Background: an optimization exercise with open tools, aiming at small area and a short achievable clock period. Do not read the settings as production practice.
RTL that was checked went through simulation tests only; none was proved equivalent to the original.
The series may have gaps, and a smaller design here may also do less where the tests do not look.
Function not checked in runs 2 to 8 and 21 to 23: the RTL went through the layout flow alone.

run_1/met4.png
Cells faint in the background.
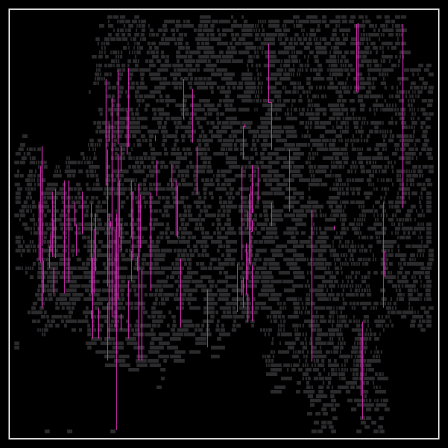
run_1/registers.png
Other sequential cells in the stronger gray, the rest of the logic in the fainter gray.
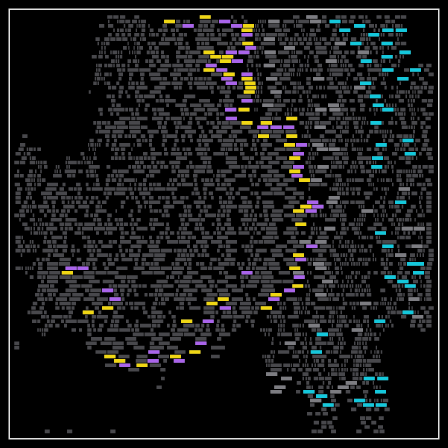
run_1/final_routing.png
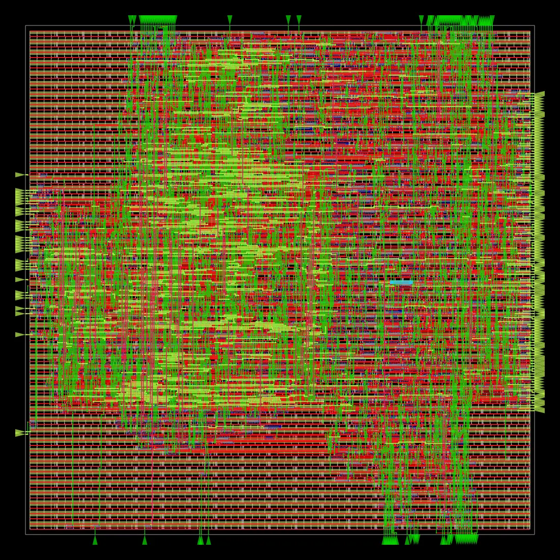
===== flow/run.sh =====
#!/bin/bash
# synth_recipe.tcl (not shown) runs the flow's synth.tcl, then flattens the netlist and writes it again
# the make line also repeats each setting of config.mk as NAME=value (left out here)
make -C /OpenROAD-flow-scripts/flow DESIGN_CONFIG=/design/flow/config.mk WORK_HOME=/design/flow/orfs CLKGATE_MAP_FILE= SYNTH_SCRIPT=/design/flow/synth_recipe.tcl finish

===== flow/config.mk =====
export PLATFORM = sky130hd
export DESIGN_NAME = gte_mac123
export DESIGN_NICKNAME = gte_mac123
export VERILOG_FILES = /design/flow/design.v
export SDC_FILE = /design/flow/constraint.sdc
export NUM_CORES = 4
export LEC_CHECK = 0
export ABC_AREA = 1
export CAP_MARGIN = 20
export CORE_MARGIN = 2
export CORE_UTILIZATION = 40
export SLEW_MARGIN = 20
export SYNTH_HIERARCHICAL = 1

===== flow/constraint.sdc =====
create_clock -name core_clock -period 14.0 [get_ports {clk}]
set_input_delay 2.8000 -clock core_clock [delete_from_list [all_inputs] [get_ports {clk}]]
set_output_delay 2.8000 -clock core_clock [all_outputs]
set_load 0.01 [all_outputs]

===== flow/design.v =====
module gte_mac123 (
   input  wire               clk,
   input  wire               reset,
   input  wire               trigger,
   input  wire signed [31:0] mul1,
   input  wire signed [31:0] mul2,
   input  wire signed [44:0] add,
   input  wire               sub,
   input  wire               swap,
   input  wire               save_shifted,
   input  wire               use_ir,
   input  wire               ir_shift,
   input  wire               ir_shift_flag,
   input  wire               sat_ir,
   input  wire               sat_ir_flag,
   input  wire               use_result,
   output wire signed [31:0] mac_result,
   output reg                mac_writeback,
   output wire signed [15:0] ir_result,
   output reg                ir_writeback,
   output reg  signed [44:0] mac_last,
   output wire signed [31:0] mac_shifted,
   output wire               flag_mac_uf,
   output wire               flag_mac_of,
   output wire               flag_ir
);
   wire [33:0] ybits = {mul2, 1'b0};
   wire [32:0] x = {mul1[31], mul1};
   wire [15:0] bone, btwo, bneg;
   genvar gj;
   generate for (gj = 0; gj < 16; gj = gj + 1) begin : benc
      wire y0 = ybits[2*gj], y1 = ybits[2*gj+1], y2 = ybits[2*gj+2];
      assign bone[gj] = y0 ^ y1;
      assign btwo[gj] = (y2 & ~y1 & ~y0) | (~y2 & y1 & y0);
      assign bneg[gj] = y2;
   end endgenerate
   wire [32:0] pp0 = (({33{bone[0]}} & x) | ({33{btwo[0]}} & {x[31:0], 1'b0})) ^ {33{bneg[0]}};
   wire [32:0] pp1 = (({33{bone[1]}} & x) | ({33{btwo[1]}} & {x[31:0], 1'b0})) ^ {33{bneg[1]}};
   wire [32:0] pp2 = (({33{bone[2]}} & x) | ({33{btwo[2]}} & {x[31:0], 1'b0})) ^ {33{bneg[2]}};
   wire [32:0] pp3 = (({33{bone[3]}} & x) | ({33{btwo[3]}} & {x[31:0], 1'b0})) ^ {33{bneg[3]}};
   wire [32:0] pp4 = (({33{bone[4]}} & x) | ({33{btwo[4]}} & {x[31:0], 1'b0})) ^ {33{bneg[4]}};
   wire [32:0] pp5 = (({33{bone[5]}} & x) | ({33{btwo[5]}} & {x[31:0], 1'b0})) ^ {33{bneg[5]}};
   wire [32:0] pp6 = (({33{bone[6]}} & x) | ({33{btwo[6]}} & {x[31:0], 1'b0})) ^ {33{bneg[6]}};
   wire [32:0] pp7 = (({33{bone[7]}} & x) | ({33{btwo[7]}} & {x[31:0], 1'b0})) ^ {33{bneg[7]}};
   wire [32:0] pp8 = (({33{bone[8]}} & x) | ({33{btwo[8]}} & {x[31:0], 1'b0})) ^ {33{bneg[8]}};
   wire [32:0] pp9 = (({33{bone[9]}} & x) | ({33{btwo[9]}} & {x[31:0], 1'b0})) ^ {33{bneg[9]}};
   wire [32:0] pp10 = (({33{bone[10]}} & x) | ({33{btwo[10]}} & {x[31:0], 1'b0})) ^ {33{bneg[10]}};
   wire [32:0] pp11 = (({33{bone[11]}} & x) | ({33{btwo[11]}} & {x[31:0], 1'b0})) ^ {33{bneg[11]}};
   wire [32:0] pp12 = (({33{bone[12]}} & x) | ({33{btwo[12]}} & {x[31:0], 1'b0})) ^ {33{bneg[12]}};
   wire [32:0] pp13 = (({33{bone[13]}} & x) | ({33{btwo[13]}} & {x[31:0], 1'b0})) ^ {33{bneg[13]}};
   wire [32:0] pp14 = (({33{bone[14]}} & x) | ({33{btwo[14]}} & {x[31:0], 1'b0})) ^ {33{bneg[14]}};
   wire [32:0] pp15 = (({33{bone[15]}} & x) | ({33{btwo[15]}} & {x[31:0], 1'b0})) ^ {33{bneg[15]}};
   wire hs0, hc0;
   mac_ha u_ha0 (.a(bneg[12]), .b(pp0[24]), .s(hs0), .co(hc0));
   wire hs1, hc1;
   mac_ha u_ha1 (.a(pp0[25]), .b(pp1[23]), .s(hs1), .co(hc1));
   wire fs2, fc2;
   mac_fa u_fa2 (.a(bneg[13]), .b(pp0[26]), .c(pp1[24]), .s(fs2), .co(fc2));
   wire hs3, hc3;
   mac_ha u_ha3 (.a(pp2[22]), .b(pp3[20]), .s(hs3), .co(hc3));
   wire fs4, fc4;
   mac_fa u_fa4 (.a(pp0[27]), .b(pp1[25]), .c(pp2[23]), .s(fs4), .co(fc4));
   wire hs5, hc5;
   mac_ha u_ha5 (.a(pp3[21]), .b(pp4[19]), .s(hs5), .co(hc5));
   wire fs6, fc6;
   mac_fa u_fa6 (.a(bneg[14]), .b(pp0[28]), .c(pp1[26]), .s(fs6), .co(fc6));
   wire fs7, fc7;
   mac_fa u_fa7 (.a(pp2[24]), .b(pp3[22]), .c(pp4[20]), .s(fs7), .co(fc7));
   wire hs8, hc8;
   mac_ha u_ha8 (.a(pp5[18]), .b(pp6[16]), .s(hs8), .co(hc8));
   wire fs9, fc9;
   mac_fa u_fa9 (.a(pp0[29]), .b(pp1[27]), .c(pp2[25]), .s(fs9), .co(fc9));
   wire fs10, fc10;
   mac_fa u_fa10 (.a(pp3[23]), .b(pp4[21]), .c(pp5[19]), .s(fs10), .co(fc10));
   wire hs11, hc11;
   mac_ha u_ha11 (.a(pp6[17]), .b(pp7[15]), .s(hs11), .co(hc11));
   wire fs12, fc12;
   mac_fa u_fa12 (.a(bneg[15]), .b(pp0[30]), .c(pp1[28]), .s(fs12), .co(fc12));
   wire fs13, fc13;
   mac_fa u_fa13 (.a(pp2[26]), .b(pp3[24]), .c(pp4[22]), .s(fs13), .co(fc13));
   wire fs14, fc14;
   mac_fa u_fa14 (.a(pp5[20]), .b(pp6[18]), .c(pp7[16]), .s(fs14), .co(fc14));
   wire hs15, hc15;
   mac_ha u_ha15 (.a(pp8[14]), .b(pp9[12]), .s(hs15), .co(hc15));
   wire fs16, fc16;
   mac_fa u_fa16 (.a(pp0[31]), .b(pp1[29]), .c(pp2[27]), .s(fs16), .co(fc16));
   wire fs17, fc17;
   mac_fa u_fa17 (.a(pp3[25]), .b(pp4[23]), .c(pp5[21]), .s(fs17), .co(fc17));
   wire fs18, fc18;
   mac_fa u_fa18 (.a(pp6[19]), .b(pp7[17]), .c(pp8[15]), .s(fs18), .co(fc18));
   wire hs19, hc19;
   mac_ha u_ha19 (.a(pp9[13]), .b(pp10[11]), .s(hs19), .co(hc19));
   wire fs20, fc20;
   mac_fa u_fa20 (.a(1'b1), .b(~pp0[32]), .c(pp1[30]), .s(fs20), .co(fc20));
   wire fs21, fc21;
   mac_fa u_fa21 (.a(pp2[28]), .b(pp3[26]), .c(pp4[24]), .s(fs21), .co(fc21));
   wire fs22, fc22;
   mac_fa u_fa22 (.a(pp5[22]), .b(pp6[20]), .c(pp7[18]), .s(fs22), .co(fc22));
   wire fs23, fc23;
   mac_fa u_fa23 (.a(pp8[16]), .b(pp9[14]), .c(pp10[12]), .s(fs23), .co(fc23));
   wire fs24, fc24;
   mac_fa u_fa24 (.a(1'b1), .b(pp1[31]), .c(pp2[29]), .s(fs24), .co(fc24));
   wire fs25, fc25;
   mac_fa u_fa25 (.a(pp3[27]), .b(pp4[25]), .c(pp5[23]), .s(fs25), .co(fc25));
   wire fs26, fc26;
   mac_fa u_fa26 (.a(pp6[21]), .b(pp7[19]), .c(pp8[17]), .s(fs26), .co(fc26));
   wire hs27, hc27;
   mac_ha u_ha27 (.a(pp9[15]), .b(pp10[13]), .s(hs27), .co(hc27));
   wire fs28, fc28;
   mac_fa u_fa28 (.a(~pp1[32]), .b(pp2[30]), .c(pp3[28]), .s(fs28), .co(fc28));
   wire fs29, fc29;
   mac_fa u_fa29 (.a(pp4[26]), .b(pp5[24]), .c(pp6[22]), .s(fs29), .co(fc29));
   wire fs30, fc30;
   mac_fa u_fa30 (.a(pp7[20]), .b(pp8[18]), .c(pp9[16]), .s(fs30), .co(fc30));
   wire fs31, fc31;
   mac_fa u_fa31 (.a(1'b1), .b(pp2[31]), .c(pp3[29]), .s(fs31), .co(fc31));
   wire fs32, fc32;
   mac_fa u_fa32 (.a(pp4[27]), .b(pp5[25]), .c(pp6[23]), .s(fs32), .co(fc32));
   wire hs33, hc33;
   mac_ha u_ha33 (.a(pp7[21]), .b(pp8[19]), .s(hs33), .co(hc33));
   wire fs34, fc34;
   mac_fa u_fa34 (.a(~pp2[32]), .b(pp3[30]), .c(pp4[28]), .s(fs34), .co(fc34));
   wire fs35, fc35;
   mac_fa u_fa35 (.a(pp5[26]), .b(pp6[24]), .c(pp7[22]), .s(fs35), .co(fc35));
   wire fs36, fc36;
   mac_fa u_fa36 (.a(1'b1), .b(pp3[31]), .c(pp4[29]), .s(fs36), .co(fc36));
   wire hs37, hc37;
   mac_ha u_ha37 (.a(pp5[27]), .b(pp6[25]), .s(hs37), .co(hc37));
   wire fs38, fc38;
   mac_fa u_fa38 (.a(~pp3[32]), .b(pp4[30]), .c(pp5[28]), .s(fs38), .co(fc38));
   wire hs39, hc39;
   mac_ha u_ha39 (.a(1'b1), .b(pp4[31]), .s(hs39), .co(hc39));
   wire hs40, hc40;
   mac_ha u_ha40 (.a(bneg[8]), .b(pp0[16]), .s(hs40), .co(hc40));
   wire hs41, hc41;
   mac_ha u_ha41 (.a(pp0[17]), .b(pp1[15]), .s(hs41), .co(hc41));
   wire fs42, fc42;
   mac_fa u_fa42 (.a(bneg[9]), .b(pp0[18]), .c(pp1[16]), .s(fs42), .co(fc42));
   wire hs43, hc43;
   mac_ha u_ha43 (.a(pp2[14]), .b(pp3[12]), .s(hs43), .co(hc43));
   wire fs44, fc44;
   mac_fa u_fa44 (.a(pp0[19]), .b(pp1[17]), .c(pp2[15]), .s(fs44), .co(fc44));
   wire hs45, hc45;
   mac_ha u_ha45 (.a(pp3[13]), .b(pp4[11]), .s(hs45), .co(hc45));
   wire fs46, fc46;
   mac_fa u_fa46 (.a(bneg[10]), .b(pp0[20]), .c(pp1[18]), .s(fs46), .co(fc46));
   wire fs47, fc47;
   mac_fa u_fa47 (.a(pp2[16]), .b(pp3[14]), .c(pp4[12]), .s(fs47), .co(fc47));
   wire hs48, hc48;
   mac_ha u_ha48 (.a(pp5[10]), .b(pp6[8]), .s(hs48), .co(hc48));
   wire fs49, fc49;
   mac_fa u_fa49 (.a(pp0[21]), .b(pp1[19]), .c(pp2[17]), .s(fs49), .co(fc49));
   wire fs50, fc50;
   mac_fa u_fa50 (.a(pp3[15]), .b(pp4[13]), .c(pp5[11]), .s(fs50), .co(fc50));
   wire hs51, hc51;
   mac_ha u_ha51 (.a(pp6[9]), .b(pp7[7]), .s(hs51), .co(hc51));
   wire fs52, fc52;
   mac_fa u_fa52 (.a(bneg[11]), .b(pp0[22]), .c(pp1[20]), .s(fs52), .co(fc52));
   wire fs53, fc53;
   mac_fa u_fa53 (.a(pp2[18]), .b(pp3[16]), .c(pp4[14]), .s(fs53), .co(fc53));
   wire fs54, fc54;
   mac_fa u_fa54 (.a(pp5[12]), .b(pp6[10]), .c(pp7[8]), .s(fs54), .co(fc54));
   wire hs55, hc55;
   mac_ha u_ha55 (.a(pp8[6]), .b(pp9[4]), .s(hs55), .co(hc55));
   wire fs56, fc56;
   mac_fa u_fa56 (.a(pp0[23]), .b(pp1[21]), .c(pp2[19]), .s(fs56), .co(fc56));
   wire fs57, fc57;
   mac_fa u_fa57 (.a(pp3[17]), .b(pp4[15]), .c(pp5[13]), .s(fs57), .co(fc57));
   wire fs58, fc58;
   mac_fa u_fa58 (.a(pp6[11]), .b(pp7[9]), .c(pp8[7]), .s(fs58), .co(fc58));
   wire hs59, hc59;
   mac_ha u_ha59 (.a(pp9[5]), .b(pp10[3]), .s(hs59), .co(hc59));
   wire fs60, fc60;
   mac_fa u_fa60 (.a(pp1[22]), .b(pp2[20]), .c(pp3[18]), .s(fs60), .co(fc60));
   wire fs61, fc61;
   mac_fa u_fa61 (.a(pp4[16]), .b(pp5[14]), .c(pp6[12]), .s(fs61), .co(fc61));
   wire fs62, fc62;
   mac_fa u_fa62 (.a(pp7[10]), .b(pp8[8]), .c(pp9[6]), .s(fs62), .co(fc62));
   wire fs63, fc63;
   mac_fa u_fa63 (.a(pp10[4]), .b(pp11[2]), .c(pp12[0]), .s(fs63), .co(fc63));
   wire fs64, fc64;
   mac_fa u_fa64 (.a(pp2[21]), .b(pp3[19]), .c(pp4[17]), .s(fs64), .co(fc64));
   wire fs65, fc65;
   mac_fa u_fa65 (.a(pp5[15]), .b(pp6[13]), .c(pp7[11]), .s(fs65), .co(fc65));
   wire fs66, fc66;
   mac_fa u_fa66 (.a(pp8[9]), .b(pp9[7]), .c(pp10[5]), .s(fs66), .co(fc66));
   wire fs67, fc67;
   mac_fa u_fa67 (.a(pp11[3]), .b(pp12[1]), .c(hc0), .s(fs67), .co(fc67));
   wire fs68, fc68;
   mac_fa u_fa68 (.a(pp4[18]), .b(pp5[16]), .c(pp6[14]), .s(fs68), .co(fc68));
   wire fs69, fc69;
   mac_fa u_fa69 (.a(pp7[12]), .b(pp8[10]), .c(pp9[8]), .s(fs69), .co(fc69));
   wire fs70, fc70;
   mac_fa u_fa70 (.a(pp10[6]), .b(pp11[4]), .c(pp12[2]), .s(fs70), .co(fc70));
   wire fs71, fc71;
   mac_fa u_fa71 (.a(pp13[0]), .b(hc1), .c(hs3), .s(fs71), .co(fc71));
   wire fs72, fc72;
   mac_fa u_fa72 (.a(pp5[17]), .b(pp6[15]), .c(pp7[13]), .s(fs72), .co(fc72));
   wire fs73, fc73;
   mac_fa u_fa73 (.a(pp8[11]), .b(pp9[9]), .c(pp10[7]), .s(fs73), .co(fc73));
   wire fs74, fc74;
   mac_fa u_fa74 (.a(pp11[5]), .b(pp12[3]), .c(pp13[1]), .s(fs74), .co(fc74));
   wire fs75, fc75;
   mac_fa u_fa75 (.a(hc3), .b(hs5), .c(fc2), .s(fs75), .co(fc75));
   wire fs76, fc76;
   mac_fa u_fa76 (.a(pp7[14]), .b(pp8[12]), .c(pp9[10]), .s(fs76), .co(fc76));
   wire fs77, fc77;
   mac_fa u_fa77 (.a(pp10[8]), .b(pp11[6]), .c(pp12[4]), .s(fs77), .co(fc77));
   wire fs78, fc78;
   mac_fa u_fa78 (.a(pp13[2]), .b(pp14[0]), .c(hc5), .s(fs78), .co(fc78));
   wire fs79, fc79;
   mac_fa u_fa79 (.a(hs8), .b(fc4), .c(fs6), .s(fs79), .co(fc79));
   wire fs80, fc80;
   mac_fa u_fa80 (.a(pp8[13]), .b(pp9[11]), .c(pp10[9]), .s(fs80), .co(fc80));
   wire fs81, fc81;
   mac_fa u_fa81 (.a(pp11[7]), .b(pp12[5]), .c(pp13[3]), .s(fs81), .co(fc81));
   wire fs82, fc82;
   mac_fa u_fa82 (.a(pp14[1]), .b(hc8), .c(hs11), .s(fs82), .co(fc82));
   wire fs83, fc83;
   mac_fa u_fa83 (.a(fc6), .b(fc7), .c(fs9), .s(fs83), .co(fc83));
   wire fs84, fc84;
   mac_fa u_fa84 (.a(pp10[10]), .b(pp11[8]), .c(pp12[6]), .s(fs84), .co(fc84));
   wire fs85, fc85;
   mac_fa u_fa85 (.a(pp13[4]), .b(pp14[2]), .c(pp15[0]), .s(fs85), .co(fc85));
   wire fs86, fc86;
   mac_fa u_fa86 (.a(hc11), .b(hs15), .c(fc9), .s(fs86), .co(fc86));
   wire fs87, fc87;
   mac_fa u_fa87 (.a(fc10), .b(fs12), .c(fs13), .s(fs87), .co(fc87));
   wire fs88, fc88;
   mac_fa u_fa88 (.a(pp11[9]), .b(pp12[7]), .c(pp13[5]), .s(fs88), .co(fc88));
   wire fs89, fc89;
   mac_fa u_fa89 (.a(pp14[3]), .b(pp15[1]), .c(hc15), .s(fs89), .co(fc89));
   wire fs90, fc90;
   mac_fa u_fa90 (.a(hs19), .b(fc12), .c(fc13), .s(fs90), .co(fc90));
   wire fs91, fc91;
   mac_fa u_fa91 (.a(fc14), .b(fs16), .c(fs17), .s(fs91), .co(fc91));
   wire fs92, fc92;
   mac_fa u_fa92 (.a(pp11[10]), .b(pp12[8]), .c(pp13[6]), .s(fs92), .co(fc92));
   wire fs93, fc93;
   mac_fa u_fa93 (.a(pp14[4]), .b(pp15[2]), .c(hc19), .s(fs93), .co(fc93));
   wire fs94, fc94;
   mac_fa u_fa94 (.a(fc16), .b(fc17), .c(fc18), .s(fs94), .co(fc94));
   wire fs95, fc95;
   mac_fa u_fa95 (.a(fs20), .b(fs21), .c(fs22), .s(fs95), .co(fc95));
   wire fs96, fc96;
   mac_fa u_fa96 (.a(pp11[11]), .b(pp12[9]), .c(pp13[7]), .s(fs96), .co(fc96));
   wire fs97, fc97;
   mac_fa u_fa97 (.a(pp14[5]), .b(pp15[3]), .c(hs27), .s(fs97), .co(fc97));
   wire fs98, fc98;
   mac_fa u_fa98 (.a(fc20), .b(fc21), .c(fc22), .s(fs98), .co(fc98));
   wire fs99, fc99;
   mac_fa u_fa99 (.a(fc23), .b(fs24), .c(fs25), .s(fs99), .co(fc99));
   wire fs100, fc100;
   mac_fa u_fa100 (.a(pp10[14]), .b(pp11[12]), .c(pp12[10]), .s(fs100), .co(fc100));
   wire fs101, fc101;
   mac_fa u_fa101 (.a(pp13[8]), .b(pp14[6]), .c(pp15[4]), .s(fs101), .co(fc101));
   wire fs102, fc102;
   mac_fa u_fa102 (.a(hc27), .b(fc24), .c(fc25), .s(fs102), .co(fc102));
   wire fs103, fc103;
   mac_fa u_fa103 (.a(fc26), .b(fs28), .c(fs29), .s(fs103), .co(fc103));
   wire fs104, fc104;
   mac_fa u_fa104 (.a(pp9[17]), .b(pp10[15]), .c(pp11[13]), .s(fs104), .co(fc104));
   wire fs105, fc105;
   mac_fa u_fa105 (.a(pp12[11]), .b(pp13[9]), .c(pp14[7]), .s(fs105), .co(fc105));
   wire fs106, fc106;
   mac_fa u_fa106 (.a(pp15[5]), .b(hs33), .c(fc28), .s(fs106), .co(fc106));
   wire fs107, fc107;
   mac_fa u_fa107 (.a(fc29), .b(fc30), .c(fs31), .s(fs107), .co(fc107));
   wire fs108, fc108;
   mac_fa u_fa108 (.a(pp8[20]), .b(pp9[18]), .c(pp10[16]), .s(fs108), .co(fc108));
   wire fs109, fc109;
   mac_fa u_fa109 (.a(pp11[14]), .b(pp12[12]), .c(pp13[10]), .s(fs109), .co(fc109));
   wire fs110, fc110;
   mac_fa u_fa110 (.a(pp14[8]), .b(pp15[6]), .c(hc33), .s(fs110), .co(fc110));
   wire fs111, fc111;
   mac_fa u_fa111 (.a(fc31), .b(fc32), .c(fs34), .s(fs111), .co(fc111));
   wire fs112, fc112;
   mac_fa u_fa112 (.a(pp7[23]), .b(pp8[21]), .c(pp9[19]), .s(fs112), .co(fc112));
   wire fs113, fc113;
   mac_fa u_fa113 (.a(pp10[17]), .b(pp11[15]), .c(pp12[13]), .s(fs113), .co(fc113));
   wire fs114, fc114;
   mac_fa u_fa114 (.a(pp13[11]), .b(pp14[9]), .c(pp15[7]), .s(fs114), .co(fc114));
   wire fs115, fc115;
   mac_fa u_fa115 (.a(hs37), .b(fc34), .c(fc35), .s(fs115), .co(fc115));
   wire fs116, fc116;
   mac_fa u_fa116 (.a(pp6[26]), .b(pp7[24]), .c(pp8[22]), .s(fs116), .co(fc116));
   wire fs117, fc117;
   mac_fa u_fa117 (.a(pp9[20]), .b(pp10[18]), .c(pp11[16]), .s(fs117), .co(fc117));
   wire fs118, fc118;
   mac_fa u_fa118 (.a(pp12[14]), .b(pp13[12]), .c(pp14[10]), .s(fs118), .co(fc118));
   wire fs119, fc119;
   mac_fa u_fa119 (.a(pp15[8]), .b(hc37), .c(fc36), .s(fs119), .co(fc119));
   wire fs120, fc120;
   mac_fa u_fa120 (.a(pp5[29]), .b(pp6[27]), .c(pp7[25]), .s(fs120), .co(fc120));
   wire fs121, fc121;
   mac_fa u_fa121 (.a(pp8[23]), .b(pp9[21]), .c(pp10[19]), .s(fs121), .co(fc121));
   wire fs122, fc122;
   mac_fa u_fa122 (.a(pp11[17]), .b(pp12[15]), .c(pp13[13]), .s(fs122), .co(fc122));
   wire fs123, fc123;
   mac_fa u_fa123 (.a(pp14[11]), .b(pp15[9]), .c(hs39), .s(fs123), .co(fc123));
   wire fs124, fc124;
   mac_fa u_fa124 (.a(~pp4[32]), .b(pp5[30]), .c(pp6[28]), .s(fs124), .co(fc124));
   wire fs125, fc125;
   mac_fa u_fa125 (.a(pp7[26]), .b(pp8[24]), .c(pp9[22]), .s(fs125), .co(fc125));
   wire fs126, fc126;
   mac_fa u_fa126 (.a(pp10[20]), .b(pp11[18]), .c(pp12[16]), .s(fs126), .co(fc126));
   wire fs127, fc127;
   mac_fa u_fa127 (.a(pp13[14]), .b(pp14[12]), .c(pp15[10]), .s(fs127), .co(fc127));
   wire fs128, fc128;
   mac_fa u_fa128 (.a(1'b1), .b(pp5[31]), .c(pp6[29]), .s(fs128), .co(fc128));
   wire fs129, fc129;
   mac_fa u_fa129 (.a(pp7[27]), .b(pp8[25]), .c(pp9[23]), .s(fs129), .co(fc129));
   wire fs130, fc130;
   mac_fa u_fa130 (.a(pp10[21]), .b(pp11[19]), .c(pp12[17]), .s(fs130), .co(fc130));
   wire hs131, hc131;
   mac_ha u_ha131 (.a(pp13[15]), .b(pp14[13]), .s(hs131), .co(hc131));
   wire fs132, fc132;
   mac_fa u_fa132 (.a(~pp5[32]), .b(pp6[30]), .c(pp7[28]), .s(fs132), .co(fc132));
   wire fs133, fc133;
   mac_fa u_fa133 (.a(pp8[26]), .b(pp9[24]), .c(pp10[22]), .s(fs133), .co(fc133));
   wire fs134, fc134;
   mac_fa u_fa134 (.a(pp11[20]), .b(pp12[18]), .c(pp13[16]), .s(fs134), .co(fc134));
   wire fs135, fc135;
   mac_fa u_fa135 (.a(1'b1), .b(pp6[31]), .c(pp7[29]), .s(fs135), .co(fc135));
   wire fs136, fc136;
   mac_fa u_fa136 (.a(pp8[27]), .b(pp9[25]), .c(pp10[23]), .s(fs136), .co(fc136));
   wire hs137, hc137;
   mac_ha u_ha137 (.a(pp11[21]), .b(pp12[19]), .s(hs137), .co(hc137));
   wire hs138, hc138;
   mac_ha u_ha138 (.a(bneg[5]), .b(pp0[10]), .s(hs138), .co(hc138));
   wire hs139, hc139;
   mac_ha u_ha139 (.a(pp0[11]), .b(pp1[9]), .s(hs139), .co(hc139));
   wire fs140, fc140;
   mac_fa u_fa140 (.a(bneg[6]), .b(pp0[12]), .c(pp1[10]), .s(fs140), .co(fc140));
   wire hs141, hc141;
   mac_ha u_ha141 (.a(pp2[8]), .b(pp3[6]), .s(hs141), .co(hc141));
   wire fs142, fc142;
   mac_fa u_fa142 (.a(pp0[13]), .b(pp1[11]), .c(pp2[9]), .s(fs142), .co(fc142));
   wire hs143, hc143;
   mac_ha u_ha143 (.a(pp3[7]), .b(pp4[5]), .s(hs143), .co(hc143));
   wire fs144, fc144;
   mac_fa u_fa144 (.a(bneg[7]), .b(pp0[14]), .c(pp1[12]), .s(fs144), .co(fc144));
   wire fs145, fc145;
   mac_fa u_fa145 (.a(pp2[10]), .b(pp3[8]), .c(pp4[6]), .s(fs145), .co(fc145));
   wire hs146, hc146;
   mac_ha u_ha146 (.a(pp5[4]), .b(pp6[2]), .s(hs146), .co(hc146));
   wire fs147, fc147;
   mac_fa u_fa147 (.a(pp0[15]), .b(pp1[13]), .c(pp2[11]), .s(fs147), .co(fc147));
   wire fs148, fc148;
   mac_fa u_fa148 (.a(pp3[9]), .b(pp4[7]), .c(pp5[5]), .s(fs148), .co(fc148));
   wire hs149, hc149;
   mac_ha u_ha149 (.a(pp6[3]), .b(pp7[1]), .s(hs149), .co(hc149));
   wire fs150, fc150;
   mac_fa u_fa150 (.a(pp1[14]), .b(pp2[12]), .c(pp3[10]), .s(fs150), .co(fc150));
   wire fs151, fc151;
   mac_fa u_fa151 (.a(pp4[8]), .b(pp5[6]), .c(pp6[4]), .s(fs151), .co(fc151));
   wire fs152, fc152;
   mac_fa u_fa152 (.a(pp7[2]), .b(pp8[0]), .c(hs40), .s(fs152), .co(fc152));
   wire fs153, fc153;
   mac_fa u_fa153 (.a(pp2[13]), .b(pp3[11]), .c(pp4[9]), .s(fs153), .co(fc153));
   wire fs154, fc154;
   mac_fa u_fa154 (.a(pp5[7]), .b(pp6[5]), .c(pp7[3]), .s(fs154), .co(fc154));
   wire fs155, fc155;
   mac_fa u_fa155 (.a(pp8[1]), .b(hc40), .c(hs41), .s(fs155), .co(fc155));
   wire fs156, fc156;
   mac_fa u_fa156 (.a(pp4[10]), .b(pp5[8]), .c(pp6[6]), .s(fs156), .co(fc156));
   wire fs157, fc157;
   mac_fa u_fa157 (.a(pp7[4]), .b(pp8[2]), .c(pp9[0]), .s(fs157), .co(fc157));
   wire fs158, fc158;
   mac_fa u_fa158 (.a(hc41), .b(hs43), .c(fs42), .s(fs158), .co(fc158));
   wire fs159, fc159;
   mac_fa u_fa159 (.a(pp5[9]), .b(pp6[7]), .c(pp7[5]), .s(fs159), .co(fc159));
   wire fs160, fc160;
   mac_fa u_fa160 (.a(pp8[3]), .b(pp9[1]), .c(hc43), .s(fs160), .co(fc160));
   wire fs161, fc161;
   mac_fa u_fa161 (.a(hs45), .b(fc42), .c(fs44), .s(fs161), .co(fc161));
   wire fs162, fc162;
   mac_fa u_fa162 (.a(pp7[6]), .b(pp8[4]), .c(pp9[2]), .s(fs162), .co(fc162));
   wire fs163, fc163;
   mac_fa u_fa163 (.a(pp10[0]), .b(hc45), .c(hs48), .s(fs163), .co(fc163));
   wire fs164, fc164;
   mac_fa u_fa164 (.a(fc44), .b(fs46), .c(fs47), .s(fs164), .co(fc164));
   wire fs165, fc165;
   mac_fa u_fa165 (.a(pp8[5]), .b(pp9[3]), .c(pp10[1]), .s(fs165), .co(fc165));
   wire fs166, fc166;
   mac_fa u_fa166 (.a(hc48), .b(hs51), .c(fc46), .s(fs166), .co(fc166));
   wire fs167, fc167;
   mac_fa u_fa167 (.a(fc47), .b(fs49), .c(fs50), .s(fs167), .co(fc167));
   wire fs168, fc168;
   mac_fa u_fa168 (.a(pp10[2]), .b(pp11[0]), .c(hc51), .s(fs168), .co(fc168));
   wire fs169, fc169;
   mac_fa u_fa169 (.a(hs55), .b(fc49), .c(fc50), .s(fs169), .co(fc169));
   wire fs170, fc170;
   mac_fa u_fa170 (.a(fs52), .b(fs53), .c(fs54), .s(fs170), .co(fc170));
   wire fs171, fc171;
   mac_fa u_fa171 (.a(pp11[1]), .b(hc55), .c(hs59), .s(fs171), .co(fc171));
   wire fs172, fc172;
   mac_fa u_fa172 (.a(fc52), .b(fc53), .c(fc54), .s(fs172), .co(fc172));
   wire fs173, fc173;
   mac_fa u_fa173 (.a(fs56), .b(fs57), .c(fs58), .s(fs173), .co(fc173));
   wire fs174, fc174;
   mac_fa u_fa174 (.a(hc59), .b(hs0), .c(fc56), .s(fs174), .co(fc174));
   wire fs175, fc175;
   mac_fa u_fa175 (.a(fc57), .b(fc58), .c(fs60), .s(fs175), .co(fc175));
   wire fs176, fc176;
   mac_fa u_fa176 (.a(fs61), .b(fs62), .c(fs63), .s(fs176), .co(fc176));
   wire fs177, fc177;
   mac_fa u_fa177 (.a(hs1), .b(fc60), .c(fc61), .s(fs177), .co(fc177));
   wire fs178, fc178;
   mac_fa u_fa178 (.a(fc62), .b(fc63), .c(fs64), .s(fs178), .co(fc178));
   wire fs179, fc179;
   mac_fa u_fa179 (.a(fs65), .b(fs66), .c(fs67), .s(fs179), .co(fc179));
   wire fs180, fc180;
   mac_fa u_fa180 (.a(fc64), .b(fc65), .c(fc66), .s(fs180), .co(fc180));
   wire fs181, fc181;
   mac_fa u_fa181 (.a(fs68), .b(fs69), .c(fs70), .s(fs181), .co(fc181));
   wire fs182, fc182;
   mac_fa u_fa182 (.a(fs2), .b(fc67), .c(fs71), .s(fs182), .co(fc182));
   wire fs183, fc183;
   mac_fa u_fa183 (.a(fc68), .b(fc69), .c(fc70), .s(fs183), .co(fc183));
   wire fs184, fc184;
   mac_fa u_fa184 (.a(fs72), .b(fs73), .c(fs74), .s(fs184), .co(fc184));
   wire fs185, fc185;
   mac_fa u_fa185 (.a(fs4), .b(fc71), .c(fs75), .s(fs185), .co(fc185));
   wire fs186, fc186;
   mac_fa u_fa186 (.a(fc72), .b(fc73), .c(fc74), .s(fs186), .co(fc186));
   wire fs187, fc187;
   mac_fa u_fa187 (.a(fs76), .b(fs77), .c(fs7), .s(fs187), .co(fc187));
   wire fs188, fc188;
   mac_fa u_fa188 (.a(fs78), .b(fc75), .c(fs79), .s(fs188), .co(fc188));
   wire fs189, fc189;
   mac_fa u_fa189 (.a(fc76), .b(fc77), .c(fs80), .s(fs189), .co(fc189));
   wire fs190, fc190;
   mac_fa u_fa190 (.a(fs81), .b(fs10), .c(fc78), .s(fs190), .co(fc190));
   wire fs191, fc191;
   mac_fa u_fa191 (.a(fs82), .b(fc79), .c(fs83), .s(fs191), .co(fc191));
   wire fs192, fc192;
   mac_fa u_fa192 (.a(fc80), .b(fc81), .c(fs84), .s(fs192), .co(fc192));
   wire fs193, fc193;
   mac_fa u_fa193 (.a(fs85), .b(fs14), .c(fc82), .s(fs193), .co(fc193));
   wire fs194, fc194;
   mac_fa u_fa194 (.a(fc83), .b(fs86), .c(fs87), .s(fs194), .co(fc194));
   wire fs195, fc195;
   mac_fa u_fa195 (.a(fc84), .b(fc85), .c(fs88), .s(fs195), .co(fc195));
   wire fs196, fc196;
   mac_fa u_fa196 (.a(fs18), .b(fs89), .c(fc86), .s(fs196), .co(fc196));
   wire fs197, fc197;
   mac_fa u_fa197 (.a(fc87), .b(fs90), .c(fs91), .s(fs197), .co(fc197));
   wire fs198, fc198;
   mac_fa u_fa198 (.a(fc88), .b(fs92), .c(fs23), .s(fs198), .co(fc198));
   wire fs199, fc199;
   mac_fa u_fa199 (.a(fc89), .b(fs93), .c(fc90), .s(fs199), .co(fc199));
   wire fs200, fc200;
   mac_fa u_fa200 (.a(fc91), .b(fs94), .c(fs95), .s(fs200), .co(fc200));
   wire fs201, fc201;
   mac_fa u_fa201 (.a(fc92), .b(fs96), .c(fs26), .s(fs201), .co(fc201));
   wire fs202, fc202;
   mac_fa u_fa202 (.a(fc93), .b(fc94), .c(fs97), .s(fs202), .co(fc202));
   wire fs203, fc203;
   mac_fa u_fa203 (.a(fc95), .b(fs98), .c(fs99), .s(fs203), .co(fc203));
   wire fs204, fc204;
   mac_fa u_fa204 (.a(fc96), .b(fs100), .c(fs101), .s(fs204), .co(fc204));
   wire fs205, fc205;
   mac_fa u_fa205 (.a(fs30), .b(fc97), .c(fc98), .s(fs205), .co(fc205));
   wire fs206, fc206;
   mac_fa u_fa206 (.a(fc99), .b(fs102), .c(fs103), .s(fs206), .co(fc206));
   wire fs207, fc207;
   mac_fa u_fa207 (.a(fc100), .b(fc101), .c(fs104), .s(fs207), .co(fc207));
   wire fs208, fc208;
   mac_fa u_fa208 (.a(fs105), .b(fs32), .c(fc102), .s(fs208), .co(fc208));
   wire fs209, fc209;
   mac_fa u_fa209 (.a(fc103), .b(fs106), .c(fs107), .s(fs209), .co(fc209));
   wire fs210, fc210;
   mac_fa u_fa210 (.a(fc104), .b(fc105), .c(fs108), .s(fs210), .co(fc210));
   wire fs211, fc211;
   mac_fa u_fa211 (.a(fs109), .b(fs35), .c(fs110), .s(fs211), .co(fc211));
   wire fs212, fc212;
   mac_fa u_fa212 (.a(fc106), .b(fc107), .c(fs111), .s(fs212), .co(fc212));
   wire fs213, fc213;
   mac_fa u_fa213 (.a(fc108), .b(fc109), .c(fs112), .s(fs213), .co(fc213));
   wire fs214, fc214;
   mac_fa u_fa214 (.a(fs113), .b(fs114), .c(fs36), .s(fs214), .co(fc214));
   wire fs215, fc215;
   mac_fa u_fa215 (.a(fc110), .b(fc111), .c(fs115), .s(fs215), .co(fc215));
   wire fs216, fc216;
   mac_fa u_fa216 (.a(fc112), .b(fc113), .c(fc114), .s(fs216), .co(fc216));
   wire fs217, fc217;
   mac_fa u_fa217 (.a(fs116), .b(fs117), .c(fs118), .s(fs217), .co(fc217));
   wire fs218, fc218;
   mac_fa u_fa218 (.a(fs38), .b(fc115), .c(fs119), .s(fs218), .co(fc218));
   wire fs219, fc219;
   mac_fa u_fa219 (.a(fc116), .b(fc117), .c(fc118), .s(fs219), .co(fc219));
   wire fs220, fc220;
   mac_fa u_fa220 (.a(fc38), .b(fs120), .c(fs121), .s(fs220), .co(fc220));
   wire fs221, fc221;
   mac_fa u_fa221 (.a(fs122), .b(fc119), .c(fs123), .s(fs221), .co(fc221));
   wire fs222, fc222;
   mac_fa u_fa222 (.a(hc39), .b(fc120), .c(fc121), .s(fs222), .co(fc222));
   wire fs223, fc223;
   mac_fa u_fa223 (.a(fc122), .b(fs124), .c(fs125), .s(fs223), .co(fc223));
   wire fs224, fc224;
   mac_fa u_fa224 (.a(fs126), .b(fs127), .c(fc123), .s(fs224), .co(fc224));
   wire fs225, fc225;
   mac_fa u_fa225 (.a(pp15[11]), .b(hs131), .c(fc124), .s(fs225), .co(fc225));
   wire fs226, fc226;
   mac_fa u_fa226 (.a(fc125), .b(fc126), .c(fc127), .s(fs226), .co(fc226));
   wire fs227, fc227;
   mac_fa u_fa227 (.a(fs128), .b(fs129), .c(fs130), .s(fs227), .co(fc227));
   wire fs228, fc228;
   mac_fa u_fa228 (.a(pp14[14]), .b(pp15[12]), .c(hc131), .s(fs228), .co(fc228));
   wire fs229, fc229;
   mac_fa u_fa229 (.a(fc128), .b(fc129), .c(fc130), .s(fs229), .co(fc229));
   wire fs230, fc230;
   mac_fa u_fa230 (.a(fs132), .b(fs133), .c(fs134), .s(fs230), .co(fc230));
   wire fs231, fc231;
   mac_fa u_fa231 (.a(pp13[17]), .b(pp14[15]), .c(pp15[13]), .s(fs231), .co(fc231));
   wire fs232, fc232;
   mac_fa u_fa232 (.a(hs137), .b(fc132), .c(fc133), .s(fs232), .co(fc232));
   wire fs233, fc233;
   mac_fa u_fa233 (.a(fc134), .b(fs135), .c(fs136), .s(fs233), .co(fc233));
   wire hs234, hc234;
   mac_ha u_ha234 (.a(bneg[3]), .b(pp0[6]), .s(hs234), .co(hc234));
   wire hs235, hc235;
   mac_ha u_ha235 (.a(pp0[7]), .b(pp1[5]), .s(hs235), .co(hc235));
   wire fs236, fc236;
   mac_fa u_fa236 (.a(bneg[4]), .b(pp0[8]), .c(pp1[6]), .s(fs236), .co(fc236));
   wire hs237, hc237;
   mac_ha u_ha237 (.a(pp2[4]), .b(pp3[2]), .s(hs237), .co(hc237));
   wire fs238, fc238;
   mac_fa u_fa238 (.a(pp0[9]), .b(pp1[7]), .c(pp2[5]), .s(fs238), .co(fc238));
   wire hs239, hc239;
   mac_ha u_ha239 (.a(pp3[3]), .b(pp4[1]), .s(hs239), .co(hc239));
   wire fs240, fc240;
   mac_fa u_fa240 (.a(pp1[8]), .b(pp2[6]), .c(pp3[4]), .s(fs240), .co(fc240));
   wire fs241, fc241;
   mac_fa u_fa241 (.a(pp4[2]), .b(pp5[0]), .c(hs138), .s(fs241), .co(fc241));
   wire fs242, fc242;
   mac_fa u_fa242 (.a(pp2[7]), .b(pp3[5]), .c(pp4[3]), .s(fs242), .co(fc242));
   wire fs243, fc243;
   mac_fa u_fa243 (.a(pp5[1]), .b(hc138), .c(hs139), .s(fs243), .co(fc243));
   wire fs244, fc244;
   mac_fa u_fa244 (.a(pp4[4]), .b(pp5[2]), .c(pp6[0]), .s(fs244), .co(fc244));
   wire fs245, fc245;
   mac_fa u_fa245 (.a(hc139), .b(hs141), .c(fs140), .s(fs245), .co(fc245));
   wire fs246, fc246;
   mac_fa u_fa246 (.a(pp5[3]), .b(pp6[1]), .c(hc141), .s(fs246), .co(fc246));
   wire fs247, fc247;
   mac_fa u_fa247 (.a(hs143), .b(fc140), .c(fs142), .s(fs247), .co(fc247));
   wire fs248, fc248;
   mac_fa u_fa248 (.a(pp7[0]), .b(hc143), .c(hs146), .s(fs248), .co(fc248));
   wire fs249, fc249;
   mac_fa u_fa249 (.a(fc142), .b(fs144), .c(fs145), .s(fs249), .co(fc249));
   wire fs250, fc250;
   mac_fa u_fa250 (.a(hc146), .b(hs149), .c(fc144), .s(fs250), .co(fc250));
   wire fs251, fc251;
   mac_fa u_fa251 (.a(fc145), .b(fs147), .c(fs148), .s(fs251), .co(fc251));
   wire fs252, fc252;
   mac_fa u_fa252 (.a(hc149), .b(fc147), .c(fc148), .s(fs252), .co(fc252));
   wire fs253, fc253;
   mac_fa u_fa253 (.a(fs150), .b(fs151), .c(fs152), .s(fs253), .co(fc253));
   wire fs254, fc254;
   mac_fa u_fa254 (.a(fc150), .b(fc151), .c(fs153), .s(fs254), .co(fc254));
   wire fs255, fc255;
   mac_fa u_fa255 (.a(fs154), .b(fc152), .c(fs155), .s(fs255), .co(fc255));
   wire fs256, fc256;
   mac_fa u_fa256 (.a(fc153), .b(fc154), .c(fs156), .s(fs256), .co(fc256));
   wire fs257, fc257;
   mac_fa u_fa257 (.a(fs157), .b(fc155), .c(fs158), .s(fs257), .co(fc257));
   wire fs258, fc258;
   mac_fa u_fa258 (.a(fc156), .b(fc157), .c(fs159), .s(fs258), .co(fc258));
   wire fs259, fc259;
   mac_fa u_fa259 (.a(fs160), .b(fc158), .c(fs161), .s(fs259), .co(fc259));
   wire fs260, fc260;
   mac_fa u_fa260 (.a(fc159), .b(fs162), .c(fc160), .s(fs260), .co(fc260));
   wire fs261, fc261;
   mac_fa u_fa261 (.a(fs163), .b(fc161), .c(fs164), .s(fs261), .co(fc261));
   wire fs262, fc262;
   mac_fa u_fa262 (.a(fc162), .b(fs165), .c(fc163), .s(fs262), .co(fc262));
   wire fs263, fc263;
   mac_fa u_fa263 (.a(fc164), .b(fs166), .c(fs167), .s(fs263), .co(fc263));
   wire fs264, fc264;
   mac_fa u_fa264 (.a(fc165), .b(fs168), .c(fc166), .s(fs264), .co(fc264));
   wire fs265, fc265;
   mac_fa u_fa265 (.a(fc167), .b(fs169), .c(fs170), .s(fs265), .co(fc265));
   wire fs266, fc266;
   mac_fa u_fa266 (.a(fc168), .b(fc169), .c(fs171), .s(fs266), .co(fc266));
   wire fs267, fc267;
   mac_fa u_fa267 (.a(fc170), .b(fs172), .c(fs173), .s(fs267), .co(fc267));
   wire fs268, fc268;
   mac_fa u_fa268 (.a(fc171), .b(fc172), .c(fc173), .s(fs268), .co(fc268));
   wire fs269, fc269;
   mac_fa u_fa269 (.a(fs174), .b(fs175), .c(fs176), .s(fs269), .co(fc269));
   wire fs270, fc270;
   mac_fa u_fa270 (.a(fc174), .b(fc175), .c(fc176), .s(fs270), .co(fc270));
   wire fs271, fc271;
   mac_fa u_fa271 (.a(fs177), .b(fs178), .c(fs179), .s(fs271), .co(fc271));
   wire fs272, fc272;
   mac_fa u_fa272 (.a(fc177), .b(fc178), .c(fs180), .s(fs272), .co(fc272));
   wire fs273, fc273;
   mac_fa u_fa273 (.a(fs181), .b(fc179), .c(fs182), .s(fs273), .co(fc273));
   wire fs274, fc274;
   mac_fa u_fa274 (.a(fc180), .b(fc181), .c(fs183), .s(fs274), .co(fc274));
   wire fs275, fc275;
   mac_fa u_fa275 (.a(fs184), .b(fc182), .c(fs185), .s(fs275), .co(fc275));
   wire fs276, fc276;
   mac_fa u_fa276 (.a(fc183), .b(fc184), .c(fs186), .s(fs276), .co(fc276));
   wire fs277, fc277;
   mac_fa u_fa277 (.a(fs187), .b(fc185), .c(fs188), .s(fs277), .co(fc277));
   wire fs278, fc278;
   mac_fa u_fa278 (.a(fc186), .b(fc187), .c(fs189), .s(fs278), .co(fc278));
   wire fs279, fc279;
   mac_fa u_fa279 (.a(fs190), .b(fc188), .c(fs191), .s(fs279), .co(fc279));
   wire fs280, fc280;
   mac_fa u_fa280 (.a(fc189), .b(fs192), .c(fc190), .s(fs280), .co(fc280));
   wire fs281, fc281;
   mac_fa u_fa281 (.a(fs193), .b(fc191), .c(fs194), .s(fs281), .co(fc281));
   wire fs282, fc282;
   mac_fa u_fa282 (.a(fc192), .b(fs195), .c(fc193), .s(fs282), .co(fc282));
   wire fs283, fc283;
   mac_fa u_fa283 (.a(fs196), .b(fc194), .c(fs197), .s(fs283), .co(fc283));
   wire fs284, fc284;
   mac_fa u_fa284 (.a(fc195), .b(fs198), .c(fc196), .s(fs284), .co(fc284));
   wire fs285, fc285;
   mac_fa u_fa285 (.a(fs199), .b(fc197), .c(fs200), .s(fs285), .co(fc285));
   wire fs286, fc286;
   mac_fa u_fa286 (.a(fc198), .b(fs201), .c(fc199), .s(fs286), .co(fc286));
   wire fs287, fc287;
   mac_fa u_fa287 (.a(fs202), .b(fc200), .c(fs203), .s(fs287), .co(fc287));
   wire fs288, fc288;
   mac_fa u_fa288 (.a(fc201), .b(fs204), .c(fc202), .s(fs288), .co(fc288));
   wire fs289, fc289;
   mac_fa u_fa289 (.a(fs205), .b(fc203), .c(fs206), .s(fs289), .co(fc289));
   wire fs290, fc290;
   mac_fa u_fa290 (.a(fc204), .b(fs207), .c(fc205), .s(fs290), .co(fc290));
   wire fs291, fc291;
   mac_fa u_fa291 (.a(fs208), .b(fc206), .c(fs209), .s(fs291), .co(fc291));
   wire fs292, fc292;
   mac_fa u_fa292 (.a(fc207), .b(fs210), .c(fc208), .s(fs292), .co(fc292));
   wire fs293, fc293;
   mac_fa u_fa293 (.a(fs211), .b(fc209), .c(fs212), .s(fs293), .co(fc293));
   wire fs294, fc294;
   mac_fa u_fa294 (.a(fc210), .b(fs213), .c(fs214), .s(fs294), .co(fc294));
   wire fs295, fc295;
   mac_fa u_fa295 (.a(fc211), .b(fc212), .c(fs215), .s(fs295), .co(fc295));
   wire fs296, fc296;
   mac_fa u_fa296 (.a(fc213), .b(fc214), .c(fs216), .s(fs296), .co(fc296));
   wire fs297, fc297;
   mac_fa u_fa297 (.a(fs217), .b(fc215), .c(fs218), .s(fs297), .co(fc297));
   wire fs298, fc298;
   mac_fa u_fa298 (.a(fc216), .b(fc217), .c(fs219), .s(fs298), .co(fc298));
   wire fs299, fc299;
   mac_fa u_fa299 (.a(fs220), .b(fc218), .c(fs221), .s(fs299), .co(fc299));
   wire fs300, fc300;
   mac_fa u_fa300 (.a(fc219), .b(fc220), .c(fs222), .s(fs300), .co(fc300));
   wire fs301, fc301;
   mac_fa u_fa301 (.a(fs223), .b(fc221), .c(fs224), .s(fs301), .co(fc301));
   wire fs302, fc302;
   mac_fa u_fa302 (.a(fc222), .b(fc223), .c(fs225), .s(fs302), .co(fc302));
   wire fs303, fc303;
   mac_fa u_fa303 (.a(fs226), .b(fs227), .c(fc224), .s(fs303), .co(fc303));
   wire fs304, fc304;
   mac_fa u_fa304 (.a(fs228), .b(fc225), .c(fc226), .s(fs304), .co(fc304));
   wire fs305, fc305;
   mac_fa u_fa305 (.a(fc227), .b(fs229), .c(fs230), .s(fs305), .co(fc305));
   wire fs306, fc306;
   mac_fa u_fa306 (.a(fs231), .b(fc228), .c(fc229), .s(fs306), .co(fc306));
   wire fs307, fc307;
   mac_fa u_fa307 (.a(fc230), .b(fs232), .c(fs233), .s(fs307), .co(fc307));
   wire hs308, hc308;
   mac_ha u_ha308 (.a(bneg[2]), .b(pp0[4]), .s(hs308), .co(hc308));
   wire hs309, hc309;
   mac_ha u_ha309 (.a(pp0[5]), .b(pp1[3]), .s(hs309), .co(hc309));
   wire fs310, fc310;
   mac_fa u_fa310 (.a(pp1[4]), .b(pp2[2]), .c(pp3[0]), .s(fs310), .co(fc310));
   wire fs311, fc311;
   mac_fa u_fa311 (.a(pp2[3]), .b(pp3[1]), .c(hc234), .s(fs311), .co(fc311));
   wire fs312, fc312;
   mac_fa u_fa312 (.a(pp4[0]), .b(hc235), .c(hs237), .s(fs312), .co(fc312));
   wire fs313, fc313;
   mac_fa u_fa313 (.a(hc237), .b(hs239), .c(fc236), .s(fs313), .co(fc313));
   wire fs314, fc314;
   mac_fa u_fa314 (.a(hc239), .b(fc238), .c(fs240), .s(fs314), .co(fc314));
   wire fs315, fc315;
   mac_fa u_fa315 (.a(fc240), .b(fs242), .c(fc241), .s(fs315), .co(fc315));
   wire fs316, fc316;
   mac_fa u_fa316 (.a(fc242), .b(fs244), .c(fc243), .s(fs316), .co(fc316));
   wire fs317, fc317;
   mac_fa u_fa317 (.a(fc244), .b(fs246), .c(fc245), .s(fs317), .co(fc317));
   wire fs318, fc318;
   mac_fa u_fa318 (.a(fc246), .b(fs248), .c(fc247), .s(fs318), .co(fc318));
   wire fs319, fc319;
   mac_fa u_fa319 (.a(fc248), .b(fc249), .c(fs250), .s(fs319), .co(fc319));
   wire fs320, fc320;
   mac_fa u_fa320 (.a(fc250), .b(fc251), .c(fs252), .s(fs320), .co(fc320));
   wire fs321, fc321;
   mac_fa u_fa321 (.a(fc252), .b(fs254), .c(fc253), .s(fs321), .co(fc321));
   wire fs322, fc322;
   mac_fa u_fa322 (.a(fc254), .b(fs256), .c(fc255), .s(fs322), .co(fc322));
   wire fs323, fc323;
   mac_fa u_fa323 (.a(fc256), .b(fs258), .c(fc257), .s(fs323), .co(fc323));
   wire fs324, fc324;
   mac_fa u_fa324 (.a(fc258), .b(fs260), .c(fc259), .s(fs324), .co(fc324));
   wire fs325, fc325;
   mac_fa u_fa325 (.a(fc260), .b(fs262), .c(fc261), .s(fs325), .co(fc325));
   wire fs326, fc326;
   mac_fa u_fa326 (.a(fc262), .b(fs264), .c(fc263), .s(fs326), .co(fc326));
   wire fs327, fc327;
   mac_fa u_fa327 (.a(fc264), .b(fs266), .c(fc265), .s(fs327), .co(fc327));
   wire fs328, fc328;
   mac_fa u_fa328 (.a(fc266), .b(fc267), .c(fs268), .s(fs328), .co(fc328));
   wire fs329, fc329;
   mac_fa u_fa329 (.a(fc268), .b(fc269), .c(fs270), .s(fs329), .co(fc329));
   wire fs330, fc330;
   mac_fa u_fa330 (.a(fc270), .b(fs272), .c(fc271), .s(fs330), .co(fc330));
   wire fs331, fc331;
   mac_fa u_fa331 (.a(fc272), .b(fs274), .c(fc273), .s(fs331), .co(fc331));
   wire fs332, fc332;
   mac_fa u_fa332 (.a(fc274), .b(fs276), .c(fc275), .s(fs332), .co(fc332));
   wire fs333, fc333;
   mac_fa u_fa333 (.a(fc276), .b(fs278), .c(fc277), .s(fs333), .co(fc333));
   wire fs334, fc334;
   mac_fa u_fa334 (.a(fc278), .b(fs280), .c(fc279), .s(fs334), .co(fc334));
   wire fs335, fc335;
   mac_fa u_fa335 (.a(fc280), .b(fs282), .c(fc281), .s(fs335), .co(fc335));
   wire fs336, fc336;
   mac_fa u_fa336 (.a(fc282), .b(fs284), .c(fc283), .s(fs336), .co(fc336));
   wire fs337, fc337;
   mac_fa u_fa337 (.a(fc284), .b(fs286), .c(fc285), .s(fs337), .co(fc337));
   wire fs338, fc338;
   mac_fa u_fa338 (.a(fc286), .b(fs288), .c(fc287), .s(fs338), .co(fc338));
   wire fs339, fc339;
   mac_fa u_fa339 (.a(fc288), .b(fs290), .c(fc289), .s(fs339), .co(fc339));
   wire fs340, fc340;
   mac_fa u_fa340 (.a(fc290), .b(fs292), .c(fc291), .s(fs340), .co(fc340));
   wire fs341, fc341;
   mac_fa u_fa341 (.a(fs294), .b(fc292), .c(fc293), .s(fs341), .co(fc341));
   wire fs342, fc342;
   mac_fa u_fa342 (.a(fc294), .b(fs296), .c(fc295), .s(fs342), .co(fc342));
   wire fs343, fc343;
   mac_fa u_fa343 (.a(fc296), .b(fs298), .c(fc297), .s(fs343), .co(fc343));
   wire fs344, fc344;
   mac_fa u_fa344 (.a(fc298), .b(fs300), .c(fc299), .s(fs344), .co(fc344));
   wire fs345, fc345;
   mac_fa u_fa345 (.a(fc300), .b(fs302), .c(fc301), .s(fs345), .co(fc345));
   wire fs346, fc346;
   mac_fa u_fa346 (.a(fc302), .b(fs304), .c(fs305), .s(fs346), .co(fc346));
   wire fs347, fc347;
   mac_fa u_fa347 (.a(fc304), .b(fs306), .c(fc305), .s(fs347), .co(fc347));
   wire hs348, hc348;
   mac_ha u_ha348 (.a(bneg[1]), .b(pp0[2]), .s(hs348), .co(hc348));
   wire hs349, hc349;
   mac_ha u_ha349 (.a(pp0[3]), .b(pp1[1]), .s(hs349), .co(hc349));
   wire fs350, fc350;
   mac_fa u_fa350 (.a(pp1[2]), .b(pp2[0]), .c(hs308), .s(fs350), .co(fc350));
   wire fs351, fc351;
   mac_fa u_fa351 (.a(pp2[1]), .b(hc308), .c(hs309), .s(fs351), .co(fc351));
   wire fs352, fc352;
   mac_fa u_fa352 (.a(hc309), .b(hs234), .c(fs310), .s(fs352), .co(fc352));
   wire fs353, fc353;
   mac_fa u_fa353 (.a(hs235), .b(fc310), .c(fs311), .s(fs353), .co(fc353));
   wire fs354, fc354;
   mac_fa u_fa354 (.a(fs236), .b(fc311), .c(fs312), .s(fs354), .co(fc354));
   wire fs355, fc355;
   mac_fa u_fa355 (.a(fs238), .b(fc312), .c(fs313), .s(fs355), .co(fc355));
   wire fs356, fc356;
   mac_fa u_fa356 (.a(fc313), .b(fs241), .c(fs314), .s(fs356), .co(fc356));
   wire fs357, fc357;
   mac_fa u_fa357 (.a(fs243), .b(fc314), .c(fs315), .s(fs357), .co(fc357));
   wire fs358, fc358;
   mac_fa u_fa358 (.a(fs245), .b(fc315), .c(fs316), .s(fs358), .co(fc358));
   wire fs359, fc359;
   mac_fa u_fa359 (.a(fs247), .b(fc316), .c(fs317), .s(fs359), .co(fc359));
   wire fs360, fc360;
   mac_fa u_fa360 (.a(fs249), .b(fc317), .c(fs318), .s(fs360), .co(fc360));
   wire fs361, fc361;
   mac_fa u_fa361 (.a(fs251), .b(fc318), .c(fs319), .s(fs361), .co(fc361));
   wire fs362, fc362;
   mac_fa u_fa362 (.a(fc319), .b(fs253), .c(fs320), .s(fs362), .co(fc362));
   wire fs363, fc363;
   mac_fa u_fa363 (.a(fc320), .b(fs255), .c(fs321), .s(fs363), .co(fc363));
   wire fs364, fc364;
   mac_fa u_fa364 (.a(fs257), .b(fc321), .c(fs322), .s(fs364), .co(fc364));
   wire fs365, fc365;
   mac_fa u_fa365 (.a(fs259), .b(fc322), .c(fs323), .s(fs365), .co(fc365));
   wire fs366, fc366;
   mac_fa u_fa366 (.a(fs261), .b(fc323), .c(fs324), .s(fs366), .co(fc366));
   wire fs367, fc367;
   mac_fa u_fa367 (.a(fs263), .b(fc324), .c(fs325), .s(fs367), .co(fc367));
   wire fs368, fc368;
   mac_fa u_fa368 (.a(fs265), .b(fc325), .c(fs326), .s(fs368), .co(fc368));
   wire fs369, fc369;
   mac_fa u_fa369 (.a(fs267), .b(fc326), .c(fs327), .s(fs369), .co(fc369));
   wire fs370, fc370;
   mac_fa u_fa370 (.a(fs269), .b(fc327), .c(fs328), .s(fs370), .co(fc370));
   wire fs371, fc371;
   mac_fa u_fa371 (.a(fs271), .b(fc328), .c(fs329), .s(fs371), .co(fc371));
   wire fs372, fc372;
   mac_fa u_fa372 (.a(fc329), .b(fs273), .c(fs330), .s(fs372), .co(fc372));
   wire fs373, fc373;
   mac_fa u_fa373 (.a(fs275), .b(fc330), .c(fs331), .s(fs373), .co(fc373));
   wire fs374, fc374;
   mac_fa u_fa374 (.a(fs277), .b(fc331), .c(fs332), .s(fs374), .co(fc374));
   wire fs375, fc375;
   mac_fa u_fa375 (.a(fs279), .b(fc332), .c(fs333), .s(fs375), .co(fc375));
   wire fs376, fc376;
   mac_fa u_fa376 (.a(fs281), .b(fc333), .c(fs334), .s(fs376), .co(fc376));
   wire fs377, fc377;
   mac_fa u_fa377 (.a(fs283), .b(fc334), .c(fs335), .s(fs377), .co(fc377));
   wire fs378, fc378;
   mac_fa u_fa378 (.a(fs285), .b(fc335), .c(fs336), .s(fs378), .co(fc378));
   wire fs379, fc379;
   mac_fa u_fa379 (.a(fs287), .b(fc336), .c(fs337), .s(fs379), .co(fc379));
   wire fs380, fc380;
   mac_fa u_fa380 (.a(fs289), .b(fc337), .c(fs338), .s(fs380), .co(fc380));
   wire fs381, fc381;
   mac_fa u_fa381 (.a(fs291), .b(fc338), .c(fs339), .s(fs381), .co(fc381));
   wire fs382, fc382;
   mac_fa u_fa382 (.a(fs293), .b(fc339), .c(fs340), .s(fs382), .co(fc382));
   wire fs383, fc383;
   mac_fa u_fa383 (.a(fs295), .b(fc340), .c(fs341), .s(fs383), .co(fc383));
   wire fs384, fc384;
   mac_fa u_fa384 (.a(fs297), .b(fc341), .c(fs342), .s(fs384), .co(fc384));
   wire fs385, fc385;
   mac_fa u_fa385 (.a(fs299), .b(fc342), .c(fs343), .s(fs385), .co(fc385));
   wire fs386, fc386;
   mac_fa u_fa386 (.a(fs301), .b(fc343), .c(fs344), .s(fs386), .co(fc386));
   wire fs387, fc387;
   mac_fa u_fa387 (.a(fs303), .b(fc344), .c(fs345), .s(fs387), .co(fc387));
   wire fs388, fc388;
   mac_fa u_fa388 (.a(fc303), .b(fs346), .c(fc345), .s(fs388), .co(fc388));
   wire fs389, fc389;
   mac_fa u_fa389 (.a(fs307), .b(fc346), .c(fs347), .s(fs389), .co(fc389));
   wire [43:0] ps = {fs389, fc387, fc386, fc385, fc384, fc383, fc382, fc381, fc380, fc379, fc378, fc377, fc376, fc375, fc374, fc373, fc372, fc371, fc370, fc369, fc368, fc367, fc366, fc365, fc364, fc363, fc362, fc361, fc360, fc359, fc358, fc357, fc356, fc355, fc354, fc353, fc352, fc351, fc350, hc349, hc348, pp1[0], pp0[1], bneg[0]};
   wire [43:0] pc = {fc388, fs388, fs387, fs386, fs385, fs384, fs383, fs382, fs381, fs380, fs379, fs378, fs377, fs376, fs375, fs374, fs373, fs372, fs371, fs370, fs369, fs368, fs367, fs366, fs365, fs364, fs363, fs362, fs361, fs360, fs359, fs358, fs357, fs356, fs355, fs354, fs353, fs352, fs351, fs350, hs349, hs348, 1'b0, pp0[0]};
   wire psign = (mul1[31] ^ mul2[31]) & (|mul1) & (|mul2);
   reg  [43:0] ps_r, pc_r;      
   reg  [43:0] a_r;             
   reg         z44_r;           
   reg         cin_r;           
   reg         inv_r;           
   reg         save_shifted_r, IRshift_1, IRshiftFlag_1, satIR_1, satIRFlag_1;
   wire [44:0] R;
   wire [44:0] last_next = mac_writeback ? R : mac_last;
   wire [44:0] addVal = use_result ? {last_next[43], last_next[43:0]} : add;
   always @(posedge clk) begin
      ps_r           <= ps;
      pc_r           <= pc;
      a_r            <= addVal[43:0] ^ {44{sub}};
      z44_r          <= addVal[44] ^ sub ^ psign ^ (sub & ~swap);
      cin_r          <= sub & swap;
      inv_r          <= sub & ~swap;
      save_shifted_r <= save_shifted;
      IRshift_1      <= ir_shift;
      IRshiftFlag_1  <= ir_shift_flag;
      satIR_1        <= sat_ir;
      satIRFlag_1    <= sat_ir_flag;
      mac_last       <= last_next;
      if (reset) begin
         mac_writeback <= 1'b0;
         ir_writeback  <= 1'b0;
      end else begin
         mac_writeback <= trigger;
         ir_writeback  <= trigger & use_ir;
      end
   end
   wire [43:0] s3, c3;
   generate for (gj = 0; gj < 44; gj = gj + 1) begin : csa
      mac_fa u_fa (.a(a_r[gj]), .b(ps_r[gj]), .c(pc_r[gj]), .s(s3[gj]), .co(c3[gj]));
   end endgenerate
   wire [43:0] vb = {c3[42:0], cin_r};
   wire [43:0] vg = s3 & vb;
   wire [43:0] vp = s3 | vb;
   wire [43:0] vh = s3 ^ vb;
   wire va_g0_1 = vg[1] | (vp[1] & vg[0]);
   wire va_p0_1 = vp[1] & vp[0];
   wire va_g0_3 = vg[3] | (vp[3] & vg[2]);
   wire va_p0_3 = vp[3] & vp[2];
   wire va_g0_5 = vg[5] | (vp[5] & vg[4]);
   wire va_p0_5 = vp[5] & vp[4];
   wire va_g0_7 = vg[7] | (vp[7] & vg[6]);
   wire va_p0_7 = vp[7] & vp[6];
   wire va_g0_9 = vg[9] | (vp[9] & vg[8]);
   wire va_p0_9 = vp[9] & vp[8];
   wire va_g0_11 = vg[11] | (vp[11] & vg[10]);
   wire va_p0_11 = vp[11] & vp[10];
   wire va_g0_13 = vg[13] | (vp[13] & vg[12]);
   wire va_p0_13 = vp[13] & vp[12];
   wire va_g0_15 = vg[15] | (vp[15] & vg[14]);
   wire va_p0_15 = vp[15] & vp[14];
   wire va_g0_17 = vg[17] | (vp[17] & vg[16]);
   wire va_p0_17 = vp[17] & vp[16];
   wire va_g0_19 = vg[19] | (vp[19] & vg[18]);
   wire va_p0_19 = vp[19] & vp[18];
   wire va_g0_21 = vg[21] | (vp[21] & vg[20]);
   wire va_p0_21 = vp[21] & vp[20];
   wire va_g0_23 = vg[23] | (vp[23] & vg[22]);
   wire va_p0_23 = vp[23] & vp[22];
   wire va_g0_25 = vg[25] | (vp[25] & vg[24]);
   wire va_p0_25 = vp[25] & vp[24];
   wire va_g0_27 = vg[27] | (vp[27] & vg[26]);
   wire va_p0_27 = vp[27] & vp[26];
   wire va_g0_29 = vg[29] | (vp[29] & vg[28]);
   wire va_p0_29 = vp[29] & vp[28];
   wire va_g0_31 = vg[31] | (vp[31] & vg[30]);
   wire va_p0_31 = vp[31] & vp[30];
   wire va_g0_33 = vg[33] | (vp[33] & vg[32]);
   wire va_p0_33 = vp[33] & vp[32];
   wire va_g0_35 = vg[35] | (vp[35] & vg[34]);
   wire va_p0_35 = vp[35] & vp[34];
   wire va_g0_37 = vg[37] | (vp[37] & vg[36]);
   wire va_p0_37 = vp[37] & vp[36];
   wire va_g0_39 = vg[39] | (vp[39] & vg[38]);
   wire va_p0_39 = vp[39] & vp[38];
   wire va_g0_41 = vg[41] | (vp[41] & vg[40]);
   wire va_p0_41 = vp[41] & vp[40];
   wire va_g0_43 = vg[43] | (vp[43] & vg[42]);
   wire va_p0_43 = vp[43] & vp[42];
   wire va_g1_2 = vg[2] | (vp[2] & va_g0_1);
   wire va_p1_2 = vp[2] & va_p0_1;
   wire va_g1_3 = va_g0_3 | (va_p0_3 & va_g0_1);
   wire va_p1_3 = va_p0_3 & va_p0_1;
   wire va_g1_6 = vg[6] | (vp[6] & va_g0_5);
   wire va_p1_6 = vp[6] & va_p0_5;
   wire va_g1_7 = va_g0_7 | (va_p0_7 & va_g0_5);
   wire va_p1_7 = va_p0_7 & va_p0_5;
   wire va_g1_10 = vg[10] | (vp[10] & va_g0_9);
   wire va_p1_10 = vp[10] & va_p0_9;
   wire va_g1_11 = va_g0_11 | (va_p0_11 & va_g0_9);
   wire va_p1_11 = va_p0_11 & va_p0_9;
   wire va_g1_14 = vg[14] | (vp[14] & va_g0_13);
   wire va_p1_14 = vp[14] & va_p0_13;
   wire va_g1_15 = va_g0_15 | (va_p0_15 & va_g0_13);
   wire va_p1_15 = va_p0_15 & va_p0_13;
   wire va_g1_18 = vg[18] | (vp[18] & va_g0_17);
   wire va_p1_18 = vp[18] & va_p0_17;
   wire va_g1_19 = va_g0_19 | (va_p0_19 & va_g0_17);
   wire va_p1_19 = va_p0_19 & va_p0_17;
   wire va_g1_22 = vg[22] | (vp[22] & va_g0_21);
   wire va_p1_22 = vp[22] & va_p0_21;
   wire va_g1_23 = va_g0_23 | (va_p0_23 & va_g0_21);
   wire va_p1_23 = va_p0_23 & va_p0_21;
   wire va_g1_26 = vg[26] | (vp[26] & va_g0_25);
   wire va_p1_26 = vp[26] & va_p0_25;
   wire va_g1_27 = va_g0_27 | (va_p0_27 & va_g0_25);
   wire va_p1_27 = va_p0_27 & va_p0_25;
   wire va_g1_30 = vg[30] | (vp[30] & va_g0_29);
   wire va_p1_30 = vp[30] & va_p0_29;
   wire va_g1_31 = va_g0_31 | (va_p0_31 & va_g0_29);
   wire va_p1_31 = va_p0_31 & va_p0_29;
   wire va_g1_34 = vg[34] | (vp[34] & va_g0_33);
   wire va_p1_34 = vp[34] & va_p0_33;
   wire va_g1_35 = va_g0_35 | (va_p0_35 & va_g0_33);
   wire va_p1_35 = va_p0_35 & va_p0_33;
   wire va_g1_38 = vg[38] | (vp[38] & va_g0_37);
   wire va_p1_38 = vp[38] & va_p0_37;
   wire va_g1_39 = va_g0_39 | (va_p0_39 & va_g0_37);
   wire va_p1_39 = va_p0_39 & va_p0_37;
   wire va_g1_42 = vg[42] | (vp[42] & va_g0_41);
   wire va_p1_42 = vp[42] & va_p0_41;
   wire va_g1_43 = va_g0_43 | (va_p0_43 & va_g0_41);
   wire va_p1_43 = va_p0_43 & va_p0_41;
   wire va_g2_4 = vg[4] | (vp[4] & va_g1_3);
   wire va_p2_4 = vp[4] & va_p1_3;
   wire va_g2_5 = va_g0_5 | (va_p0_5 & va_g1_3);
   wire va_p2_5 = va_p0_5 & va_p1_3;
   wire va_g2_6 = va_g1_6 | (va_p1_6 & va_g1_3);
   wire va_p2_6 = va_p1_6 & va_p1_3;
   wire va_g2_7 = va_g1_7 | (va_p1_7 & va_g1_3);
   wire va_p2_7 = va_p1_7 & va_p1_3;
   wire va_g2_12 = vg[12] | (vp[12] & va_g1_11);
   wire va_p2_12 = vp[12] & va_p1_11;
   wire va_g2_13 = va_g0_13 | (va_p0_13 & va_g1_11);
   wire va_p2_13 = va_p0_13 & va_p1_11;
   wire va_g2_14 = va_g1_14 | (va_p1_14 & va_g1_11);
   wire va_p2_14 = va_p1_14 & va_p1_11;
   wire va_g2_15 = va_g1_15 | (va_p1_15 & va_g1_11);
   wire va_p2_15 = va_p1_15 & va_p1_11;
   wire va_g2_20 = vg[20] | (vp[20] & va_g1_19);
   wire va_p2_20 = vp[20] & va_p1_19;
   wire va_g2_21 = va_g0_21 | (va_p0_21 & va_g1_19);
   wire va_p2_21 = va_p0_21 & va_p1_19;
   wire va_g2_22 = va_g1_22 | (va_p1_22 & va_g1_19);
   wire va_p2_22 = va_p1_22 & va_p1_19;
   wire va_g2_23 = va_g1_23 | (va_p1_23 & va_g1_19);
   wire va_p2_23 = va_p1_23 & va_p1_19;
   wire va_g2_28 = vg[28] | (vp[28] & va_g1_27);
   wire va_p2_28 = vp[28] & va_p1_27;
   wire va_g2_29 = va_g0_29 | (va_p0_29 & va_g1_27);
   wire va_p2_29 = va_p0_29 & va_p1_27;
   wire va_g2_30 = va_g1_30 | (va_p1_30 & va_g1_27);
   wire va_p2_30 = va_p1_30 & va_p1_27;
   wire va_g2_31 = va_g1_31 | (va_p1_31 & va_g1_27);
   wire va_p2_31 = va_p1_31 & va_p1_27;
   wire va_g2_36 = vg[36] | (vp[36] & va_g1_35);
   wire va_p2_36 = vp[36] & va_p1_35;
   wire va_g2_37 = va_g0_37 | (va_p0_37 & va_g1_35);
   wire va_p2_37 = va_p0_37 & va_p1_35;
   wire va_g2_38 = va_g1_38 | (va_p1_38 & va_g1_35);
   wire va_p2_38 = va_p1_38 & va_p1_35;
   wire va_g2_39 = va_g1_39 | (va_p1_39 & va_g1_35);
   wire va_p2_39 = va_p1_39 & va_p1_35;
   wire va_g3_8 = vg[8] | (vp[8] & va_g2_7);
   wire va_p3_8 = vp[8] & va_p2_7;
   wire va_g3_9 = va_g0_9 | (va_p0_9 & va_g2_7);
   wire va_p3_9 = va_p0_9 & va_p2_7;
   wire va_g3_10 = va_g1_10 | (va_p1_10 & va_g2_7);
   wire va_p3_10 = va_p1_10 & va_p2_7;
   wire va_g3_11 = va_g1_11 | (va_p1_11 & va_g2_7);
   wire va_p3_11 = va_p1_11 & va_p2_7;
   wire va_g3_12 = va_g2_12 | (va_p2_12 & va_g2_7);
   wire va_p3_12 = va_p2_12 & va_p2_7;
   wire va_g3_13 = va_g2_13 | (va_p2_13 & va_g2_7);
   wire va_p3_13 = va_p2_13 & va_p2_7;
   wire va_g3_14 = va_g2_14 | (va_p2_14 & va_g2_7);
   wire va_p3_14 = va_p2_14 & va_p2_7;
   wire va_g3_15 = va_g2_15 | (va_p2_15 & va_g2_7);
   wire va_p3_15 = va_p2_15 & va_p2_7;
   wire va_g3_24 = vg[24] | (vp[24] & va_g2_23);
   wire va_p3_24 = vp[24] & va_p2_23;
   wire va_g3_25 = va_g0_25 | (va_p0_25 & va_g2_23);
   wire va_p3_25 = va_p0_25 & va_p2_23;
   wire va_g3_26 = va_g1_26 | (va_p1_26 & va_g2_23);
   wire va_p3_26 = va_p1_26 & va_p2_23;
   wire va_g3_27 = va_g1_27 | (va_p1_27 & va_g2_23);
   wire va_p3_27 = va_p1_27 & va_p2_23;
   wire va_g3_28 = va_g2_28 | (va_p2_28 & va_g2_23);
   wire va_p3_28 = va_p2_28 & va_p2_23;
   wire va_g3_29 = va_g2_29 | (va_p2_29 & va_g2_23);
   wire va_p3_29 = va_p2_29 & va_p2_23;
   wire va_g3_30 = va_g2_30 | (va_p2_30 & va_g2_23);
   wire va_p3_30 = va_p2_30 & va_p2_23;
   wire va_g3_31 = va_g2_31 | (va_p2_31 & va_g2_23);
   wire va_p3_31 = va_p2_31 & va_p2_23;
   wire va_g3_40 = vg[40] | (vp[40] & va_g2_39);
   wire va_p3_40 = vp[40] & va_p2_39;
   wire va_g3_41 = va_g0_41 | (va_p0_41 & va_g2_39);
   wire va_p3_41 = va_p0_41 & va_p2_39;
   wire va_g3_42 = va_g1_42 | (va_p1_42 & va_g2_39);
   wire va_p3_42 = va_p1_42 & va_p2_39;
   wire va_g3_43 = va_g1_43 | (va_p1_43 & va_g2_39);
   wire va_p3_43 = va_p1_43 & va_p2_39;
   wire va_g4_16 = vg[16] | (vp[16] & va_g3_15);
   wire va_p4_16 = vp[16] & va_p3_15;
   wire va_g4_17 = va_g0_17 | (va_p0_17 & va_g3_15);
   wire va_p4_17 = va_p0_17 & va_p3_15;
   wire va_g4_18 = va_g1_18 | (va_p1_18 & va_g3_15);
   wire va_p4_18 = va_p1_18 & va_p3_15;
   wire va_g4_19 = va_g1_19 | (va_p1_19 & va_g3_15);
   wire va_p4_19 = va_p1_19 & va_p3_15;
   wire va_g4_20 = va_g2_20 | (va_p2_20 & va_g3_15);
   wire va_p4_20 = va_p2_20 & va_p3_15;
   wire va_g4_21 = va_g2_21 | (va_p2_21 & va_g3_15);
   wire va_p4_21 = va_p2_21 & va_p3_15;
   wire va_g4_22 = va_g2_22 | (va_p2_22 & va_g3_15);
   wire va_p4_22 = va_p2_22 & va_p3_15;
   wire va_g4_23 = va_g2_23 | (va_p2_23 & va_g3_15);
   wire va_p4_23 = va_p2_23 & va_p3_15;
   wire va_g4_24 = va_g3_24 | (va_p3_24 & va_g3_15);
   wire va_p4_24 = va_p3_24 & va_p3_15;
   wire va_g4_25 = va_g3_25 | (va_p3_25 & va_g3_15);
   wire va_p4_25 = va_p3_25 & va_p3_15;
   wire va_g4_26 = va_g3_26 | (va_p3_26 & va_g3_15);
   wire va_p4_26 = va_p3_26 & va_p3_15;
   wire va_g4_27 = va_g3_27 | (va_p3_27 & va_g3_15);
   wire va_p4_27 = va_p3_27 & va_p3_15;
   wire va_g4_28 = va_g3_28 | (va_p3_28 & va_g3_15);
   wire va_p4_28 = va_p3_28 & va_p3_15;
   wire va_g4_29 = va_g3_29 | (va_p3_29 & va_g3_15);
   wire va_p4_29 = va_p3_29 & va_p3_15;
   wire va_g4_30 = va_g3_30 | (va_p3_30 & va_g3_15);
   wire va_p4_30 = va_p3_30 & va_p3_15;
   wire va_g4_31 = va_g3_31 | (va_p3_31 & va_g3_15);
   wire va_p4_31 = va_p3_31 & va_p3_15;
   wire va_g5_32 = vg[32] | (vp[32] & va_g4_31);
   wire va_p5_32 = vp[32] & va_p4_31;
   wire va_g5_33 = va_g0_33 | (va_p0_33 & va_g4_31);
   wire va_p5_33 = va_p0_33 & va_p4_31;
   wire va_g5_34 = va_g1_34 | (va_p1_34 & va_g4_31);
   wire va_p5_34 = va_p1_34 & va_p4_31;
   wire va_g5_35 = va_g1_35 | (va_p1_35 & va_g4_31);
   wire va_p5_35 = va_p1_35 & va_p4_31;
   wire va_g5_36 = va_g2_36 | (va_p2_36 & va_g4_31);
   wire va_p5_36 = va_p2_36 & va_p4_31;
   wire va_g5_37 = va_g2_37 | (va_p2_37 & va_g4_31);
   wire va_p5_37 = va_p2_37 & va_p4_31;
   wire va_g5_38 = va_g2_38 | (va_p2_38 & va_g4_31);
   wire va_p5_38 = va_p2_38 & va_p4_31;
   wire va_g5_39 = va_g2_39 | (va_p2_39 & va_g4_31);
   wire va_p5_39 = va_p2_39 & va_p4_31;
   wire va_g5_40 = va_g3_40 | (va_p3_40 & va_g4_31);
   wire va_p5_40 = va_p3_40 & va_p4_31;
   wire va_g5_41 = va_g3_41 | (va_p3_41 & va_g4_31);
   wire va_p5_41 = va_p3_41 & va_p4_31;
   wire va_g5_42 = va_g3_42 | (va_p3_42 & va_g4_31);
   wire va_p5_42 = va_p3_42 & va_p4_31;
   wire va_g5_43 = va_g3_43 | (va_p3_43 & va_g4_31);
   wire va_p5_43 = va_p3_43 & va_p4_31;
   wire pcy_g0_0 = pg[1] | (pp_[1] & pg[0]);
   wire pcy_p0_0 = pp_[1] & pp_[0];
   wire pcy_g0_2 = pg[3] | (pp_[3] & pg[2]);
   wire pcy_p0_2 = pp_[3] & pp_[2];
   wire pcy_g0_4 = pg[5] | (pp_[5] & pg[4]);
   wire pcy_p0_4 = pp_[5] & pp_[4];
   wire pcy_g0_6 = pg[7] | (pp_[7] & pg[6]);
   wire pcy_p0_6 = pp_[7] & pp_[6];
   wire pcy_g0_8 = pg[9] | (pp_[9] & pg[8]);
   wire pcy_p0_8 = pp_[9] & pp_[8];
   wire pcy_g0_10 = pg[11] | (pp_[11] & pg[10]);
   wire pcy_p0_10 = pp_[11] & pp_[10];
   wire pcy_g0_12 = pg[13] | (pp_[13] & pg[12]);
   wire pcy_p0_12 = pp_[13] & pp_[12];
   wire pcy_g0_14 = pg[15] | (pp_[15] & pg[14]);
   wire pcy_p0_14 = pp_[15] & pp_[14];
   wire pcy_g0_16 = pg[17] | (pp_[17] & pg[16]);
   wire pcy_p0_16 = pp_[17] & pp_[16];
   wire pcy_g0_18 = pg[19] | (pp_[19] & pg[18]);
   wire pcy_p0_18 = pp_[19] & pp_[18];
   wire pcy_g0_20 = pg[21] | (pp_[21] & pg[20]);
   wire pcy_p0_20 = pp_[21] & pp_[20];
   wire pcy_g0_22 = pg[23] | (pp_[23] & pg[22]);
   wire pcy_p0_22 = pp_[23] & pp_[22];
   wire pcy_g0_24 = pg[25] | (pp_[25] & pg[24]);
   wire pcy_p0_24 = pp_[25] & pp_[24];
   wire pcy_g0_26 = pg[27] | (pp_[27] & pg[26]);
   wire pcy_p0_26 = pp_[27] & pp_[26];
   wire pcy_g0_28 = pg[29] | (pp_[29] & pg[28]);
   wire pcy_p0_28 = pp_[29] & pp_[28];
   wire pcy_g0_30 = pg[31] | (pp_[31] & pg[30]);
   wire pcy_p0_30 = pp_[31] & pp_[30];
   wire pcy_g0_32 = pg[33] | (pp_[33] & pg[32]);
   wire pcy_p0_32 = pp_[33] & pp_[32];
   wire pcy_g0_34 = pg[35] | (pp_[35] & pg[34]);
   wire pcy_p0_34 = pp_[35] & pp_[34];
   wire pcy_g0_36 = pg[37] | (pp_[37] & pg[36]);
   wire pcy_p0_36 = pp_[37] & pp_[36];
   wire pcy_g0_38 = pg[39] | (pp_[39] & pg[38]);
   wire pcy_p0_38 = pp_[39] & pp_[38];
   wire pcy_g0_40 = pg[41] | (pp_[41] & pg[40]);
   wire pcy_p0_40 = pp_[41] & pp_[40];
   wire pcy_g0_42 = pg[43] | (pp_[43] & pg[42]);
   wire pcy_p0_42 = pp_[43] & pp_[42];
   wire pcy_g1_0 = pcy_g0_2 | (pcy_p0_2 & pcy_g0_0);
   wire pcy_p1_0 = pcy_p0_2 & pcy_p0_0;
   wire pcy_g1_2 = pcy_g0_6 | (pcy_p0_6 & pcy_g0_4);
   wire pcy_p1_2 = pcy_p0_6 & pcy_p0_4;
   wire pcy_g1_4 = pcy_g0_10 | (pcy_p0_10 & pcy_g0_8);
   wire pcy_p1_4 = pcy_p0_10 & pcy_p0_8;
   wire pcy_g1_6 = pcy_g0_14 | (pcy_p0_14 & pcy_g0_12);
   wire pcy_p1_6 = pcy_p0_14 & pcy_p0_12;
   wire pcy_g1_8 = pcy_g0_18 | (pcy_p0_18 & pcy_g0_16);
   wire pcy_p1_8 = pcy_p0_18 & pcy_p0_16;
   wire pcy_g1_10 = pcy_g0_22 | (pcy_p0_22 & pcy_g0_20);
   wire pcy_p1_10 = pcy_p0_22 & pcy_p0_20;
   wire pcy_g1_12 = pcy_g0_26 | (pcy_p0_26 & pcy_g0_24);
   wire pcy_p1_12 = pcy_p0_26 & pcy_p0_24;
   wire pcy_g1_14 = pcy_g0_30 | (pcy_p0_30 & pcy_g0_28);
   wire pcy_p1_14 = pcy_p0_30 & pcy_p0_28;
   wire pcy_g1_16 = pcy_g0_34 | (pcy_p0_34 & pcy_g0_32);
   wire pcy_p1_16 = pcy_p0_34 & pcy_p0_32;
   wire pcy_g1_18 = pcy_g0_38 | (pcy_p0_38 & pcy_g0_36);
   wire pcy_p1_18 = pcy_p0_38 & pcy_p0_36;
   wire pcy_g1_20 = pcy_g0_42 | (pcy_p0_42 & pcy_g0_40);
   wire pcy_p1_20 = pcy_p0_42 & pcy_p0_40;
   wire pcy_g2_0 = pcy_g1_2 | (pcy_p1_2 & pcy_g1_0);
   wire pcy_p2_0 = pcy_p1_2 & pcy_p1_0;
   wire pcy_g2_2 = pcy_g1_6 | (pcy_p1_6 & pcy_g1_4);
   wire pcy_p2_2 = pcy_p1_6 & pcy_p1_4;
   wire pcy_g2_4 = pcy_g1_10 | (pcy_p1_10 & pcy_g1_8);
   wire pcy_p2_4 = pcy_p1_10 & pcy_p1_8;
   wire pcy_g2_6 = pcy_g1_14 | (pcy_p1_14 & pcy_g1_12);
   wire pcy_p2_6 = pcy_p1_14 & pcy_p1_12;
   wire pcy_g2_8 = pcy_g1_18 | (pcy_p1_18 & pcy_g1_16);
   wire pcy_p2_8 = pcy_p1_18 & pcy_p1_16;
   wire pcy_g3_0 = pcy_g2_2 | (pcy_p2_2 & pcy_g2_0);
   wire pcy_p3_0 = pcy_p2_2 & pcy_p2_0;
   wire pcy_g3_2 = pcy_g2_6 | (pcy_p2_6 & pcy_g2_4);
   wire pcy_p3_2 = pcy_p2_6 & pcy_p2_4;
   wire pcy_g3_4 = pcy_g1_20 | (pcy_p1_20 & pcy_g2_8);
   wire pcy_p3_4 = pcy_p1_20 & pcy_p2_8;
   wire pcy_g4_0 = pcy_g3_2 | (pcy_p3_2 & pcy_g3_0);
   wire pcy_p4_0 = pcy_p3_2 & pcy_p3_0;
   wire pcy_g5_0 = pcy_g3_4 | (pcy_p3_4 & pcy_g4_0);
   wire pcy_p5_0 = pcy_p3_4 & pcy_p4_0;
   wire [43:0] vcy = {va_g5_43, va_g5_42, va_g5_41, va_g5_40, va_g5_39, va_g5_38, va_g5_37, va_g5_36, va_g5_35, va_g5_34, va_g5_33, va_g5_32, va_g4_31, va_g4_30, va_g4_29, va_g4_28, va_g4_27, va_g4_26, va_g4_25, va_g4_24, va_g4_23, va_g4_22, va_g4_21, va_g4_20, va_g4_19, va_g4_18, va_g4_17, va_g4_16, va_g3_15, va_g3_14, va_g3_13, va_g3_12, va_g3_11, va_g3_10, va_g3_9, va_g3_8, va_g2_7, va_g2_6, va_g2_5, va_g2_4, va_g1_3, va_g1_2, va_g0_1, vg[0]};              
   wire [43:0] vci = {vcy[42:0], 1'b0};       
   wire [43:0] pg = ps_r & pc_r;
   wire [43:0] pp_ = ps_r | pc_r;
   wire        pcarry = pcy_g5_0;
   wire        T44 = c3[43] ^ vcy[43] ^ z44_r ^ pcarry;
   assign R = {T44, (vh ^ {44{inv_r}}) ^ vci};
   assign mac_shifted = R[43:12];
   assign mac_result  = save_shifted_r ? R[43:12] : R[31:0];
   assign flag_mac_uf = mac_writeback & R[44] & ~R[43];
   assign flag_mac_of = mac_writeback & ~R[44] & R[43];
   wire lo_neg = R[31], hi_neg = R[43];
   wire lo_big = ~(&R[31:15]) & (|R[31:15]);
   wire hi_big = ~(&R[43:27]) & (|R[43:27]);
   wire        v_neg  = IRshift_1 ? hi_neg : lo_neg;
   wire        v_big  = IRshift_1 ? hi_big : lo_big;
   wire [15:0] v_low  = IRshift_1 ? R[27:12] : R[15:0];
   assign ir_result = ~ir_writeback ? 16'h0000 :
                      (satIR_1 & v_neg)  ? 16'h0000 :
                      v_big ? (v_neg ? 16'h8000 : 16'h7FFF) : v_low;
   wire        w_neg  = IRshiftFlag_1 ? hi_neg : lo_neg;
   wire        w_big  = IRshiftFlag_1 ? hi_big : lo_big;
   assign flag_ir = ir_writeback & ((satIRFlag_1 & w_neg) | w_big);
endmodule
module mac_fa (input wire a, input wire b, input wire c, output wire s, output wire co);
   assign s  = a ^ b ^ c;
   assign co = (a & b) | (a & c) | (b & c);
endmodule
module mac_ha (input wire a, input wire b, output wire s, output wire co);
   assign s  = a ^ b;
   assign co = a & b;
endmodule

==> results.json, run 1 <==
{
  "status": "complete, no violations",
  "fin_setup_tns_ps": 0,
  "start_util": 0.404,
  "die_y_microns": 264,
  "synth-compound-area-share": 0.140,
  "inv_count": 270,
  "path_delay_family": "simple AND/OR/NAND/NOR gates",
  "grt-ovfl-total": 0,
  "crit_start": "a_r[12]$_DFF_P_",
  "fin_ws_ps": 6170,
  "synth.distinct_cells": 63,
  "clock_area_frac": 0.0197,
  "drtIter0Drc": 2062,
  "max-slew-margin-rel": 0.266,
  "detail-route-antenna-nets": 0,
  "path_clk_slew_ps": 80,
  "cts_root_buf": "clkbuf_16",
  "drv_cap": 0,
  "syn_area_sq_um": 27100,
  "cts_tree": "built",
  "use_met1": 0.362,
  "num_io_pins": 251,
  "seq_area_frac_synth": 0.138,
  "finalNetCount": 3793,
  "cp-start-kind": "flop",
  "grtUsageMet3": 0.0577,
  "synth_edf_count": 1,
  "timing.fmax_mhz": 128,
  "area_growth_pct": 13.9,
  "rrSetupSlack_ps": 10240,
  "multi_input_cells": 2360,
  "r2r-start": "a_r[12]$_DFF_P_",
  "largest_class": "multi-input gates",
  "path_class": "flop to output port",
  "drive_gt1_frac": 0.0777,
  "setup.worst_path.end": "ir_result[2]",
  "fin_cells": 4038,
  "worst_pin_slew_ps": 1090,
  "pre_cts_slack_ps": 6070,
  "dieArea_sq_um": 69800,
  "hpwlAfterDp_microns": 66300,
  "vias_per_cell": 5.62,
  "multi_input_area_share": 0.695,
  "multi_input_area_sq_um": 21400,
  "synthFlopType": "dfxtp_1",
  "top_register": "mac_last",
  "place_congestion": 0.871,
  "hold_viol": 0,
  "seq_cells": 186,
  "crit_required_ps": 11200,
  "async_reset_ff_frac": 0,
  "cts_buffer_depth": 2,
  "rows": 95,
  "critical_path.cell_chain": "fa_1 -> inv_1 -> ha_1 -> nor2_2 -> nand2_1 -> nor2_1 -> nand2_4 -> nand2_8 -> nand2_2 -> nand2_2 -> nand2_1 -> nand2_1 -> nand2_1 -> nand2_1 -> inv_1 -> nand2_1 -> nand2_2 -> nand4_1 -> nand3_1 -> nand2_2 -> nor2_1 -> nor2_1 -> clkdlybuf4s50_1",
  "fill_cells": 6517,
  "fin_area_sq_um": 30800,
  "signal_buffers": 316,
  "synth_mux_area_frac": 0.0118,
  "min_to": "mac_last[22]$_DFF_P_",
  "met2_usage": 0.399,
  "yosys-top-cells-count": "486 x xor2_1, 407 x o22ai_1, 398 x fa_1",
  "drc_errors": 0,
  "yosysTopAreaCell": "fa_1",
  "timing.rr.end": "a_r[43]$_DFF_P_",
  "synth_top_area_frac": 0.294
}
About met4.png:
nets with wire on the layer: 63
wire length on this layer: 3280 microns
main direction: vertical
longest straight run: 135 microns
Detailed Route WL: 91700 microns
Vias: 22712

About registers.png:
[cyan] mac_last | sequential cells: 45 | where: a vertical strip on the right
[yellow] ps_r | sequential cells: 44
[purple] pc_r | sequential cells: 43
not colored: 54
fraction of area in registers: 0.121
flip-flop and latch area: 3730 sq um
utilization after layout: 0.460

About final_routing.png:
met2 WL: 40500 microns
GRT Util Overall: 0.262

run_1/pins.png
Pins as bars across the die edge, other pins in gray.
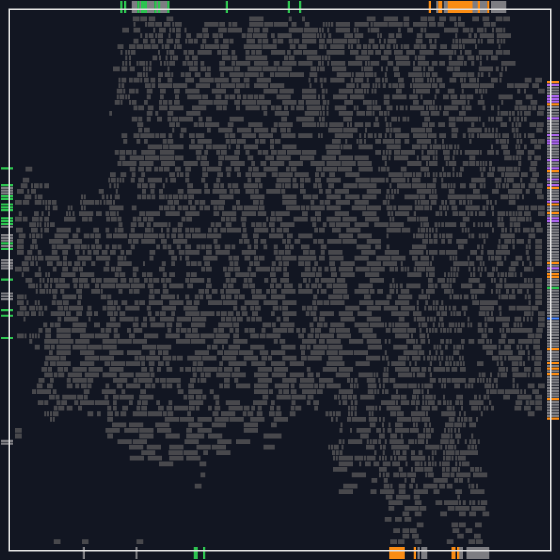

==> run 1 -> run 2 <==
--- a/flow/design.v
+++ b/flow/design.v
@@ -1188,12 +1188,19 @@
    wire        pcarry = pcy_g5_0;
    wire        T44 = c3[43] ^ vcy[43] ^ z44_r ^ pcarry;
-   assign R = {T44, (vh ^ {44{inv_r}}) ^ vci};
+   wire [43:0] V = vh ^ vci;
+   assign R = {T44, V ^ {44{inv_r}}};
    assign mac_shifted = R[43:12];
    assign mac_result  = save_shifted_r ? R[43:12] : R[31:0];
    assign flag_mac_uf = mac_writeback & R[44] & ~R[43];
    assign flag_mac_of = mac_writeback & ~R[44] & R[43];
+   wire [43:0] vp1 = {vp[42:0], 1'b0};
+   wire [43:0] vg1 = {vg[42:0], 1'b0};
+   wire lo_z = &(~(vh[31:16] ^ vp1[31:16]));
+   wire lo_o = &(vh[31:16] ^ vg1[31:16]);
+   wire hi_z = &(~(vh[43:28] ^ vp1[43:28]));
+   wire hi_o = &(vh[43:28] ^ vg1[43:28]);
+   wire lo_big = ~(V[15] ? lo_o : lo_z);
+   wire hi_big = ~(V[27] ? hi_o : hi_z);
    wire lo_neg = R[31], hi_neg = R[43];
-   wire lo_big = ~(&R[31:15]) & (|R[31:15]);
-   wire hi_big = ~(&R[43:27]) & (|R[43:27]);
    wire        v_neg  = IRshift_1 ? hi_neg : lo_neg;
    wire        v_big  = IRshift_1 ? hi_big : lo_big;
run_2/pins.png
Pins as bars across the die edge, other pins in gray.
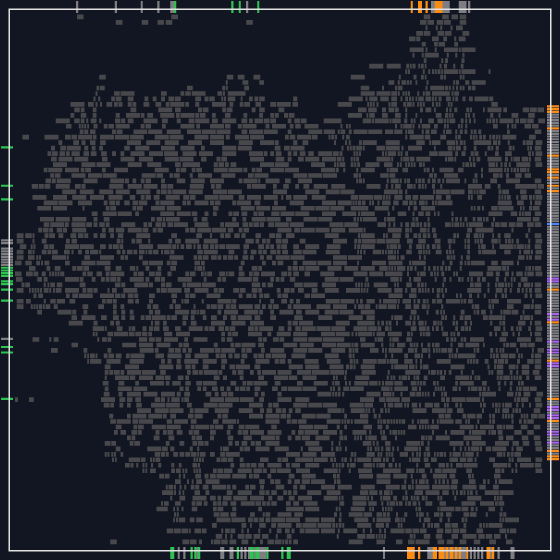
[orange] add | pins: 45 | direction: input | edge: 19 south, 18 east, 8 north
[green] mul2 | pins: 32 | direction: input | edge: 14 west, 14 south, 4 north
[blue] trigger | pins: 1 | direction: input | edge: east
[purple] ir_result | pins: 16 | direction: output | edge: east

run_2/met4.png
Cells faint in the background.
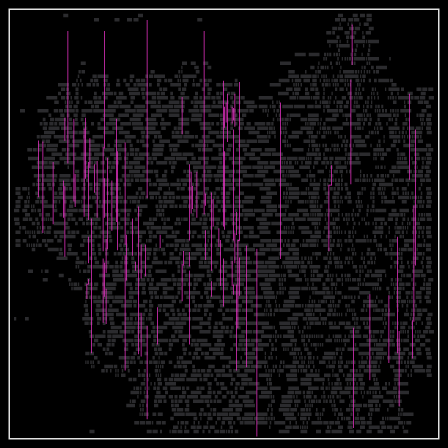
main direction: vertical
nets with wire on the layer: 63
longest straight run: 118 microns
share of all routed wire: 3.8%

==> run 2 against run 1 <==
Critical endpoint is now mac_result[21]. Count of clock-buffer cells in the layout unchanged. Cell count is 8.0% higher. Critical path type unchanged.
==> results.json, run 2 <==
{
  "status": "complete, no violations",
  "r2r-start": "ps_r[0]$_DFF_P_",
  "synth_edf_count": 1,
  "top_register": "mac_last",
  "max-slew-margin-rel": 0.273,
  "cts_buffer_depth": 2,
  "fin_cells": 4361,
  "worstHoldPathCells": 2,
  "synth_top_family_by_area": "adder cells",
  "hpwlAfterDp_microns": 70700,
  "port_buffers": 250,
  "min_to": "mac_last[33]$_DFF_P_",
  "clock_area_frac": 0.0183,
  "path_class": "flop to output port",
  "grt_pass1_vias": 24389,
  "wl_met2_microns": 44300,
  "use_met1": 0.358,
  "path_buf_inv": 3,
  "seq_area_frac": 0.117,
  "met2_usage": 0.432,
  "slowest_stage": "clkdlybuf4s50_1",
  "synth_xor_area_frac": 0.162,
  "yosysTopAreaCell": "fa_1",
  "synthTopCellsByArea": "fa_1 30%, xor2_1 15%, dfxtp_1 13%, o22ai_1 9.1%, nand2_1 6.6%",
  "critical_path.cell_chain": "fa_1 -> ha_1 -> inv_1 -> fa_1 -> nor2_1 -> nand2_1 -> nand2_1 -> nand2_1 -> nand2_2 -> nand2_1 -> nand2_2 -> nand2_1 -> nand2_2 -> inv_1 -> fa_1 -> xor2_1 -> nand2_1 -> o21ai_0 -> clkdlybuf4s50_1",
  "start_util": 0.402,
  "detail-route-antenna-nets": 0,
  "cts.htree.levels": 4,
  "fin_area_sq_um": 31900,
  "cts_root_buf": "clkbuf_16",
  "final_common_cell": "xor2_1",
  "signal_buffers": 321,
  "grt-ovfl-total": 0,
  "ff2ff_path_depth": 20,
  "pre_cts_slack_ps": 6230,
  "drt-total-wl_microns": 98600,
  "fin_setup_tns_ps": 0,
  "crit_start": "ps_r[0]$_DFF_P_",
  "hold_viol": 0,
  "via_count": 24401,
  "grt_pass1_wl_microns": 149000,
  "fin_ws_ps": 6150,
  "timing.rr.end": "a_r[33]$_DFF_P_",
  "rows": 97,
  "finish.utilization": 0.458,
  "synth.distinct_cells": 52,
  "path_delay_family": "adder cells",
  "register_area_sq_um": 3740,
  "setup.worst_path.end": "mac_result[21]",
  "drive_gt1_frac": 0.0632,
  "fin_hold_ws_ps": 483,
  "synth-compound-area-share": 0.130,
  "drtIter0Drc": 2432,
  "cts_tree": "built",
  "multi_input_cells": 2576,
  "crit_required_ps": 11200,
  "fill_cells": 6875,
  "place_congestion": 0.905,
  "vias_per_cell": 5.60,
  "die_y_microns": 269,
  "area_growth_pct": 13.8,
  "cts_resized": 0,
  "cp-start-kind": "flop",
  "drc_errors": 0,
  "yosys-top-cells-count": "494 x xor2_1, 490 x nand2_1, 418 x fa_1",
  "drv_cap": 0,
  "syn_area_sq_um": 28000,
  "multi_input_area_sq_um": 22300,
  "ys_warn_count": 7,
  "synth_top_area_frac": 0.299,
  "path_clk_slew_ps": 80,
  "rrSetupSlack_ps": 9690,
  "inv_count": 304,
  "cts_buffers": 17,
  "timing.fmax_mhz": 127,
  "dieArea_sq_um": 72200,
  "grt_usage": 0.275,
  "seq_cells": 186,
  "grtUsageMet3": 0.0734,
  "synthFlopType": "dfxtp_1",
  "num_io_pins": 251,
  "largest_class": "multi-input gates",
  "async_reset_ff_frac": 0,
  "finalNetCount": 4065,
  "synth_mux_area_frac": 0.00214,
  "worst_pin_slew_ps": 1090,
  "path_depth": 19,
  "multi_input_area_share": 0.698,
  "seq_area_frac_synth": 0.133
}
run_2/registers.png
Other sequential cells in the stronger gray, the rest of the logic in the fainter gray.
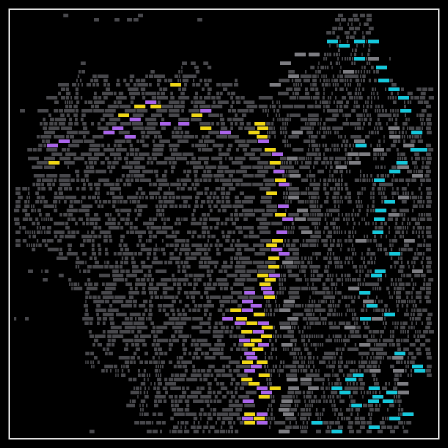
[purple] pc_r | sequential cells: 43
[cyan] mac_last | sequential cells: 45 | where: a vertical strip on the right
[yellow] ps_r | sequential cells: 44 | where: a vertical strip down the middle

run_2/final_routing.png
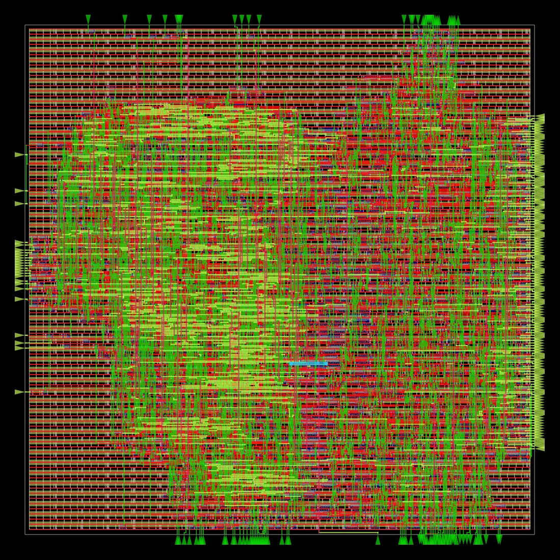

==> run 2 -> run 3 <==
==> flow/flow/run.sh (new file) <==
#!/bin/bash
# The standard layout (standard.sh with its unchanged synthesis) with two
# changes to how the layout is made: the port buffers are plain buffers
# (sky130_fd_sc_hd__buf_1) instead of the delay cells buffer_ports picks by
# default, and ORFS's timing repair is asked for a setup margin past what the
# clock period needs. The clock and constraints are the design's.
# make's full output goes to make_finish.log in the work folder.
set -euo pipefail
here="$(cd "$(dirname "${BASH_SOURCE[0]}")/.." && pwd)"
cd "$here"
bash ./standard.sh "BUFFER_PORTS_ARGS=-buffer_cell sky130_fd_sc_hd__buf_1" \
  SETUP_SLACK_MARGIN=6.5 finish > make_finish.log 2>&1
==> flow/standard.sh (new file) <==
#!/bin/bash
# synth_recipe.tcl (not shown) runs the flow's synth.tcl, then flattens the netlist and writes it again
# the make line also repeats each setting of config.mk as NAME=value (left out here)
make -C /OpenROAD-flow-scripts/flow DESIGN_CONFIG=/design/flow/config.mk WORK_HOME=/design/flow/orfs CLKGATE_MAP_FILE= SYNTH_SCRIPT=/design/flow/synth_recipe.tcl "${@:-finish}"
removed: flow/run.sh
run_3/final_routing.png
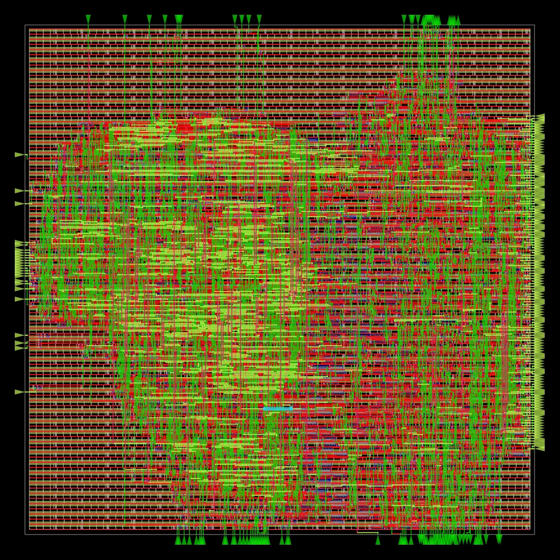
Detailed Route WL: 96600 microns
WL met1: 40800 microns
highest metal used: met5
met2 WL: 42900 microns

run_3/met4.png
Cells faint in the background.
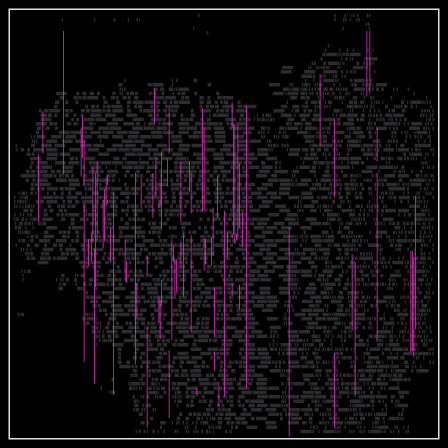
main direction: vertical
share of all routed wire: 3.7%
nets with wire on the layer: 64
wire length on this layer: 3530 microns
longest straight run: 177 microns

==> run 3 against run 2 <==
Still clean. Design area shrank 4.5%. Count of clock-buffer cells in the layout grew 1. Clock skew shrank 2.0 ps. Critical path depth shrank 9. First-iteration DRC count grew 3.8%. Routed wire length shrank 2.1%. Cell count shrank 0.14%. Maximum frequency grew 6.6%. Die area is the same.
==> results.json, run 3 <==
{
  "status": "complete, no violations",
  "dieArea_sq_um": 72200,
  "final_common_cell": "xor2_1",
  "grt_pass1_wl_microns": 147000,
  "area_growth_pct": 8.72,
  "place_congestion": 0.888,
  "synthTopCellsByArea": "fa_1 30%, xor2_1 15%, dfxtp_1 13%, o22ai_1 9.1%, nand2_1 6.6%",
  "max-slew-margin-rel": 0.226,
  "cts.htree.levels": 4,
  "grtUsageMet3": 0.0536,
  "fin_ws_ps": 6630,
  "path_depth": 10,
  "critical_path.cell_chain": "clkbuf_2 -> or2_2 -> nand2_1 -> o22ai_1 -> xor2_1 -> fa_1 -> fa_1 -> fa_1 -> fa_1 -> fa_1",
  "top_register": "mac_last",
  "signal_buffers": 317,
  "fin_setup_tns_ps": 0,
  "synth-compound-area-share": 0.130,
  "worst_pin_slew_ps": 1160,
  "drive_gt1_frac": 0.0647,
  "synth_top_family_by_area": "adder cells",
  "seq_cells": 186,
  "cts_root_buf": "clkbuf_16",
  "hold_viol": 0,
  "slowest_stage": "clkbuf_2",
  "clock_area_frac": 0.0201,
  "via_count": 24271,
  "hpwlAfterDp_microns": 70500,
  "crit_start": "mul2[23]",
  "rows": 97,
  "drtIter0Drc": 2525,
  "die_y_microns": 269,
  "multi_input_area_sq_um": 22300,
  "start_util": 0.402,
  "syn_area_sq_um": 28000,
  "vias_per_cell": 5.57,
  "path_delay_family": "adder cells",
  "synth_top_area_frac": 0.299,
  "cp-start-kind": "input pin",
  "finalNetCount": 4061,
  "r2r-start": "ps_r[0]$_DFF_P_",
  "synth_mux_area_frac": 0.00214,
  "inv_count": 304
}
run_3/registers.png
Other sequential cells in the stronger gray, the rest of the logic in the fainter gray.
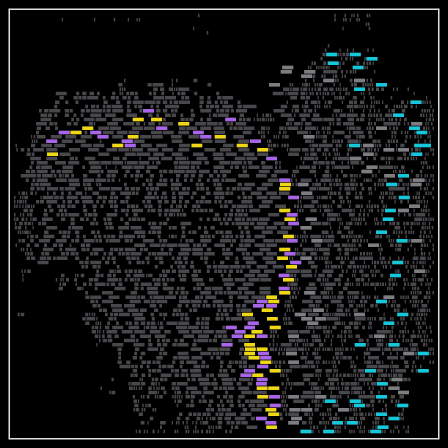
[purple] pc_r | sequential cells: 43
[cyan] mac_last | sequential cells: 45 | where: a vertical strip on the right
[yellow] ps_r | sequential cells: 44
not colored: 54

run_3/pins.png
Pins as bars across the die edge, other pins in gray.
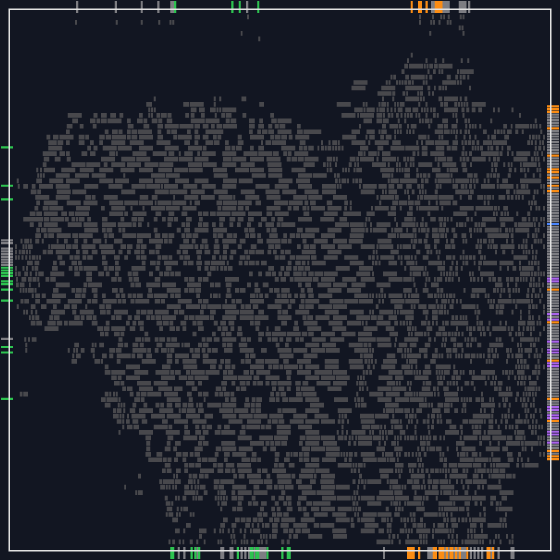

==> run 3 -> run 4 <==
--- a/flow/flow/run.sh
+++ b/flow/flow/run.sh
@@ -10,3 +10,3 @@
 cd "$here"
 bash ./standard.sh "BUFFER_PORTS_ARGS=-buffer_cell sky130_fd_sc_hd__buf_1" \
-  SETUP_SLACK_MARGIN=6.5 finish > make_finish.log 2>&1
+  SETUP_SLACK_MARGIN=7.0 finish > make_finish.log 2>&1
run_4/pins.png
Pins as bars across the die edge, other pins in gray.
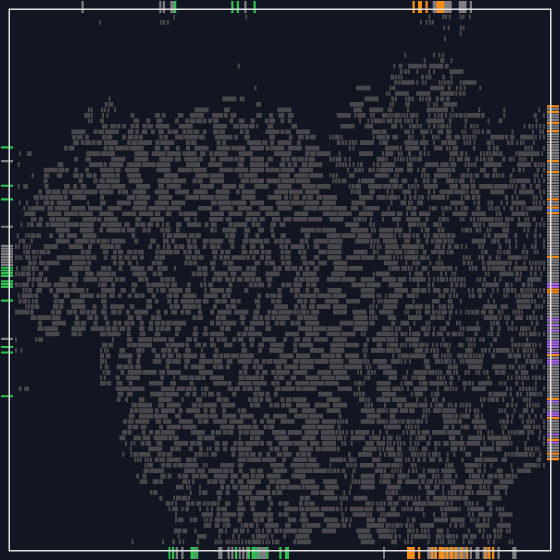
[orange] add | pins: 45 | direction: input | edge: 19 south, 18 east, 8 north
[purple] ir_result | pins: 16 | direction: output | edge: east
[green] mul2 | pins: 32 | direction: input | edge: 14 west, 14 south, 4 north
[blue] trigger | pins: 1 | direction: input | edge: east
all pins by edge: 130 east, 67 south, 29 north, 25 west

run_4/final_routing.png
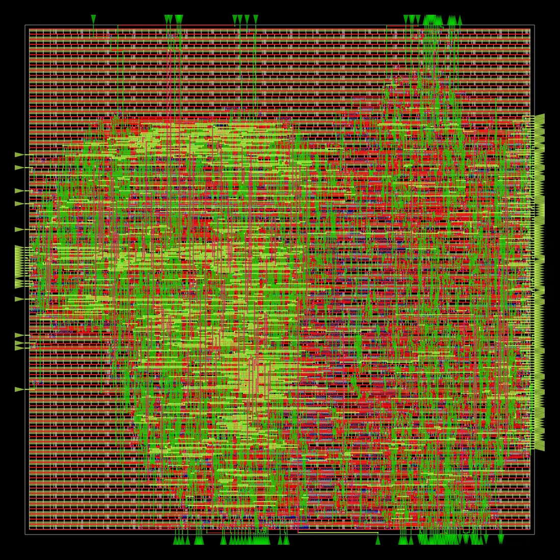
met2 WL: 43600 microns
WL met1: 40400 microns
Detailed Route WL: 98900 microns

==> run 4 against run 3 <==
Still clean on timing, DRC and antenna. Register-to-register slack better by 210 ps. Non-clock buffer count is 9 higher. First-iteration DRC count is 3.6% higher. Synthesized area did not move. Design area up 0.97%. Synthesized cell count did not move. Routed wire length rose by 2.4%. Die area stayed put. Hold slack better by 1.2 ps.
==> results.json, run 4 <==
{
  "syn_area_sq_um": 28000,
  "port_buffers": 250,
  "signal_buffers": 326,
  "drive_gt1_frac": 0.0744,
  "cts_buffers": 17,
  "synth_top_family_by_area": "adder cells",
  "multi_input_area_share": 0.728,
  "drc_errors": 0,
  "grt-ovfl-total": 0,
  "cts_resized": 13,
  "cts_buffer_depth": 2,
  "fin_area_sq_um": 30800,
  "num_io_pins": 251,
  "status": "complete, no violations",
  "grt_pass1_vias": 23823,
  "fill_cells": 6939,
  "multi_input_area_sq_um": 22400,
  "register_area_sq_um": 3740,
  "critical_path.cell_chain": "buf_1 -> buf_4 -> inv_1 -> buf_4 -> nand2_1 -> buf_4 -> o22ai_1 -> xor2_1 -> fa_1 -> fa_1 -> fa_1 -> fa_1 -> fa_1 -> fa_1",
  "dr.max_layer_used": "met4",
  "rows": 97,
  "largest_class": "multi-input gates",
  "area_growth_pct": 9.78,
  "seq_area_frac_synth": 0.133,
  "synth_top_area_frac": 0.299,
  "min_to": "mac_last[31]$_DFF_P_",
  "synthFlopType": "dfxtp_1",
  "r2r-start": "a_r[0]$_DFF_P_",
  "fin_ws_ps": 7090,
  "path_depth": 14,
  "final_common_cell": "xor2_1",
  "seq_area_frac": 0.122,
  "finalNetCount": 4073,
  "hold_viol": 0,
  "cts_root_buf": "clkbuf_16",
  "start_util": 0.402,
  "hpwlAfterDp_microns": 70900,
  "slowest_stage": "fa_1",
  "crit_start": "mul2[0]",
  "grtUsageMet3": 0.0711,
  "place_congestion": 0.895,
  "cp-start-kind": "input pin",
  "ff2ff_path_depth": 21,
  "async_reset_ff_frac": 0,
  "crit_required_ps": 14360,
  "grt_pass1_wl_microns": 148000,
  "yosys-top-cells-count": "494 x xor2_1, 490 x nand2_1, 418 x fa_1",
  "yosysTopAreaCell": "fa_1",
  "synthTopCellsByArea": "fa_1 30%, xor2_1 15%, dfxtp_1 13%, o22ai_1 9.1%, nand2_1 6.6%",
  "fin_cells": 4367,
  "dieArea_sq_um": 72200,
  "cts_tree": "built",
  "fin_hold_ws_ps": 480,
  "timing.rr.end": "a_r[32]$_DFF_P_",
  "met2_usage": 0.426,
  "use_met1": 0.363,
  "synth_xor_area_frac": 0.162,
  "top_register": "mac_last",
  "detail-route-antenna-nets": 0,
  "path_class": "input pin to flop",
  "multi_input_cells": 2579
}
run_4/met4.png
Cells faint in the background.
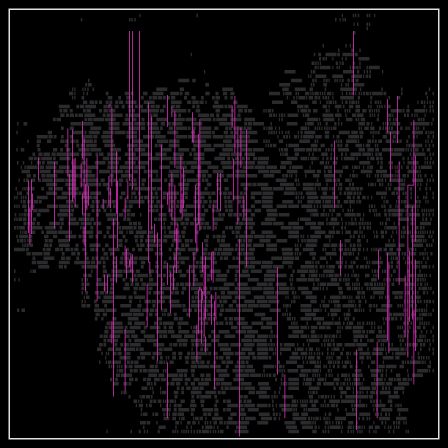
main direction: vertical
wire length on this layer: 4240 microns
Vias: 24648

run_4/registers.png
Other sequential cells in the stronger gray, the rest of the logic in the fainter gray.
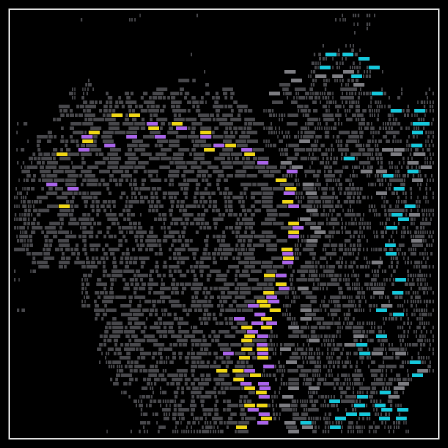

==> run 4 -> run 5 <==
--- a/flow/flow/run.sh
+++ b/flow/flow/run.sh
@@ -10,3 +10,3 @@
 cd "$here"
 bash ./standard.sh "BUFFER_PORTS_ARGS=-buffer_cell sky130_fd_sc_hd__buf_1" \
-  SETUP_SLACK_MARGIN=7.0 finish > make_finish.log 2>&1
+  SETUP_SLACK_MARGIN=7.5 finish > make_finish.log 2>&1
run_5/registers.png
Other sequential cells in the stronger gray, the rest of the logic in the fainter gray.
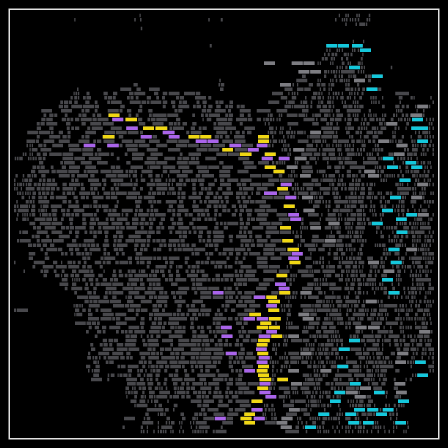
[purple] pc_r | sequential cells: 43
[cyan] mac_last | sequential cells: 45 | where: a vertical strip on the right
[yellow] ps_r | sequential cells: 44
not colored: 54
fraction of area in registers: 0.114
utilization after layout: 0.474
flip-flop and latch area: 3770 sq um

run_5/met4.png
Cells faint in the background.
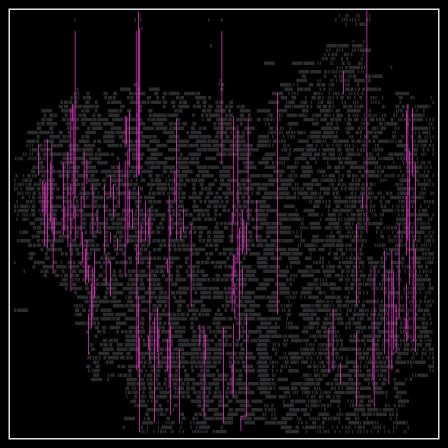
wire length on this layer: 4980 microns
main direction: vertical
longest straight run: 139 microns
nets with wire on the layer: 106

run_5/pins.png
Pins as bars across the die edge, other pins in gray.
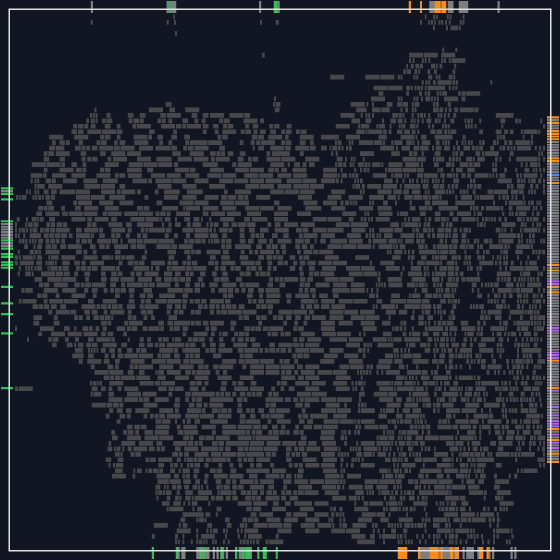
[orange] add | pins: 45 | direction: input | edge: 19 south, 19 east, 7 north
[green] mul2 | pins: 32 | direction: input | edge: 16 west, 13 south, 3 north
[purple] ir_result | pins: 16 | direction: output | edge: east
[blue] trigger | pins: 1 | direction: input | edge: east
die span in x: 269 microns
PortBufs: 250

==> run 5 against run 4 <==
Still clean. Synthesized area unchanged. Count of clock-buffer cells in the layout rose by 3. Clock skew shrank 6.3 ps.
==> results.json, run 5 <==
{
  "status": "complete, no violations",
  "rows": 97,
  "area_growth_pct": 17.8,
  "grt-ovfl-total": 0,
  "wl_met2_microns": 45500,
  "crit_required_ps": 11200,
  "top_register": "mac_last",
  "rrSetupSlack_ps": 10350,
  "path_delay_family": "simple AND/OR/NAND/NOR gates",
  "met1_length_microns": 40800,
  "seq_area_frac_synth": 0.133,
  "drc_errors": 0,
  "synth-compound-area-share": 0.130,
  "hpwlAfterDp_microns": 70500,
  "cts.htree.levels": 4,
  "multi_input_area_sq_um": 23200,
  "syn_area_sq_um": 28000,
  "multi_input_cells": 2577,
  "use_met1": 0.362,
  "hold_viol": 0,
  "signal_buffers": 414,
  "synth_xor_area_frac": 0.162,
  "grt_usage": 0.281,
  "r2r-start": "a_r[0]$_DFF_P_",
  "fill_cells": 6781,
  "synth_top_family_by_area": "adder cells",
  "grt_pass1_wl_microns": 152000,
  "setup.worst_path.end": "ir_result[3]",
  "cts_buffer_depth": 2,
  "detail-route-antenna-nets": 0,
  "synthFlopType": "dfxtp_1",
  "largest_class": "multi-input gates",
  "clock_area_frac": 0.0169,
  "timing.fmax_mhz": 153,
  "start_util": 0.402,
  "path_depth": 24,
  "drtIter0Drc": 2496,
  "fin_ws_ps": 7460,
  "ys_warn_count": 7,
  "grt_pass1_vias": 24682,
  "pre_cts_slack_ps": 6200,
  "async_reset_ff_frac": 0,
  "via_count": 25196,
  "cts_root_buf": "clkbuf_16",
  "synthTopCellsByArea": "fa_1 30%, xor2_1 15%, dfxtp_1 13%, o22ai_1 9.1%, nand2_1 6.6%",
  "num_io_pins": 251,
  "dr.max_layer_used": "met4",
  "fin_hold_ws_ps": 480,
  "worst_pin_slew_ps": 1230,
  "synth_mux_area_frac": 0.00214,
  "finalNetCount": 4165,
  "final_common_cell": "xor2_1",
  "yosysTopAreaCell": "fa_1",
  "fin_area_sq_um": 33000,
  "synth.distinct_cells": 52,
  "timing.rr.end": "a_r[32]$_DFF_P_",
  "cts_tree": "built",
  "grtUsageMet3": 0.0719,
  "fin_setup_tns_ps": 0,
  "yosys-top-cells-count": "494 x xor2_1, 490 x nand2_1, 418 x fa_1",
  "path_buf_inv": 4,
  "ff2ff_path_depth": 21
}
run_5/cell_classes.png
Fill, decap, tap and diode cells in gray.
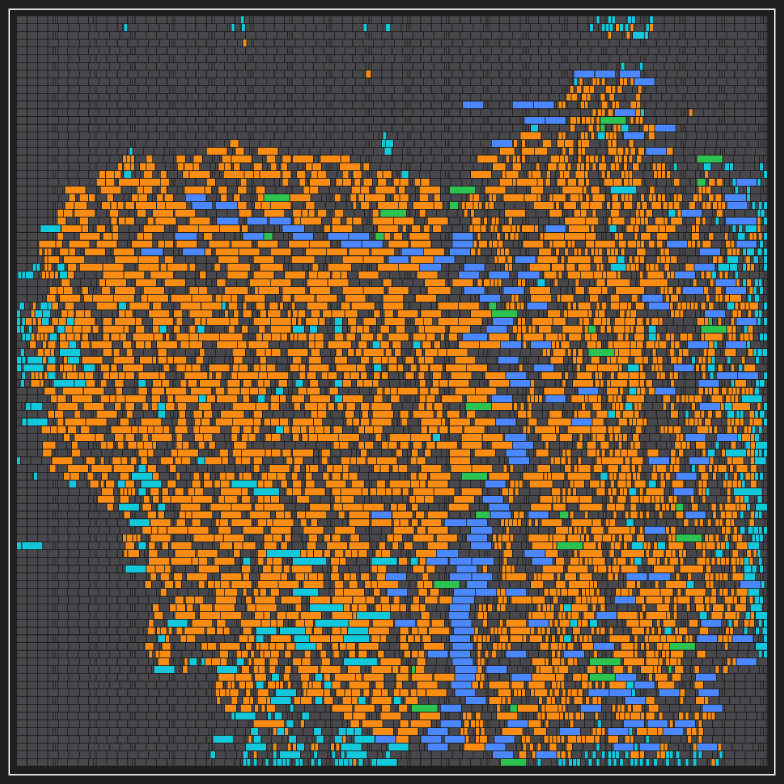

==> run 5 -> run 6 <==
--- a/flow/config.mk
+++ b/flow/config.mk
@@ -9,5 +9,5 @@
 export CAP_MARGIN = 20
 export CORE_MARGIN = 2
-export CORE_UTILIZATION = 40
+export CORE_UTILIZATION = 55
 export SLEW_MARGIN = 20
 export SYNTH_HIERARCHICAL = 1
run_6/cell_classes.png
Fill, decap, tap and diode cells in gray.
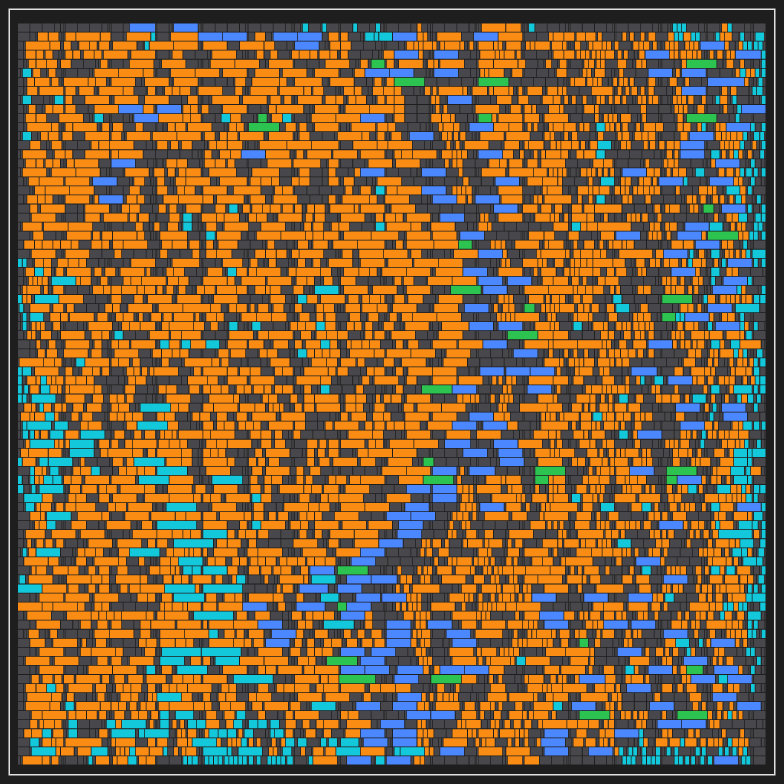
[blue] flip-flops | cells: 186
[orange] all other logic | cells: 2886
[green] clock drivers and dummy loads | cells: 32
[cyan] other buffers and delay cells | cells: 426

run_6/registers.png
Other sequential cells in the stronger gray, the rest of the logic in the fainter gray.
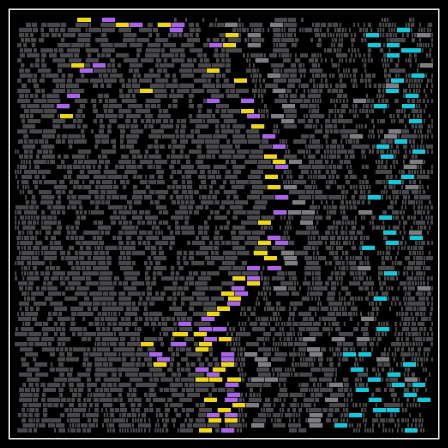
[purple] pc_r | sequential cells: 43
[cyan] mac_last | sequential cells: 45 | where: a vertical strip on the right
[yellow] ps_r | sequential cells: 44
not colored: 54

run_6/final_routing.png
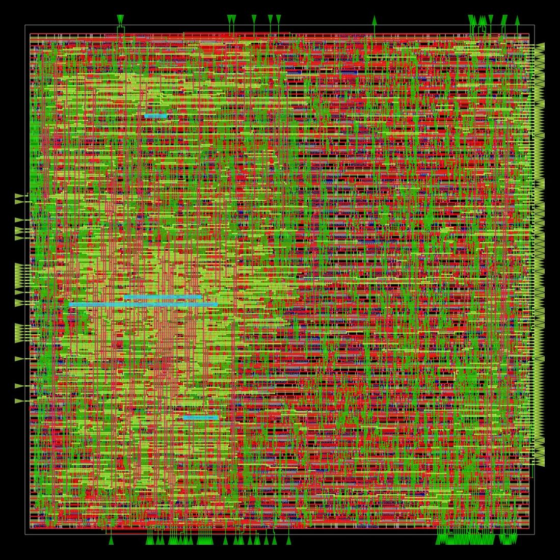
met2 WL: 46000 microns
Vias: 26341
drt wl/cell: 25.4 microns

==> run 6 against run 5 <==
First-iteration DRC count is 23% higher. Critical path type unchanged. Synthesized area stayed put. Design area is 0.58% higher. Setup slack worse by 100 ps. Synthesized cell count stayed put. Largest cell class unchanged. Global-route usage is 11 points higher. Die area is 27% lower.
==> results.json, run 6 <==
{
  "drc_errors": 0,
  "cts_root_buf": "clkbuf_16",
  "min_to": "mac_last[30]$_DFF_P_",
  "finish.utilization": 0.662,
  "hold_viol": 0,
  "path_buf_inv": 3,
  "yosysTopAreaCell": "fa_1",
  "met2_usage": 0.592,
  "detail-route-antenna-nets": 0,
  "vias_per_cell": 6.27,
  "fill_cells": 4220,
  "die_y_microns": 230,
  "cts_tree": "built",
  "seq_area_frac_synth": 0.133,
  "synth_xor_area_frac": 0.162,
  "multi_input_area_share": 0.706,
  "path_depth": 23,
  "signal_buffers": 426,
  "cts_buffer_depth": 2,
  "inv_count": 309,
  "grt_pass1_vias": 25899,
  "r2r-start": "pc_r[0]$_DFF_P_",
  "fin_cells": 4202,
  "path_clk_slew_ps": 70,
  "slowest_stage": "fa_1",
  "n_antenna_cell": 0,
  "hold_buffers": 0,
  "top_register": "mac_last",
  "cp-start-kind": "flop",
  "timing.rr.end": "a_r[32]$_DFF_P_",
  "drive_gt1_frac": 0.174,
  "status": "complete, no violations",
  "cts_resized": 179,
  "synth_top_family_by_area": "adder cells",
  "synth-compound-area-share": 0.130,
  "synthFlopType": "dfxtp_1",
  "synth_top_area_frac": 0.299,
  "largest_class": "multi-input gates",
  "critical_path.cell_chain": "fa_1 -> ha_2 -> inv_2 -> fa_2 -> nor2_2 -> nand2_1 -> nand2_2 -> nand2_2 -> nand2_4 -> nand2_4 -> nand2_8 -> nand2_2 -> nand2_2 -> nand2_1 -> nand3_1 -> nand2_2 -> nand2_2 -> nand2_4 -> nand2_4 -> nand3_4 -> buf_12 -> nor2_4 -> buf_6",
  "port_buffers": 250,
  "rows": 82,
  "skew_ps": 17.1,
  "num_io_pins": 251,
  "register_area_sq_um": 3750,
  "drtIter0Drc": 3066,
  "rrSetupSlack_ps": 10160,
  "ff2ff_path_depth": 22,
  "fin_setup_tns_ps": 0,
  "final_common_cell": "xor2_1",
  "die_x_microns": 230,
  "max-slew-margin-rel": 0.319,
  "timing.fmax_mhz": 151,
  "crit_start": "pc_r[0]$_DFF_P_",
  "finalNetCount": 4176,
  "grt_usage": 0.388,
  "cts_buffers": 17,
  "met1_length_microns": 41300,
  "ys_warn_count": 7,
  "crit_required_ps": 11200,
  "synth_mux_area_frac": 0.00214,
  "worst_pin_slew_ps": 1020,
  "synth_edf_count": 1,
  "dieArea_sq_um": 52800,
  "drt-total-wl_microns": 107000,
  "multi_input_area_sq_um": 23400,
  "path_delay_family": "simple AND/OR/NAND/NOR gates",
  "grtUsageMet3": 0.109,
  "drv_cap": 0,
  "grt_pass1_wl_microns": 155000,
  "grt-ovfl-total": 0,
  "syn_area_sq_um": 28000,
  "end_kind": "output port",
  "use_met1": 0.509,
  "fin_hold_ws_ps": 477,
  "fin_ws_ps": 7360,
  "fin_area_sq_um": 33200,
  "area_growth_pct": 18.5,
  "start_util": 0.558,
  "clock_area_frac": 0.0183,
  "place_congestion": 0.943,
  "path_class": "flop to output port"
}
run_6/met4.png
Cells faint in the background.
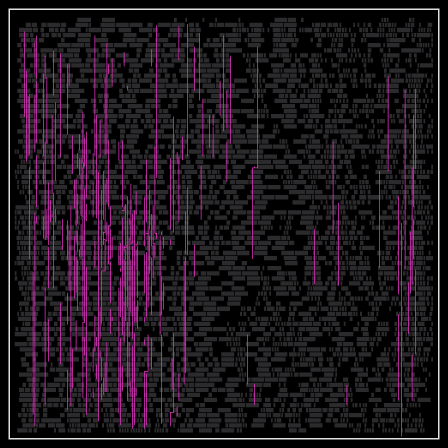

==> run 6 -> run 7 <==
--- a/flow/flow/run.sh
+++ b/flow/flow/run.sh
@@ -10,3 +10,3 @@
 cd "$here"
 bash ./standard.sh "BUFFER_PORTS_ARGS=-buffer_cell sky130_fd_sc_hd__buf_1" \
-  SETUP_SLACK_MARGIN=7.5 finish > make_finish.log 2>&1
+  SETUP_SLACK_MARGIN=6.8 finish > make_finish.log 2>&1
--- a/flow/config.mk
+++ b/flow/config.mk
@@ -9,5 +9,5 @@
 export CAP_MARGIN = 20
 export CORE_MARGIN = 2
-export CORE_UTILIZATION = 55
+export CORE_UTILIZATION = 40
 export SLEW_MARGIN = 20
 export SYNTH_HIERARCHICAL = 1
run_7/met4.png
Cells faint in the background.
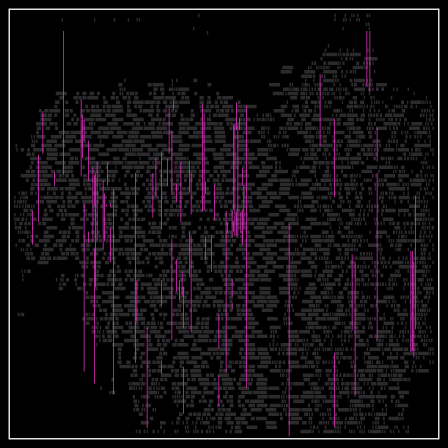
longest straight run: 177 microns
wire length on this layer: 3430 microns
Vias: 24278
Detailed Route WL: 96600 microns

run_7/final_routing.png
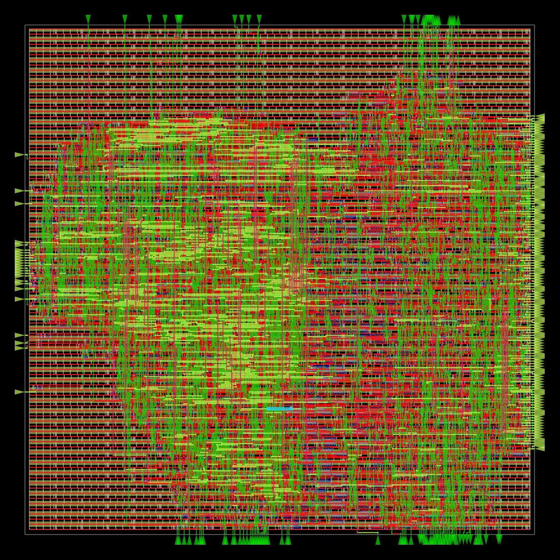
GRT Util Overall: 0.269
WL met1: 40900 microns

run_7/pins.png
Pins as bars across the die edge, other pins in gray.
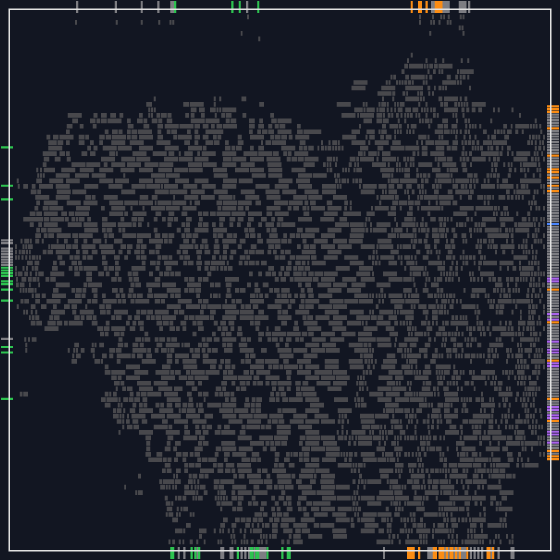
[orange] add | pins: 45 | direction: input | edge: 19 south, 18 east, 8 north
[purple] ir_result | pins: 16 | direction: output | edge: east
[green] mul2 | pins: 32 | direction: input | edge: 14 west, 14 south, 4 north
[blue] trigger | pins: 1 | direction: input | edge: east
all pins by edge: 130 east, 67 south, 30 north, 24 west
Die Span Y: 269 microns

==> run 7 against run 6 <==
Still clean on timing, DRC and antenna. Count of clock-buffer cells in the layout stayed put. Sequential share of layout area is 0.89 points higher. Critical path depth is 13 lower. Via count is 7.8% lower. Cell count is 3.9% higher. Synthesized cell count stayed put.
==> results.json, run 7 <==
{
  "fin_hold_ws_ps": 482,
  "use_met1": 0.366,
  "synth_top_family_by_area": "adder cells",
  "yosysTopAreaCell": "fa_1",
  "synthFlopType": "dfxtp_1",
  "path_delay_family": "adder cells",
  "fin_crit_ps": 7070,
  "hold_viol": 0,
  "cts.htree.levels": 4,
  "final_common_cell": "xor2_1",
  "start_util": 0.402,
  "hpwlAfterDp_microns": 70500,
  "largest_class": "multi-input gates",
  "dr.max_layer_used": "met5",
  "cts_buffers": 17,
  "syn_area_sq_um": 28000,
  "slowest_stage": "nand2_1",
  "max-slew-margin-rel": 0.201,
  "ys_warn_count": 7,
  "cts_root_buf": "clkbuf_16",
  "layout.nonclk_buf_frac": 0.0540,
  "grt_pass1_wl_microns": 147000,
  "multi_input_cells": 2576,
  "path_depth": 10,
  "path_clk_slew_ps": 90,
  "syn_avg_cell_area_sq_um": 8.46,
  "synthTopCellsByArea": "fa_1 30%, xor2_1 15%, dfxtp_1 13%, o22ai_1 9.1%, nand2_1 6.6%",
  "seq_area_frac": 0.122,
  "skew_ps": 22.5,
  "wl_met2_microns": 42900,
  "drive_gt1_frac": 0.0700,
  "place_congestion": 0.888,
  "drv_cap": 0,
  "synth_mux_area_frac": 0.00214,
  "timing.fmax_mhz": 142,
  "min_to": "mac_last[4]$_DFF_P_",
  "multi_input_area_share": 0.728,
  "dieArea_sq_um": 72200,
  "finish.utilization": 0.440,
  "r2r-start": "ps_r[0]$_DFF_P_",
  "die_x_microns": 269,
  "rrSetupSlack_ps": 10060,
  "cts_buffer_depth": 2,
  "end_kind": "flop",
  "grt-ovfl-total": 0,
  "grt_pass1_vias": 23847,
  "wire_per_inst_microns": 22.1,
  "inv_count": 304,
  "crit_start": "mul2[23]",
  "drc_errors": 0,
  "fin_setup_tns_ps": 0,
  "clock_area_frac": 0.0200,
  "grtUsageMet3": 0.0539,
  "synth_xor_area_frac": 0.162,
  "signal_buffers": 329,
  "worst_pin_slew_ps": 1200,
  "reg_top3": "mac_last x45, a_r x44, ps_r x44",
  "async_reset_ff_frac": 0,
  "ff2ff_path_depth": 21,
  "fin_cells": 4367,
  "path_class": "input pin to flop",
  "hold_buffers": 0,
  "path_buf_inv": 1,
  "register_area_sq_um": 3740,
  "vias_per_cell": 5.56,
  "worstHoldPathCells": 2,
  "seq_area_frac_synth": 0.133,
  "n_antenna_cell": 0,
  "seq_cells": 186,
  "setup.worst_path.end": "pc_r[37]$_DFF_P_",
  "yosys-top-cells-count": "494 x xor2_1, 490 x nand2_1, 418 x fa_1",
  "timing.rr.end": "a_r[32]$_DFF_P_",
  "synth_edf_count": 1,
  "met2_usage": 0.420,
  "fin_ws_ps": 6930,
  "tap_cells": 940,
  "slew_viol_final": 0,
  "pre_cts_slack_ps": 6190,
  "fin_area_sq_um": 30600,
  "rows": 97,
  "port_buffers": 250,
  "crit_required_ps": 14360,
  "fill_cells": 6997,
  "drtIter0Drc": 2603,
  "finalNetCount": 4073,
  "detail-route-antenna-nets": 0,
  "top_register": "mac_last",
  "synth_top_area_frac": 0.299,
  "synth.distinct_cells": 52,
  "cts_tree": "built",
  "status": "complete, no violations",
  "cp-start-kind": "input pin"
}
run_7/cell_classes.png
Fill, decap, tap and diode cells in gray.
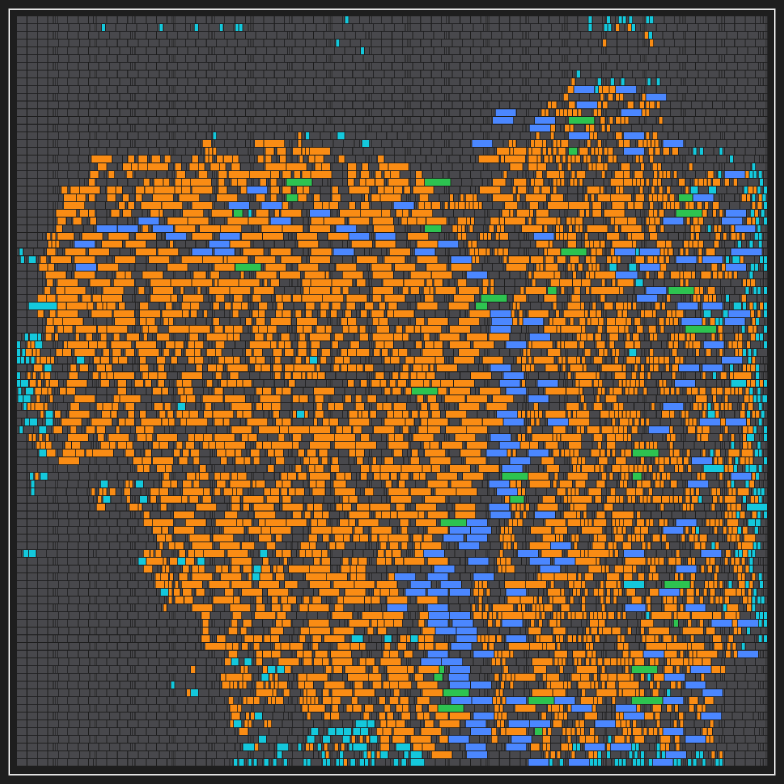

==> run 7 -> run 8 <==
--- a/flow/design.v
+++ b/flow/design.v
@@ -30,8 +30,6 @@
    genvar gj;
    generate for (gj = 0; gj < 16; gj = gj + 1) begin : benc
-      wire y0 = ybits[2*gj], y1 = ybits[2*gj+1], y2 = ybits[2*gj+2];
-      assign bone[gj] = y0 ^ y1;
-      assign btwo[gj] = (y2 & ~y1 & ~y0) | (~y2 & y1 & y0);
-      assign bneg[gj] = y2;
+      mac_benc u_enc (.y0(ybits[2*gj]), .y1(ybits[2*gj+1]), .y2(ybits[2*gj+2]),
+                      .one(bone[gj]), .two(btwo[gj]), .neg(bneg[gj]));
    end endgenerate
    wire [32:0] pp0 = (({33{bone[0]}} & x) | ({33{btwo[0]}} & {x[31:0], 1'b0})) ^ {33{bneg[0]}};
@@ -1213,4 +1211,10 @@
    assign flag_ir = ir_writeback & ((satIRFlag_1 & w_neg) | w_big);
 endmodule
+module mac_benc (input wire y0, input wire y1, input wire y2,
+                 output wire one, output wire two, output wire neg);
+   assign one = y0 ^ y1;
+   assign two = (y2 & ~y1 & ~y0) | (~y2 & y1 & y0);
+   assign neg = y2;
+endmodule
 module mac_fa (input wire a, input wire b, input wire c, output wire s, output wire co);
    assign s  = a ^ b ^ c;
--- a/flow/flow/run.sh
+++ b/flow/flow/run.sh
@@ -10,3 +10,3 @@
 cd "$here"
 bash ./standard.sh "BUFFER_PORTS_ARGS=-buffer_cell sky130_fd_sc_hd__buf_1" \
-  SETUP_SLACK_MARGIN=6.8 finish > make_finish.log 2>&1
+  SETUP_SLACK_MARGIN=7.5 finish > make_finish.log 2>&1
run_8/cell_classes.png
Fill, decap, tap and diode cells in gray.
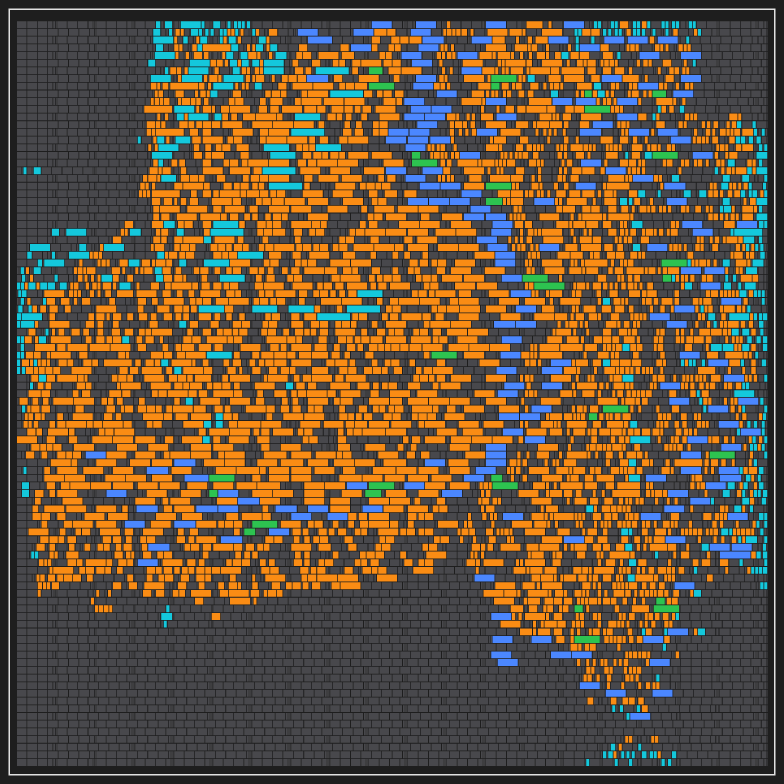
[green] clock drivers and dummy loads | cells: 32
[cyan] other buffers and delay cells | cells: 397
[orange] all other logic | cells: 2922
[blue] flip-flops | cells: 186
Core ar.: 70100 sq um
utilization after layout: 0.472
cell area after layout: 33100 sq um
Rows: 97
fraction of area in registers: 0.114

run_8/met4.png
Cells faint in the background.
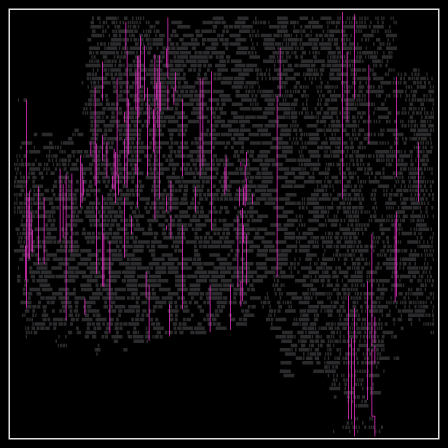
longest straight run: 131 microns
share of all routed wire: 3.9%
main direction: vertical
wire length on this layer: 3910 microns

==> run 8 against run 7 <==
Via count increased by 3.7%. Critical path depth rose by 9. Largest cell class unchanged. Design area increased by 8.0%. Global-route usage fell by 0.40 points. Routed wire length increased by 4.7%. First-iteration DRC count is 2.5% lower. Non-clock buffer count grew 68. Synthesized cell count increased by 1.4%. Still clean on timing, DRC and antenna. Setup slack gained 460 ps. Cell count grew 2.6%.
==> results.json, run 8 <==
{
  "status": "complete, no violations",
  "multi_input_area_share": 0.697,
  "ff2ff_path_depth": 20,
  "yosys-top-cells-count": "500 x xor2_1, 468 x nand2_1, 418 x fa_1",
  "cts_buffer_depth": 2,
  "final_common_cell": "xor2_1",
  "wire_per_inst_microns": 22.6,
  "timing.fmax_mhz": 151,
  "syn_area_sq_um": 28400,
  "signal_buffers": 397,
  "fin_ws_ps": 7400,
  "slowest_stage": "fa_1",
  "top_register": "mac_last",
  "detail-route-antenna-nets": 0,
  "place_congestion": 0.880,
  "setup.worst_path.end": "ir_result[2]",
  "tap_cells": 940,
  "cp-start-kind": "flop",
  "end_kind": "output port",
  "multi_input_area_sq_um": 23100,
  "path_depth": 19,
  "use_met1": 0.355,
  "met2_usage": 0.412,
  "register_area_sq_um": 3760,
  "fin_hold_ws_ps": 483,
  "cts_tree": "built",
  "hold_buffers": 0,
  "finalNetCount": 4183,
  "rrSetupSlack_ps": 10270,
  "cts.htree.levels": 4,
  "fin_crit_ps": 6600,
  "dieArea_sq_um": 73100,
  "pre_cts_slack_ps": 5980,
  "area_growth_pct": 16.6,
  "seq_cells": 186,
  "synth_edf_count": 1,
  "syn_avg_cell_area_sq_um": 8.46,
  "critical_path.cell_chain": "fa_1 -> inv_1 -> ha_1 -> nor4_4 -> nand2_1 -> nor2_2 -> nand2_4 -> nand2_4 -> buf_12 -> nand2_8 -> nand2_4 -> nand2_4 -> nand3_4 -> nand2_4 -> nand2_4 -> nand3_4 -> buf_12 -> nor2_1 -> buf_2",
  "path_delay_family": "simple AND/OR/NAND/NOR gates",
  "wl_met2_microns": 45100,
  "path_class": "flop to output port",
  "synth_top_family_by_area": "adder cells",
  "drtIter0Drc": 2538,
  "r2r-start": "a_r[0]$_DFF_P_",
  "synth-compound-area-share": 0.125,
  "drv_cap": 0,
  "crit_required_ps": 11200,
  "worst_pin_slew_ps": 1010,
  "fin_setup_tns_ps": 0,
  "start_util": 0.405,
  "hold_viol": 0,
  "drc_errors": 0,
  "async_reset_ff_frac": 0,
  "die_x_microns": 270,
  "num_io_pins": 251,
  "synth.distinct_cells": 53,
  "fin_cells": 4479,
  "grt_pass1_wl_microns": 149000,
  "largest_class": "multi-input gates",
  "seq_area_frac_synth": 0.132,
  "worstHoldPathCells": 2
}
run_8/final_routing.png
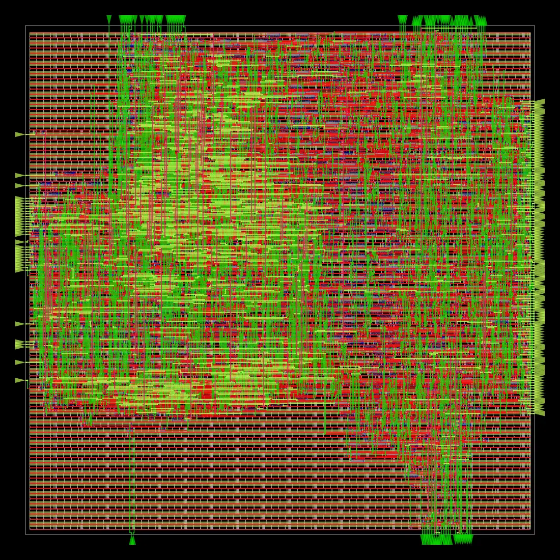
WL met1: 41400 microns
Vias: 25172

run_8/registers.png
Other sequential cells in the stronger gray, the rest of the logic in the fainter gray.
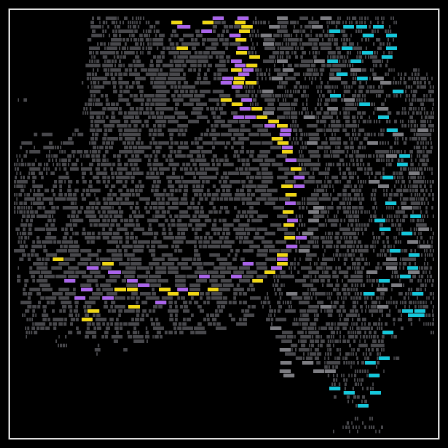

==> run 8 -> run 9 <==
--- a/flow/design.v
+++ b/flow/design.v
@@ -30,6 +30,8 @@
    genvar gj;
    generate for (gj = 0; gj < 16; gj = gj + 1) begin : benc
-      mac_benc u_enc (.y0(ybits[2*gj]), .y1(ybits[2*gj+1]), .y2(ybits[2*gj+2]),
-                      .one(bone[gj]), .two(btwo[gj]), .neg(bneg[gj]));
+      wire y0 = ybits[2*gj], y1 = ybits[2*gj+1], y2 = ybits[2*gj+2];
+      assign bone[gj] = y0 ^ y1;
+      assign btwo[gj] = (y2 & ~y1 & ~y0) | (~y2 & y1 & y0);
+      assign bneg[gj] = y2;
    end endgenerate
    wire [32:0] pp0 = (({33{bone[0]}} & x) | ({33{btwo[0]}} & {x[31:0], 1'b0})) ^ {33{bneg[0]}};
@@ -1186,19 +1188,12 @@
    wire        pcarry = pcy_g5_0;
    wire        T44 = c3[43] ^ vcy[43] ^ z44_r ^ pcarry;
-   wire [43:0] V = vh ^ vci;
-   assign R = {T44, V ^ {44{inv_r}}};
+   assign R = {T44, (vh ^ {44{inv_r}}) ^ vci};
    assign mac_shifted = R[43:12];
    assign mac_result  = save_shifted_r ? R[43:12] : R[31:0];
    assign flag_mac_uf = mac_writeback & R[44] & ~R[43];
    assign flag_mac_of = mac_writeback & ~R[44] & R[43];
-   wire [43:0] vp1 = {vp[42:0], 1'b0};
-   wire [43:0] vg1 = {vg[42:0], 1'b0};
-   wire lo_z = &(~(vh[31:16] ^ vp1[31:16]));
-   wire lo_o = &(vh[31:16] ^ vg1[31:16]);
-   wire hi_z = &(~(vh[43:28] ^ vp1[43:28]));
-   wire hi_o = &(vh[43:28] ^ vg1[43:28]);
-   wire lo_big = ~(V[15] ? lo_o : lo_z);
-   wire hi_big = ~(V[27] ? hi_o : hi_z);
    wire lo_neg = R[31], hi_neg = R[43];
+   wire lo_big = ~(&R[31:15]) & (|R[31:15]);
+   wire hi_big = ~(&R[43:27]) & (|R[43:27]);
    wire        v_neg  = IRshift_1 ? hi_neg : lo_neg;
    wire        v_big  = IRshift_1 ? hi_big : lo_big;
@@ -1211,10 +1206,4 @@
    assign flag_ir = ir_writeback & ((satIRFlag_1 & w_neg) | w_big);
 endmodule
-module mac_benc (input wire y0, input wire y1, input wire y2,
-                 output wire one, output wire two, output wire neg);
-   assign one = y0 ^ y1;
-   assign two = (y2 & ~y1 & ~y0) | (~y2 & y1 & y0);
-   assign neg = y2;
-endmodule
 module mac_fa (input wire a, input wire b, input wire c, output wire s, output wire co);
    assign s  = a ^ b ^ c;
--- a/flow/flow/run.sh
+++ b/flow/flow/run.sh
@@ -10,3 +10,3 @@
 cd "$here"
 bash ./standard.sh "BUFFER_PORTS_ARGS=-buffer_cell sky130_fd_sc_hd__buf_1" \
-  SETUP_SLACK_MARGIN=7.5 finish > make_finish.log 2>&1
+  SETUP_SLACK_MARGIN=7.25 finish > make_finish.log 2>&1
run_9/registers.png
Other sequential cells in the stronger gray, the rest of the logic in the fainter gray.
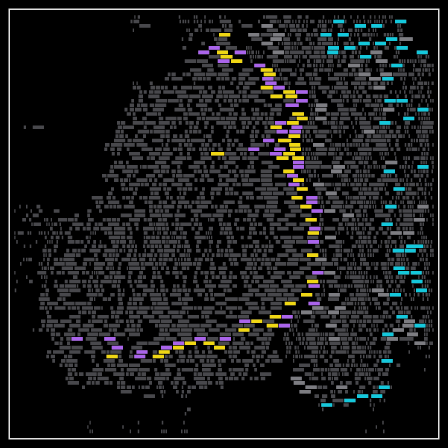
[yellow] ps_r | sequential cells: 44
[purple] pc_r | sequential cells: 43
[cyan] mac_last | sequential cells: 45 | where: a vertical strip on the right
utilization after layout: 0.468
fraction of area in registers: 0.121
flip-flop and latch area: 3780 sq um

run_9/final_routing.png
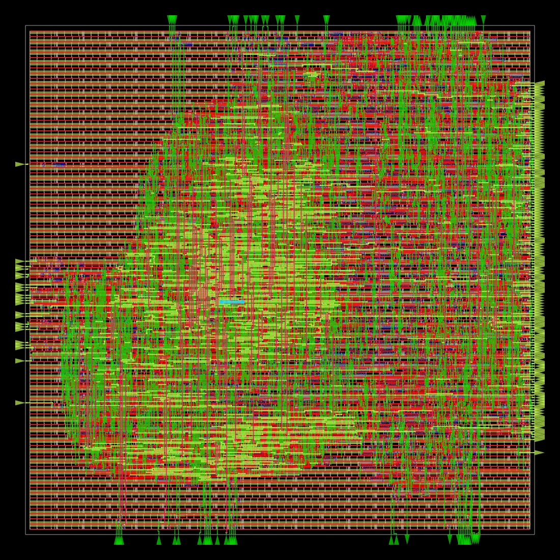
met2 WL: 43800 microns
met3 routed WL: 10800 microns
GRT Util Overall: 0.276
Vias: 23766

run_9/cell_classes.png
Fill, decap, tap and diode cells in gray.
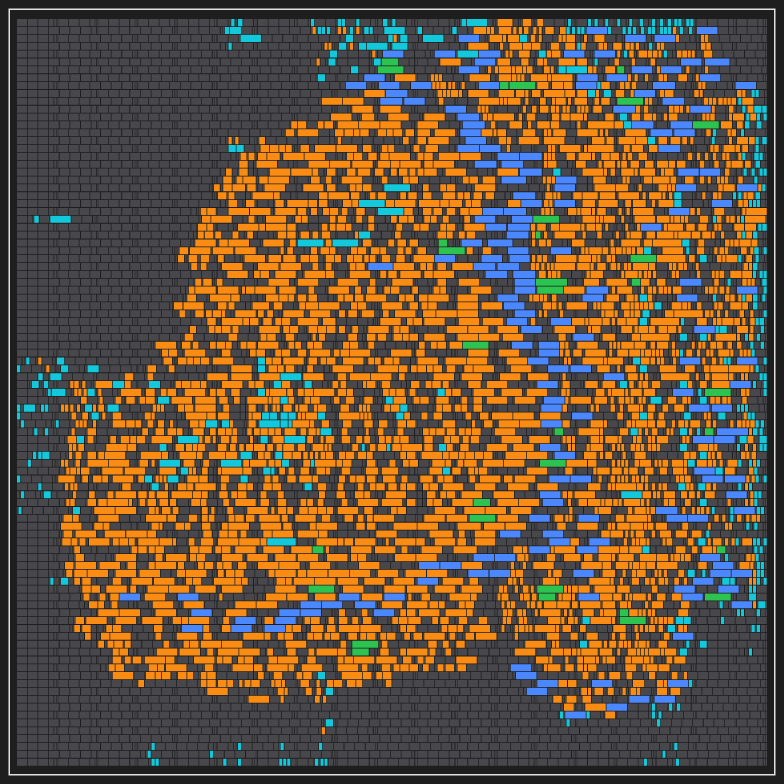
[orange] all other logic | cells: 2641
[green] clock drivers and dummy loads | cells: 32
[blue] flip-flops | cells: 186
[cyan] other buffers and delay cells | cells: 394
Core ar.: 67000 sq um
Rows: 95
cell area after layout: 31400 sq um

==> run 9 against run 8 <==
Critical endpoint is now ir_result[4]. Global-route usage is 1.1 points higher. Design area is 5.2% lower. Critical path depth is 5 higher. Via count is 5.6% lower. Still clean. Register-to-register slack better by 210 ps. Synthesized area is 4.7% lower. Utilization is 0.39 points lower. Maximum frequency is 2.7% lower. Sequential share of layout area is 0.71 points higher. First-iteration DRC count hardly changed. Clock skew is 5.4 ps higher.
==> results.json, run 9 <==
{
  "status": "complete, no violations",
  "path_delay_family": "simple AND/OR/NAND/NOR gates",
  "min_to": "mac_last[43]$_DFF_P_",
  "path_clk_slew_ps": 70,
  "syn_area_sq_um": 27100,
  "met2_usage": 0.429,
  "clock_area_frac": 0.0193,
  "die_x_microns": 264,
  "slowest_stage": "fa_1",
  "multi_input_cells": 2369,
  "wire_per_inst_microns": 23.7,
  "ys_warn_count": 7,
  "cts.htree.levels": 4,
  "tap_cells": 873,
  "crit_start": "pc_r[7]$_DFF_P_",
  "fin_crit_ps": 6790,
  "drtIter0Drc": 2539,
  "critPathMaxStageDelay_ps": 570,
  "finalNetCount": 3882,
  "detail-route-antenna-nets": 0,
  "cts_buffer_depth": 2,
  "worst_pin_slew_ps": 1190,
  "drv_cap": 0,
  "yosysTopAreaCell": "fa_1",
  "synth_cells": 3050,
  "top_register": "mac_last",
  "r2r-start": "pc_r[5]$_DFF_P_",
  "drive_gt1_frac": 0.161,
  "fin_cells": 4129,
  "grt_max_degree": 64,
  "met1_length_microns": 38700,
  "cts_resized": 169,
  "layout.nonclk_buf_frac": 0.0771,
  "cts_tree": "built",
  "path_depth": 24,
  "timing.fmax_mhz": 147,
  "synth_mux_area_frac": 0.0118,
  "ff2ff_path_depth": 16,
  "grt_pass1_wl_microns": 146000,
  "seq_cells": 186,
  "start_util": 0.404,
  "synth_edf_count": 1,
  "reg_top3": "mac_last x45, a_r x44, ps_r x44",
  "critical_path.cell_chain": "fa_1 -> inv_2 -> ha_4 -> nor2_4 -> and3_4 -> nand2_4 -> nand2_8 -> nand2_8 -> nand2_8 -> nand2_8 -> nand2_8 -> nand2_4 -> nand2_2 -> nand2_2 -> nand2_4 -> nand2_2 -> nor2_2 -> nand4_1 -> buf_4 -> nand3_4 -> nand2_8 -> nor2_4 -> nor2_2 -> buf_2",
  "drc_errors": 0,
  "syn_avg_cell_area_sq_um": 8.87,
  "fill_cells": 6441,
  "crit_required_ps": 11200,
  "dieArea_sq_um": 69800,
  "synthTopCellsByArea": "fa_1 29%, xor2_1 16%, dfxtp_1 14%, o22ai_1 9.4%, ha_1 5.7%",
  "cts_root_buf": "clkbuf_16",
  "grt_pass1_vias": 23527,
  "synth_top_family_by_area": "adder cells",
  "port_buffers": 250,
  "inv_count": 272,
  "use_met1": 0.362,
  "synth.distinct_cells": 63,
  "path_buf_inv": 3,
  "end_kind": "output port",
  "pre_cts_slack_ps": 6050,
  "grtUsageMet3": 0.0769,
  "cts_buffers": 17,
  "vias_per_cell": 5.76,
  "slew_viol_final": 0,
  "largest_class": "multi-input gates",
  "seq_area_frac_synth": 0.138,
  "antenna_found_initial": 4,
  "final_common_cell": "xor2_1",
  "area_growth_pct": 15.9,
  "timing.rr.end": "a_r[14]$_DFF_P_",
  "drt-total-wl_microns": 98000,
  "num_io_pins": 251,
  "fin_hold_ws_ps": 480,
  "timing.critical_path.mode_cell": "nand2_8",
  "multi_input_area_share": 0.714,
  "signal_buffers": 394,
  "hold_viol": 0,
  "fin_setup_tns_ps": 0,
  "multi_input_area_sq_um": 22400,
  "synth_xor_area_frac": 0.175,
  "hold_buffers": 0,
  "worstHoldPathCells": 2,
  "synth-compound-area-share": 0.140,
  "n_antenna_cell": 3,
  "grt-ovfl-total": 0,
  "synth_top_area_frac": 0.294,
  "dr.max_layer_used": "met5",
  "die_y_microns": 264,
  "place_congestion": 0.884,
  "async_reset_ff_frac": 0,
  "rrSetupSlack_ps": 10480,
  "path_class": "flop to output port",
  "skew_ps": 21.5,
  "setup.worst_path.end": "ir_result[4]",
  "max-slew-margin-rel": 0.208,
  "hpwlAfterDp_microns": 66700,
  "yosys-top-cells-count": "486 x xor2_1, 407 x o22ai_1, 398 x fa_1",
  "fin_ws_ps": 7210,
  "cp-start-kind": "flop"
}
run_9/pins.png
Pins as bars across the die edge, other pins in gray.
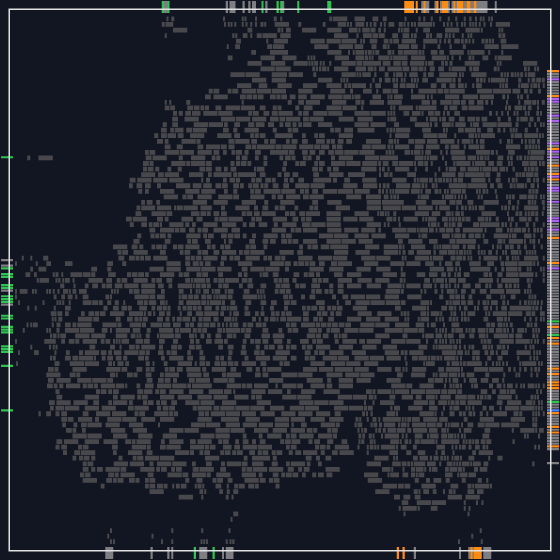

==> run 9 -> run 10 <==
--- a/flow/flow/run.sh
+++ b/flow/flow/run.sh
@@ -10,3 +10,3 @@
 cd "$here"
 bash ./standard.sh "BUFFER_PORTS_ARGS=-buffer_cell sky130_fd_sc_hd__buf_1" \
-  SETUP_SLACK_MARGIN=7.25 finish > make_finish.log 2>&1
+  SETUP_SLACK_MARGIN=7.0 finish > make_finish.log 2>&1
--- a/flow/config.mk
+++ b/flow/config.mk
@@ -7,4 +7,5 @@
 export LEC_CHECK = 0
 export ABC_AREA = 1
+export ABC_CLOCK_PERIOD_IN_PS = 2500
 export CAP_MARGIN = 20
 export CORE_MARGIN = 2
run_10/pins.png
Pins as bars across the die edge, other pins in gray.
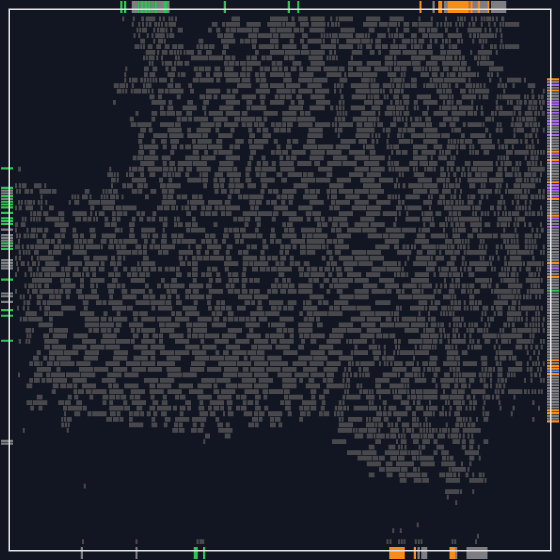
[blue] trigger | pins: 1 | direction: input | edge: east
[orange] add | pins: 45 | direction: input | edge: 17 north, 16 east, 12 south
[purple] ir_result | pins: 16 | direction: output | edge: east
[green] mul2 | pins: 32 | direction: input | edge: 16 west, 12 north, 3 south, 1 east
Die Span Y: 264 microns
die span in x: 264 microns

run_10/met4.png
Cells faint in the background.
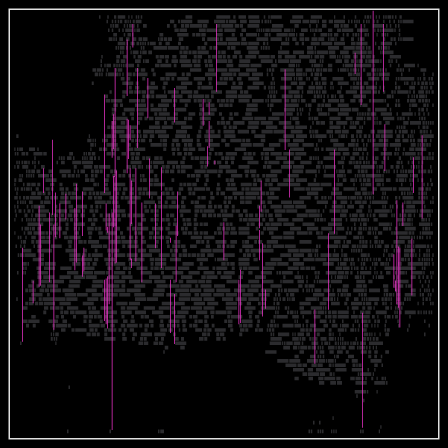
share of all routed wire: 3.1%
wire length on this layer: 2900 microns
Vias: 23007
Detailed Route WL: 93900 microns

run_10/cell_classes.png
Fill, decap, tap and diode cells in gray.
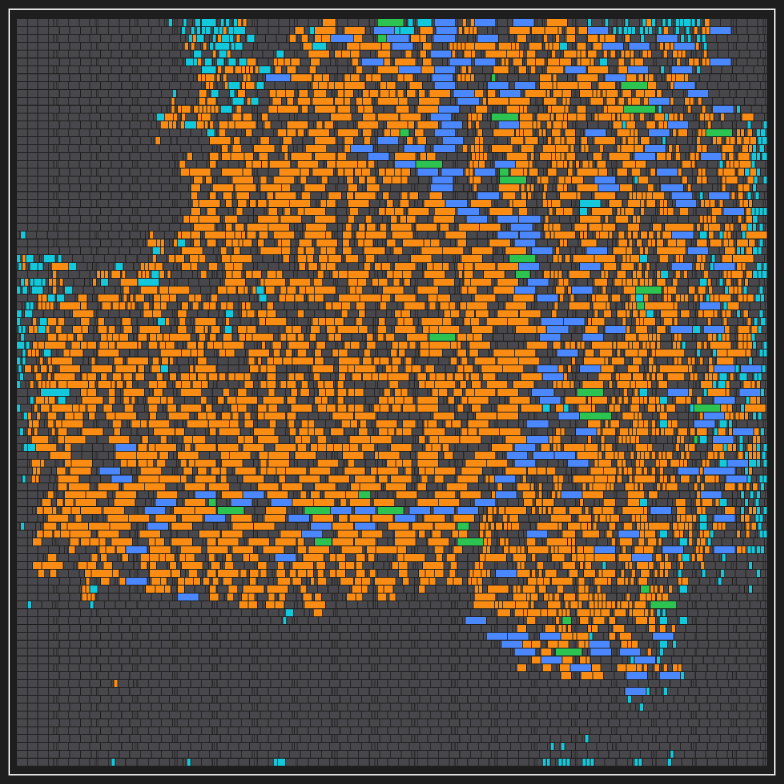
[cyan] other buffers and delay cells | cells: 344
[green] clock drivers and dummy loads | cells: 32
[orange] all other logic | cells: 2634
[blue] flip-flops | cells: 186
fraction of area in registers: 0.125
cell area after layout: 30200 sq um
utilization after layout: 0.451

==> run 10 against run 9 <==
Synthesized area unchanged. Maximum frequency is 2.4% lower. Sequential share of layout area is 0.41 points higher. Clock skew shrank 4.0 ps. First-iteration DRC count fell by 4.2%. Non-clock buffer count decreased by 50. Hold slack barely moved. Via count fell by 3.2%. Largest cell class unchanged. Highest routed layer is now met4.
==> results.json, run 10 <==
{
  "hold_viol": 0,
  "status": "complete, no violations",
  "grt_max_degree": 64,
  "num_io_pins": 251,
  "area_growth_pct": 11.6,
  "drv_cap": 0,
  "cp-start-kind": "input pin",
  "syn_area_sq_um": 27100,
  "setup.worst_path.end": "pc_r[32]$_DFF_P_",
  "seq_area_frac_synth": 0.138,
  "port_buffers": 250,
  "synth.distinct_cells": 63,
  "timing.fmax_mhz": 144,
  "critPathMaxStageDelay_ps": 570,
  "worstHoldPathCells": 2,
  "timing.rr.end": "a_r[14]$_DFF_P_",
  "cts_resized": 23,
  "fin_crit_ps": 6960,
  "final_common_cell": "xor2_1",
  "fin_ws_ps": 7040,
  "yosys-top-cells-count": "486 x xor2_1, 407 x o22ai_1, 398 x fa_1",
  "detail-route-antenna-nets": 0,
  "end_kind": "flop",
  "synth-compound-area-share": 0.140,
  "route.met3.wl_microns": 9900,
  "grt-ovfl-total": 0,
  "use_met1": 0.362,
  "multi_input_area_share": 0.726,
  "place_congestion": 0.878,
  "crit_required_ps": 14370,
  "clock_area_frac": 0.0200,
  "ff2ff_path_depth": 14,
  "async_reset_ff_frac": 0,
  "met1_length_microns": 39000,
  "rrSetupSlack_ps": 10610,
  "wl_met2_microns": 42100,
  "met2_usage": 0.404,
  "fin_setup_tns_ps": 0,
  "top_register": "mac_last",
  "skew_ps": 17.5,
  "inv_count": 270,
  "worst_pin_slew_ps": 1170,
  "crit_start": "mul2[13]",
  "multi_input_area_sq_um": 21900,
  "synthTopCellsByArea": "fa_1 29%, xor2_1 16%, dfxtp_1 14%, o22ai_1 9.4%, ha_1 5.7%",
  "yosysTopAreaCell": "fa_1",
  "dr.max_layer_used": "met4",
  "hpwlAfterDp_microns": 65800,
  "grt_usage": 0.263,
  "min_to": "mac_last[5]$_DFF_P_",
  "coreArea_sq_um": 67000,
  "vias_per_cell": 5.65,
  "path_clk_slew_ps": 80,
  "finalNetCount": 3825,
  "slowest_stage": "fa_1",
  "hold_buffers": 0,
  "cts.htree.levels": 4,
  "synth_edf_count": 1,
  "drtIter0Drc": 2433,
  "timing.critical_path.mode_cell": "fa_1",
  "multi_input_cells": 2364,
  "seq_cells": 186,
  "antenna_found_initial": 1,
  "path_class": "input pin to flop",
  "grt_pass1_vias": 22263,
  "critical_path.cell_chain": "clkbuf_2 -> clkbuf_8 -> nor2_1 -> a21oi_4 -> buf_4 -> o22ai_1 -> xor2_1 -> fa_1 -> fa_1 -> fa_1 -> fa_1 -> fa_1 -> fa_1",
  "fin_hold_ws_ps": 480,
  "synth_mux_area_frac": 0.0118,
  "drc_errors": 0,
  "slew_viol_final": 0,
  "fin_cells": 4070,
  "synth_xor_area_frac": 0.175,
  "dieArea_sq_um": 69800,
  "wire_per_inst_microns": 23.1,
  "synth_top_family_by_area": "adder cells",
  "path_delay_family": "adder cells",
  "r2r-start": "ps_r[2]$_DFF_P_",
  "reg_top3": "mac_last x45, a_r x44, ps_r x44",
  "fill_cells": 6559,
  "start_util": 0.404,
  "synthFlopType": "dfxtp_1",
  "drive_gt1_frac": 0.118,
  "path_depth": 13,
  "rows": 95,
  "cts_root_buf": "clkbuf_16",
  "ys_warn_count": 7
}
run_10/final_routing.png
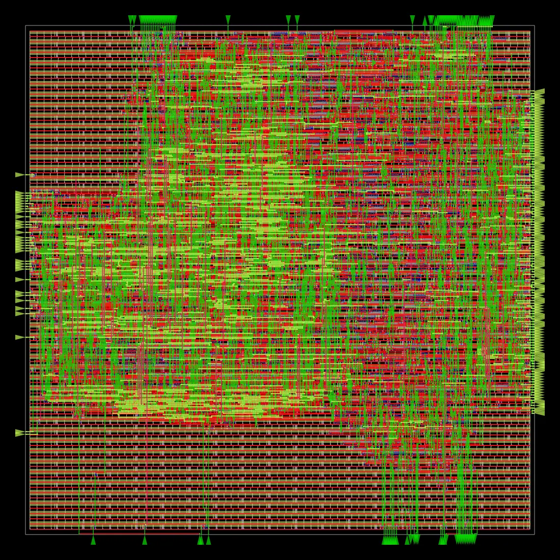

==> run 10 -> run 11 <==
--- a/flow/config.mk
+++ b/flow/config.mk
@@ -7,8 +7,8 @@
 export LEC_CHECK = 0
 export ABC_AREA = 1
-export ABC_CLOCK_PERIOD_IN_PS = 2500
 export CAP_MARGIN = 20
 export CORE_MARGIN = 2
 export CORE_UTILIZATION = 40
+export PLACE_DENSITY = 0.8
 export SLEW_MARGIN = 20
 export SYNTH_HIERARCHICAL = 1
run_11/final_routing.png
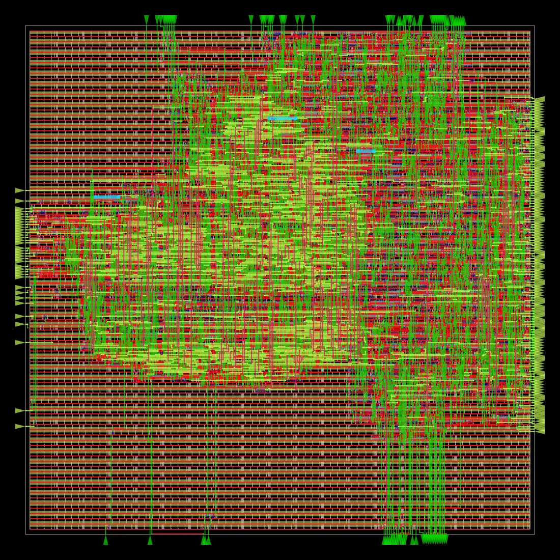
met2 WL: 41600 microns
Vias: 24252
met3 routed WL: 12000 microns

run_11/pins.png
Pins as bars across the die edge, other pins in gray.
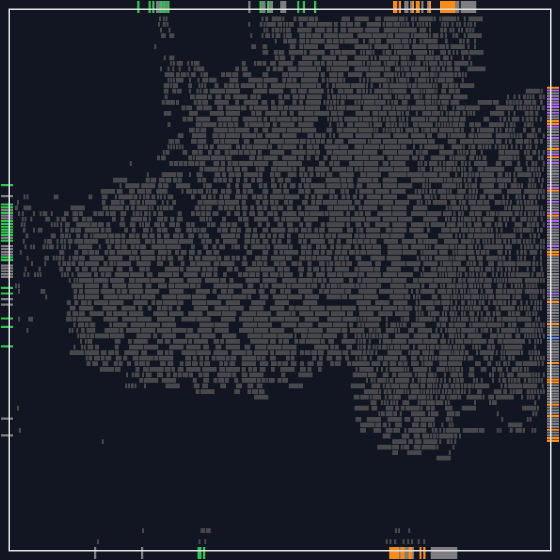
[orange] add | pins: 45 | direction: input | edge: 19 east, 15 north, 11 south
[purple] ir_result | pins: 16 | direction: output | edge: east
[green] mul2 | pins: 32 | direction: input | edge: 18 west, 11 north, 3 south
[blue] trigger | pins: 1 | direction: input | edge: east
all pins by edge: 128 east, 53 north, 36 west, 34 south

run_11/met4.png
Cells faint in the background.
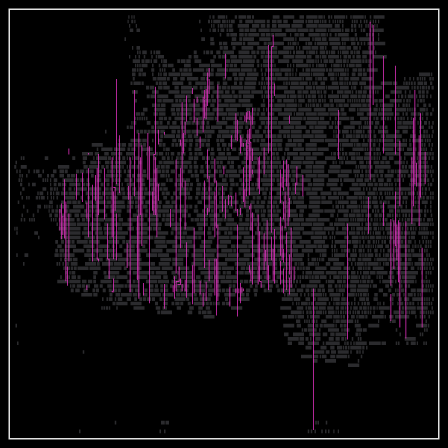
nets with wire on the layer: 142
main direction: vertical
Detailed Route WL: 91900 microns

==> run 11 against run 10 <==
Global-route usage is 0.80 points lower. Hold slack worse by 0.88 ps. Via count is 5.4% higher. Maximum frequency hardly changed. Cell count is 0.32% higher. Largest cell class unchanged.
==> results.json, run 11 <==
{
  "n_antenna_cell": 0,
  "setup.worst_path.end": "pc_r[31]$_DFF_P_",
  "path_depth": 13,
  "seq_area_frac_synth": 0.138,
  "max-slew-margin-rel": 0.246,
  "synthFlopType": "dfxtp_1",
  "cts_resized": 26,
  "fin_hold_ws_ps": 479,
  "wire_per_inst_microns": 22.5,
  "timing.fmax_mhz": 144,
  "synthTopCellsByArea": "fa_1 29%, xor2_1 16%, dfxtp_1 14%, o22ai_1 9.4%, ha_1 5.7%",
  "slowest_stage": "fa_1",
  "fin_crit_ps": 6950,
  "yosys-top-cells-count": "486 x xor2_1, 407 x o22ai_1, 398 x fa_1",
  "path_class": "input pin to flop",
  "pre_cts_slack_ps": 6170,
  "finalNetCount": 3839,
  "min_to": "mac_last[0]$_DFF_P_",
  "fin_cells": 4083,
  "grtUsageMet3": 0.0839,
  "dr.max_layer_used": "met5",
  "coreArea_sq_um": 67000,
  "synth_mux_area_frac": 0.0118,
  "die_y_microns": 264,
  "cts_buffers": 17,
  "grt_pass1_vias": 23414,
  "syn_avg_cell_area_sq_um": 8.87,
  "inv_count": 270,
  "multi_input_area_sq_um": 22000,
  "signal_buffers": 359,
  "timing.rr.end": "a_r[14]$_DFF_P_",
  "cts_root_buf": "clkbuf_16",
  "worstHoldPathCells": 2,
  "synth_top_area_frac": 0.294,
  "hold_buffers": 0,
  "cts_tree": "built",
  "end_kind": "flop",
  "met2_usage": 0.406,
  "largest_class": "multi-input gates",
  "ff2ff_path_depth": 16,
  "fin_area_sq_um": 30400,
  "crit_start": "mul2[0]",
  "seq_cells": 186,
  "synth.distinct_cells": 63,
  "hold_viol": 0,
  "fin_setup_tns_ps": 0,
  "grt_pass1_wl_microns": 138000,
  "drc_errors": 0,
  "antenna_found_initial": 3,
  "status": "complete, no violations",
  "worst_pin_slew_ps": 1120,
  "drive_gt1_frac": 0.132,
  "timing.critical_path.mode_cell": "fa_1",
  "hpwlAfterDp_microns": 65300,
  "r2r-start": "pc_r[7]$_DFF_P_",
  "rrSetupSlack_ps": 10410,
  "critical_path.cell_chain": "buf_1 -> inv_1 -> buf_4 -> nand2_1 -> buf_4 -> o22ai_1 -> xor2_1 -> fa_1 -> fa_1 -> fa_1 -> fa_1 -> fa_1 -> fa_1",
  "path_delay_family": "adder cells",
  "synth_top_family_by_area": "adder cells",
  "grt_max_degree": 64,
  "register_area_sq_um": 3780,
  "tap_cells": 873,
  "drtIter0Drc": 3336,
  "vias_per_cell": 5.94,
  "met1_length_microns": 33500,
  "crit_required_ps": 14380,
  "path_clk_slew_ps": 80,
  "use_met1": 0.314,
  "detail-route-antenna-nets": 0,
  "fill_cells": 6235,
  "path_buf_inv": 4,
  "top_register": "mac_last",
  "fin_ws_ps": 7050,
  "final_common_cell": "xor2_1",
  "skew_ps": 18.0,
  "critPathMaxStageDelay_ps": 530,
  "num_io_pins": 251,
  "slew_viol_final": 0,
  "seq_area_frac": 0.124,
  "grt_usage": 0.255,
  "synth_edf_count": 1
}
run_11/registers.png
Other sequential cells in the stronger gray, the rest of the logic in the fainter gray.
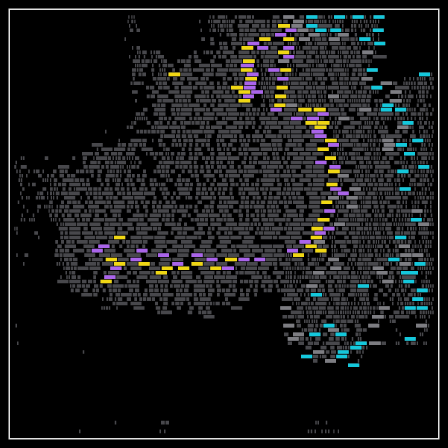

==> run 11 -> run 12 <==
--- a/flow/config.mk
+++ b/flow/config.mk
@@ -10,5 +10,4 @@
 export CORE_MARGIN = 2
 export CORE_UTILIZATION = 40
-export PLACE_DENSITY = 0.8
 export SLEW_MARGIN = 20
 export SYNTH_HIERARCHICAL = 1
run_12/registers.png
Other sequential cells in the stronger gray, the rest of the logic in the fainter gray.
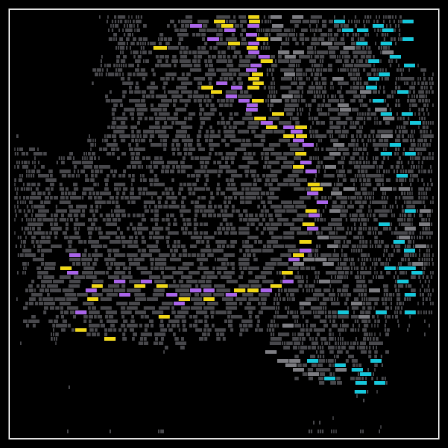
[yellow] ps_r | sequential cells: 44
[cyan] mac_last | sequential cells: 45 | where: a vertical strip on the right
[purple] pc_r | sequential cells: 43
not colored: 54

==> run 12 against run 11 <==
Still clean on timing, DRC and antenna. Design area fell by 0.48%. Setup slack got worse by 6.2 ps. Utilization decreased by 0.22 points. Count of clock-buffer cells in the layout is 3 higher. Largest cell class unchanged. Highest routed layer is now met4.
==> results.json, run 12 <==
{
  "status": "complete, no violations",
  "fin_setup_tns_ps": 0,
  "detail-route-antenna-nets": 0,
  "slew_viol_final": 0,
  "hpwlAfterDp_microns": 65800,
  "dr.max_layer_used": "met4",
  "critical_path.cell_chain": "clkbuf_2 -> clkbuf_8 -> nor2_1 -> a21oi_4 -> buf_4 -> o22ai_1 -> xor2_1 -> fa_1 -> fa_1 -> fa_1 -> fa_1 -> fa_1 -> fa_1",
  "drt-total-wl_microns": 93900,
  "setup.worst_path.end": "pc_r[32]$_DFF_P_",
  "hold_buffers": 0,
  "met1_length_microns": 39000,
  "end_kind": "flop",
  "path_buf_inv": 3,
  "synth.distinct_cells": 63,
  "via_count": 23007,
  "cts.htree.levels": 4,
  "pre_cts_slack_ps": 6240,
  "drtIter0Drc": 2433,
  "critPathMaxStageDelay_ps": 570,
  "grt_pass1_wl_microns": 140000,
  "reg_top3": "mac_last x45, a_r x44, ps_r x44",
  "slowest_stage": "fa_1",
  "crit_start": "mul2[13]",
  "crit_required_ps": 14370,
  "path_delay_family": "adder cells",
  "min_to": "mac_last[5]$_DFF_P_",
  "syn_area_sq_um": 27100,
  "rows": 95,
  "max-slew-margin-rel": 0.220,
  "skew_ps": 17.5,
  "finish.utilization": 0.451,
  "fin_ws_ps": 7040,
  "ys_warn_count": 7,
  "grt_pass1_vias": 22263,
  "top_register": "mac_last",
  "cts_tree": "built",
  "multi_input_cells": 2364,
  "place_congestion": 0.878,
  "register_area_sq_um": 3770,
  "seq_area_frac": 0.125,
  "cts_resized": 23,
  "signal_buffers": 344,
  "async_reset_ff_frac": 0,
  "finalNetCount": 3825,
  "syn_avg_cell_area_sq_um": 8.87,
  "grt_max_degree": 64,
  "synth-compound-area-share": 0.140,
  "drive_gt1_frac": 0.118,
  "synthTopCellsByArea": "fa_1 29%, xor2_1 16%, dfxtp_1 14%, o22ai_1 9.4%, ha_1 5.7%",
  "area_growth_pct": 11.6,
  "yosysTopAreaCell": "fa_1",
  "cp-start-kind": "input pin",
  "cts_root_buf": "clkbuf_16",
  "drv_cap": 0,
  "multi_input_area_sq_um": 21900,
  "largest_class": "multi-input gates",
  "timing.rr.end": "a_r[14]$_DFF_P_",
  "timing.fmax_mhz": 144,
  "synth_cells": 3050,
  "vias_per_cell": 5.65,
  "synth_top_family_by_area": "adder cells"
}
==> run 12 -> run 13 <==
--- a/flow/config.mk
+++ b/flow/config.mk
@@ -12,2 +12,3 @@
 export SLEW_MARGIN = 20
 export SYNTH_HIERARCHICAL = 1
+export TNS_END_PERCENT = 30
run_13/pins.png
Pins as bars across the die edge, other pins in gray.
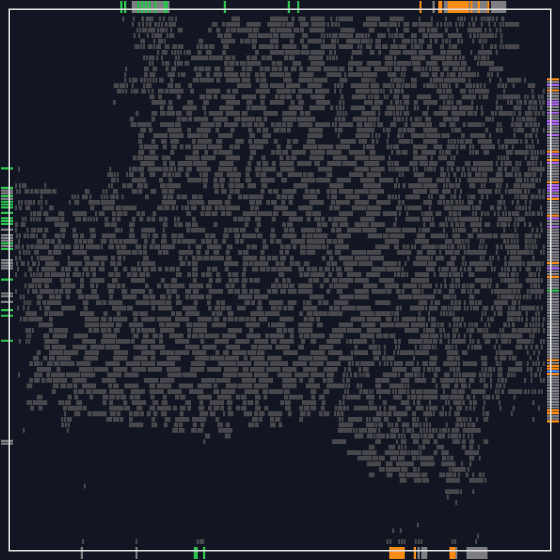
[blue] trigger | pins: 1 | direction: input | edge: east
[orange] add | pins: 45 | direction: input | edge: 17 north, 16 east, 12 south
[purple] ir_result | pins: 16 | direction: output | edge: east
[green] mul2 | pins: 32 | direction: input | edge: 16 west, 12 north, 3 south, 1 east

run_13/cell_classes.png
Fill, decap, tap and diode cells in gray.
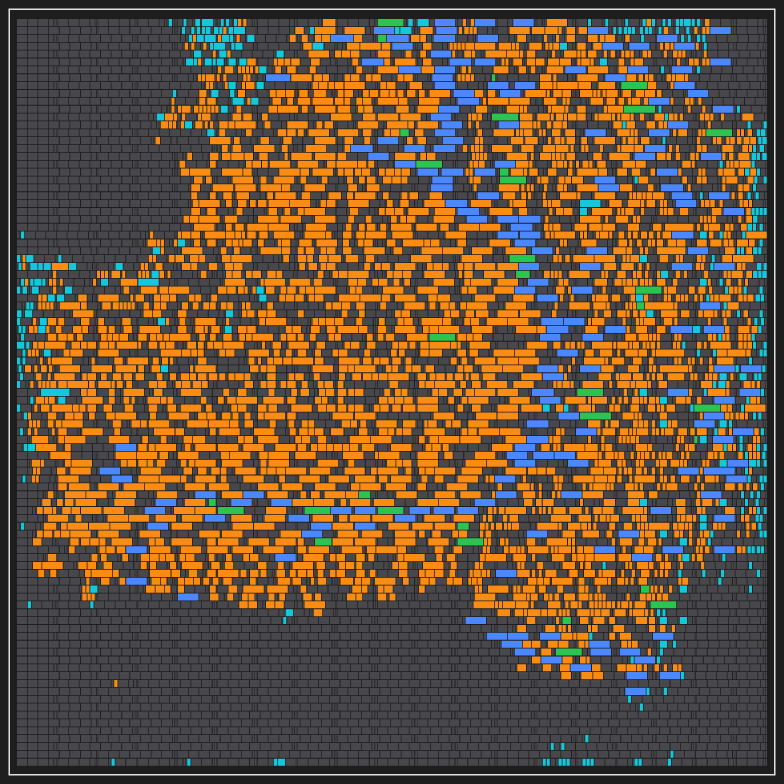
[cyan] other buffers and delay cells | cells: 344
[green] clock drivers and dummy loads | cells: 32
[blue] flip-flops | cells: 186
[orange] all other logic | cells: 2634
utilization after layout: 0.450
fraction of area in registers: 0.125
cell area after layout: 30200 sq um

run_13/met4.png
Cells faint in the background.
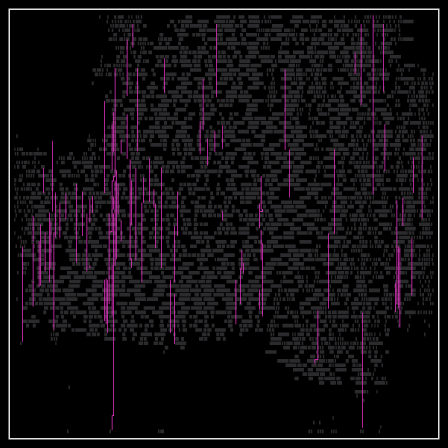
share of all routed wire: 3.2%
wire length on this layer: 3020 microns
Vias: 22986
Detailed Route WL: 93800 microns

==> run 13 against run 12 <==
Count of clock-buffer cells in the layout unchanged. Hold slack better by 0.69 ps. Synthesized area unchanged. Global-route usage unchanged. Critical path depth unchanged. Design area down 0.17%. Setup slack worse by 120 ps. Die area unchanged. Cell count unchanged. Synthesized cell count unchanged. Sequential cell count unchanged. Critical path type unchanged. Largest cell class unchanged. Highest routed layer unchanged.
==> results.json, run 13 <==
{
  "cts_buffer_depth": 2,
  "rows": 95,
  "grt_pass1_wl_microns": 140000,
  "path_buf_inv": 3,
  "hold_viol": 0,
  "drtIter0Drc": 2509,
  "syn_avg_cell_area_sq_um": 8.87,
  "hold_buffers": 0,
  "synth_xor_area_frac": 0.175,
  "signal_buffers": 344,
  "drc_errors": 0,
  "async_reset_ff_frac": 0,
  "multi_input_area_share": 0.727,
  "critPathMaxStageDelay_ps": 570,
  "fin_ws_ps": 6930,
  "cts_tree": "built",
  "synth.distinct_cells": 63,
  "grt_pass1_vias": 22263,
  "fin_crit_ps": 7070,
  "fin_cells": 4070,
  "path_delay_family": "adder cells",
  "pre_cts_slack_ps": 6240,
  "end_kind": "flop",
  "yosysTopAreaCell": "fa_1",
  "drv_cap": 0,
  "cts_root_buf": "clkbuf_16",
  "multi_input_area_sq_um": 21900,
  "path_depth": 13,
  "yosys-top-cells-count": "486 x xor2_1, 407 x o22ai_1, 398 x fa_1",
  "tap_cells": 873,
  "wl_met2_microns": 41800,
  "reg_top3": "mac_last x45, a_r x44, ps_r x44",
  "crit_start": "mul2[17]",
  "cts.htree.levels": 4,
  "status": "complete, no violations",
  "port_buffers": 250,
  "vias_per_cell": 5.65,
  "grtUsageMet3": 0.0663,
  "hpwlAfterDp_microns": 65800,
  "fin_hold_ws_ps": 481,
  "synth_top_family_by_area": "adder cells",
  "num_io_pins": 251,
  "largest_class": "multi-input gates",
  "synth-compound-area-share": 0.140,
  "grt-ovfl-total": 0,
  "use_met1": 0.362,
  "finalNetCount": 3825,
  "worst_pin_slew_ps": 1160,
  "timing.fmax_mhz": 141,
  "synth_mux_area_frac": 0.0118,
  "min_to": "mac_last[5]$_DFF_P_",
  "path_clk_slew_ps": 80,
  "grt_usage": 0.263,
  "detail-route-antenna-nets": 0,
  "dr.max_layer_used": "met4",
  "clock_area_frac": 0.0200,
  "seq_cells": 186,
  "slowest_stage": "fa_1",
  "route.met3.wl_microns": 9780,
  "multi_input_cells": 2364,
  "ff2ff_path_depth": 16,
  "fin_setup_tns_ps": 0,
  "timing.critical_path.mode_cell": "fa_1",
  "seq_area_frac_synth": 0.138,
  "fill_cells": 6553,
  "crit_required_ps": 14370,
  "critical_path.cell_chain": "clkbuf_2 -> buf_4 -> nor2_1 -> a21oi_4 -> buf_4 -> o22ai_1 -> xor2_1 -> fa_1 -> fa_1 -> fa_1 -> fa_1 -> fa_1 -> fa_1",
  "r2r-start": "ps_r[3]$_DFF_P_",
  "start_util": 0.404,
  "drive_gt1_frac": 0.116,
  "syn_area_sq_um": 27100
}
run_13/final_routing.png
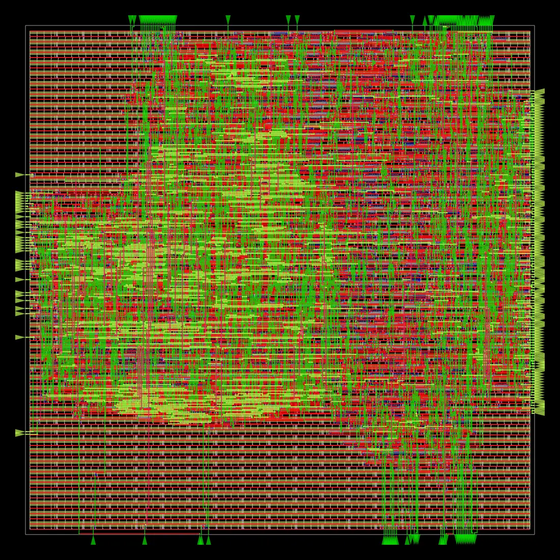

==> run 13 -> run 14 <==
--- a/flow/config.mk
+++ b/flow/config.mk
@@ -7,8 +7,7 @@
 export LEC_CHECK = 0
 export ABC_AREA = 1
-export CAP_MARGIN = 20
+export CAP_MARGIN = 0
 export CORE_MARGIN = 2
 export CORE_UTILIZATION = 40
-export SLEW_MARGIN = 20
+export SLEW_MARGIN = 0
 export SYNTH_HIERARCHICAL = 1
-export TNS_END_PERCENT = 30
run_14/final_routing.png
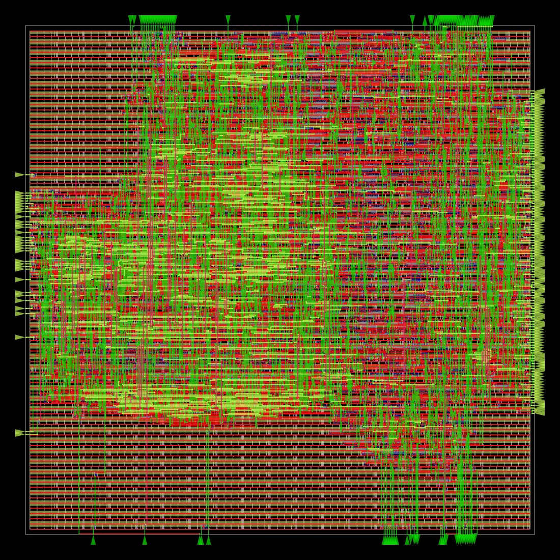
GRT Util Overall: 0.263
met3 routed WL: 9960 microns

run_14/met4.png
Cells faint in the background.
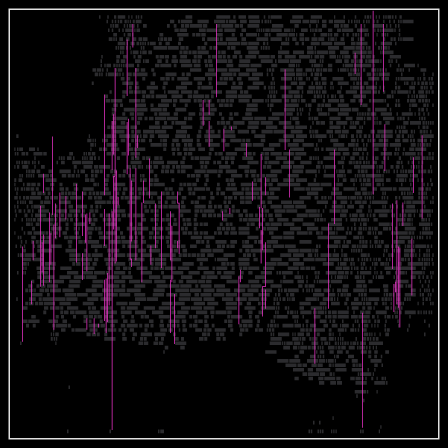
wire length on this layer: 3090 microns
longest straight run: 135 microns
main direction: vertical
Vias: 23013
Detailed Route WL: 93700 microns

==> run 14 against run 13 <==
Critical path type unchanged. Count of clock-buffer cells in the layout stayed put. Global-route usage unchanged. Sequential cell count stayed put. Design area is essentially flat.
==> results.json, run 14 <==
{
  "largest_class": "multi-input gates",
  "cts.htree.levels": 4,
  "synth-compound-area-share": 0.140,
  "num_io_pins": 251,
  "yosys-top-cells-count": "486 x xor2_1, 407 x o22ai_1, 398 x fa_1",
  "fin_area_sq_um": 30200,
  "tap_cells": 873,
  "grt_max_degree": 64,
  "met1_length_microns": 39000,
  "synth_mux_area_frac": 0.0118,
  "slew_viol_final": 0,
  "reg_top3": "mac_last x45, a_r x44, ps_r x44",
  "cp-start-kind": "input pin",
  "critPathMaxStageDelay_ps": 570,
  "start_util": 0.404,
  "multi_input_area_sq_um": 21900,
  "area_growth_pct": 11.6,
  "place_congestion": 0.878,
  "hold_buffers": 0,
  "synth_top_family_by_area": "adder cells",
  "seq_area_frac": 0.125,
  "r2r-start": "ps_r[2]$_DFF_P_",
  "hold_viol": 0,
  "end_kind": "flop",
  "detail-route-antenna-nets": 0,
  "die_y_microns": 264,
  "path_class": "input pin to flop",
  "critical_path.cell_chain": "clkbuf_2 -> clkbuf_8 -> nor2_1 -> a21oi_4 -> buf_4 -> o22ai_1 -> xor2_1 -> fa_1 -> fa_1 -> fa_1 -> fa_1 -> fa_1 -> fa_1",
  "worstHoldPathCells": 2,
  "clock_area_frac": 0.0200,
  "path_delay_family": "adder cells",
  "signal_buffers": 343,
  "top_register": "mac_last",
  "met2_usage": 0.404,
  "seq_area_frac_synth": 0.138,
  "synthFlopType": "dfxtp_1",
  "use_met1": 0.362,
  "min_to": "mac_last[5]$_DFF_P_",
  "drv_cap": 0,
  "yosysTopAreaCell": "fa_1",
  "pre_cts_slack_ps": 6240,
  "finalNetCount": 3824,
  "final_common_cell": "xor2_1",
  "fin_setup_tns_ps": 0,
  "drc_errors": 0,
  "crit_required_ps": 14370,
  "coreArea_sq_um": 67000,
  "skew_ps": 17.4,
  "multi_input_area_share": 0.727,
  "cts_resized": 23,
  "cts_buffers": 17,
  "synth_edf_count": 1,
  "syn_area_sq_um": 27100,
  "synth.distinct_cells": 63,
  "antenna_found_initial": 1,
  "status": "complete, no violations",
  "timing.critical_path.mode_cell": "fa_1",
  "fin_cells": 4069
}
run_14/pins.png
Pins as bars across the die edge, other pins in gray.
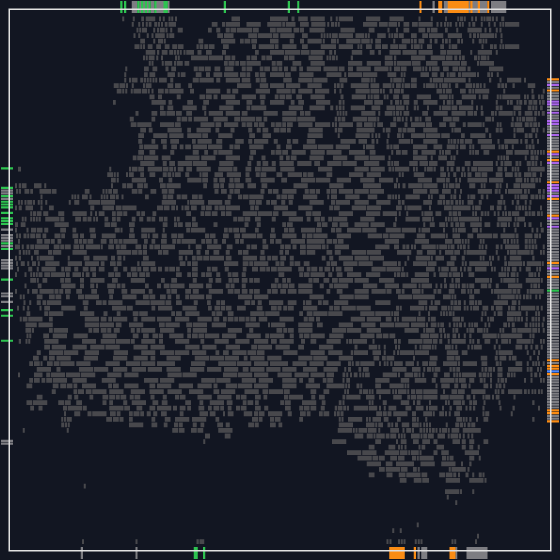
[blue] trigger | pins: 1 | direction: input | edge: east
[green] mul2 | pins: 32 | direction: input | edge: 16 west, 12 north, 3 south, 1 east
[orange] add | pins: 45 | direction: input | edge: 17 north, 16 east, 12 south
[purple] ir_result | pins: 16 | direction: output | edge: east
all pins by edge: 124 east, 61 north, 33 south, 33 west

run_14/cell_classes.png
Fill, decap, tap and diode cells in gray.
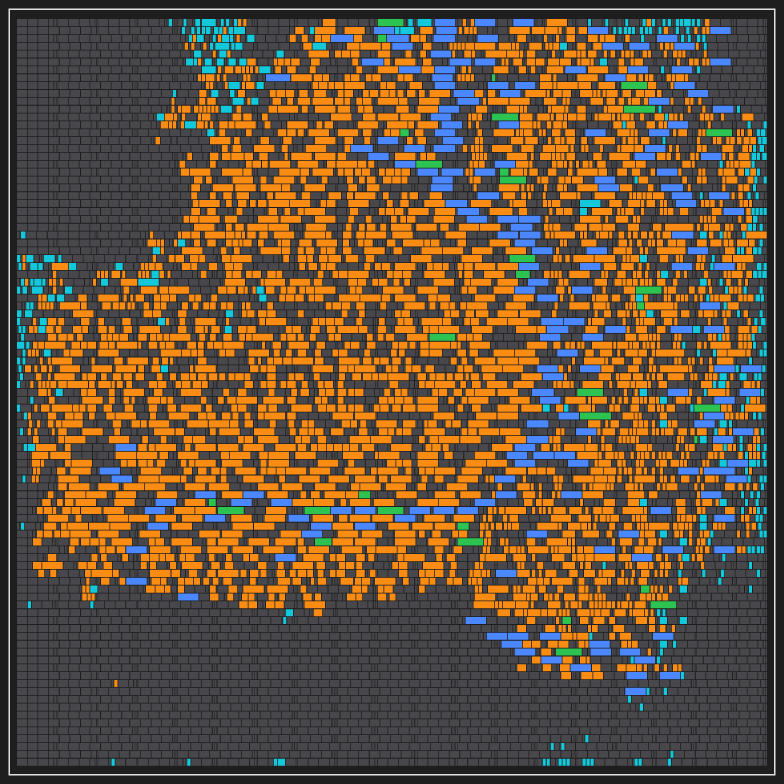

==> run 14 -> run 15 <==
--- a/flow/flow/run.sh
+++ b/flow/flow/run.sh
@@ -10,3 +10,3 @@
 cd "$here"
 bash ./standard.sh "BUFFER_PORTS_ARGS=-buffer_cell sky130_fd_sc_hd__buf_1" \
-  SETUP_SLACK_MARGIN=7.0 finish > make_finish.log 2>&1
+  SETUP_SLACK_MARGIN=6.8 finish > make_finish.log 2>&1
--- a/flow/config.mk
+++ b/flow/config.mk
@@ -7,7 +7,7 @@
 export LEC_CHECK = 0
 export ABC_AREA = 1
-export CAP_MARGIN = 0
+export CAP_MARGIN = 20
 export CORE_MARGIN = 2
 export CORE_UTILIZATION = 40
-export SLEW_MARGIN = 0
+export SLEW_MARGIN = 20
 export SYNTH_HIERARCHICAL = 1
run_15/cell_classes.png
Fill, decap, tap and diode cells in gray.
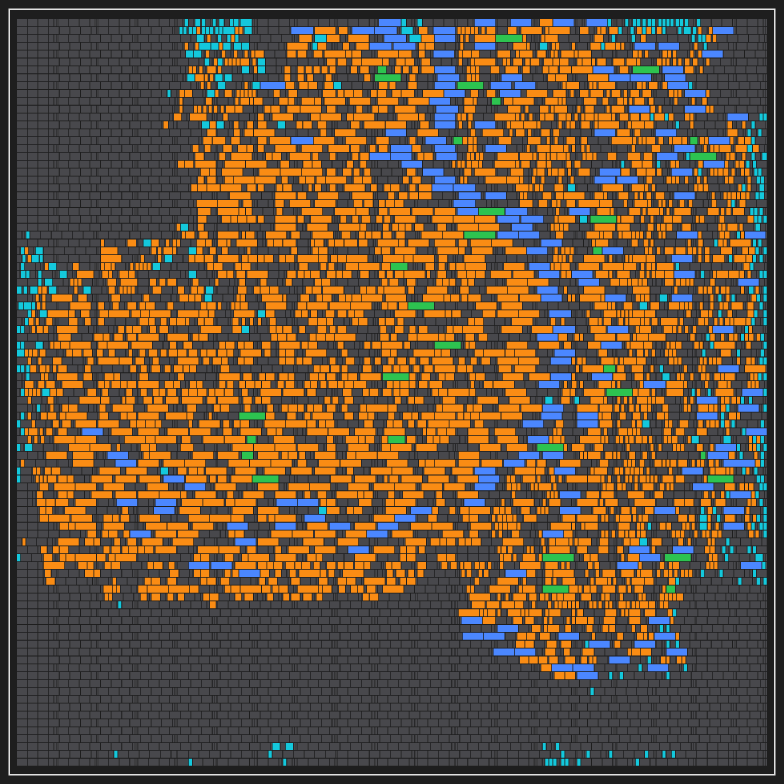
[green] clock drivers and dummy loads | cells: 31
[orange] all other logic | cells: 2634
[cyan] other buffers and delay cells | cells: 319
[blue] flip-flops | cells: 186
cell area after layout: 29600 sq um
utilization after layout: 0.442
fraction of area in registers: 0.127

run_15/met4.png
Cells faint in the background.
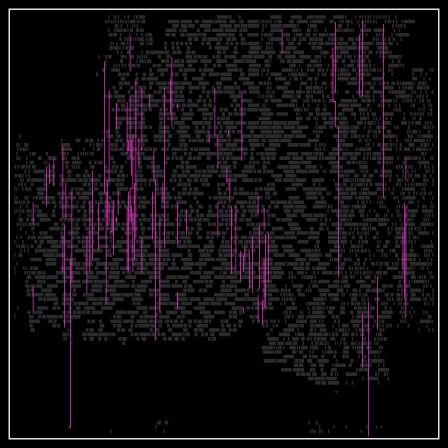
longest straight run: 107 microns
nets with wire on the layer: 74
wire length on this layer: 3090 microns
main direction: vertical
share of all routed wire: 3.3%

run_15/final_routing.png
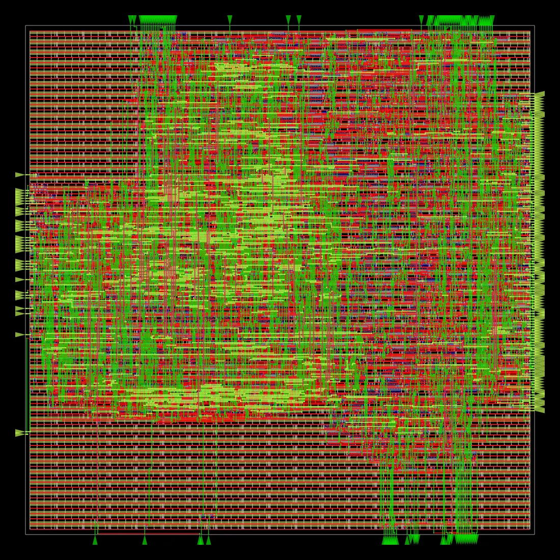
met3 routed WL: 9380 microns
WL met1: 38600 microns
Vias: 22950
drt wl/cell: 23.1 microns

==> run 15 against run 14 <==
Register-to-register slack worse by 100 ps. Routed wire length shrank 0.30%. Hold slack got worse by 0.96 ps. Sequential cell count stayed put. Global-route usage increased by 0.13 points. Design area shrank 1.9%. Die area is the same. Synthesized area unchanged. Critical endpoint is now pc_r[34]$_DFF_P_. Largest cell class unchanged.
==> results.json, run 15 <==
{
  "cts_buffer_depth": 2,
  "synthTopCellsByArea": "fa_1 29%, xor2_1 16%, dfxtp_1 14%, o22ai_1 9.4%, ha_1 5.7%",
  "final_common_cell": "xor2_1",
  "syn_avg_cell_area_sq_um": 8.87,
  "reg_top3": "mac_last x45, a_r x44, ps_r x44",
  "drt-total-wl_microns": 93500,
  "largest_class": "multi-input gates",
  "start_util": 0.404,
  "yosysTopAreaCell": "fa_1",
  "synthFlopType": "dfxtp_1",
  "timing.critical_path.mode_cell": "fa_1",
  "n_antenna_cell": 0,
  "ff2ff_path_depth": 23,
  "synth_xor_area_frac": 0.175,
  "status": "complete, no violations",
  "yosys-top-cells-count": "486 x xor2_1, 407 x o22ai_1, 398 x fa_1",
  "vias_per_cell": 5.68,
  "synth_cells": 3050,
  "fin_cells": 4043,
  "wl_met2_microns": 42400,
  "antenna_found_initial": 0,
  "worst_pin_slew_ps": 1170,
  "slowest_stage": "fa_1",
  "synth_edf_count": 1,
  "path_depth": 13,
  "grt-ovfl-total": 0,
  "timing.rr.end": "a_r[43]$_DFF_P_",
  "seq_area_frac_synth": 0.138,
  "synth_mux_area_frac": 0.0118,
  "max-slew-margin-rel": 0.218,
  "seq_cells": 186,
  "grt_pass1_wl_microns": 141000,
  "path_class": "input pin to flop",
  "timing.fmax_mhz": 141,
  "tap_cells": 873,
  "syn_area_sq_um": 27100,
  "place_congestion": 0.876,
  "critPathMaxStageDelay_ps": 560,
  "grt_pass1_vias": 22659,
  "die_x_microns": 264,
  "path_clk_slew_ps": 80,
  "r2r-start": "a_r[15]$_DFF_P_",
  "synth.distinct_cells": 63,
  "crit_required_ps": 14370,
  "drtIter0Drc": 2180,
  "fin_setup_tns_ps": 0,
  "critical_path.cell_chain": "clkbuf_2 -> buf_4 -> nor2_2 -> a21oi_4 -> buf_4 -> o22ai_1 -> xor2_1 -> fa_1 -> fa_1 -> fa_1 -> fa_1 -> fa_1 -> fa_1",
  "crit_start": "mul2[15]",
  "path_buf_inv": 3,
  "hold_viol": 0,
  "grt_usage": 0.264,
  "grt_max_degree": 64,
  "drc_errors": 0,
  "cts_resized": 5,
  "cp-start-kind": "input pin",
  "fin_ws_ps": 6900,
  "end_kind": "flop",
  "hpwlAfterDp_microns": 66100,
  "drv_cap": 0,
  "use_met1": 0.352,
  "met2_usage": 0.416,
  "register_area_sq_um": 3760,
  "hold_buffers": 0,
  "synth_top_area_frac": 0.294,
  "min_to": "mac_last[8]$_DFF_P_",
  "synth-compound-area-share": 0.140,
  "dieArea_sq_um": 69800,
  "cts.htree.levels": 4,
  "rows": 95,
  "slew_viol_final": 0,
  "area_growth_pct": 9.45,
  "cts_root_buf": "clkbuf_16",
  "fin_crit_ps": 7100,
  "layout.nonclk_buf_frac": 0.0508,
  "fin_hold_ws_ps": 479,
  "path_delay_family": "adder cells",
  "port_buffers": 250,
  "multi_input_area_share": 0.731,
  "skew_ps": 23.2,
  "rrSetupSlack_ps": 10490,
  "cts_buffers": 17,
  "multi_input_cells": 2364
}
run_15/registers.png
Other sequential cells in the stronger gray, the rest of the logic in the fainter gray.
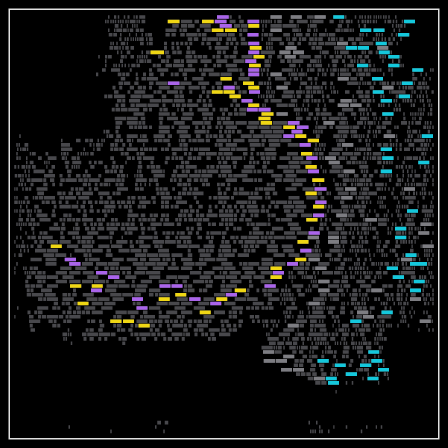

==> run 15 -> run 16 <==
--- a/flow/design.v
+++ b/flow/design.v
@@ -869,7 +869,9 @@
    end endgenerate
    wire [43:0] vb = {c3[42:0], cin_r};
-   wire [43:0] vg = s3 & vb;
+   wire [43:0] vg, vh;
+   generate for (gj = 0; gj < 44; gj = gj + 1) begin : cpa_in
+      mac_ha u_ha (.a(s3[gj]), .b(vb[gj]), .s(vh[gj]), .co(vg[gj]));
+   end endgenerate
    wire [43:0] vp = s3 | vb;
-   wire [43:0] vh = s3 ^ vb;
    wire va_g0_1 = vg[1] | (vp[1] & vg[0]);
    wire va_p0_1 = vp[1] & vp[0];
run_16/registers.png
Other sequential cells in the stronger gray, the rest of the logic in the fainter gray.
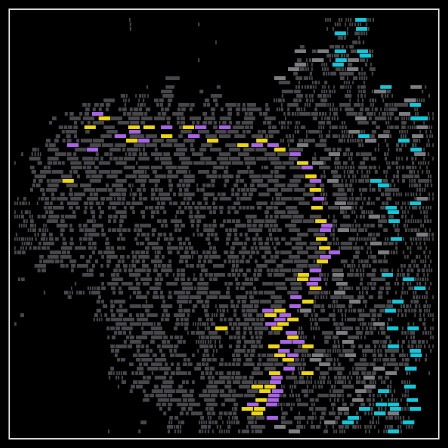
[cyan] mac_last | sequential cells: 45 | where: a vertical strip on the right
[purple] pc_r | sequential cells: 43
[yellow] ps_r | sequential cells: 44

run_16/cell_classes.png
Fill, decap, tap and diode cells in gray.
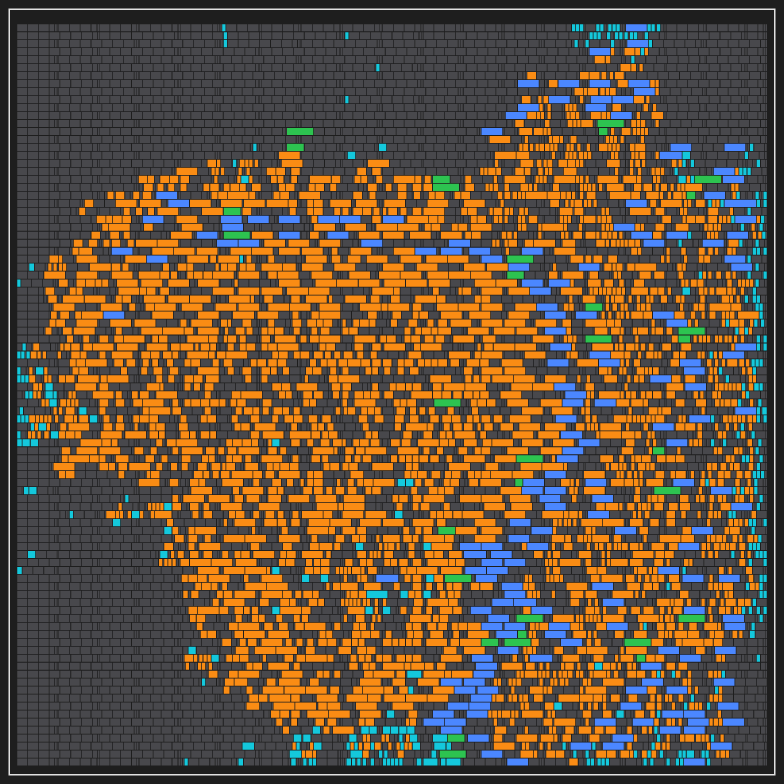
[orange] all other logic | cells: 2561
[cyan] other buffers and delay cells | cells: 316
[blue] flip-flops | cells: 186
[green] clock drivers and dummy loads | cells: 32

==> run 16 against run 15 <==
Design area decreased by 3.0%. Maximum frequency hardly changed. Register-to-register slack worse by 70 ps. Cell count fell by 2.3%. Critical path type unchanged. Highest routed layer is now met5.
==> results.json, run 16 <==
{
  "multi_input_area_share": 0.733,
  "path_class": "input pin to flop",
  "dieArea_sq_um": 67800,
  "cts_root_buf": "clkbuf_16",
  "dr.max_layer_used": "met5",
  "synthFlopType": "dfxtp_1",
  "finalNetCount": 3681,
  "rows": 93,
  "end_kind": "flop",
  "timing.rr.end": "a_r[13]$_DFF_P_",
  "setup.worst_path.end": "pc_r[35]$_DFF_P_",
  "yosys-top-cells-count": "494 x xor2_1, 406 x o22ai_1, 398 x fa_1",
  "fin_area_sq_um": 28700,
  "skew_ps": 30.3,
  "timing.critical_path.mode_cell": "fa_1",
  "hpwlAfterDp_microns": 66700,
  "path_buf_inv": 3,
  "path_depth": 13,
  "multi_input_area_sq_um": 21100,
  "grt_pass1_wl_microns": 139000,
  "fill_cells": 6357,
  "fin_cells": 3952,
  "cts_tree": "built",
  "inv_count": 191,
  "via_count": 22598,
  "drive_gt1_frac": 0.0805,
  "wire_per_inst_microns": 23.2,
  "slew_viol_final": 0,
  "cts.htree.levels": 4,
  "detail-route-antenna-nets": 0,
  "syn_avg_cell_area_sq_um": 8.83,
  "seq_cells": 186,
  "grt-ovfl-total": 0,
  "antenna_found_initial": 4,
  "largest_class": "multi-input gates",
  "synthTopCellsByArea": "fa_1 30%, xor2_1 16%, dfxtp_1 14%, o22ai_1 9.7%, nand2_1 4.8%",
  "status": "complete, no violations",
  "rrSetupSlack_ps": 10420,
  "start_util": 0.406,
  "grtUsageMet3": 0.0712,
  "final_common_cell": "xor2_1",
  "crit_required_ps": 14370,
  "fin_crit_ps": 7090,
  "coreArea_sq_um": 64700,
  "synth-compound-area-share": 0.147,
  "register_area_sq_um": 3740,
  "met1_length_microns": 37000,
  "drv_cap": 0,
  "grt_usage": 0.270,
  "met2_usage": 0.422,
  "path_delay_family": "adder cells",
  "slowest_stage": "fa_1",
  "wl_met2_microns": 40700,
  "syn_area_sq_um": 26300,
  "area_growth_pct": 9.36,
  "cts_buffers": 17,
  "tap_cells": 855,
  "grt_pass1_vias": 22515,
  "yosysTopAreaCell": "fa_1"
}
run_16/met4.png
Cells faint in the background.
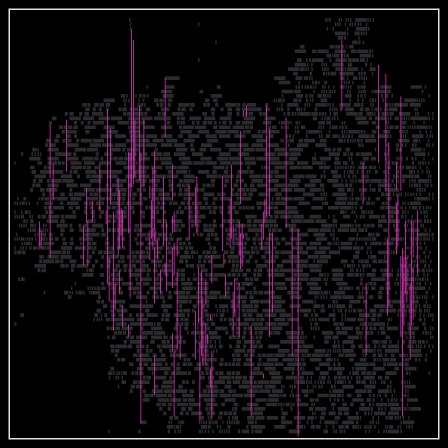
main direction: vertical
nets with wire on the layer: 92
longest straight run: 164 microns

run_16/final_routing.png
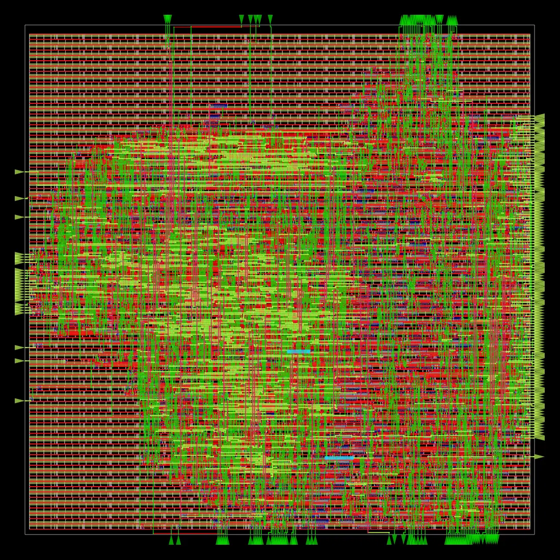

==> run 16 -> run 17 <==
--- a/flow/design.v
+++ b/flow/design.v
@@ -873,5 +873,5 @@
       mac_ha u_ha (.a(s3[gj]), .b(vb[gj]), .s(vh[gj]), .co(vg[gj]));
    end endgenerate
-   wire [43:0] vp = s3 | vb;
+   wire [43:0] vp = vh;          
    wire va_g0_1 = vg[1] | (vp[1] & vg[0]);
    wire va_p0_1 = vp[1] & vp[0];
run_17/final_routing.png
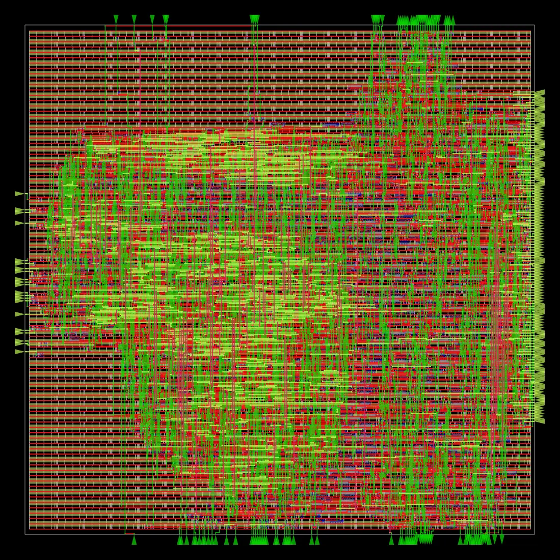
Vias: 22751
highest metal used: met4
met2 WL: 42400 microns
WL met1: 37200 microns
Detailed Route WL: 93400 microns

run_17/registers.png
Other sequential cells in the stronger gray, the rest of the logic in the fainter gray.
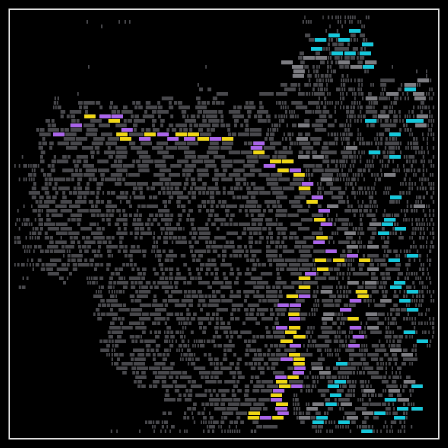
[purple] pc_r | sequential cells: 43
[yellow] ps_r | sequential cells: 44
[cyan] mac_last | sequential cells: 45 | where: a vertical strip on the right
not colored: 54

==> run 17 against run 16 <==
Critical path depth increased by 1. Sequential share of layout area is essentially flat. Setup slack improved by 13 ps. Count of clock-buffer cells in the layout unchanged. Die area fell by 1.3%.
==> results.json, run 17 <==
{
  "fin_cells": 3942,
  "path_clk_slew_ps": 70,
  "worst_pin_slew_ps": 1180,
  "fin_setup_tns_ps": 0,
  "fin_crit_ps": 7080,
  "ff2ff_path_depth": 19,
  "slew_viol_final": 0,
  "layout.nonclk_buf_frac": 0.0558,
  "rrSetupSlack_ps": 10530,
  "fin_ws_ps": 6920,
  "antenna_found_initial": 4,
  "detail-route-antenna-nets": 0,
  "end_kind": "flop",
  "signal_buffers": 328,
  "die_y_microns": 259,
  "synth.distinct_cells": 54,
  "place_congestion": 0.936,
  "fin_hold_ws_ps": 486,
  "use_met1": 0.352,
  "largest_class": "multi-input gates",
  "synth_mux_area_frac": 0.0150,
  "tap_cells": 855,
  "finalNetCount": 3672,
  "synth_xor_area_frac": 0.181,
  "cts_root_buf": "clkbuf_16",
  "drtIter0Drc": 2575,
  "timing.fmax_mhz": 141,
  "synthFlopType": "dfxtp_1",
  "status": "complete, no violations",
  "min_to": "mac_last[43]$_DFF_P_",
  "timing.rr.end": "a_r[43]$_DFF_P_",
  "cts_resized": 7,
  "hpwlAfterDp_microns": 67000,
  "vias_per_cell": 5.77,
  "hold_viol": 0,
  "final_common_cell": "xor2_1",
  "synthTopCellsByArea": "fa_1 31%, xor2_1 17%, dfxtp_1 14%, o22ai_1 9.9%, nand2_1 5.5%",
  "drv_cap": 0,
  "area_growth_pct": 10.5,
  "skew_ps": 20.2,
  "path_delay_family": "adder cells",
  "hold_buffers": 0,
  "start_util": 0.403,
  "grt_usage": 0.276,
  "yosys-top-cells-count": "495 x xor2_1, 409 x o22ai_1, 398 x fa_1",
  "synth_edf_count": 1,
  "reg_top3": "mac_last x45, a_r x44, ps_r x44",
  "seq_area_frac_synth": 0.144,
  "multi_input_cells": 2348,
  "grt_max_degree": 61,
  "clock_area_frac": 0.0208,
  "num_io_pins": 251,
  "cts_buffers": 17,
  "cts_tree": "built",
  "synth-compound-area-share": 0.142,
  "top_register": "mac_last",
  "cts_buffer_depth": 2,
  "n_antenna_cell": 1,
  "grt-ovfl-total": 0,
  "multi_input_area_share": 0.730,
  "pre_cts_slack_ps": 6240
}
run_17/cell_classes.png
Fill, decap, tap and diode cells in gray.
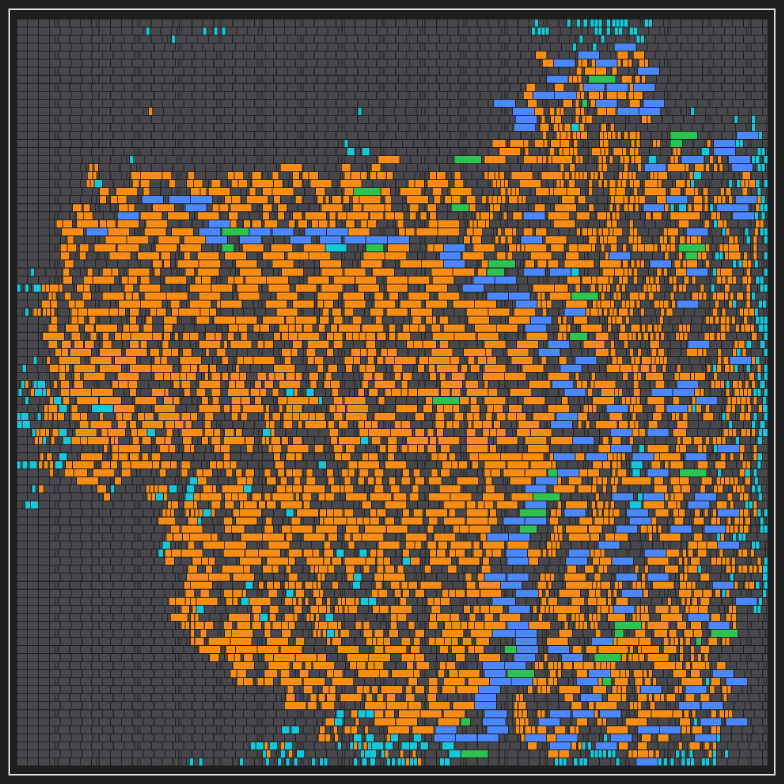
[orange] all other logic | cells: 2540
[blue] flip-flops | cells: 186
[green] clock drivers and dummy loads | cells: 32
[cyan] other buffers and delay cells | cells: 328

run_17/met4.png
Cells faint in the background.
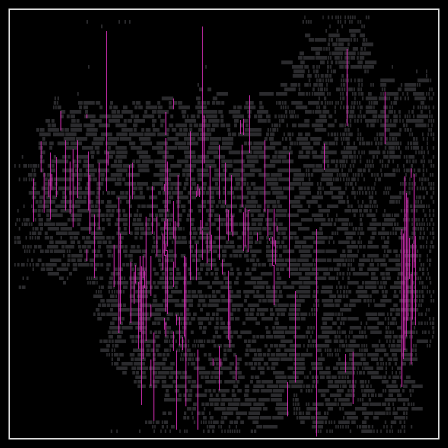

==> run 17 -> run 18 <==
--- a/flow/flow/run.sh
+++ b/flow/flow/run.sh
@@ -10,3 +10,3 @@
 cd "$here"
 bash ./standard.sh "BUFFER_PORTS_ARGS=-buffer_cell sky130_fd_sc_hd__buf_1" \
-  SETUP_SLACK_MARGIN=6.8 finish > make_finish.log 2>&1
+  SETUP_SLACK_MARGIN=7.0 finish > make_finish.log 2>&1
run_18/met4.png
Cells faint in the background.
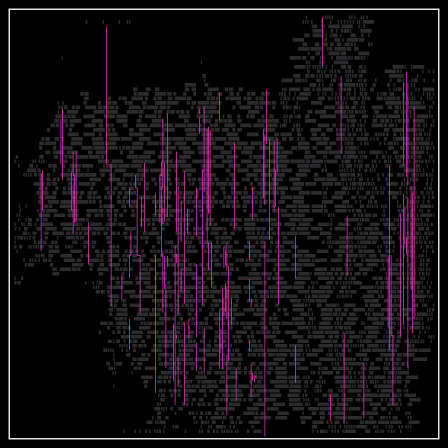
longest straight run: 128 microns
share of all routed wire: 4.5%
wire length on this layer: 4240 microns

run_18/final_routing.png
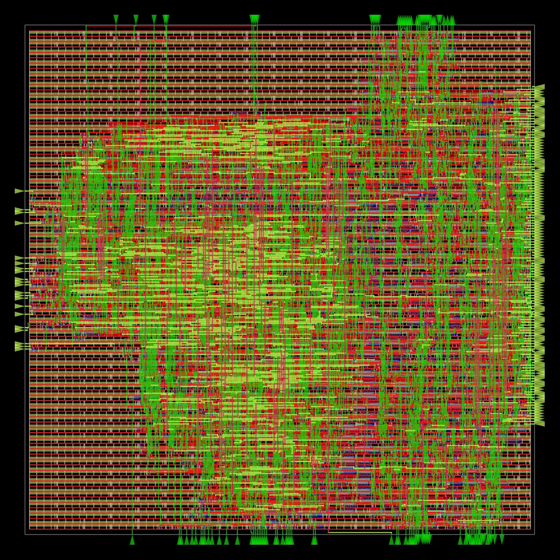
GRT Util Overall: 0.276
met3 routed WL: 9860 microns
met2 WL: 43100 microns

==> run 18 against run 17 <==
Non-clock buffer count increased by 23. Critical endpoint is now ir_result[6]. Via count is 1.1% higher. Synthesized cell count did not move. First-iteration DRC count down 4.2%. Die area is the same. Utilization rose by 1.3 points. Synthesized area stayed put. Global-route usage about the same. Sequential share of layout area down 0.29 points. Critical path depth is 9 higher.
==> results.json, run 18 <==
{
  "fin_setup_tns_ps": 0,
  "fin_ws_ps": 7100,
  "syn_area_sq_um": 26000,
  "reg_top3": "mac_last x45, a_r x44, ps_r x44",
  "critical_path.cell_chain": "fa_1 -> ha_1 -> nand2_2 -> inv_2 -> nand2_2 -> nand2_4 -> a21oi_4 -> nand2_8 -> nand2_8 -> nand2_8 -> buf_8 -> xor2_4 -> buf_4 -> nor2_1 -> nand2_1 -> nor2_2 -> nand3_2 -> nand2_2 -> nand2_2 -> nand3_4 -> nand2_8 -> nor2_1 -> clkbuf_2",
  "synth_xor_area_frac": 0.181,
  "synth.distinct_cells": 54,
  "critPathMaxStageDelay_ps": 480,
  "cts.htree.levels": 4,
  "synth_cells": 2958,
  "rows": 93,
  "cts_buffers": 17,
  "min_to": "mac_last[5]$_DFF_P_",
  "grt_pass1_vias": 22596,
  "grtUsageMet3": 0.0664,
  "area_growth_pct": 13.8,
  "met1_length_microns": 36900,
  "coreArea_sq_um": 64300,
  "seq_area_frac": 0.128,
  "synth_top_area_frac": 0.307,
  "path_clk_slew_ps": 80,
  "start_util": 0.403,
  "drtIter0Drc": 2468,
  "detail-route-antenna-nets": 0,
  "clock_area_frac": 0.0205,
  "vias_per_cell": 5.80,
  "drc_errors": 0,
  "top_register": "mac_last",
  "drt-total-wl_microns": 94000,
  "path_depth": 23,
  "multi_input_area_share": 0.728,
  "timing.fmax_mhz": 145,
  "port_buffers": 250,
  "synth_edf_count": 1,
  "fill_cells": 6216,
  "cts_root_buf": "clkbuf_16",
  "seq_area_frac_synth": 0.144,
  "cts_tree": "built",
  "fin_area_sq_um": 29500,
  "multi_input_area_sq_um": 21500,
  "signal_buffers": 351,
  "final_common_cell": "xor2_1",
  "skew_ps": 20.0,
  "synth_mux_area_frac": 0.0150,
  "antenna_found_initial": 3,
  "seq_cells": 186,
  "yosys-top-cells-count": "495 x xor2_1, 409 x o22ai_1, 398 x fa_1",
  "timing.rr.end": "a_r[19]$_DFF_P_",
  "max-slew-margin-rel": 0.308,
  "wire_per_inst_microns": 23.7,
  "status": "complete, no violations",
  "path_class": "flop to output port",
  "n_antenna_cell": 0,
  "multi_input_cells": 2350,
  "register_area_sq_um": 3770,
  "drv_cap": 0,
  "end_kind": "output port",
  "ff2ff_path_depth": 19,
  "cp-start-kind": "flop",
  "num_io_pins": 251,
  "crit_required_ps": 11200,
  "hpwlAfterDp_microns": 65800,
  "async_reset_ff_frac": 0,
  "largest_class": "multi-input gates",
  "fin_crit_ps": 6900,
  "drive_gt1_frac": 0.122,
  "syn_avg_cell_area_sq_um": 8.77,
  "grt_pass1_wl_microns": 141000,
  "tap_cells": 855
}
run_18/pins.png
Pins as bars across the die edge, other pins in gray.
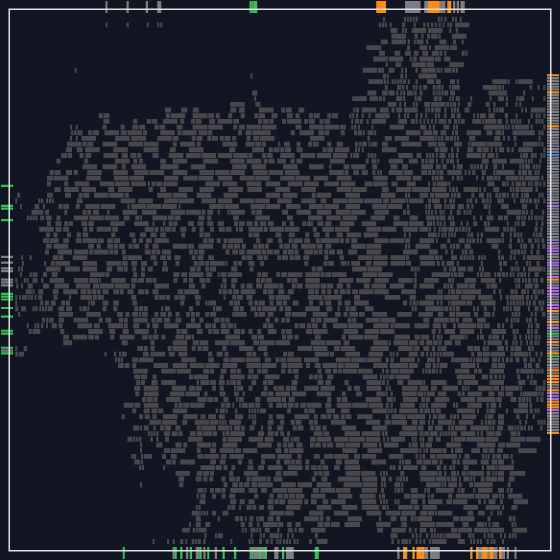
[orange] add | pins: 45 | direction: input | edge: 17 east, 15 south, 13 north
[green] mul2 | pins: 32 | direction: input | edge: 14 south, 13 west, 3 north, 2 east
[purple] ir_result | pins: 16 | direction: output | edge: east
[blue] trigger | pins: 1 | direction: input | edge: east
die span in x: 259 microns
Die Span Y: 259 microns

run_18/cell_classes.png
Fill, decap, tap and diode cells in gray.
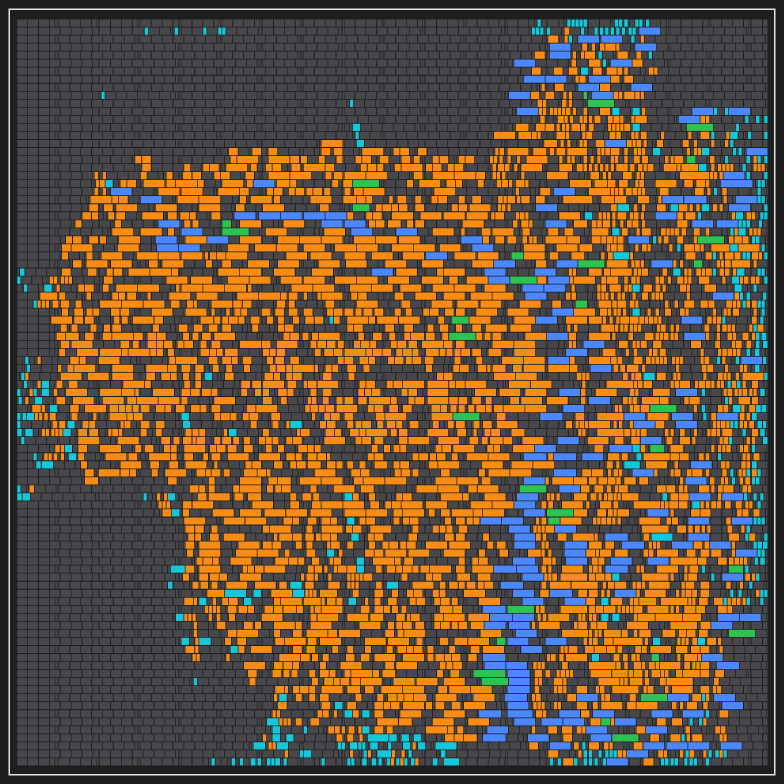

==> run 18 -> run 19 <==
--- a/flow/design.v
+++ b/flow/design.v
@@ -873,5 +873,5 @@
       mac_ha u_ha (.a(s3[gj]), .b(vb[gj]), .s(vh[gj]), .co(vg[gj]));
    end endgenerate
-   wire [43:0] vp = vh;          
+   wire [43:0] vp = s3 | vb;
    wire va_g0_1 = vg[1] | (vp[1] & vg[0]);
    wire va_p0_1 = vp[1] & vp[0];
--- a/flow/flow/run.sh
+++ b/flow/flow/run.sh
@@ -10,3 +10,3 @@
 cd "$here"
 bash ./standard.sh "BUFFER_PORTS_ARGS=-buffer_cell sky130_fd_sc_hd__buf_1" \
-  SETUP_SLACK_MARGIN=7.0 finish > make_finish.log 2>&1
+  SETUP_SLACK_MARGIN=7.1 finish > make_finish.log 2>&1
run_19/cell_classes.png
Fill, decap, tap and diode cells in gray.
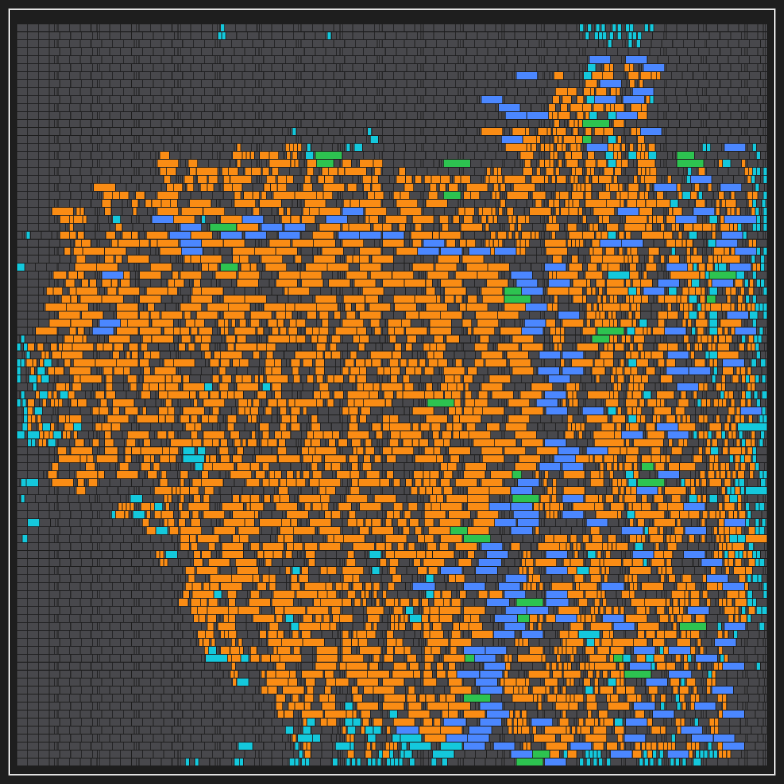
[blue] flip-flops | cells: 186
[orange] all other logic | cells: 2563
[green] clock drivers and dummy loads | cells: 32
[cyan] other buffers and delay cells | cells: 372
utilization after layout: 0.462
cell area after layout: 29900 sq um
Core ar.: 64700 sq um
fraction of area in registers: 0.126

run_19/registers.png
Other sequential cells in the stronger gray, the rest of the logic in the fainter gray.
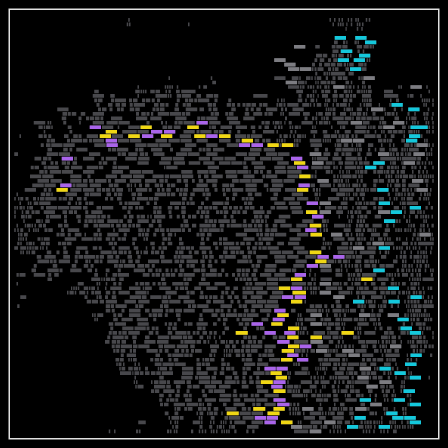
[purple] pc_r | sequential cells: 43
[yellow] ps_r | sequential cells: 44
[cyan] mac_last | sequential cells: 45 | where: a vertical strip on the right

==> run 19 against run 18 <==
Global-route usage grew 0.076 points. Clock skew grew 5.1 ps. Via count grew 0.96%. Critical path depth shrank 11. Register-to-register slack lost 200 ps. Cell count grew 1.0%. Largest cell class unchanged.
==> results.json, run 19 <==
{
  "die_y_microns": 260,
  "multi_input_cells": 2372,
  "vias_per_cell": 5.79,
  "cp-start-kind": "input pin",
  "via_count": 23217,
  "r2r-start": "ps_r[4]$_DFF_P_",
  "synth_mux_area_frac": 0.0126,
  "path_class": "input pin to flop",
  "top_register": "mac_last",
  "drv_cap": 0,
  "dr.max_layer_used": "met5",
  "slew_viol_final": 0,
  "use_met1": 0.355,
  "place_congestion": 0.932,
  "max-slew-margin-rel": 0.254,
  "n_antenna_cell": 0,
  "reg_top3": "mac_last x45, a_r x44, ps_r x44",
  "path_buf_inv": 3,
  "pre_cts_slack_ps": 6180,
  "timing.rr.end": "a_r[13]$_DFF_P_",
  "drt-total-wl_microns": 94100,
  "synth_top_area_frac": 0.303,
  "worstHoldPathCells": 2,
  "final_common_cell": "xor2_1",
  "async_reset_ff_frac": 0,
  "wire_per_inst_microns": 23.5,
  "critical_path.cell_chain": "clkbuf_2 -> clkbuf_8 -> inv_1 -> o21ai_4 -> o22ai_1 -> xor2_1 -> fa_1 -> fa_1 -> fa_1 -> fa_1 -> fa_1 -> fa_1",
  "fin_cells": 4008,
  "num_io_pins": 251,
  "status": "complete, no violations",
  "yosysTopAreaCell": "fa_1",
  "seq_cells": 186,
  "worst_pin_slew_ps": 1120,
  "hpwlAfterDp_microns": 67100,
  "dieArea_sq_um": 67800,
  "die_x_microns": 260,
  "synthTopCellsByArea": "fa_1 30%, xor2_1 16%, dfxtp_1 14%, o22ai_1 9.7%, nand2_1 4.8%",
  "hold_viol": 0,
  "path_depth": 12,
  "fin_hold_ws_ps": 485,
  "synth_cells": 2978,
  "route.met3.wl_microns": 10100,
  "grt_usage": 0.277,
  "clock_area_frac": 0.0208,
  "synth_top_family_by_area": "adder cells",
  "grtUsageMet3": 0.0748,
  "register_area_sq_um": 3760,
  "synth_xor_area_frac": 0.181,
  "cts_resized": 59,
  "grt_pass1_wl_microns": 142000,
  "syn_area_sq_um": 26300,
  "setup.worst_path.end": "pc_r[33]$_DFF_P_",
  "fin_crit_ps": 6820,
  "ff2ff_path_depth": 15,
  "met1_length_microns": 37300,
  "detail-route-antenna-nets": 0,
  "path_clk_slew_ps": 90,
  "rrSetupSlack_ps": 10380,
  "fin_setup_tns_ps": 0,
  "end_kind": "flop",
  "grt_pass1_vias": 22816,
  "met2_usage": 0.440,
  "tap_cells": 855,
  "syn_avg_cell_area_sq_um": 8.83,
  "cts.htree.levels": 4,
  "cts_buffers": 17,
  "layout.nonclk_buf_frac": 0.0700,
  "synth-compound-area-share": 0.147,
  "cts_buffer_depth": 2,
  "yosys-top-cells-count": "494 x xor2_1, 406 x o22ai_1, 398 x fa_1",
  "synth.distinct_cells": 56,
  "drc_errors": 0,
  "largest_class": "multi-input gates",
  "critPathMaxStageDelay_ps": 600,
  "min_to": "mac_last[13]$_DFF_P_",
  "skew_ps": 25.1,
  "drtIter0Drc": 2470,
  "synthFlopType": "dfxtp_1",
  "grt_max_degree": 72,
  "grt-ovfl-total": 0
}
run_19/pins.png
Pins as bars across the die edge, other pins in gray.
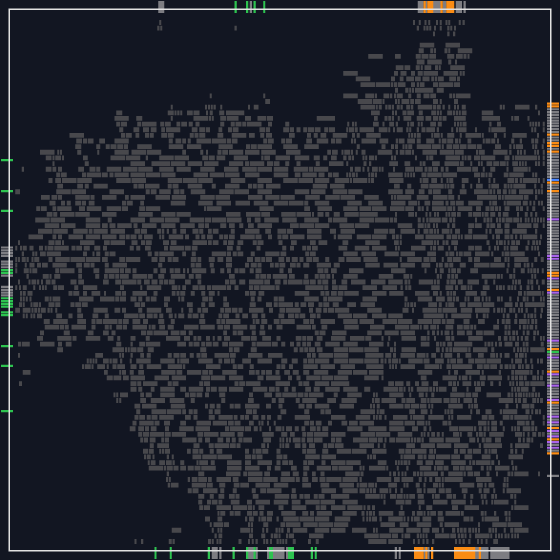
[orange] add | pins: 45 | direction: input | edge: 19 south, 17 east, 9 north
[green] mul2 | pins: 32 | direction: input | edge: 14 west, 13 south, 4 north, 1 east
[blue] trigger | pins: 1 | direction: input | edge: east
[purple] ir_result | pins: 16 | direction: output | edge: east
all pins by edge: 126 east, 68 south, 31 north, 26 west

run_19/met4.png
Cells faint in the background.
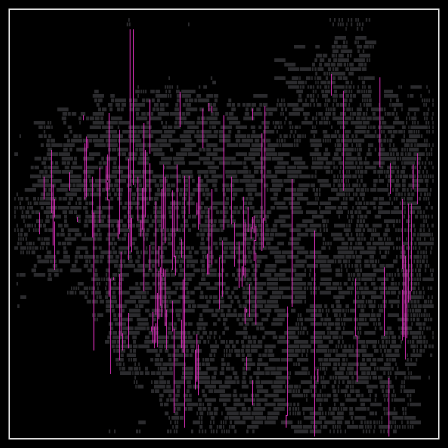

==> run 19 -> run 20 <==
--- a/flow/flow/run.sh
+++ b/flow/flow/run.sh
@@ -10,3 +10,3 @@
 cd "$here"
 bash ./standard.sh "BUFFER_PORTS_ARGS=-buffer_cell sky130_fd_sc_hd__buf_1" \
-  SETUP_SLACK_MARGIN=7.1 finish > make_finish.log 2>&1
+  SETUP_SLACK_MARGIN=6.5 finish > make_finish.log 2>&1
run_20/met4.png
Cells faint in the background.
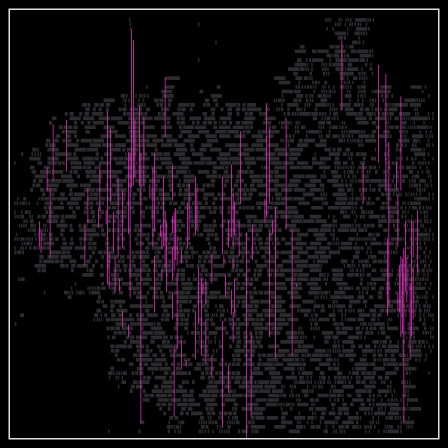
nets with wire on the layer: 82
share of all routed wire: 4.4%
longest straight run: 164 microns
main direction: vertical

run_20/pins.png
Pins as bars across the die edge, other pins in gray.
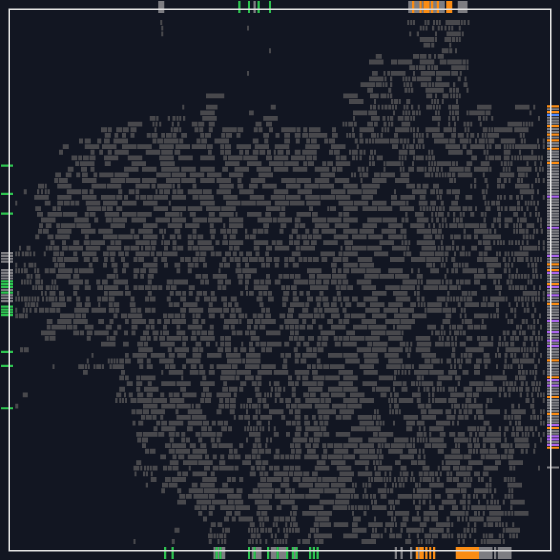
[green] mul2 | pins: 32 | direction: input | edge: 14 west, 14 south, 4 north
[orange] add | pins: 45 | direction: input | edge: 18 south, 17 east, 10 north
[purple] ir_result | pins: 16 | direction: output | edge: east
[blue] trigger | pins: 1 | direction: input | edge: east
all pins by edge: 123 east, 67 south, 35 north, 26 west

run_20/final_routing.png
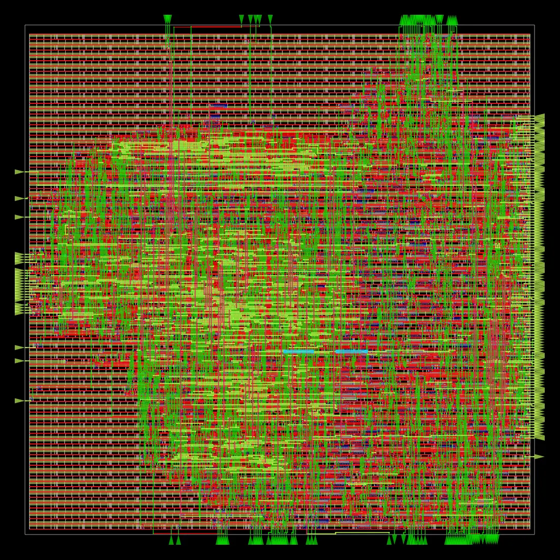
highest metal used: met5
met3 routed WL: 9130 microns
Detailed Route WL: 91300 microns
GRT Util Overall: 0.270

==> run 20 against run 19 <==
Setup slack got worse by 550 ps. Cell count is 1.6% lower. Sequential share of layout area up 0.52 points. Count of clock-buffer cells in the layout did not move. Global-route usage is 0.73 points lower. Routed wire length is 3.0% lower.
==> results.json, run 20 <==
{
  "status": "complete, no violations",
  "path_depth": 13,
  "yosysTopAreaCell": "fa_1",
  "synthTopCellsByArea": "fa_1 30%, xor2_1 16%, dfxtp_1 14%, o22ai_1 9.7%, nand2_1 4.8%",
  "rrSetupSlack_ps": 10420,
  "final_common_cell": "xor2_1",
  "largest_class": "multi-input gates",
  "register_area_sq_um": 3730,
  "fin_area_sq_um": 28500,
  "seq_area_frac": 0.131,
  "cts_buffers": 17,
  "coreArea_sq_um": 64700,
  "port_buffers": 250,
  "end_kind": "flop",
  "cp-start-kind": "input pin",
  "cts.htree.levels": 4,
  "syn_avg_cell_area_sq_um": 8.83,
  "async_reset_ff_frac": 0,
  "path_class": "input pin to flop",
  "path_clk_slew_ps": 80,
  "syn_area_sq_um": 26300,
  "grtUsageMet3": 0.0709,
  "hold_viol": 0,
  "drv_cap": 0,
  "crit_required_ps": 14370,
  "fin_crit_ps": 7380,
  "clock_area_frac": 0.0217,
  "antenna_found_initial": 3,
  "drtIter0Drc": 2405,
  "met2_usage": 0.423,
  "met1_length_microns": 37200,
  "signal_buffers": 310,
  "hold_buffers": 0,
  "die_x_microns": 260,
  "tap_cells": 855,
  "reg_top3": "mac_last x45, a_r x44, ps_r x44",
  "synth_edf_count": 1,
  "grt-ovfl-total": 0,
  "path_buf_inv": 3,
  "grt_pass1_wl_microns": 138000,
  "cts_root_buf": "clkbuf_16",
  "synth_top_family_by_area": "adder cells",
  "multi_input_area_sq_um": 21000,
  "timing.rr.end": "a_r[13]$_DFF_P_",
  "layout.nonclk_buf_frac": 0.0495,
  "ff2ff_path_depth": 16,
  "synth_xor_area_frac": 0.181,
  "worstHoldPathCells": 2,
  "skew_ps": 28.2,
  "fin_cells": 3944,
  "seq_area_frac_synth": 0.142,
  "ys_warn_count": 7,
  "synth_mux_area_frac": 0.0126,
  "grt_pass1_vias": 22415,
  "synth.distinct_cells": 56,
  "setup.worst_path.end": "pc_r[34]$_DFF_P_",
  "timing.critical_path.mode_cell": "fa_1",
  "synth_cells": 2978,
  "place_congestion": 0.921,
  "use_met1": 0.348,
  "inv_count": 191,
  "seq_cells": 186,
  "via_count": 22490,
  "crit_start": "mul2[17]",
  "vias_per_cell": 5.70,
  "slowest_stage": "nand2_1"
}
run_20/registers.png
Other sequential cells in the stronger gray, the rest of the logic in the fainter gray.
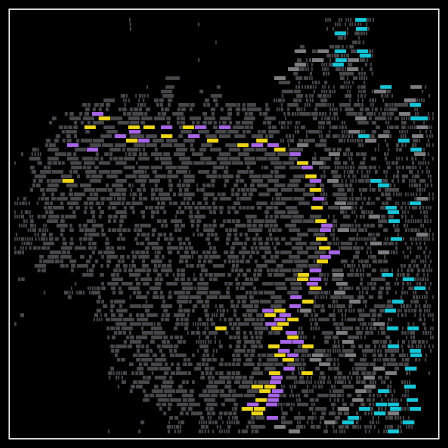

==> run 20 -> run 21 <==
--- a/flow/design.v
+++ b/flow/design.v
@@ -33,22 +33,22 @@
       assign bone[gj] = y0 ^ y1;
       assign btwo[gj] = (y2 & ~y1 & ~y0) | (~y2 & y1 & y0);
-      assign bneg[gj] = y2;
+      assign bneg[gj] = y2 & ~(y1 & y0);    
    end endgenerate
-   wire [32:0] pp0 = (({33{bone[0]}} & x) | ({33{btwo[0]}} & {x[31:0], 1'b0})) ^ {33{bneg[0]}};
-   wire [32:0] pp1 = (({33{bone[1]}} & x) | ({33{btwo[1]}} & {x[31:0], 1'b0})) ^ {33{bneg[1]}};
-   wire [32:0] pp2 = (({33{bone[2]}} & x) | ({33{btwo[2]}} & {x[31:0], 1'b0})) ^ {33{bneg[2]}};
-   wire [32:0] pp3 = (({33{bone[3]}} & x) | ({33{btwo[3]}} & {x[31:0], 1'b0})) ^ {33{bneg[3]}};
-   wire [32:0] pp4 = (({33{bone[4]}} & x) | ({33{btwo[4]}} & {x[31:0], 1'b0})) ^ {33{bneg[4]}};
-   wire [32:0] pp5 = (({33{bone[5]}} & x) | ({33{btwo[5]}} & {x[31:0], 1'b0})) ^ {33{bneg[5]}};
-   wire [32:0] pp6 = (({33{bone[6]}} & x) | ({33{btwo[6]}} & {x[31:0], 1'b0})) ^ {33{bneg[6]}};
-   wire [32:0] pp7 = (({33{bone[7]}} & x) | ({33{btwo[7]}} & {x[31:0], 1'b0})) ^ {33{bneg[7]}};
-   wire [32:0] pp8 = (({33{bone[8]}} & x) | ({33{btwo[8]}} & {x[31:0], 1'b0})) ^ {33{bneg[8]}};
-   wire [32:0] pp9 = (({33{bone[9]}} & x) | ({33{btwo[9]}} & {x[31:0], 1'b0})) ^ {33{bneg[9]}};
-   wire [32:0] pp10 = (({33{bone[10]}} & x) | ({33{btwo[10]}} & {x[31:0], 1'b0})) ^ {33{bneg[10]}};
-   wire [32:0] pp11 = (({33{bone[11]}} & x) | ({33{btwo[11]}} & {x[31:0], 1'b0})) ^ {33{bneg[11]}};
-   wire [32:0] pp12 = (({33{bone[12]}} & x) | ({33{btwo[12]}} & {x[31:0], 1'b0})) ^ {33{bneg[12]}};
-   wire [32:0] pp13 = (({33{bone[13]}} & x) | ({33{btwo[13]}} & {x[31:0], 1'b0})) ^ {33{bneg[13]}};
-   wire [32:0] pp14 = (({33{bone[14]}} & x) | ({33{btwo[14]}} & {x[31:0], 1'b0})) ^ {33{bneg[14]}};
-   wire [32:0] pp15 = (({33{bone[15]}} & x) | ({33{btwo[15]}} & {x[31:0], 1'b0})) ^ {33{bneg[15]}};
+   wire [32:0] pp0 = ({33{bone[0]}} & (x ^ {33{bneg[0]}})) | ({33{btwo[0]}} & ({x[31:0], 1'b0} ^ {33{bneg[0]}}));
+   wire [32:0] pp1 = ({33{bone[1]}} & (x ^ {33{bneg[1]}})) | ({33{btwo[1]}} & ({x[31:0], 1'b0} ^ {33{bneg[1]}}));
+   wire [32:0] pp2 = ({33{bone[2]}} & (x ^ {33{bneg[2]}})) | ({33{btwo[2]}} & ({x[31:0], 1'b0} ^ {33{bneg[2]}}));
+   wire [32:0] pp3 = ({33{bone[3]}} & (x ^ {33{bneg[3]}})) | ({33{btwo[3]}} & ({x[31:0], 1'b0} ^ {33{bneg[3]}}));
+   wire [32:0] pp4 = ({33{bone[4]}} & (x ^ {33{bneg[4]}})) | ({33{btwo[4]}} & ({x[31:0], 1'b0} ^ {33{bneg[4]}}));
+   wire [32:0] pp5 = ({33{bone[5]}} & (x ^ {33{bneg[5]}})) | ({33{btwo[5]}} & ({x[31:0], 1'b0} ^ {33{bneg[5]}}));
+   wire [32:0] pp6 = ({33{bone[6]}} & (x ^ {33{bneg[6]}})) | ({33{btwo[6]}} & ({x[31:0], 1'b0} ^ {33{bneg[6]}}));
+   wire [32:0] pp7 = ({33{bone[7]}} & (x ^ {33{bneg[7]}})) | ({33{btwo[7]}} & ({x[31:0], 1'b0} ^ {33{bneg[7]}}));
+   wire [32:0] pp8 = ({33{bone[8]}} & (x ^ {33{bneg[8]}})) | ({33{btwo[8]}} & ({x[31:0], 1'b0} ^ {33{bneg[8]}}));
+   wire [32:0] pp9 = ({33{bone[9]}} & (x ^ {33{bneg[9]}})) | ({33{btwo[9]}} & ({x[31:0], 1'b0} ^ {33{bneg[9]}}));
+   wire [32:0] pp10 = ({33{bone[10]}} & (x ^ {33{bneg[10]}})) | ({33{btwo[10]}} & ({x[31:0], 1'b0} ^ {33{bneg[10]}}));
+   wire [32:0] pp11 = ({33{bone[11]}} & (x ^ {33{bneg[11]}})) | ({33{btwo[11]}} & ({x[31:0], 1'b0} ^ {33{bneg[11]}}));
+   wire [32:0] pp12 = ({33{bone[12]}} & (x ^ {33{bneg[12]}})) | ({33{btwo[12]}} & ({x[31:0], 1'b0} ^ {33{bneg[12]}}));
+   wire [32:0] pp13 = ({33{bone[13]}} & (x ^ {33{bneg[13]}})) | ({33{btwo[13]}} & ({x[31:0], 1'b0} ^ {33{bneg[13]}}));
+   wire [32:0] pp14 = ({33{bone[14]}} & (x ^ {33{bneg[14]}})) | ({33{btwo[14]}} & ({x[31:0], 1'b0} ^ {33{bneg[14]}}));
+   wire [32:0] pp15 = ({33{bone[15]}} & (x ^ {33{bneg[15]}})) | ({33{btwo[15]}} & ({x[31:0], 1'b0} ^ {33{bneg[15]}}));
    wire hs0, hc0;
    mac_ha u_ha0 (.a(bneg[12]), .b(pp0[24]), .s(hs0), .co(hc0));
@@ -869,9 +869,7 @@
    end endgenerate
    wire [43:0] vb = {c3[42:0], cin_r};
-   wire [43:0] vg, vh;
-   generate for (gj = 0; gj < 44; gj = gj + 1) begin : cpa_in
-      mac_ha u_ha (.a(s3[gj]), .b(vb[gj]), .s(vh[gj]), .co(vg[gj]));
-   end endgenerate
+   wire [43:0] vg = s3 & vb;
    wire [43:0] vp = s3 | vb;
+   wire [43:0] vh = s3 ^ vb;
    wire va_g0_1 = vg[1] | (vp[1] & vg[0]);
    wire va_p0_1 = vp[1] & vp[0];
--- a/flow/flow/run.sh
+++ b/flow/flow/run.sh
@@ -10,3 +10,3 @@
 cd "$here"
 bash ./standard.sh "BUFFER_PORTS_ARGS=-buffer_cell sky130_fd_sc_hd__buf_1" \
-  SETUP_SLACK_MARGIN=6.5 finish > make_finish.log 2>&1
+  SETUP_SLACK_MARGIN=7.0 finish > make_finish.log 2>&1
run_21/registers.png
Other sequential cells in the stronger gray, the rest of the logic in the fainter gray.
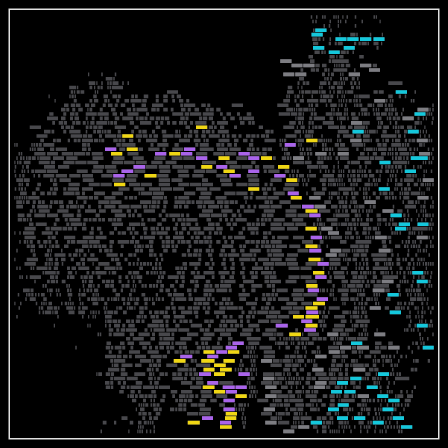
[yellow] ps_r | sequential cells: 44
[purple] pc_r | sequential cells: 43
[cyan] mac_last | sequential cells: 45 | where: a vertical strip on the right
not colored: 54

run_21/final_routing.png
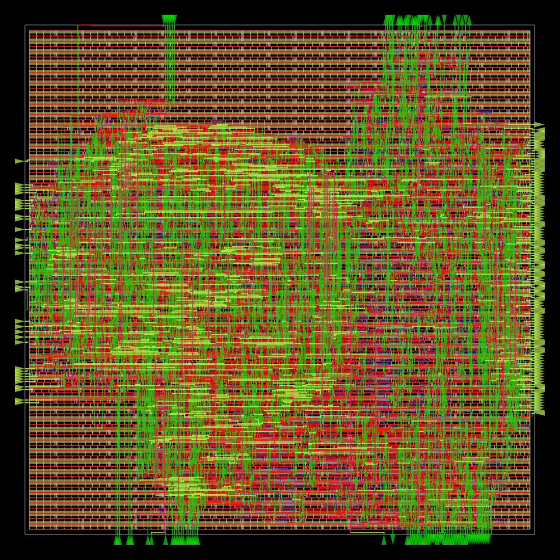
Detailed Route WL: 94900 microns
Vias: 23528
highest metal used: met4
met3 routed WL: 8690 microns
drt wl/cell: 22.8 microns

run_21/met4.png
Cells faint in the background.
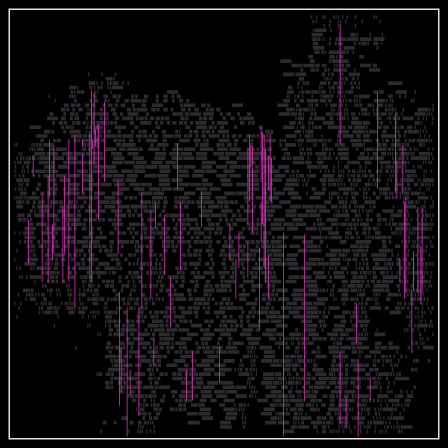
share of all routed wire: 3.5%
main direction: vertical
longest straight run: 126 microns
nets with wire on the layer: 66
wire length on this layer: 3300 microns

==> run 21 against run 20 <==
Still clean on timing, DRC and antenna. Highest routed layer is now met4. Hold slack worse by 11 ps. Synthesized cell count is 4.2% higher. Setup slack improved by 450 ps. Register-to-register slack about the same. Critical endpoint is now pc_r[35]$_DFF_P_.
==> results.json, run 21 <==
{
  "max-slew-margin-rel": 0.268,
  "timing.fmax_mhz": 144,
  "critical_path.cell_chain": "buf_1 -> clkinv_1 -> xor2_1 -> o22ai_1 -> fa_1 -> fa_1 -> fa_1 -> fa_1 -> fa_1 -> fa_1",
  "cts_buffers": 17,
  "fin_cells": 4160,
  "fin_ws_ps": 7070,
  "met1_length_microns": 39600,
  "dieArea_sq_um": 69700,
  "fin_setup_tns_ps": 0,
  "path_buf_inv": 2,
  "multi_input_area_sq_um": 22300,
  "place_congestion": 0.941,
  "status": "complete, no violations",
  "detail-route-antenna-nets": 0,
  "timing.critical_path.mode_cell": "fa_1",
  "critPathMaxStageDelay_ps": 770,
  "setup.worst_path.end": "pc_r[35]$_DFF_P_",
  "hpwlAfterDp_microns": 74900,
  "layout.nonclk_buf_frac": 0.0502,
  "rrSetupSlack_ps": 10420,
  "clock_area_frac": 0.0197,
  "end_kind": "flop",
  "multi_input_cells": 2444,
  "seq_area_frac": 0.124,
  "start_util": 0.404,
  "finish.utilization": 0.454,
  "fin_area_sq_um": 30500,
  "cts.htree.levels": 4,
  "hold_viol": 0,
  "yosys-top-cells-count": "414 x xor2_1, 399 x o22ai_1, 398 x fa_1",
  "num_io_pins": 251,
  "signal_buffers": 320,
  "async_reset_ff_frac": 0,
  "synth_mux_area_frac": 0.0122,
  "drive_gt1_frac": 0.113,
  "cp-start-kind": "input pin",
  "grt-ovfl-total": 0,
  "synthTopCellsByArea": "fa_1 29%, dfxtp_1 14%, xor2_1 13%, o22ai_1 9.2%, ha_1 6.4%",
  "synth.distinct_cells": 55,
  "cts_root_buf": "clkbuf_16",
  "min_to": "mac_last[43]$_DFF_P_",
  "ys_warn_count": 7,
  "met2_usage": 0.432,
  "coreArea_sq_um": 67000,
  "tap_cells": 873,
  "area_growth_pct": 12.6,
  "synthFlopType": "dfxtp_1",
  "drv_cap": 0,
  "synth_xor_area_frac": 0.168,
  "synth_top_family_by_area": "adder cells",
  "drtIter0Drc": 2326,
  "hold_buffers": 0,
  "wl_met2_microns": 43300,
  "inv_count": 304,
  "top_register": "mac_last",
  "path_clk_slew_ps": 80,
  "port_buffers": 250,
  "synth-compound-area-share": 0.147,
  "syn_avg_cell_area_sq_um": 8.72,
  "synth_top_area_frac": 0.294,
  "seq_cells": 186,
  "vias_per_cell": 5.66,
  "antenna_found_initial": 2,
  "grt_max_degree": 76,
  "worstHoldPathCells": 2,
  "r2r-start": "ps_r[3]$_DFF_P_",
  "path_delay_family": "adder cells",
  "crit_required_ps": 14370
}
run_21/pins.png
Pins as bars across the die edge, other pins in gray.
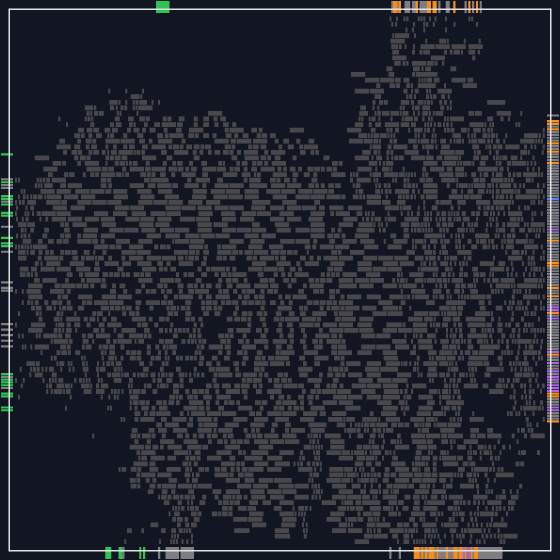

==> run 21 -> run 22 <==
--- a/flow/flow/run.sh
+++ b/flow/flow/run.sh
@@ -10,3 +10,3 @@
 cd "$here"
 bash ./standard.sh "BUFFER_PORTS_ARGS=-buffer_cell sky130_fd_sc_hd__buf_1" \
-  SETUP_SLACK_MARGIN=7.0 finish > make_finish.log 2>&1
+  SETUP_SLACK_MARGIN=7.3 finish > make_finish.log 2>&1
run_22/pins.png
Pins as bars across the die edge, other pins in gray.
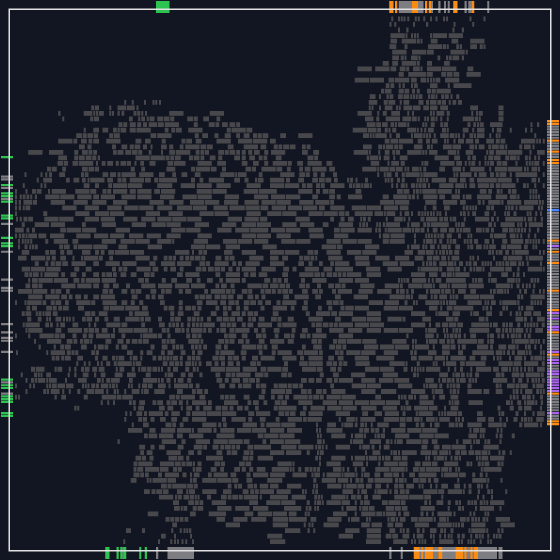
[orange] add | pins: 45 | direction: input | edge: 18 south, 16 east, 11 north
[blue] trigger | pins: 1 | direction: input | edge: east
[green] mul2 | pins: 32 | direction: input | edge: 18 west, 7 south, 7 north
[purple] ir_result | pins: 16 | direction: output | edge: east
all pins by edge: 110 east, 71 south, 36 north, 34 west
Die Span Y: 264 microns
die span in x: 264 microns

run_22/final_routing.png
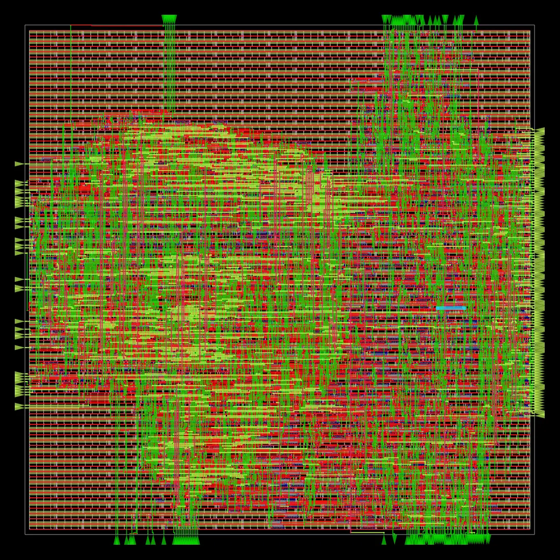
WL met1: 39000 microns
met2 WL: 43200 microns
Detailed Route WL: 95700 microns
met3 routed WL: 9780 microns
GRT Util Overall: 0.271

run_22/cell_classes.png
Fill, decap, tap and diode cells in gray.
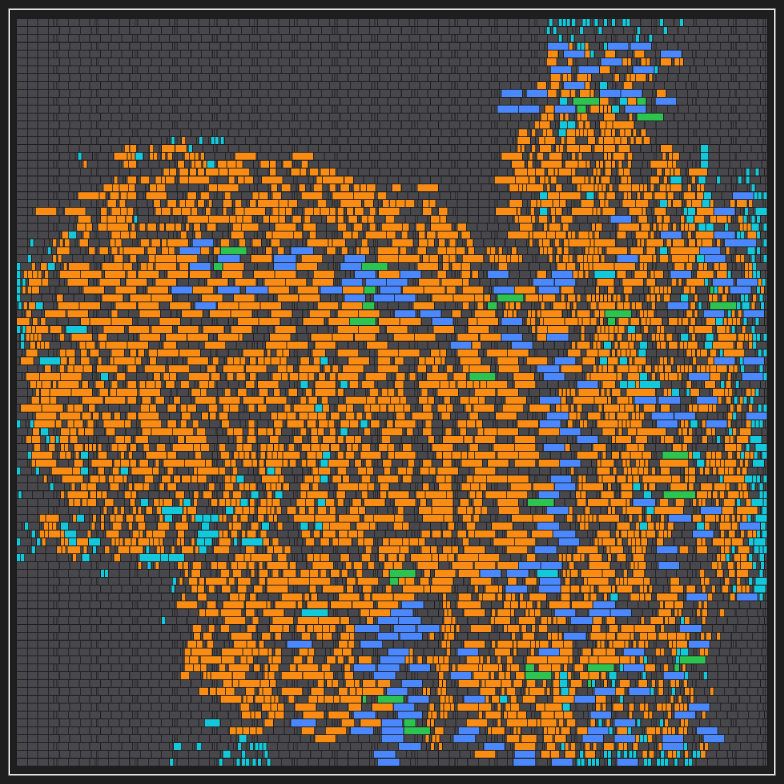
[green] clock drivers and dummy loads | cells: 32
[orange] all other logic | cells: 2753
[blue] flip-flops | cells: 186
[cyan] other buffers and delay cells | cells: 369
fraction of area in registers: 0.121
utilization after layout: 0.469

==> run 22 against run 21 <==
Utilization up 1.5 points. Global-route usage up 0.19 points. Cell count up 1.3%. Sequential share of layout area down 0.29 points.
==> results.json, run 22 <==
{
  "status": "complete, no violations",
  "rows": 95,
  "cts_buffer_depth": 2,
  "area_growth_pct": 16.2,
  "path_delay_family": "simple AND/OR/NAND/NOR gates",
  "synth_mux_area_frac": 0.0122,
  "max-slew-margin-rel": 0.246,
  "synth_top_family_by_area": "adder cells",
  "drive_gt1_frac": 0.160,
  "async_reset_ff_frac": 0,
  "hold_buffers": 0,
  "setup.worst_path.end": "ir_result[10]",
  "antenna_found_initial": 2,
  "slowest_stage": "fa_1",
  "cts.htree.levels": 4,
  "slew_viol_final": 0,
  "synthTopCellsByArea": "fa_1 29%, dfxtp_1 14%, xor2_1 13%, o22ai_1 9.2%, ha_1 6.4%",
  "tap_cells": 873,
  "synth.distinct_cells": 55,
  "hold_viol": 0,
  "signal_buffers": 369,
  "critical_path.cell_chain": "fa_1 -> inv_1 -> ha_2 -> nor2_4 -> and3_4 -> nand2_4 -> nand2_8 -> nand2_8 -> nand2_8 -> nand2_8 -> nand2_8 -> nand2_4 -> nand3_2 -> nand2_2 -> nor2_1 -> nand2_1 -> nor2_4 -> nand3_4 -> nand2_2 -> nand2_2 -> nand3_4 -> nand2_8 -> nor2_1 -> buf_2",
  "ff2ff_path_depth": 23,
  "grt_pass1_wl_microns": 144000,
  "worstHoldPathCells": 2,
  "path_class": "flop to output port",
  "end_kind": "output port",
  "fin_crit_ps": 6840,
  "dr.max_layer_used": "met5",
  "synth-compound-area-share": 0.147,
  "cts_root_buf": "clkbuf_16",
  "start_util": 0.404,
  "timing.rr.end": "z44_r$_DFF_P_",
  "skew_ps": 19.3,
  "final_common_cell": "xor2_1",
  "syn_avg_cell_area_sq_um": 8.72,
  "fin_hold_ws_ps": 480,
  "top_register": "mac_last",
  "seq_area_frac_synth": 0.138,
  "register_area_sq_um": 3810,
  "vias_per_cell": 5.67,
  "synth_xor_area_frac": 0.168,
  "synth_cells": 3104,
  "largest_class": "multi-input gates",
  "use_met1": 0.355,
  "wire_per_inst_microns": 22.7,
  "synthFlopType": "dfxtp_1",
  "cts_buffers": 17,
  "min_to": "mac_last[0]$_DFF_P_",
  "grt-ovfl-total": 0,
  "syn_area_sq_um": 27100,
  "crit_start": "pc_r[7]$_DFF_P_",
  "fin_area_sq_um": 31500,
  "finalNetCount": 3984,
  "detail-route-antenna-nets": 0,
  "pre_cts_slack_ps": 5770,
  "timing.fmax_mhz": 146,
  "yosysTopAreaCell": "fa_1",
  "critPathMaxStageDelay_ps": 570,
  "cts_tree": "built",
  "num_io_pins": 251,
  "drtIter0Drc": 2395,
  "cts_resized": 192,
  "fin_cells": 4213,
  "grtUsageMet3": 0.0718,
  "path_depth": 24,
  "r2r-start": "pc_r[5]$_DFF_P_",
  "path_clk_slew_ps": 80
}
run_22/registers.png
Other sequential cells in the stronger gray, the rest of the logic in the fainter gray.
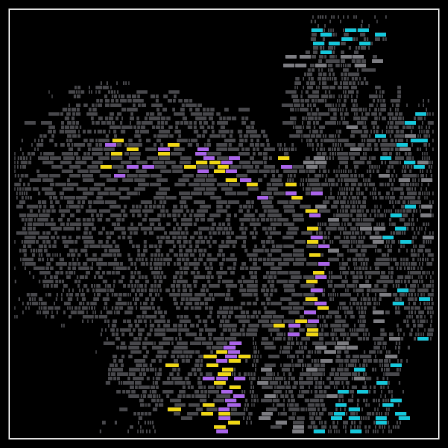

==> run 22 -> run 23 <==
--- a/flow/flow/run.sh
+++ b/flow/flow/run.sh
@@ -10,3 +10,3 @@
 cd "$here"
 bash ./standard.sh "BUFFER_PORTS_ARGS=-buffer_cell sky130_fd_sc_hd__buf_1" \
-  SETUP_SLACK_MARGIN=7.3 finish > make_finish.log 2>&1
+  SETUP_SLACK_MARGIN=6.8 finish > make_finish.log 2>&1
run_23/registers.png
Other sequential cells in the stronger gray, the rest of the logic in the fainter gray.
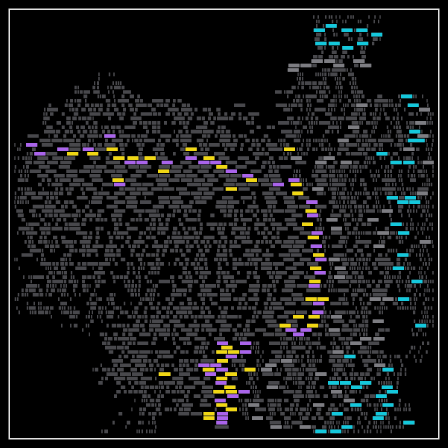
[purple] pc_r | sequential cells: 43
[cyan] mac_last | sequential cells: 45 | where: a vertical strip on the right
[yellow] ps_r | sequential cells: 44
not colored: 54

run_23/cell_classes.png
Fill, decap, tap and diode cells in gray.
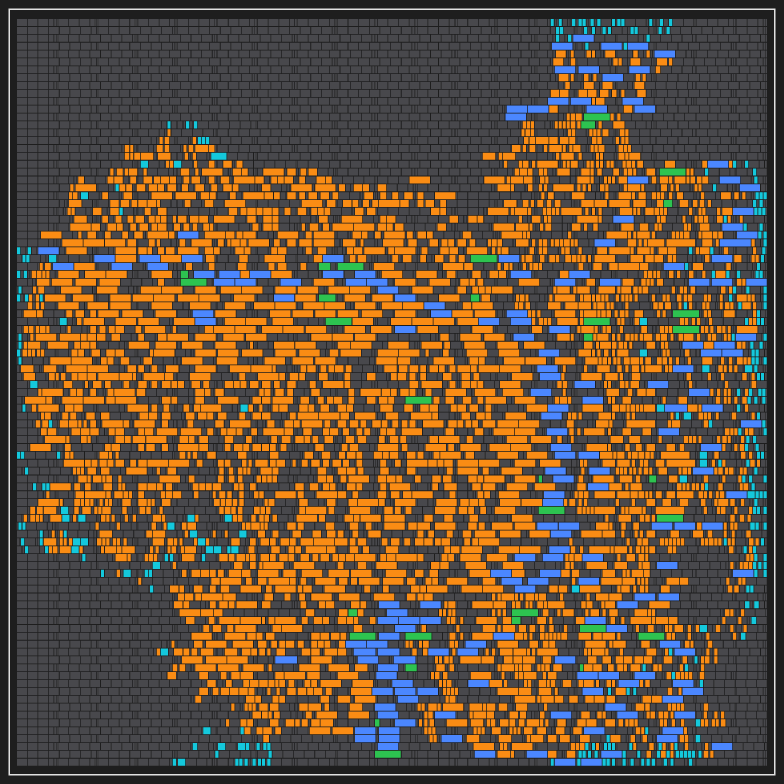
[orange] all other logic | cells: 2745
[blue] flip-flops | cells: 186
[cyan] other buffers and delay cells | cells: 292
[green] clock drivers and dummy loads | cells: 32

==> run 23 against run 22 <==
Design area fell by 5.8%. Highest routed layer is now met4. Via count is 2.9% lower. Sequential share of layout area increased by 0.51 points. Routed wire length fell by 2.4%. Critical path depth shrank 12. Global-route usage down 0.42 points. Die area unchanged.
==> results.json, run 23 <==
{
  "status": "complete, no violations",
  "grt-ovfl-total": 0,
  "path_buf_inv": 2,
  "die_x_microns": 264,
  "inv_count": 303,
  "multi_input_area_share": 0.736,
  "cts_root_buf": "clkbuf_16",
  "cts_buffers": 17,
  "final_common_cell": "xor2_1",
  "fin_setup_tns_ps": 0,
  "cts_resized": 9,
  "synthTopCellsByArea": "fa_1 29%, dfxtp_1 14%, xor2_1 13%, o22ai_1 9.2%, ha_1 6.4%",
  "start_util": 0.404,
  "end_kind": "flop",
  "num_io_pins": 251,
  "syn_area_sq_um": 27100,
  "r2r-start": "pc_r[0]$_DFF_P_",
  "coreArea_sq_um": 67000,
  "place_congestion": 0.965,
  "syn_avg_cell_area_sq_um": 8.72,
  "seq_area_frac": 0.126,
  "crit_required_ps": 14360,
  "synth.distinct_cells": 55,
  "seq_area_frac_synth": 0.138,
  "synth_xor_area_frac": 0.168,
  "dr.max_layer_used": "met4",
  "drive_gt1_frac": 0.0664,
  "largest_class": "multi-input gates",
  "max-slew-margin-rel": 0.220,
  "ys_warn_count": 7,
  "pre_cts_slack_ps": 6180,
  "drc_errors": 0,
  "synth_top_area_frac": 0.294,
  "drt-total-wl_microns": 93400,
  "rrSetupSlack_ps": 10330,
  "detail-route-antenna-nets": 0,
  "grtUsageMet3": 0.0584,
  "cts_tree": "built",
  "die_y_microns": 264,
  "timing.critical_path.mode_cell": "fa_1",
  "synth_mux_area_frac": 0.0122,
  "rows": 95,
  "n_antenna_cell": 0,
  "critical_path.cell_chain": "buf_1 -> ha_1 -> nor2_2 -> buf_4 -> xor2_1 -> o22ai_1 -> fa_1 -> fa_1 -> fa_1 -> fa_1 -> fa_1 -> fa_1",
  "finalNetCount": 3899,
  "hold_viol": 0,
  "port_buffers": 250,
  "fin_crit_ps": 7100,
  "ff2ff_path_depth": 16,
  "timing.rr.end": "a_r[14]$_DFF_P_",
  "reg_top3": "mac_last x45, a_r x44, ps_r x44",
  "synth-compound-area-share": 0.147,
  "synthFlopType": "dfxtp_1",
  "layout.nonclk_buf_frac": 0.0429,
  "fin_hold_ws_ps": 485,
  "cts_buffer_depth": 2,
  "cp-start-kind": "input pin",
  "multi_input_cells": 2442,
  "yosysTopAreaCell": "fa_1",
  "vias_per_cell": 5.62,
  "critPathMaxStageDelay_ps": 590,
  "hold_buffers": 0,
  "drtIter0Drc": 2282,
  "grt_pass1_vias": 22593,
  "use_met1": 0.366,
  "min_to": "mac_last[5]$_DFF_P_",
  "fin_area_sq_um": 29600,
  "multi_input_area_sq_um": 21800,
  "crit_start": "mul2[19]",
  "synth_edf_count": 1,
  "dieArea_sq_um": 69700,
  "fin_ws_ps": 6900,
  "met2_usage": 0.418
}
run_23/final_routing.png
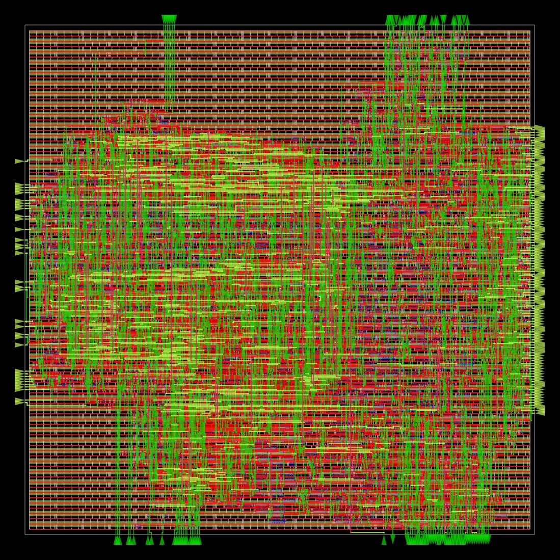
met2 WL: 41800 microns
Vias: 23201
WL met1: 40300 microns
GRT Util Overall: 0.266

-- afterwards: timing with drivers on the ports --
The flow's constraints put no driver on any port. The routed layouts listed below were extracted and timed again, unchanged, in two steps.
Step 1, drivers: a clkbuf_16 drives clk and a buf_2 each remaining input, both assumed.
Step 2 moves the port delays by t, midway between the first and last clock arrival at a register: inputs arrive t later, outputs are due t later. That takes back most of the time a late clock gives input paths.
a / b / c = ideal ports / drivers / drivers and shift; a / b = the first two.
run	t (ns)	setup slack, ns	worst setup path at the end	slew at the worst register clock pin (ns)
run 1	0.543	6.166 / 6.104 / 5.983	input to register	0.08 / 0.08
run 2	0.530	6.146 / 6.100 / 6.119	input to register	0.09 / 0.09
run 3	0.539	6.631 / 6.664 / 6.125	input to register	0.09 / 0.09
run 4	0.541	7.094 / 7.123 / 6.582	input to register	0.08 / 0.08
run 5	0.544	7.460 / 7.398 / 6.996	input to register	0.08 / 0.08
run 6	0.542	7.357 / 7.296 / 6.976	input to register	0.09 / 0.09
run 7	0.536	6.933 / 6.963 / 6.427	input to register	0.09 / 0.09
run 8	0.548	7.396 / 7.333 / 6.936	input to register	0.08 / 0.08
run 9	0.544	7.211 / 7.153 / 6.763	input to register	0.09 / 0.09
run 10	0.552	7.041 / 7.007 / 6.527	input to register	0.08 / 0.08
run 11	0.551	7.048 / 7.078 / 6.529	input to register	0.08 / 0.08
run 12	0.552	7.041 / 7.007 / 6.527	input to register	0.08 / 0.08
run 13	0.552	6.926 / 6.959 / 6.407	input to register	0.08 / 0.08
run 14	0.550	7.027 / 7.009 / 6.514	input to register	0.08 / 0.08
run 15	0.552	6.905 / 6.928 / 6.375	input to register	0.10 / 0.10
run 16	0.543	6.907 / 6.934 / 6.391	input to register	0.10 / 0.10
run 17	0.542	6.920 / 6.909 / 6.366	input to register	0.09 / 0.09
run 18	0.534	7.098 / 7.047 / 6.603	input to register	0.09 / 0.09
run 19	0.547	7.176 / 7.155 / 6.655	input to register	0.09 / 0.09
run 20	0.545	6.625 / 6.656 / 6.111	input to register	0.10 / 0.10
run 21	0.532	7.072 / 7.041 / 6.561	input to register	0.09 / 0.09
run 22	0.532	7.162 / 7.113 / 6.835	input to register	0.09 / 0.09
run 23	0.542	6.901 / 6.937 / 6.394	input to register	0.09 / 0.09
After both steps setup and hold are still met in every run listed. For run 17, which loses most, drivers alone change the setup slack by -0.011 ns; drivers and shift together by -0.554 ns.
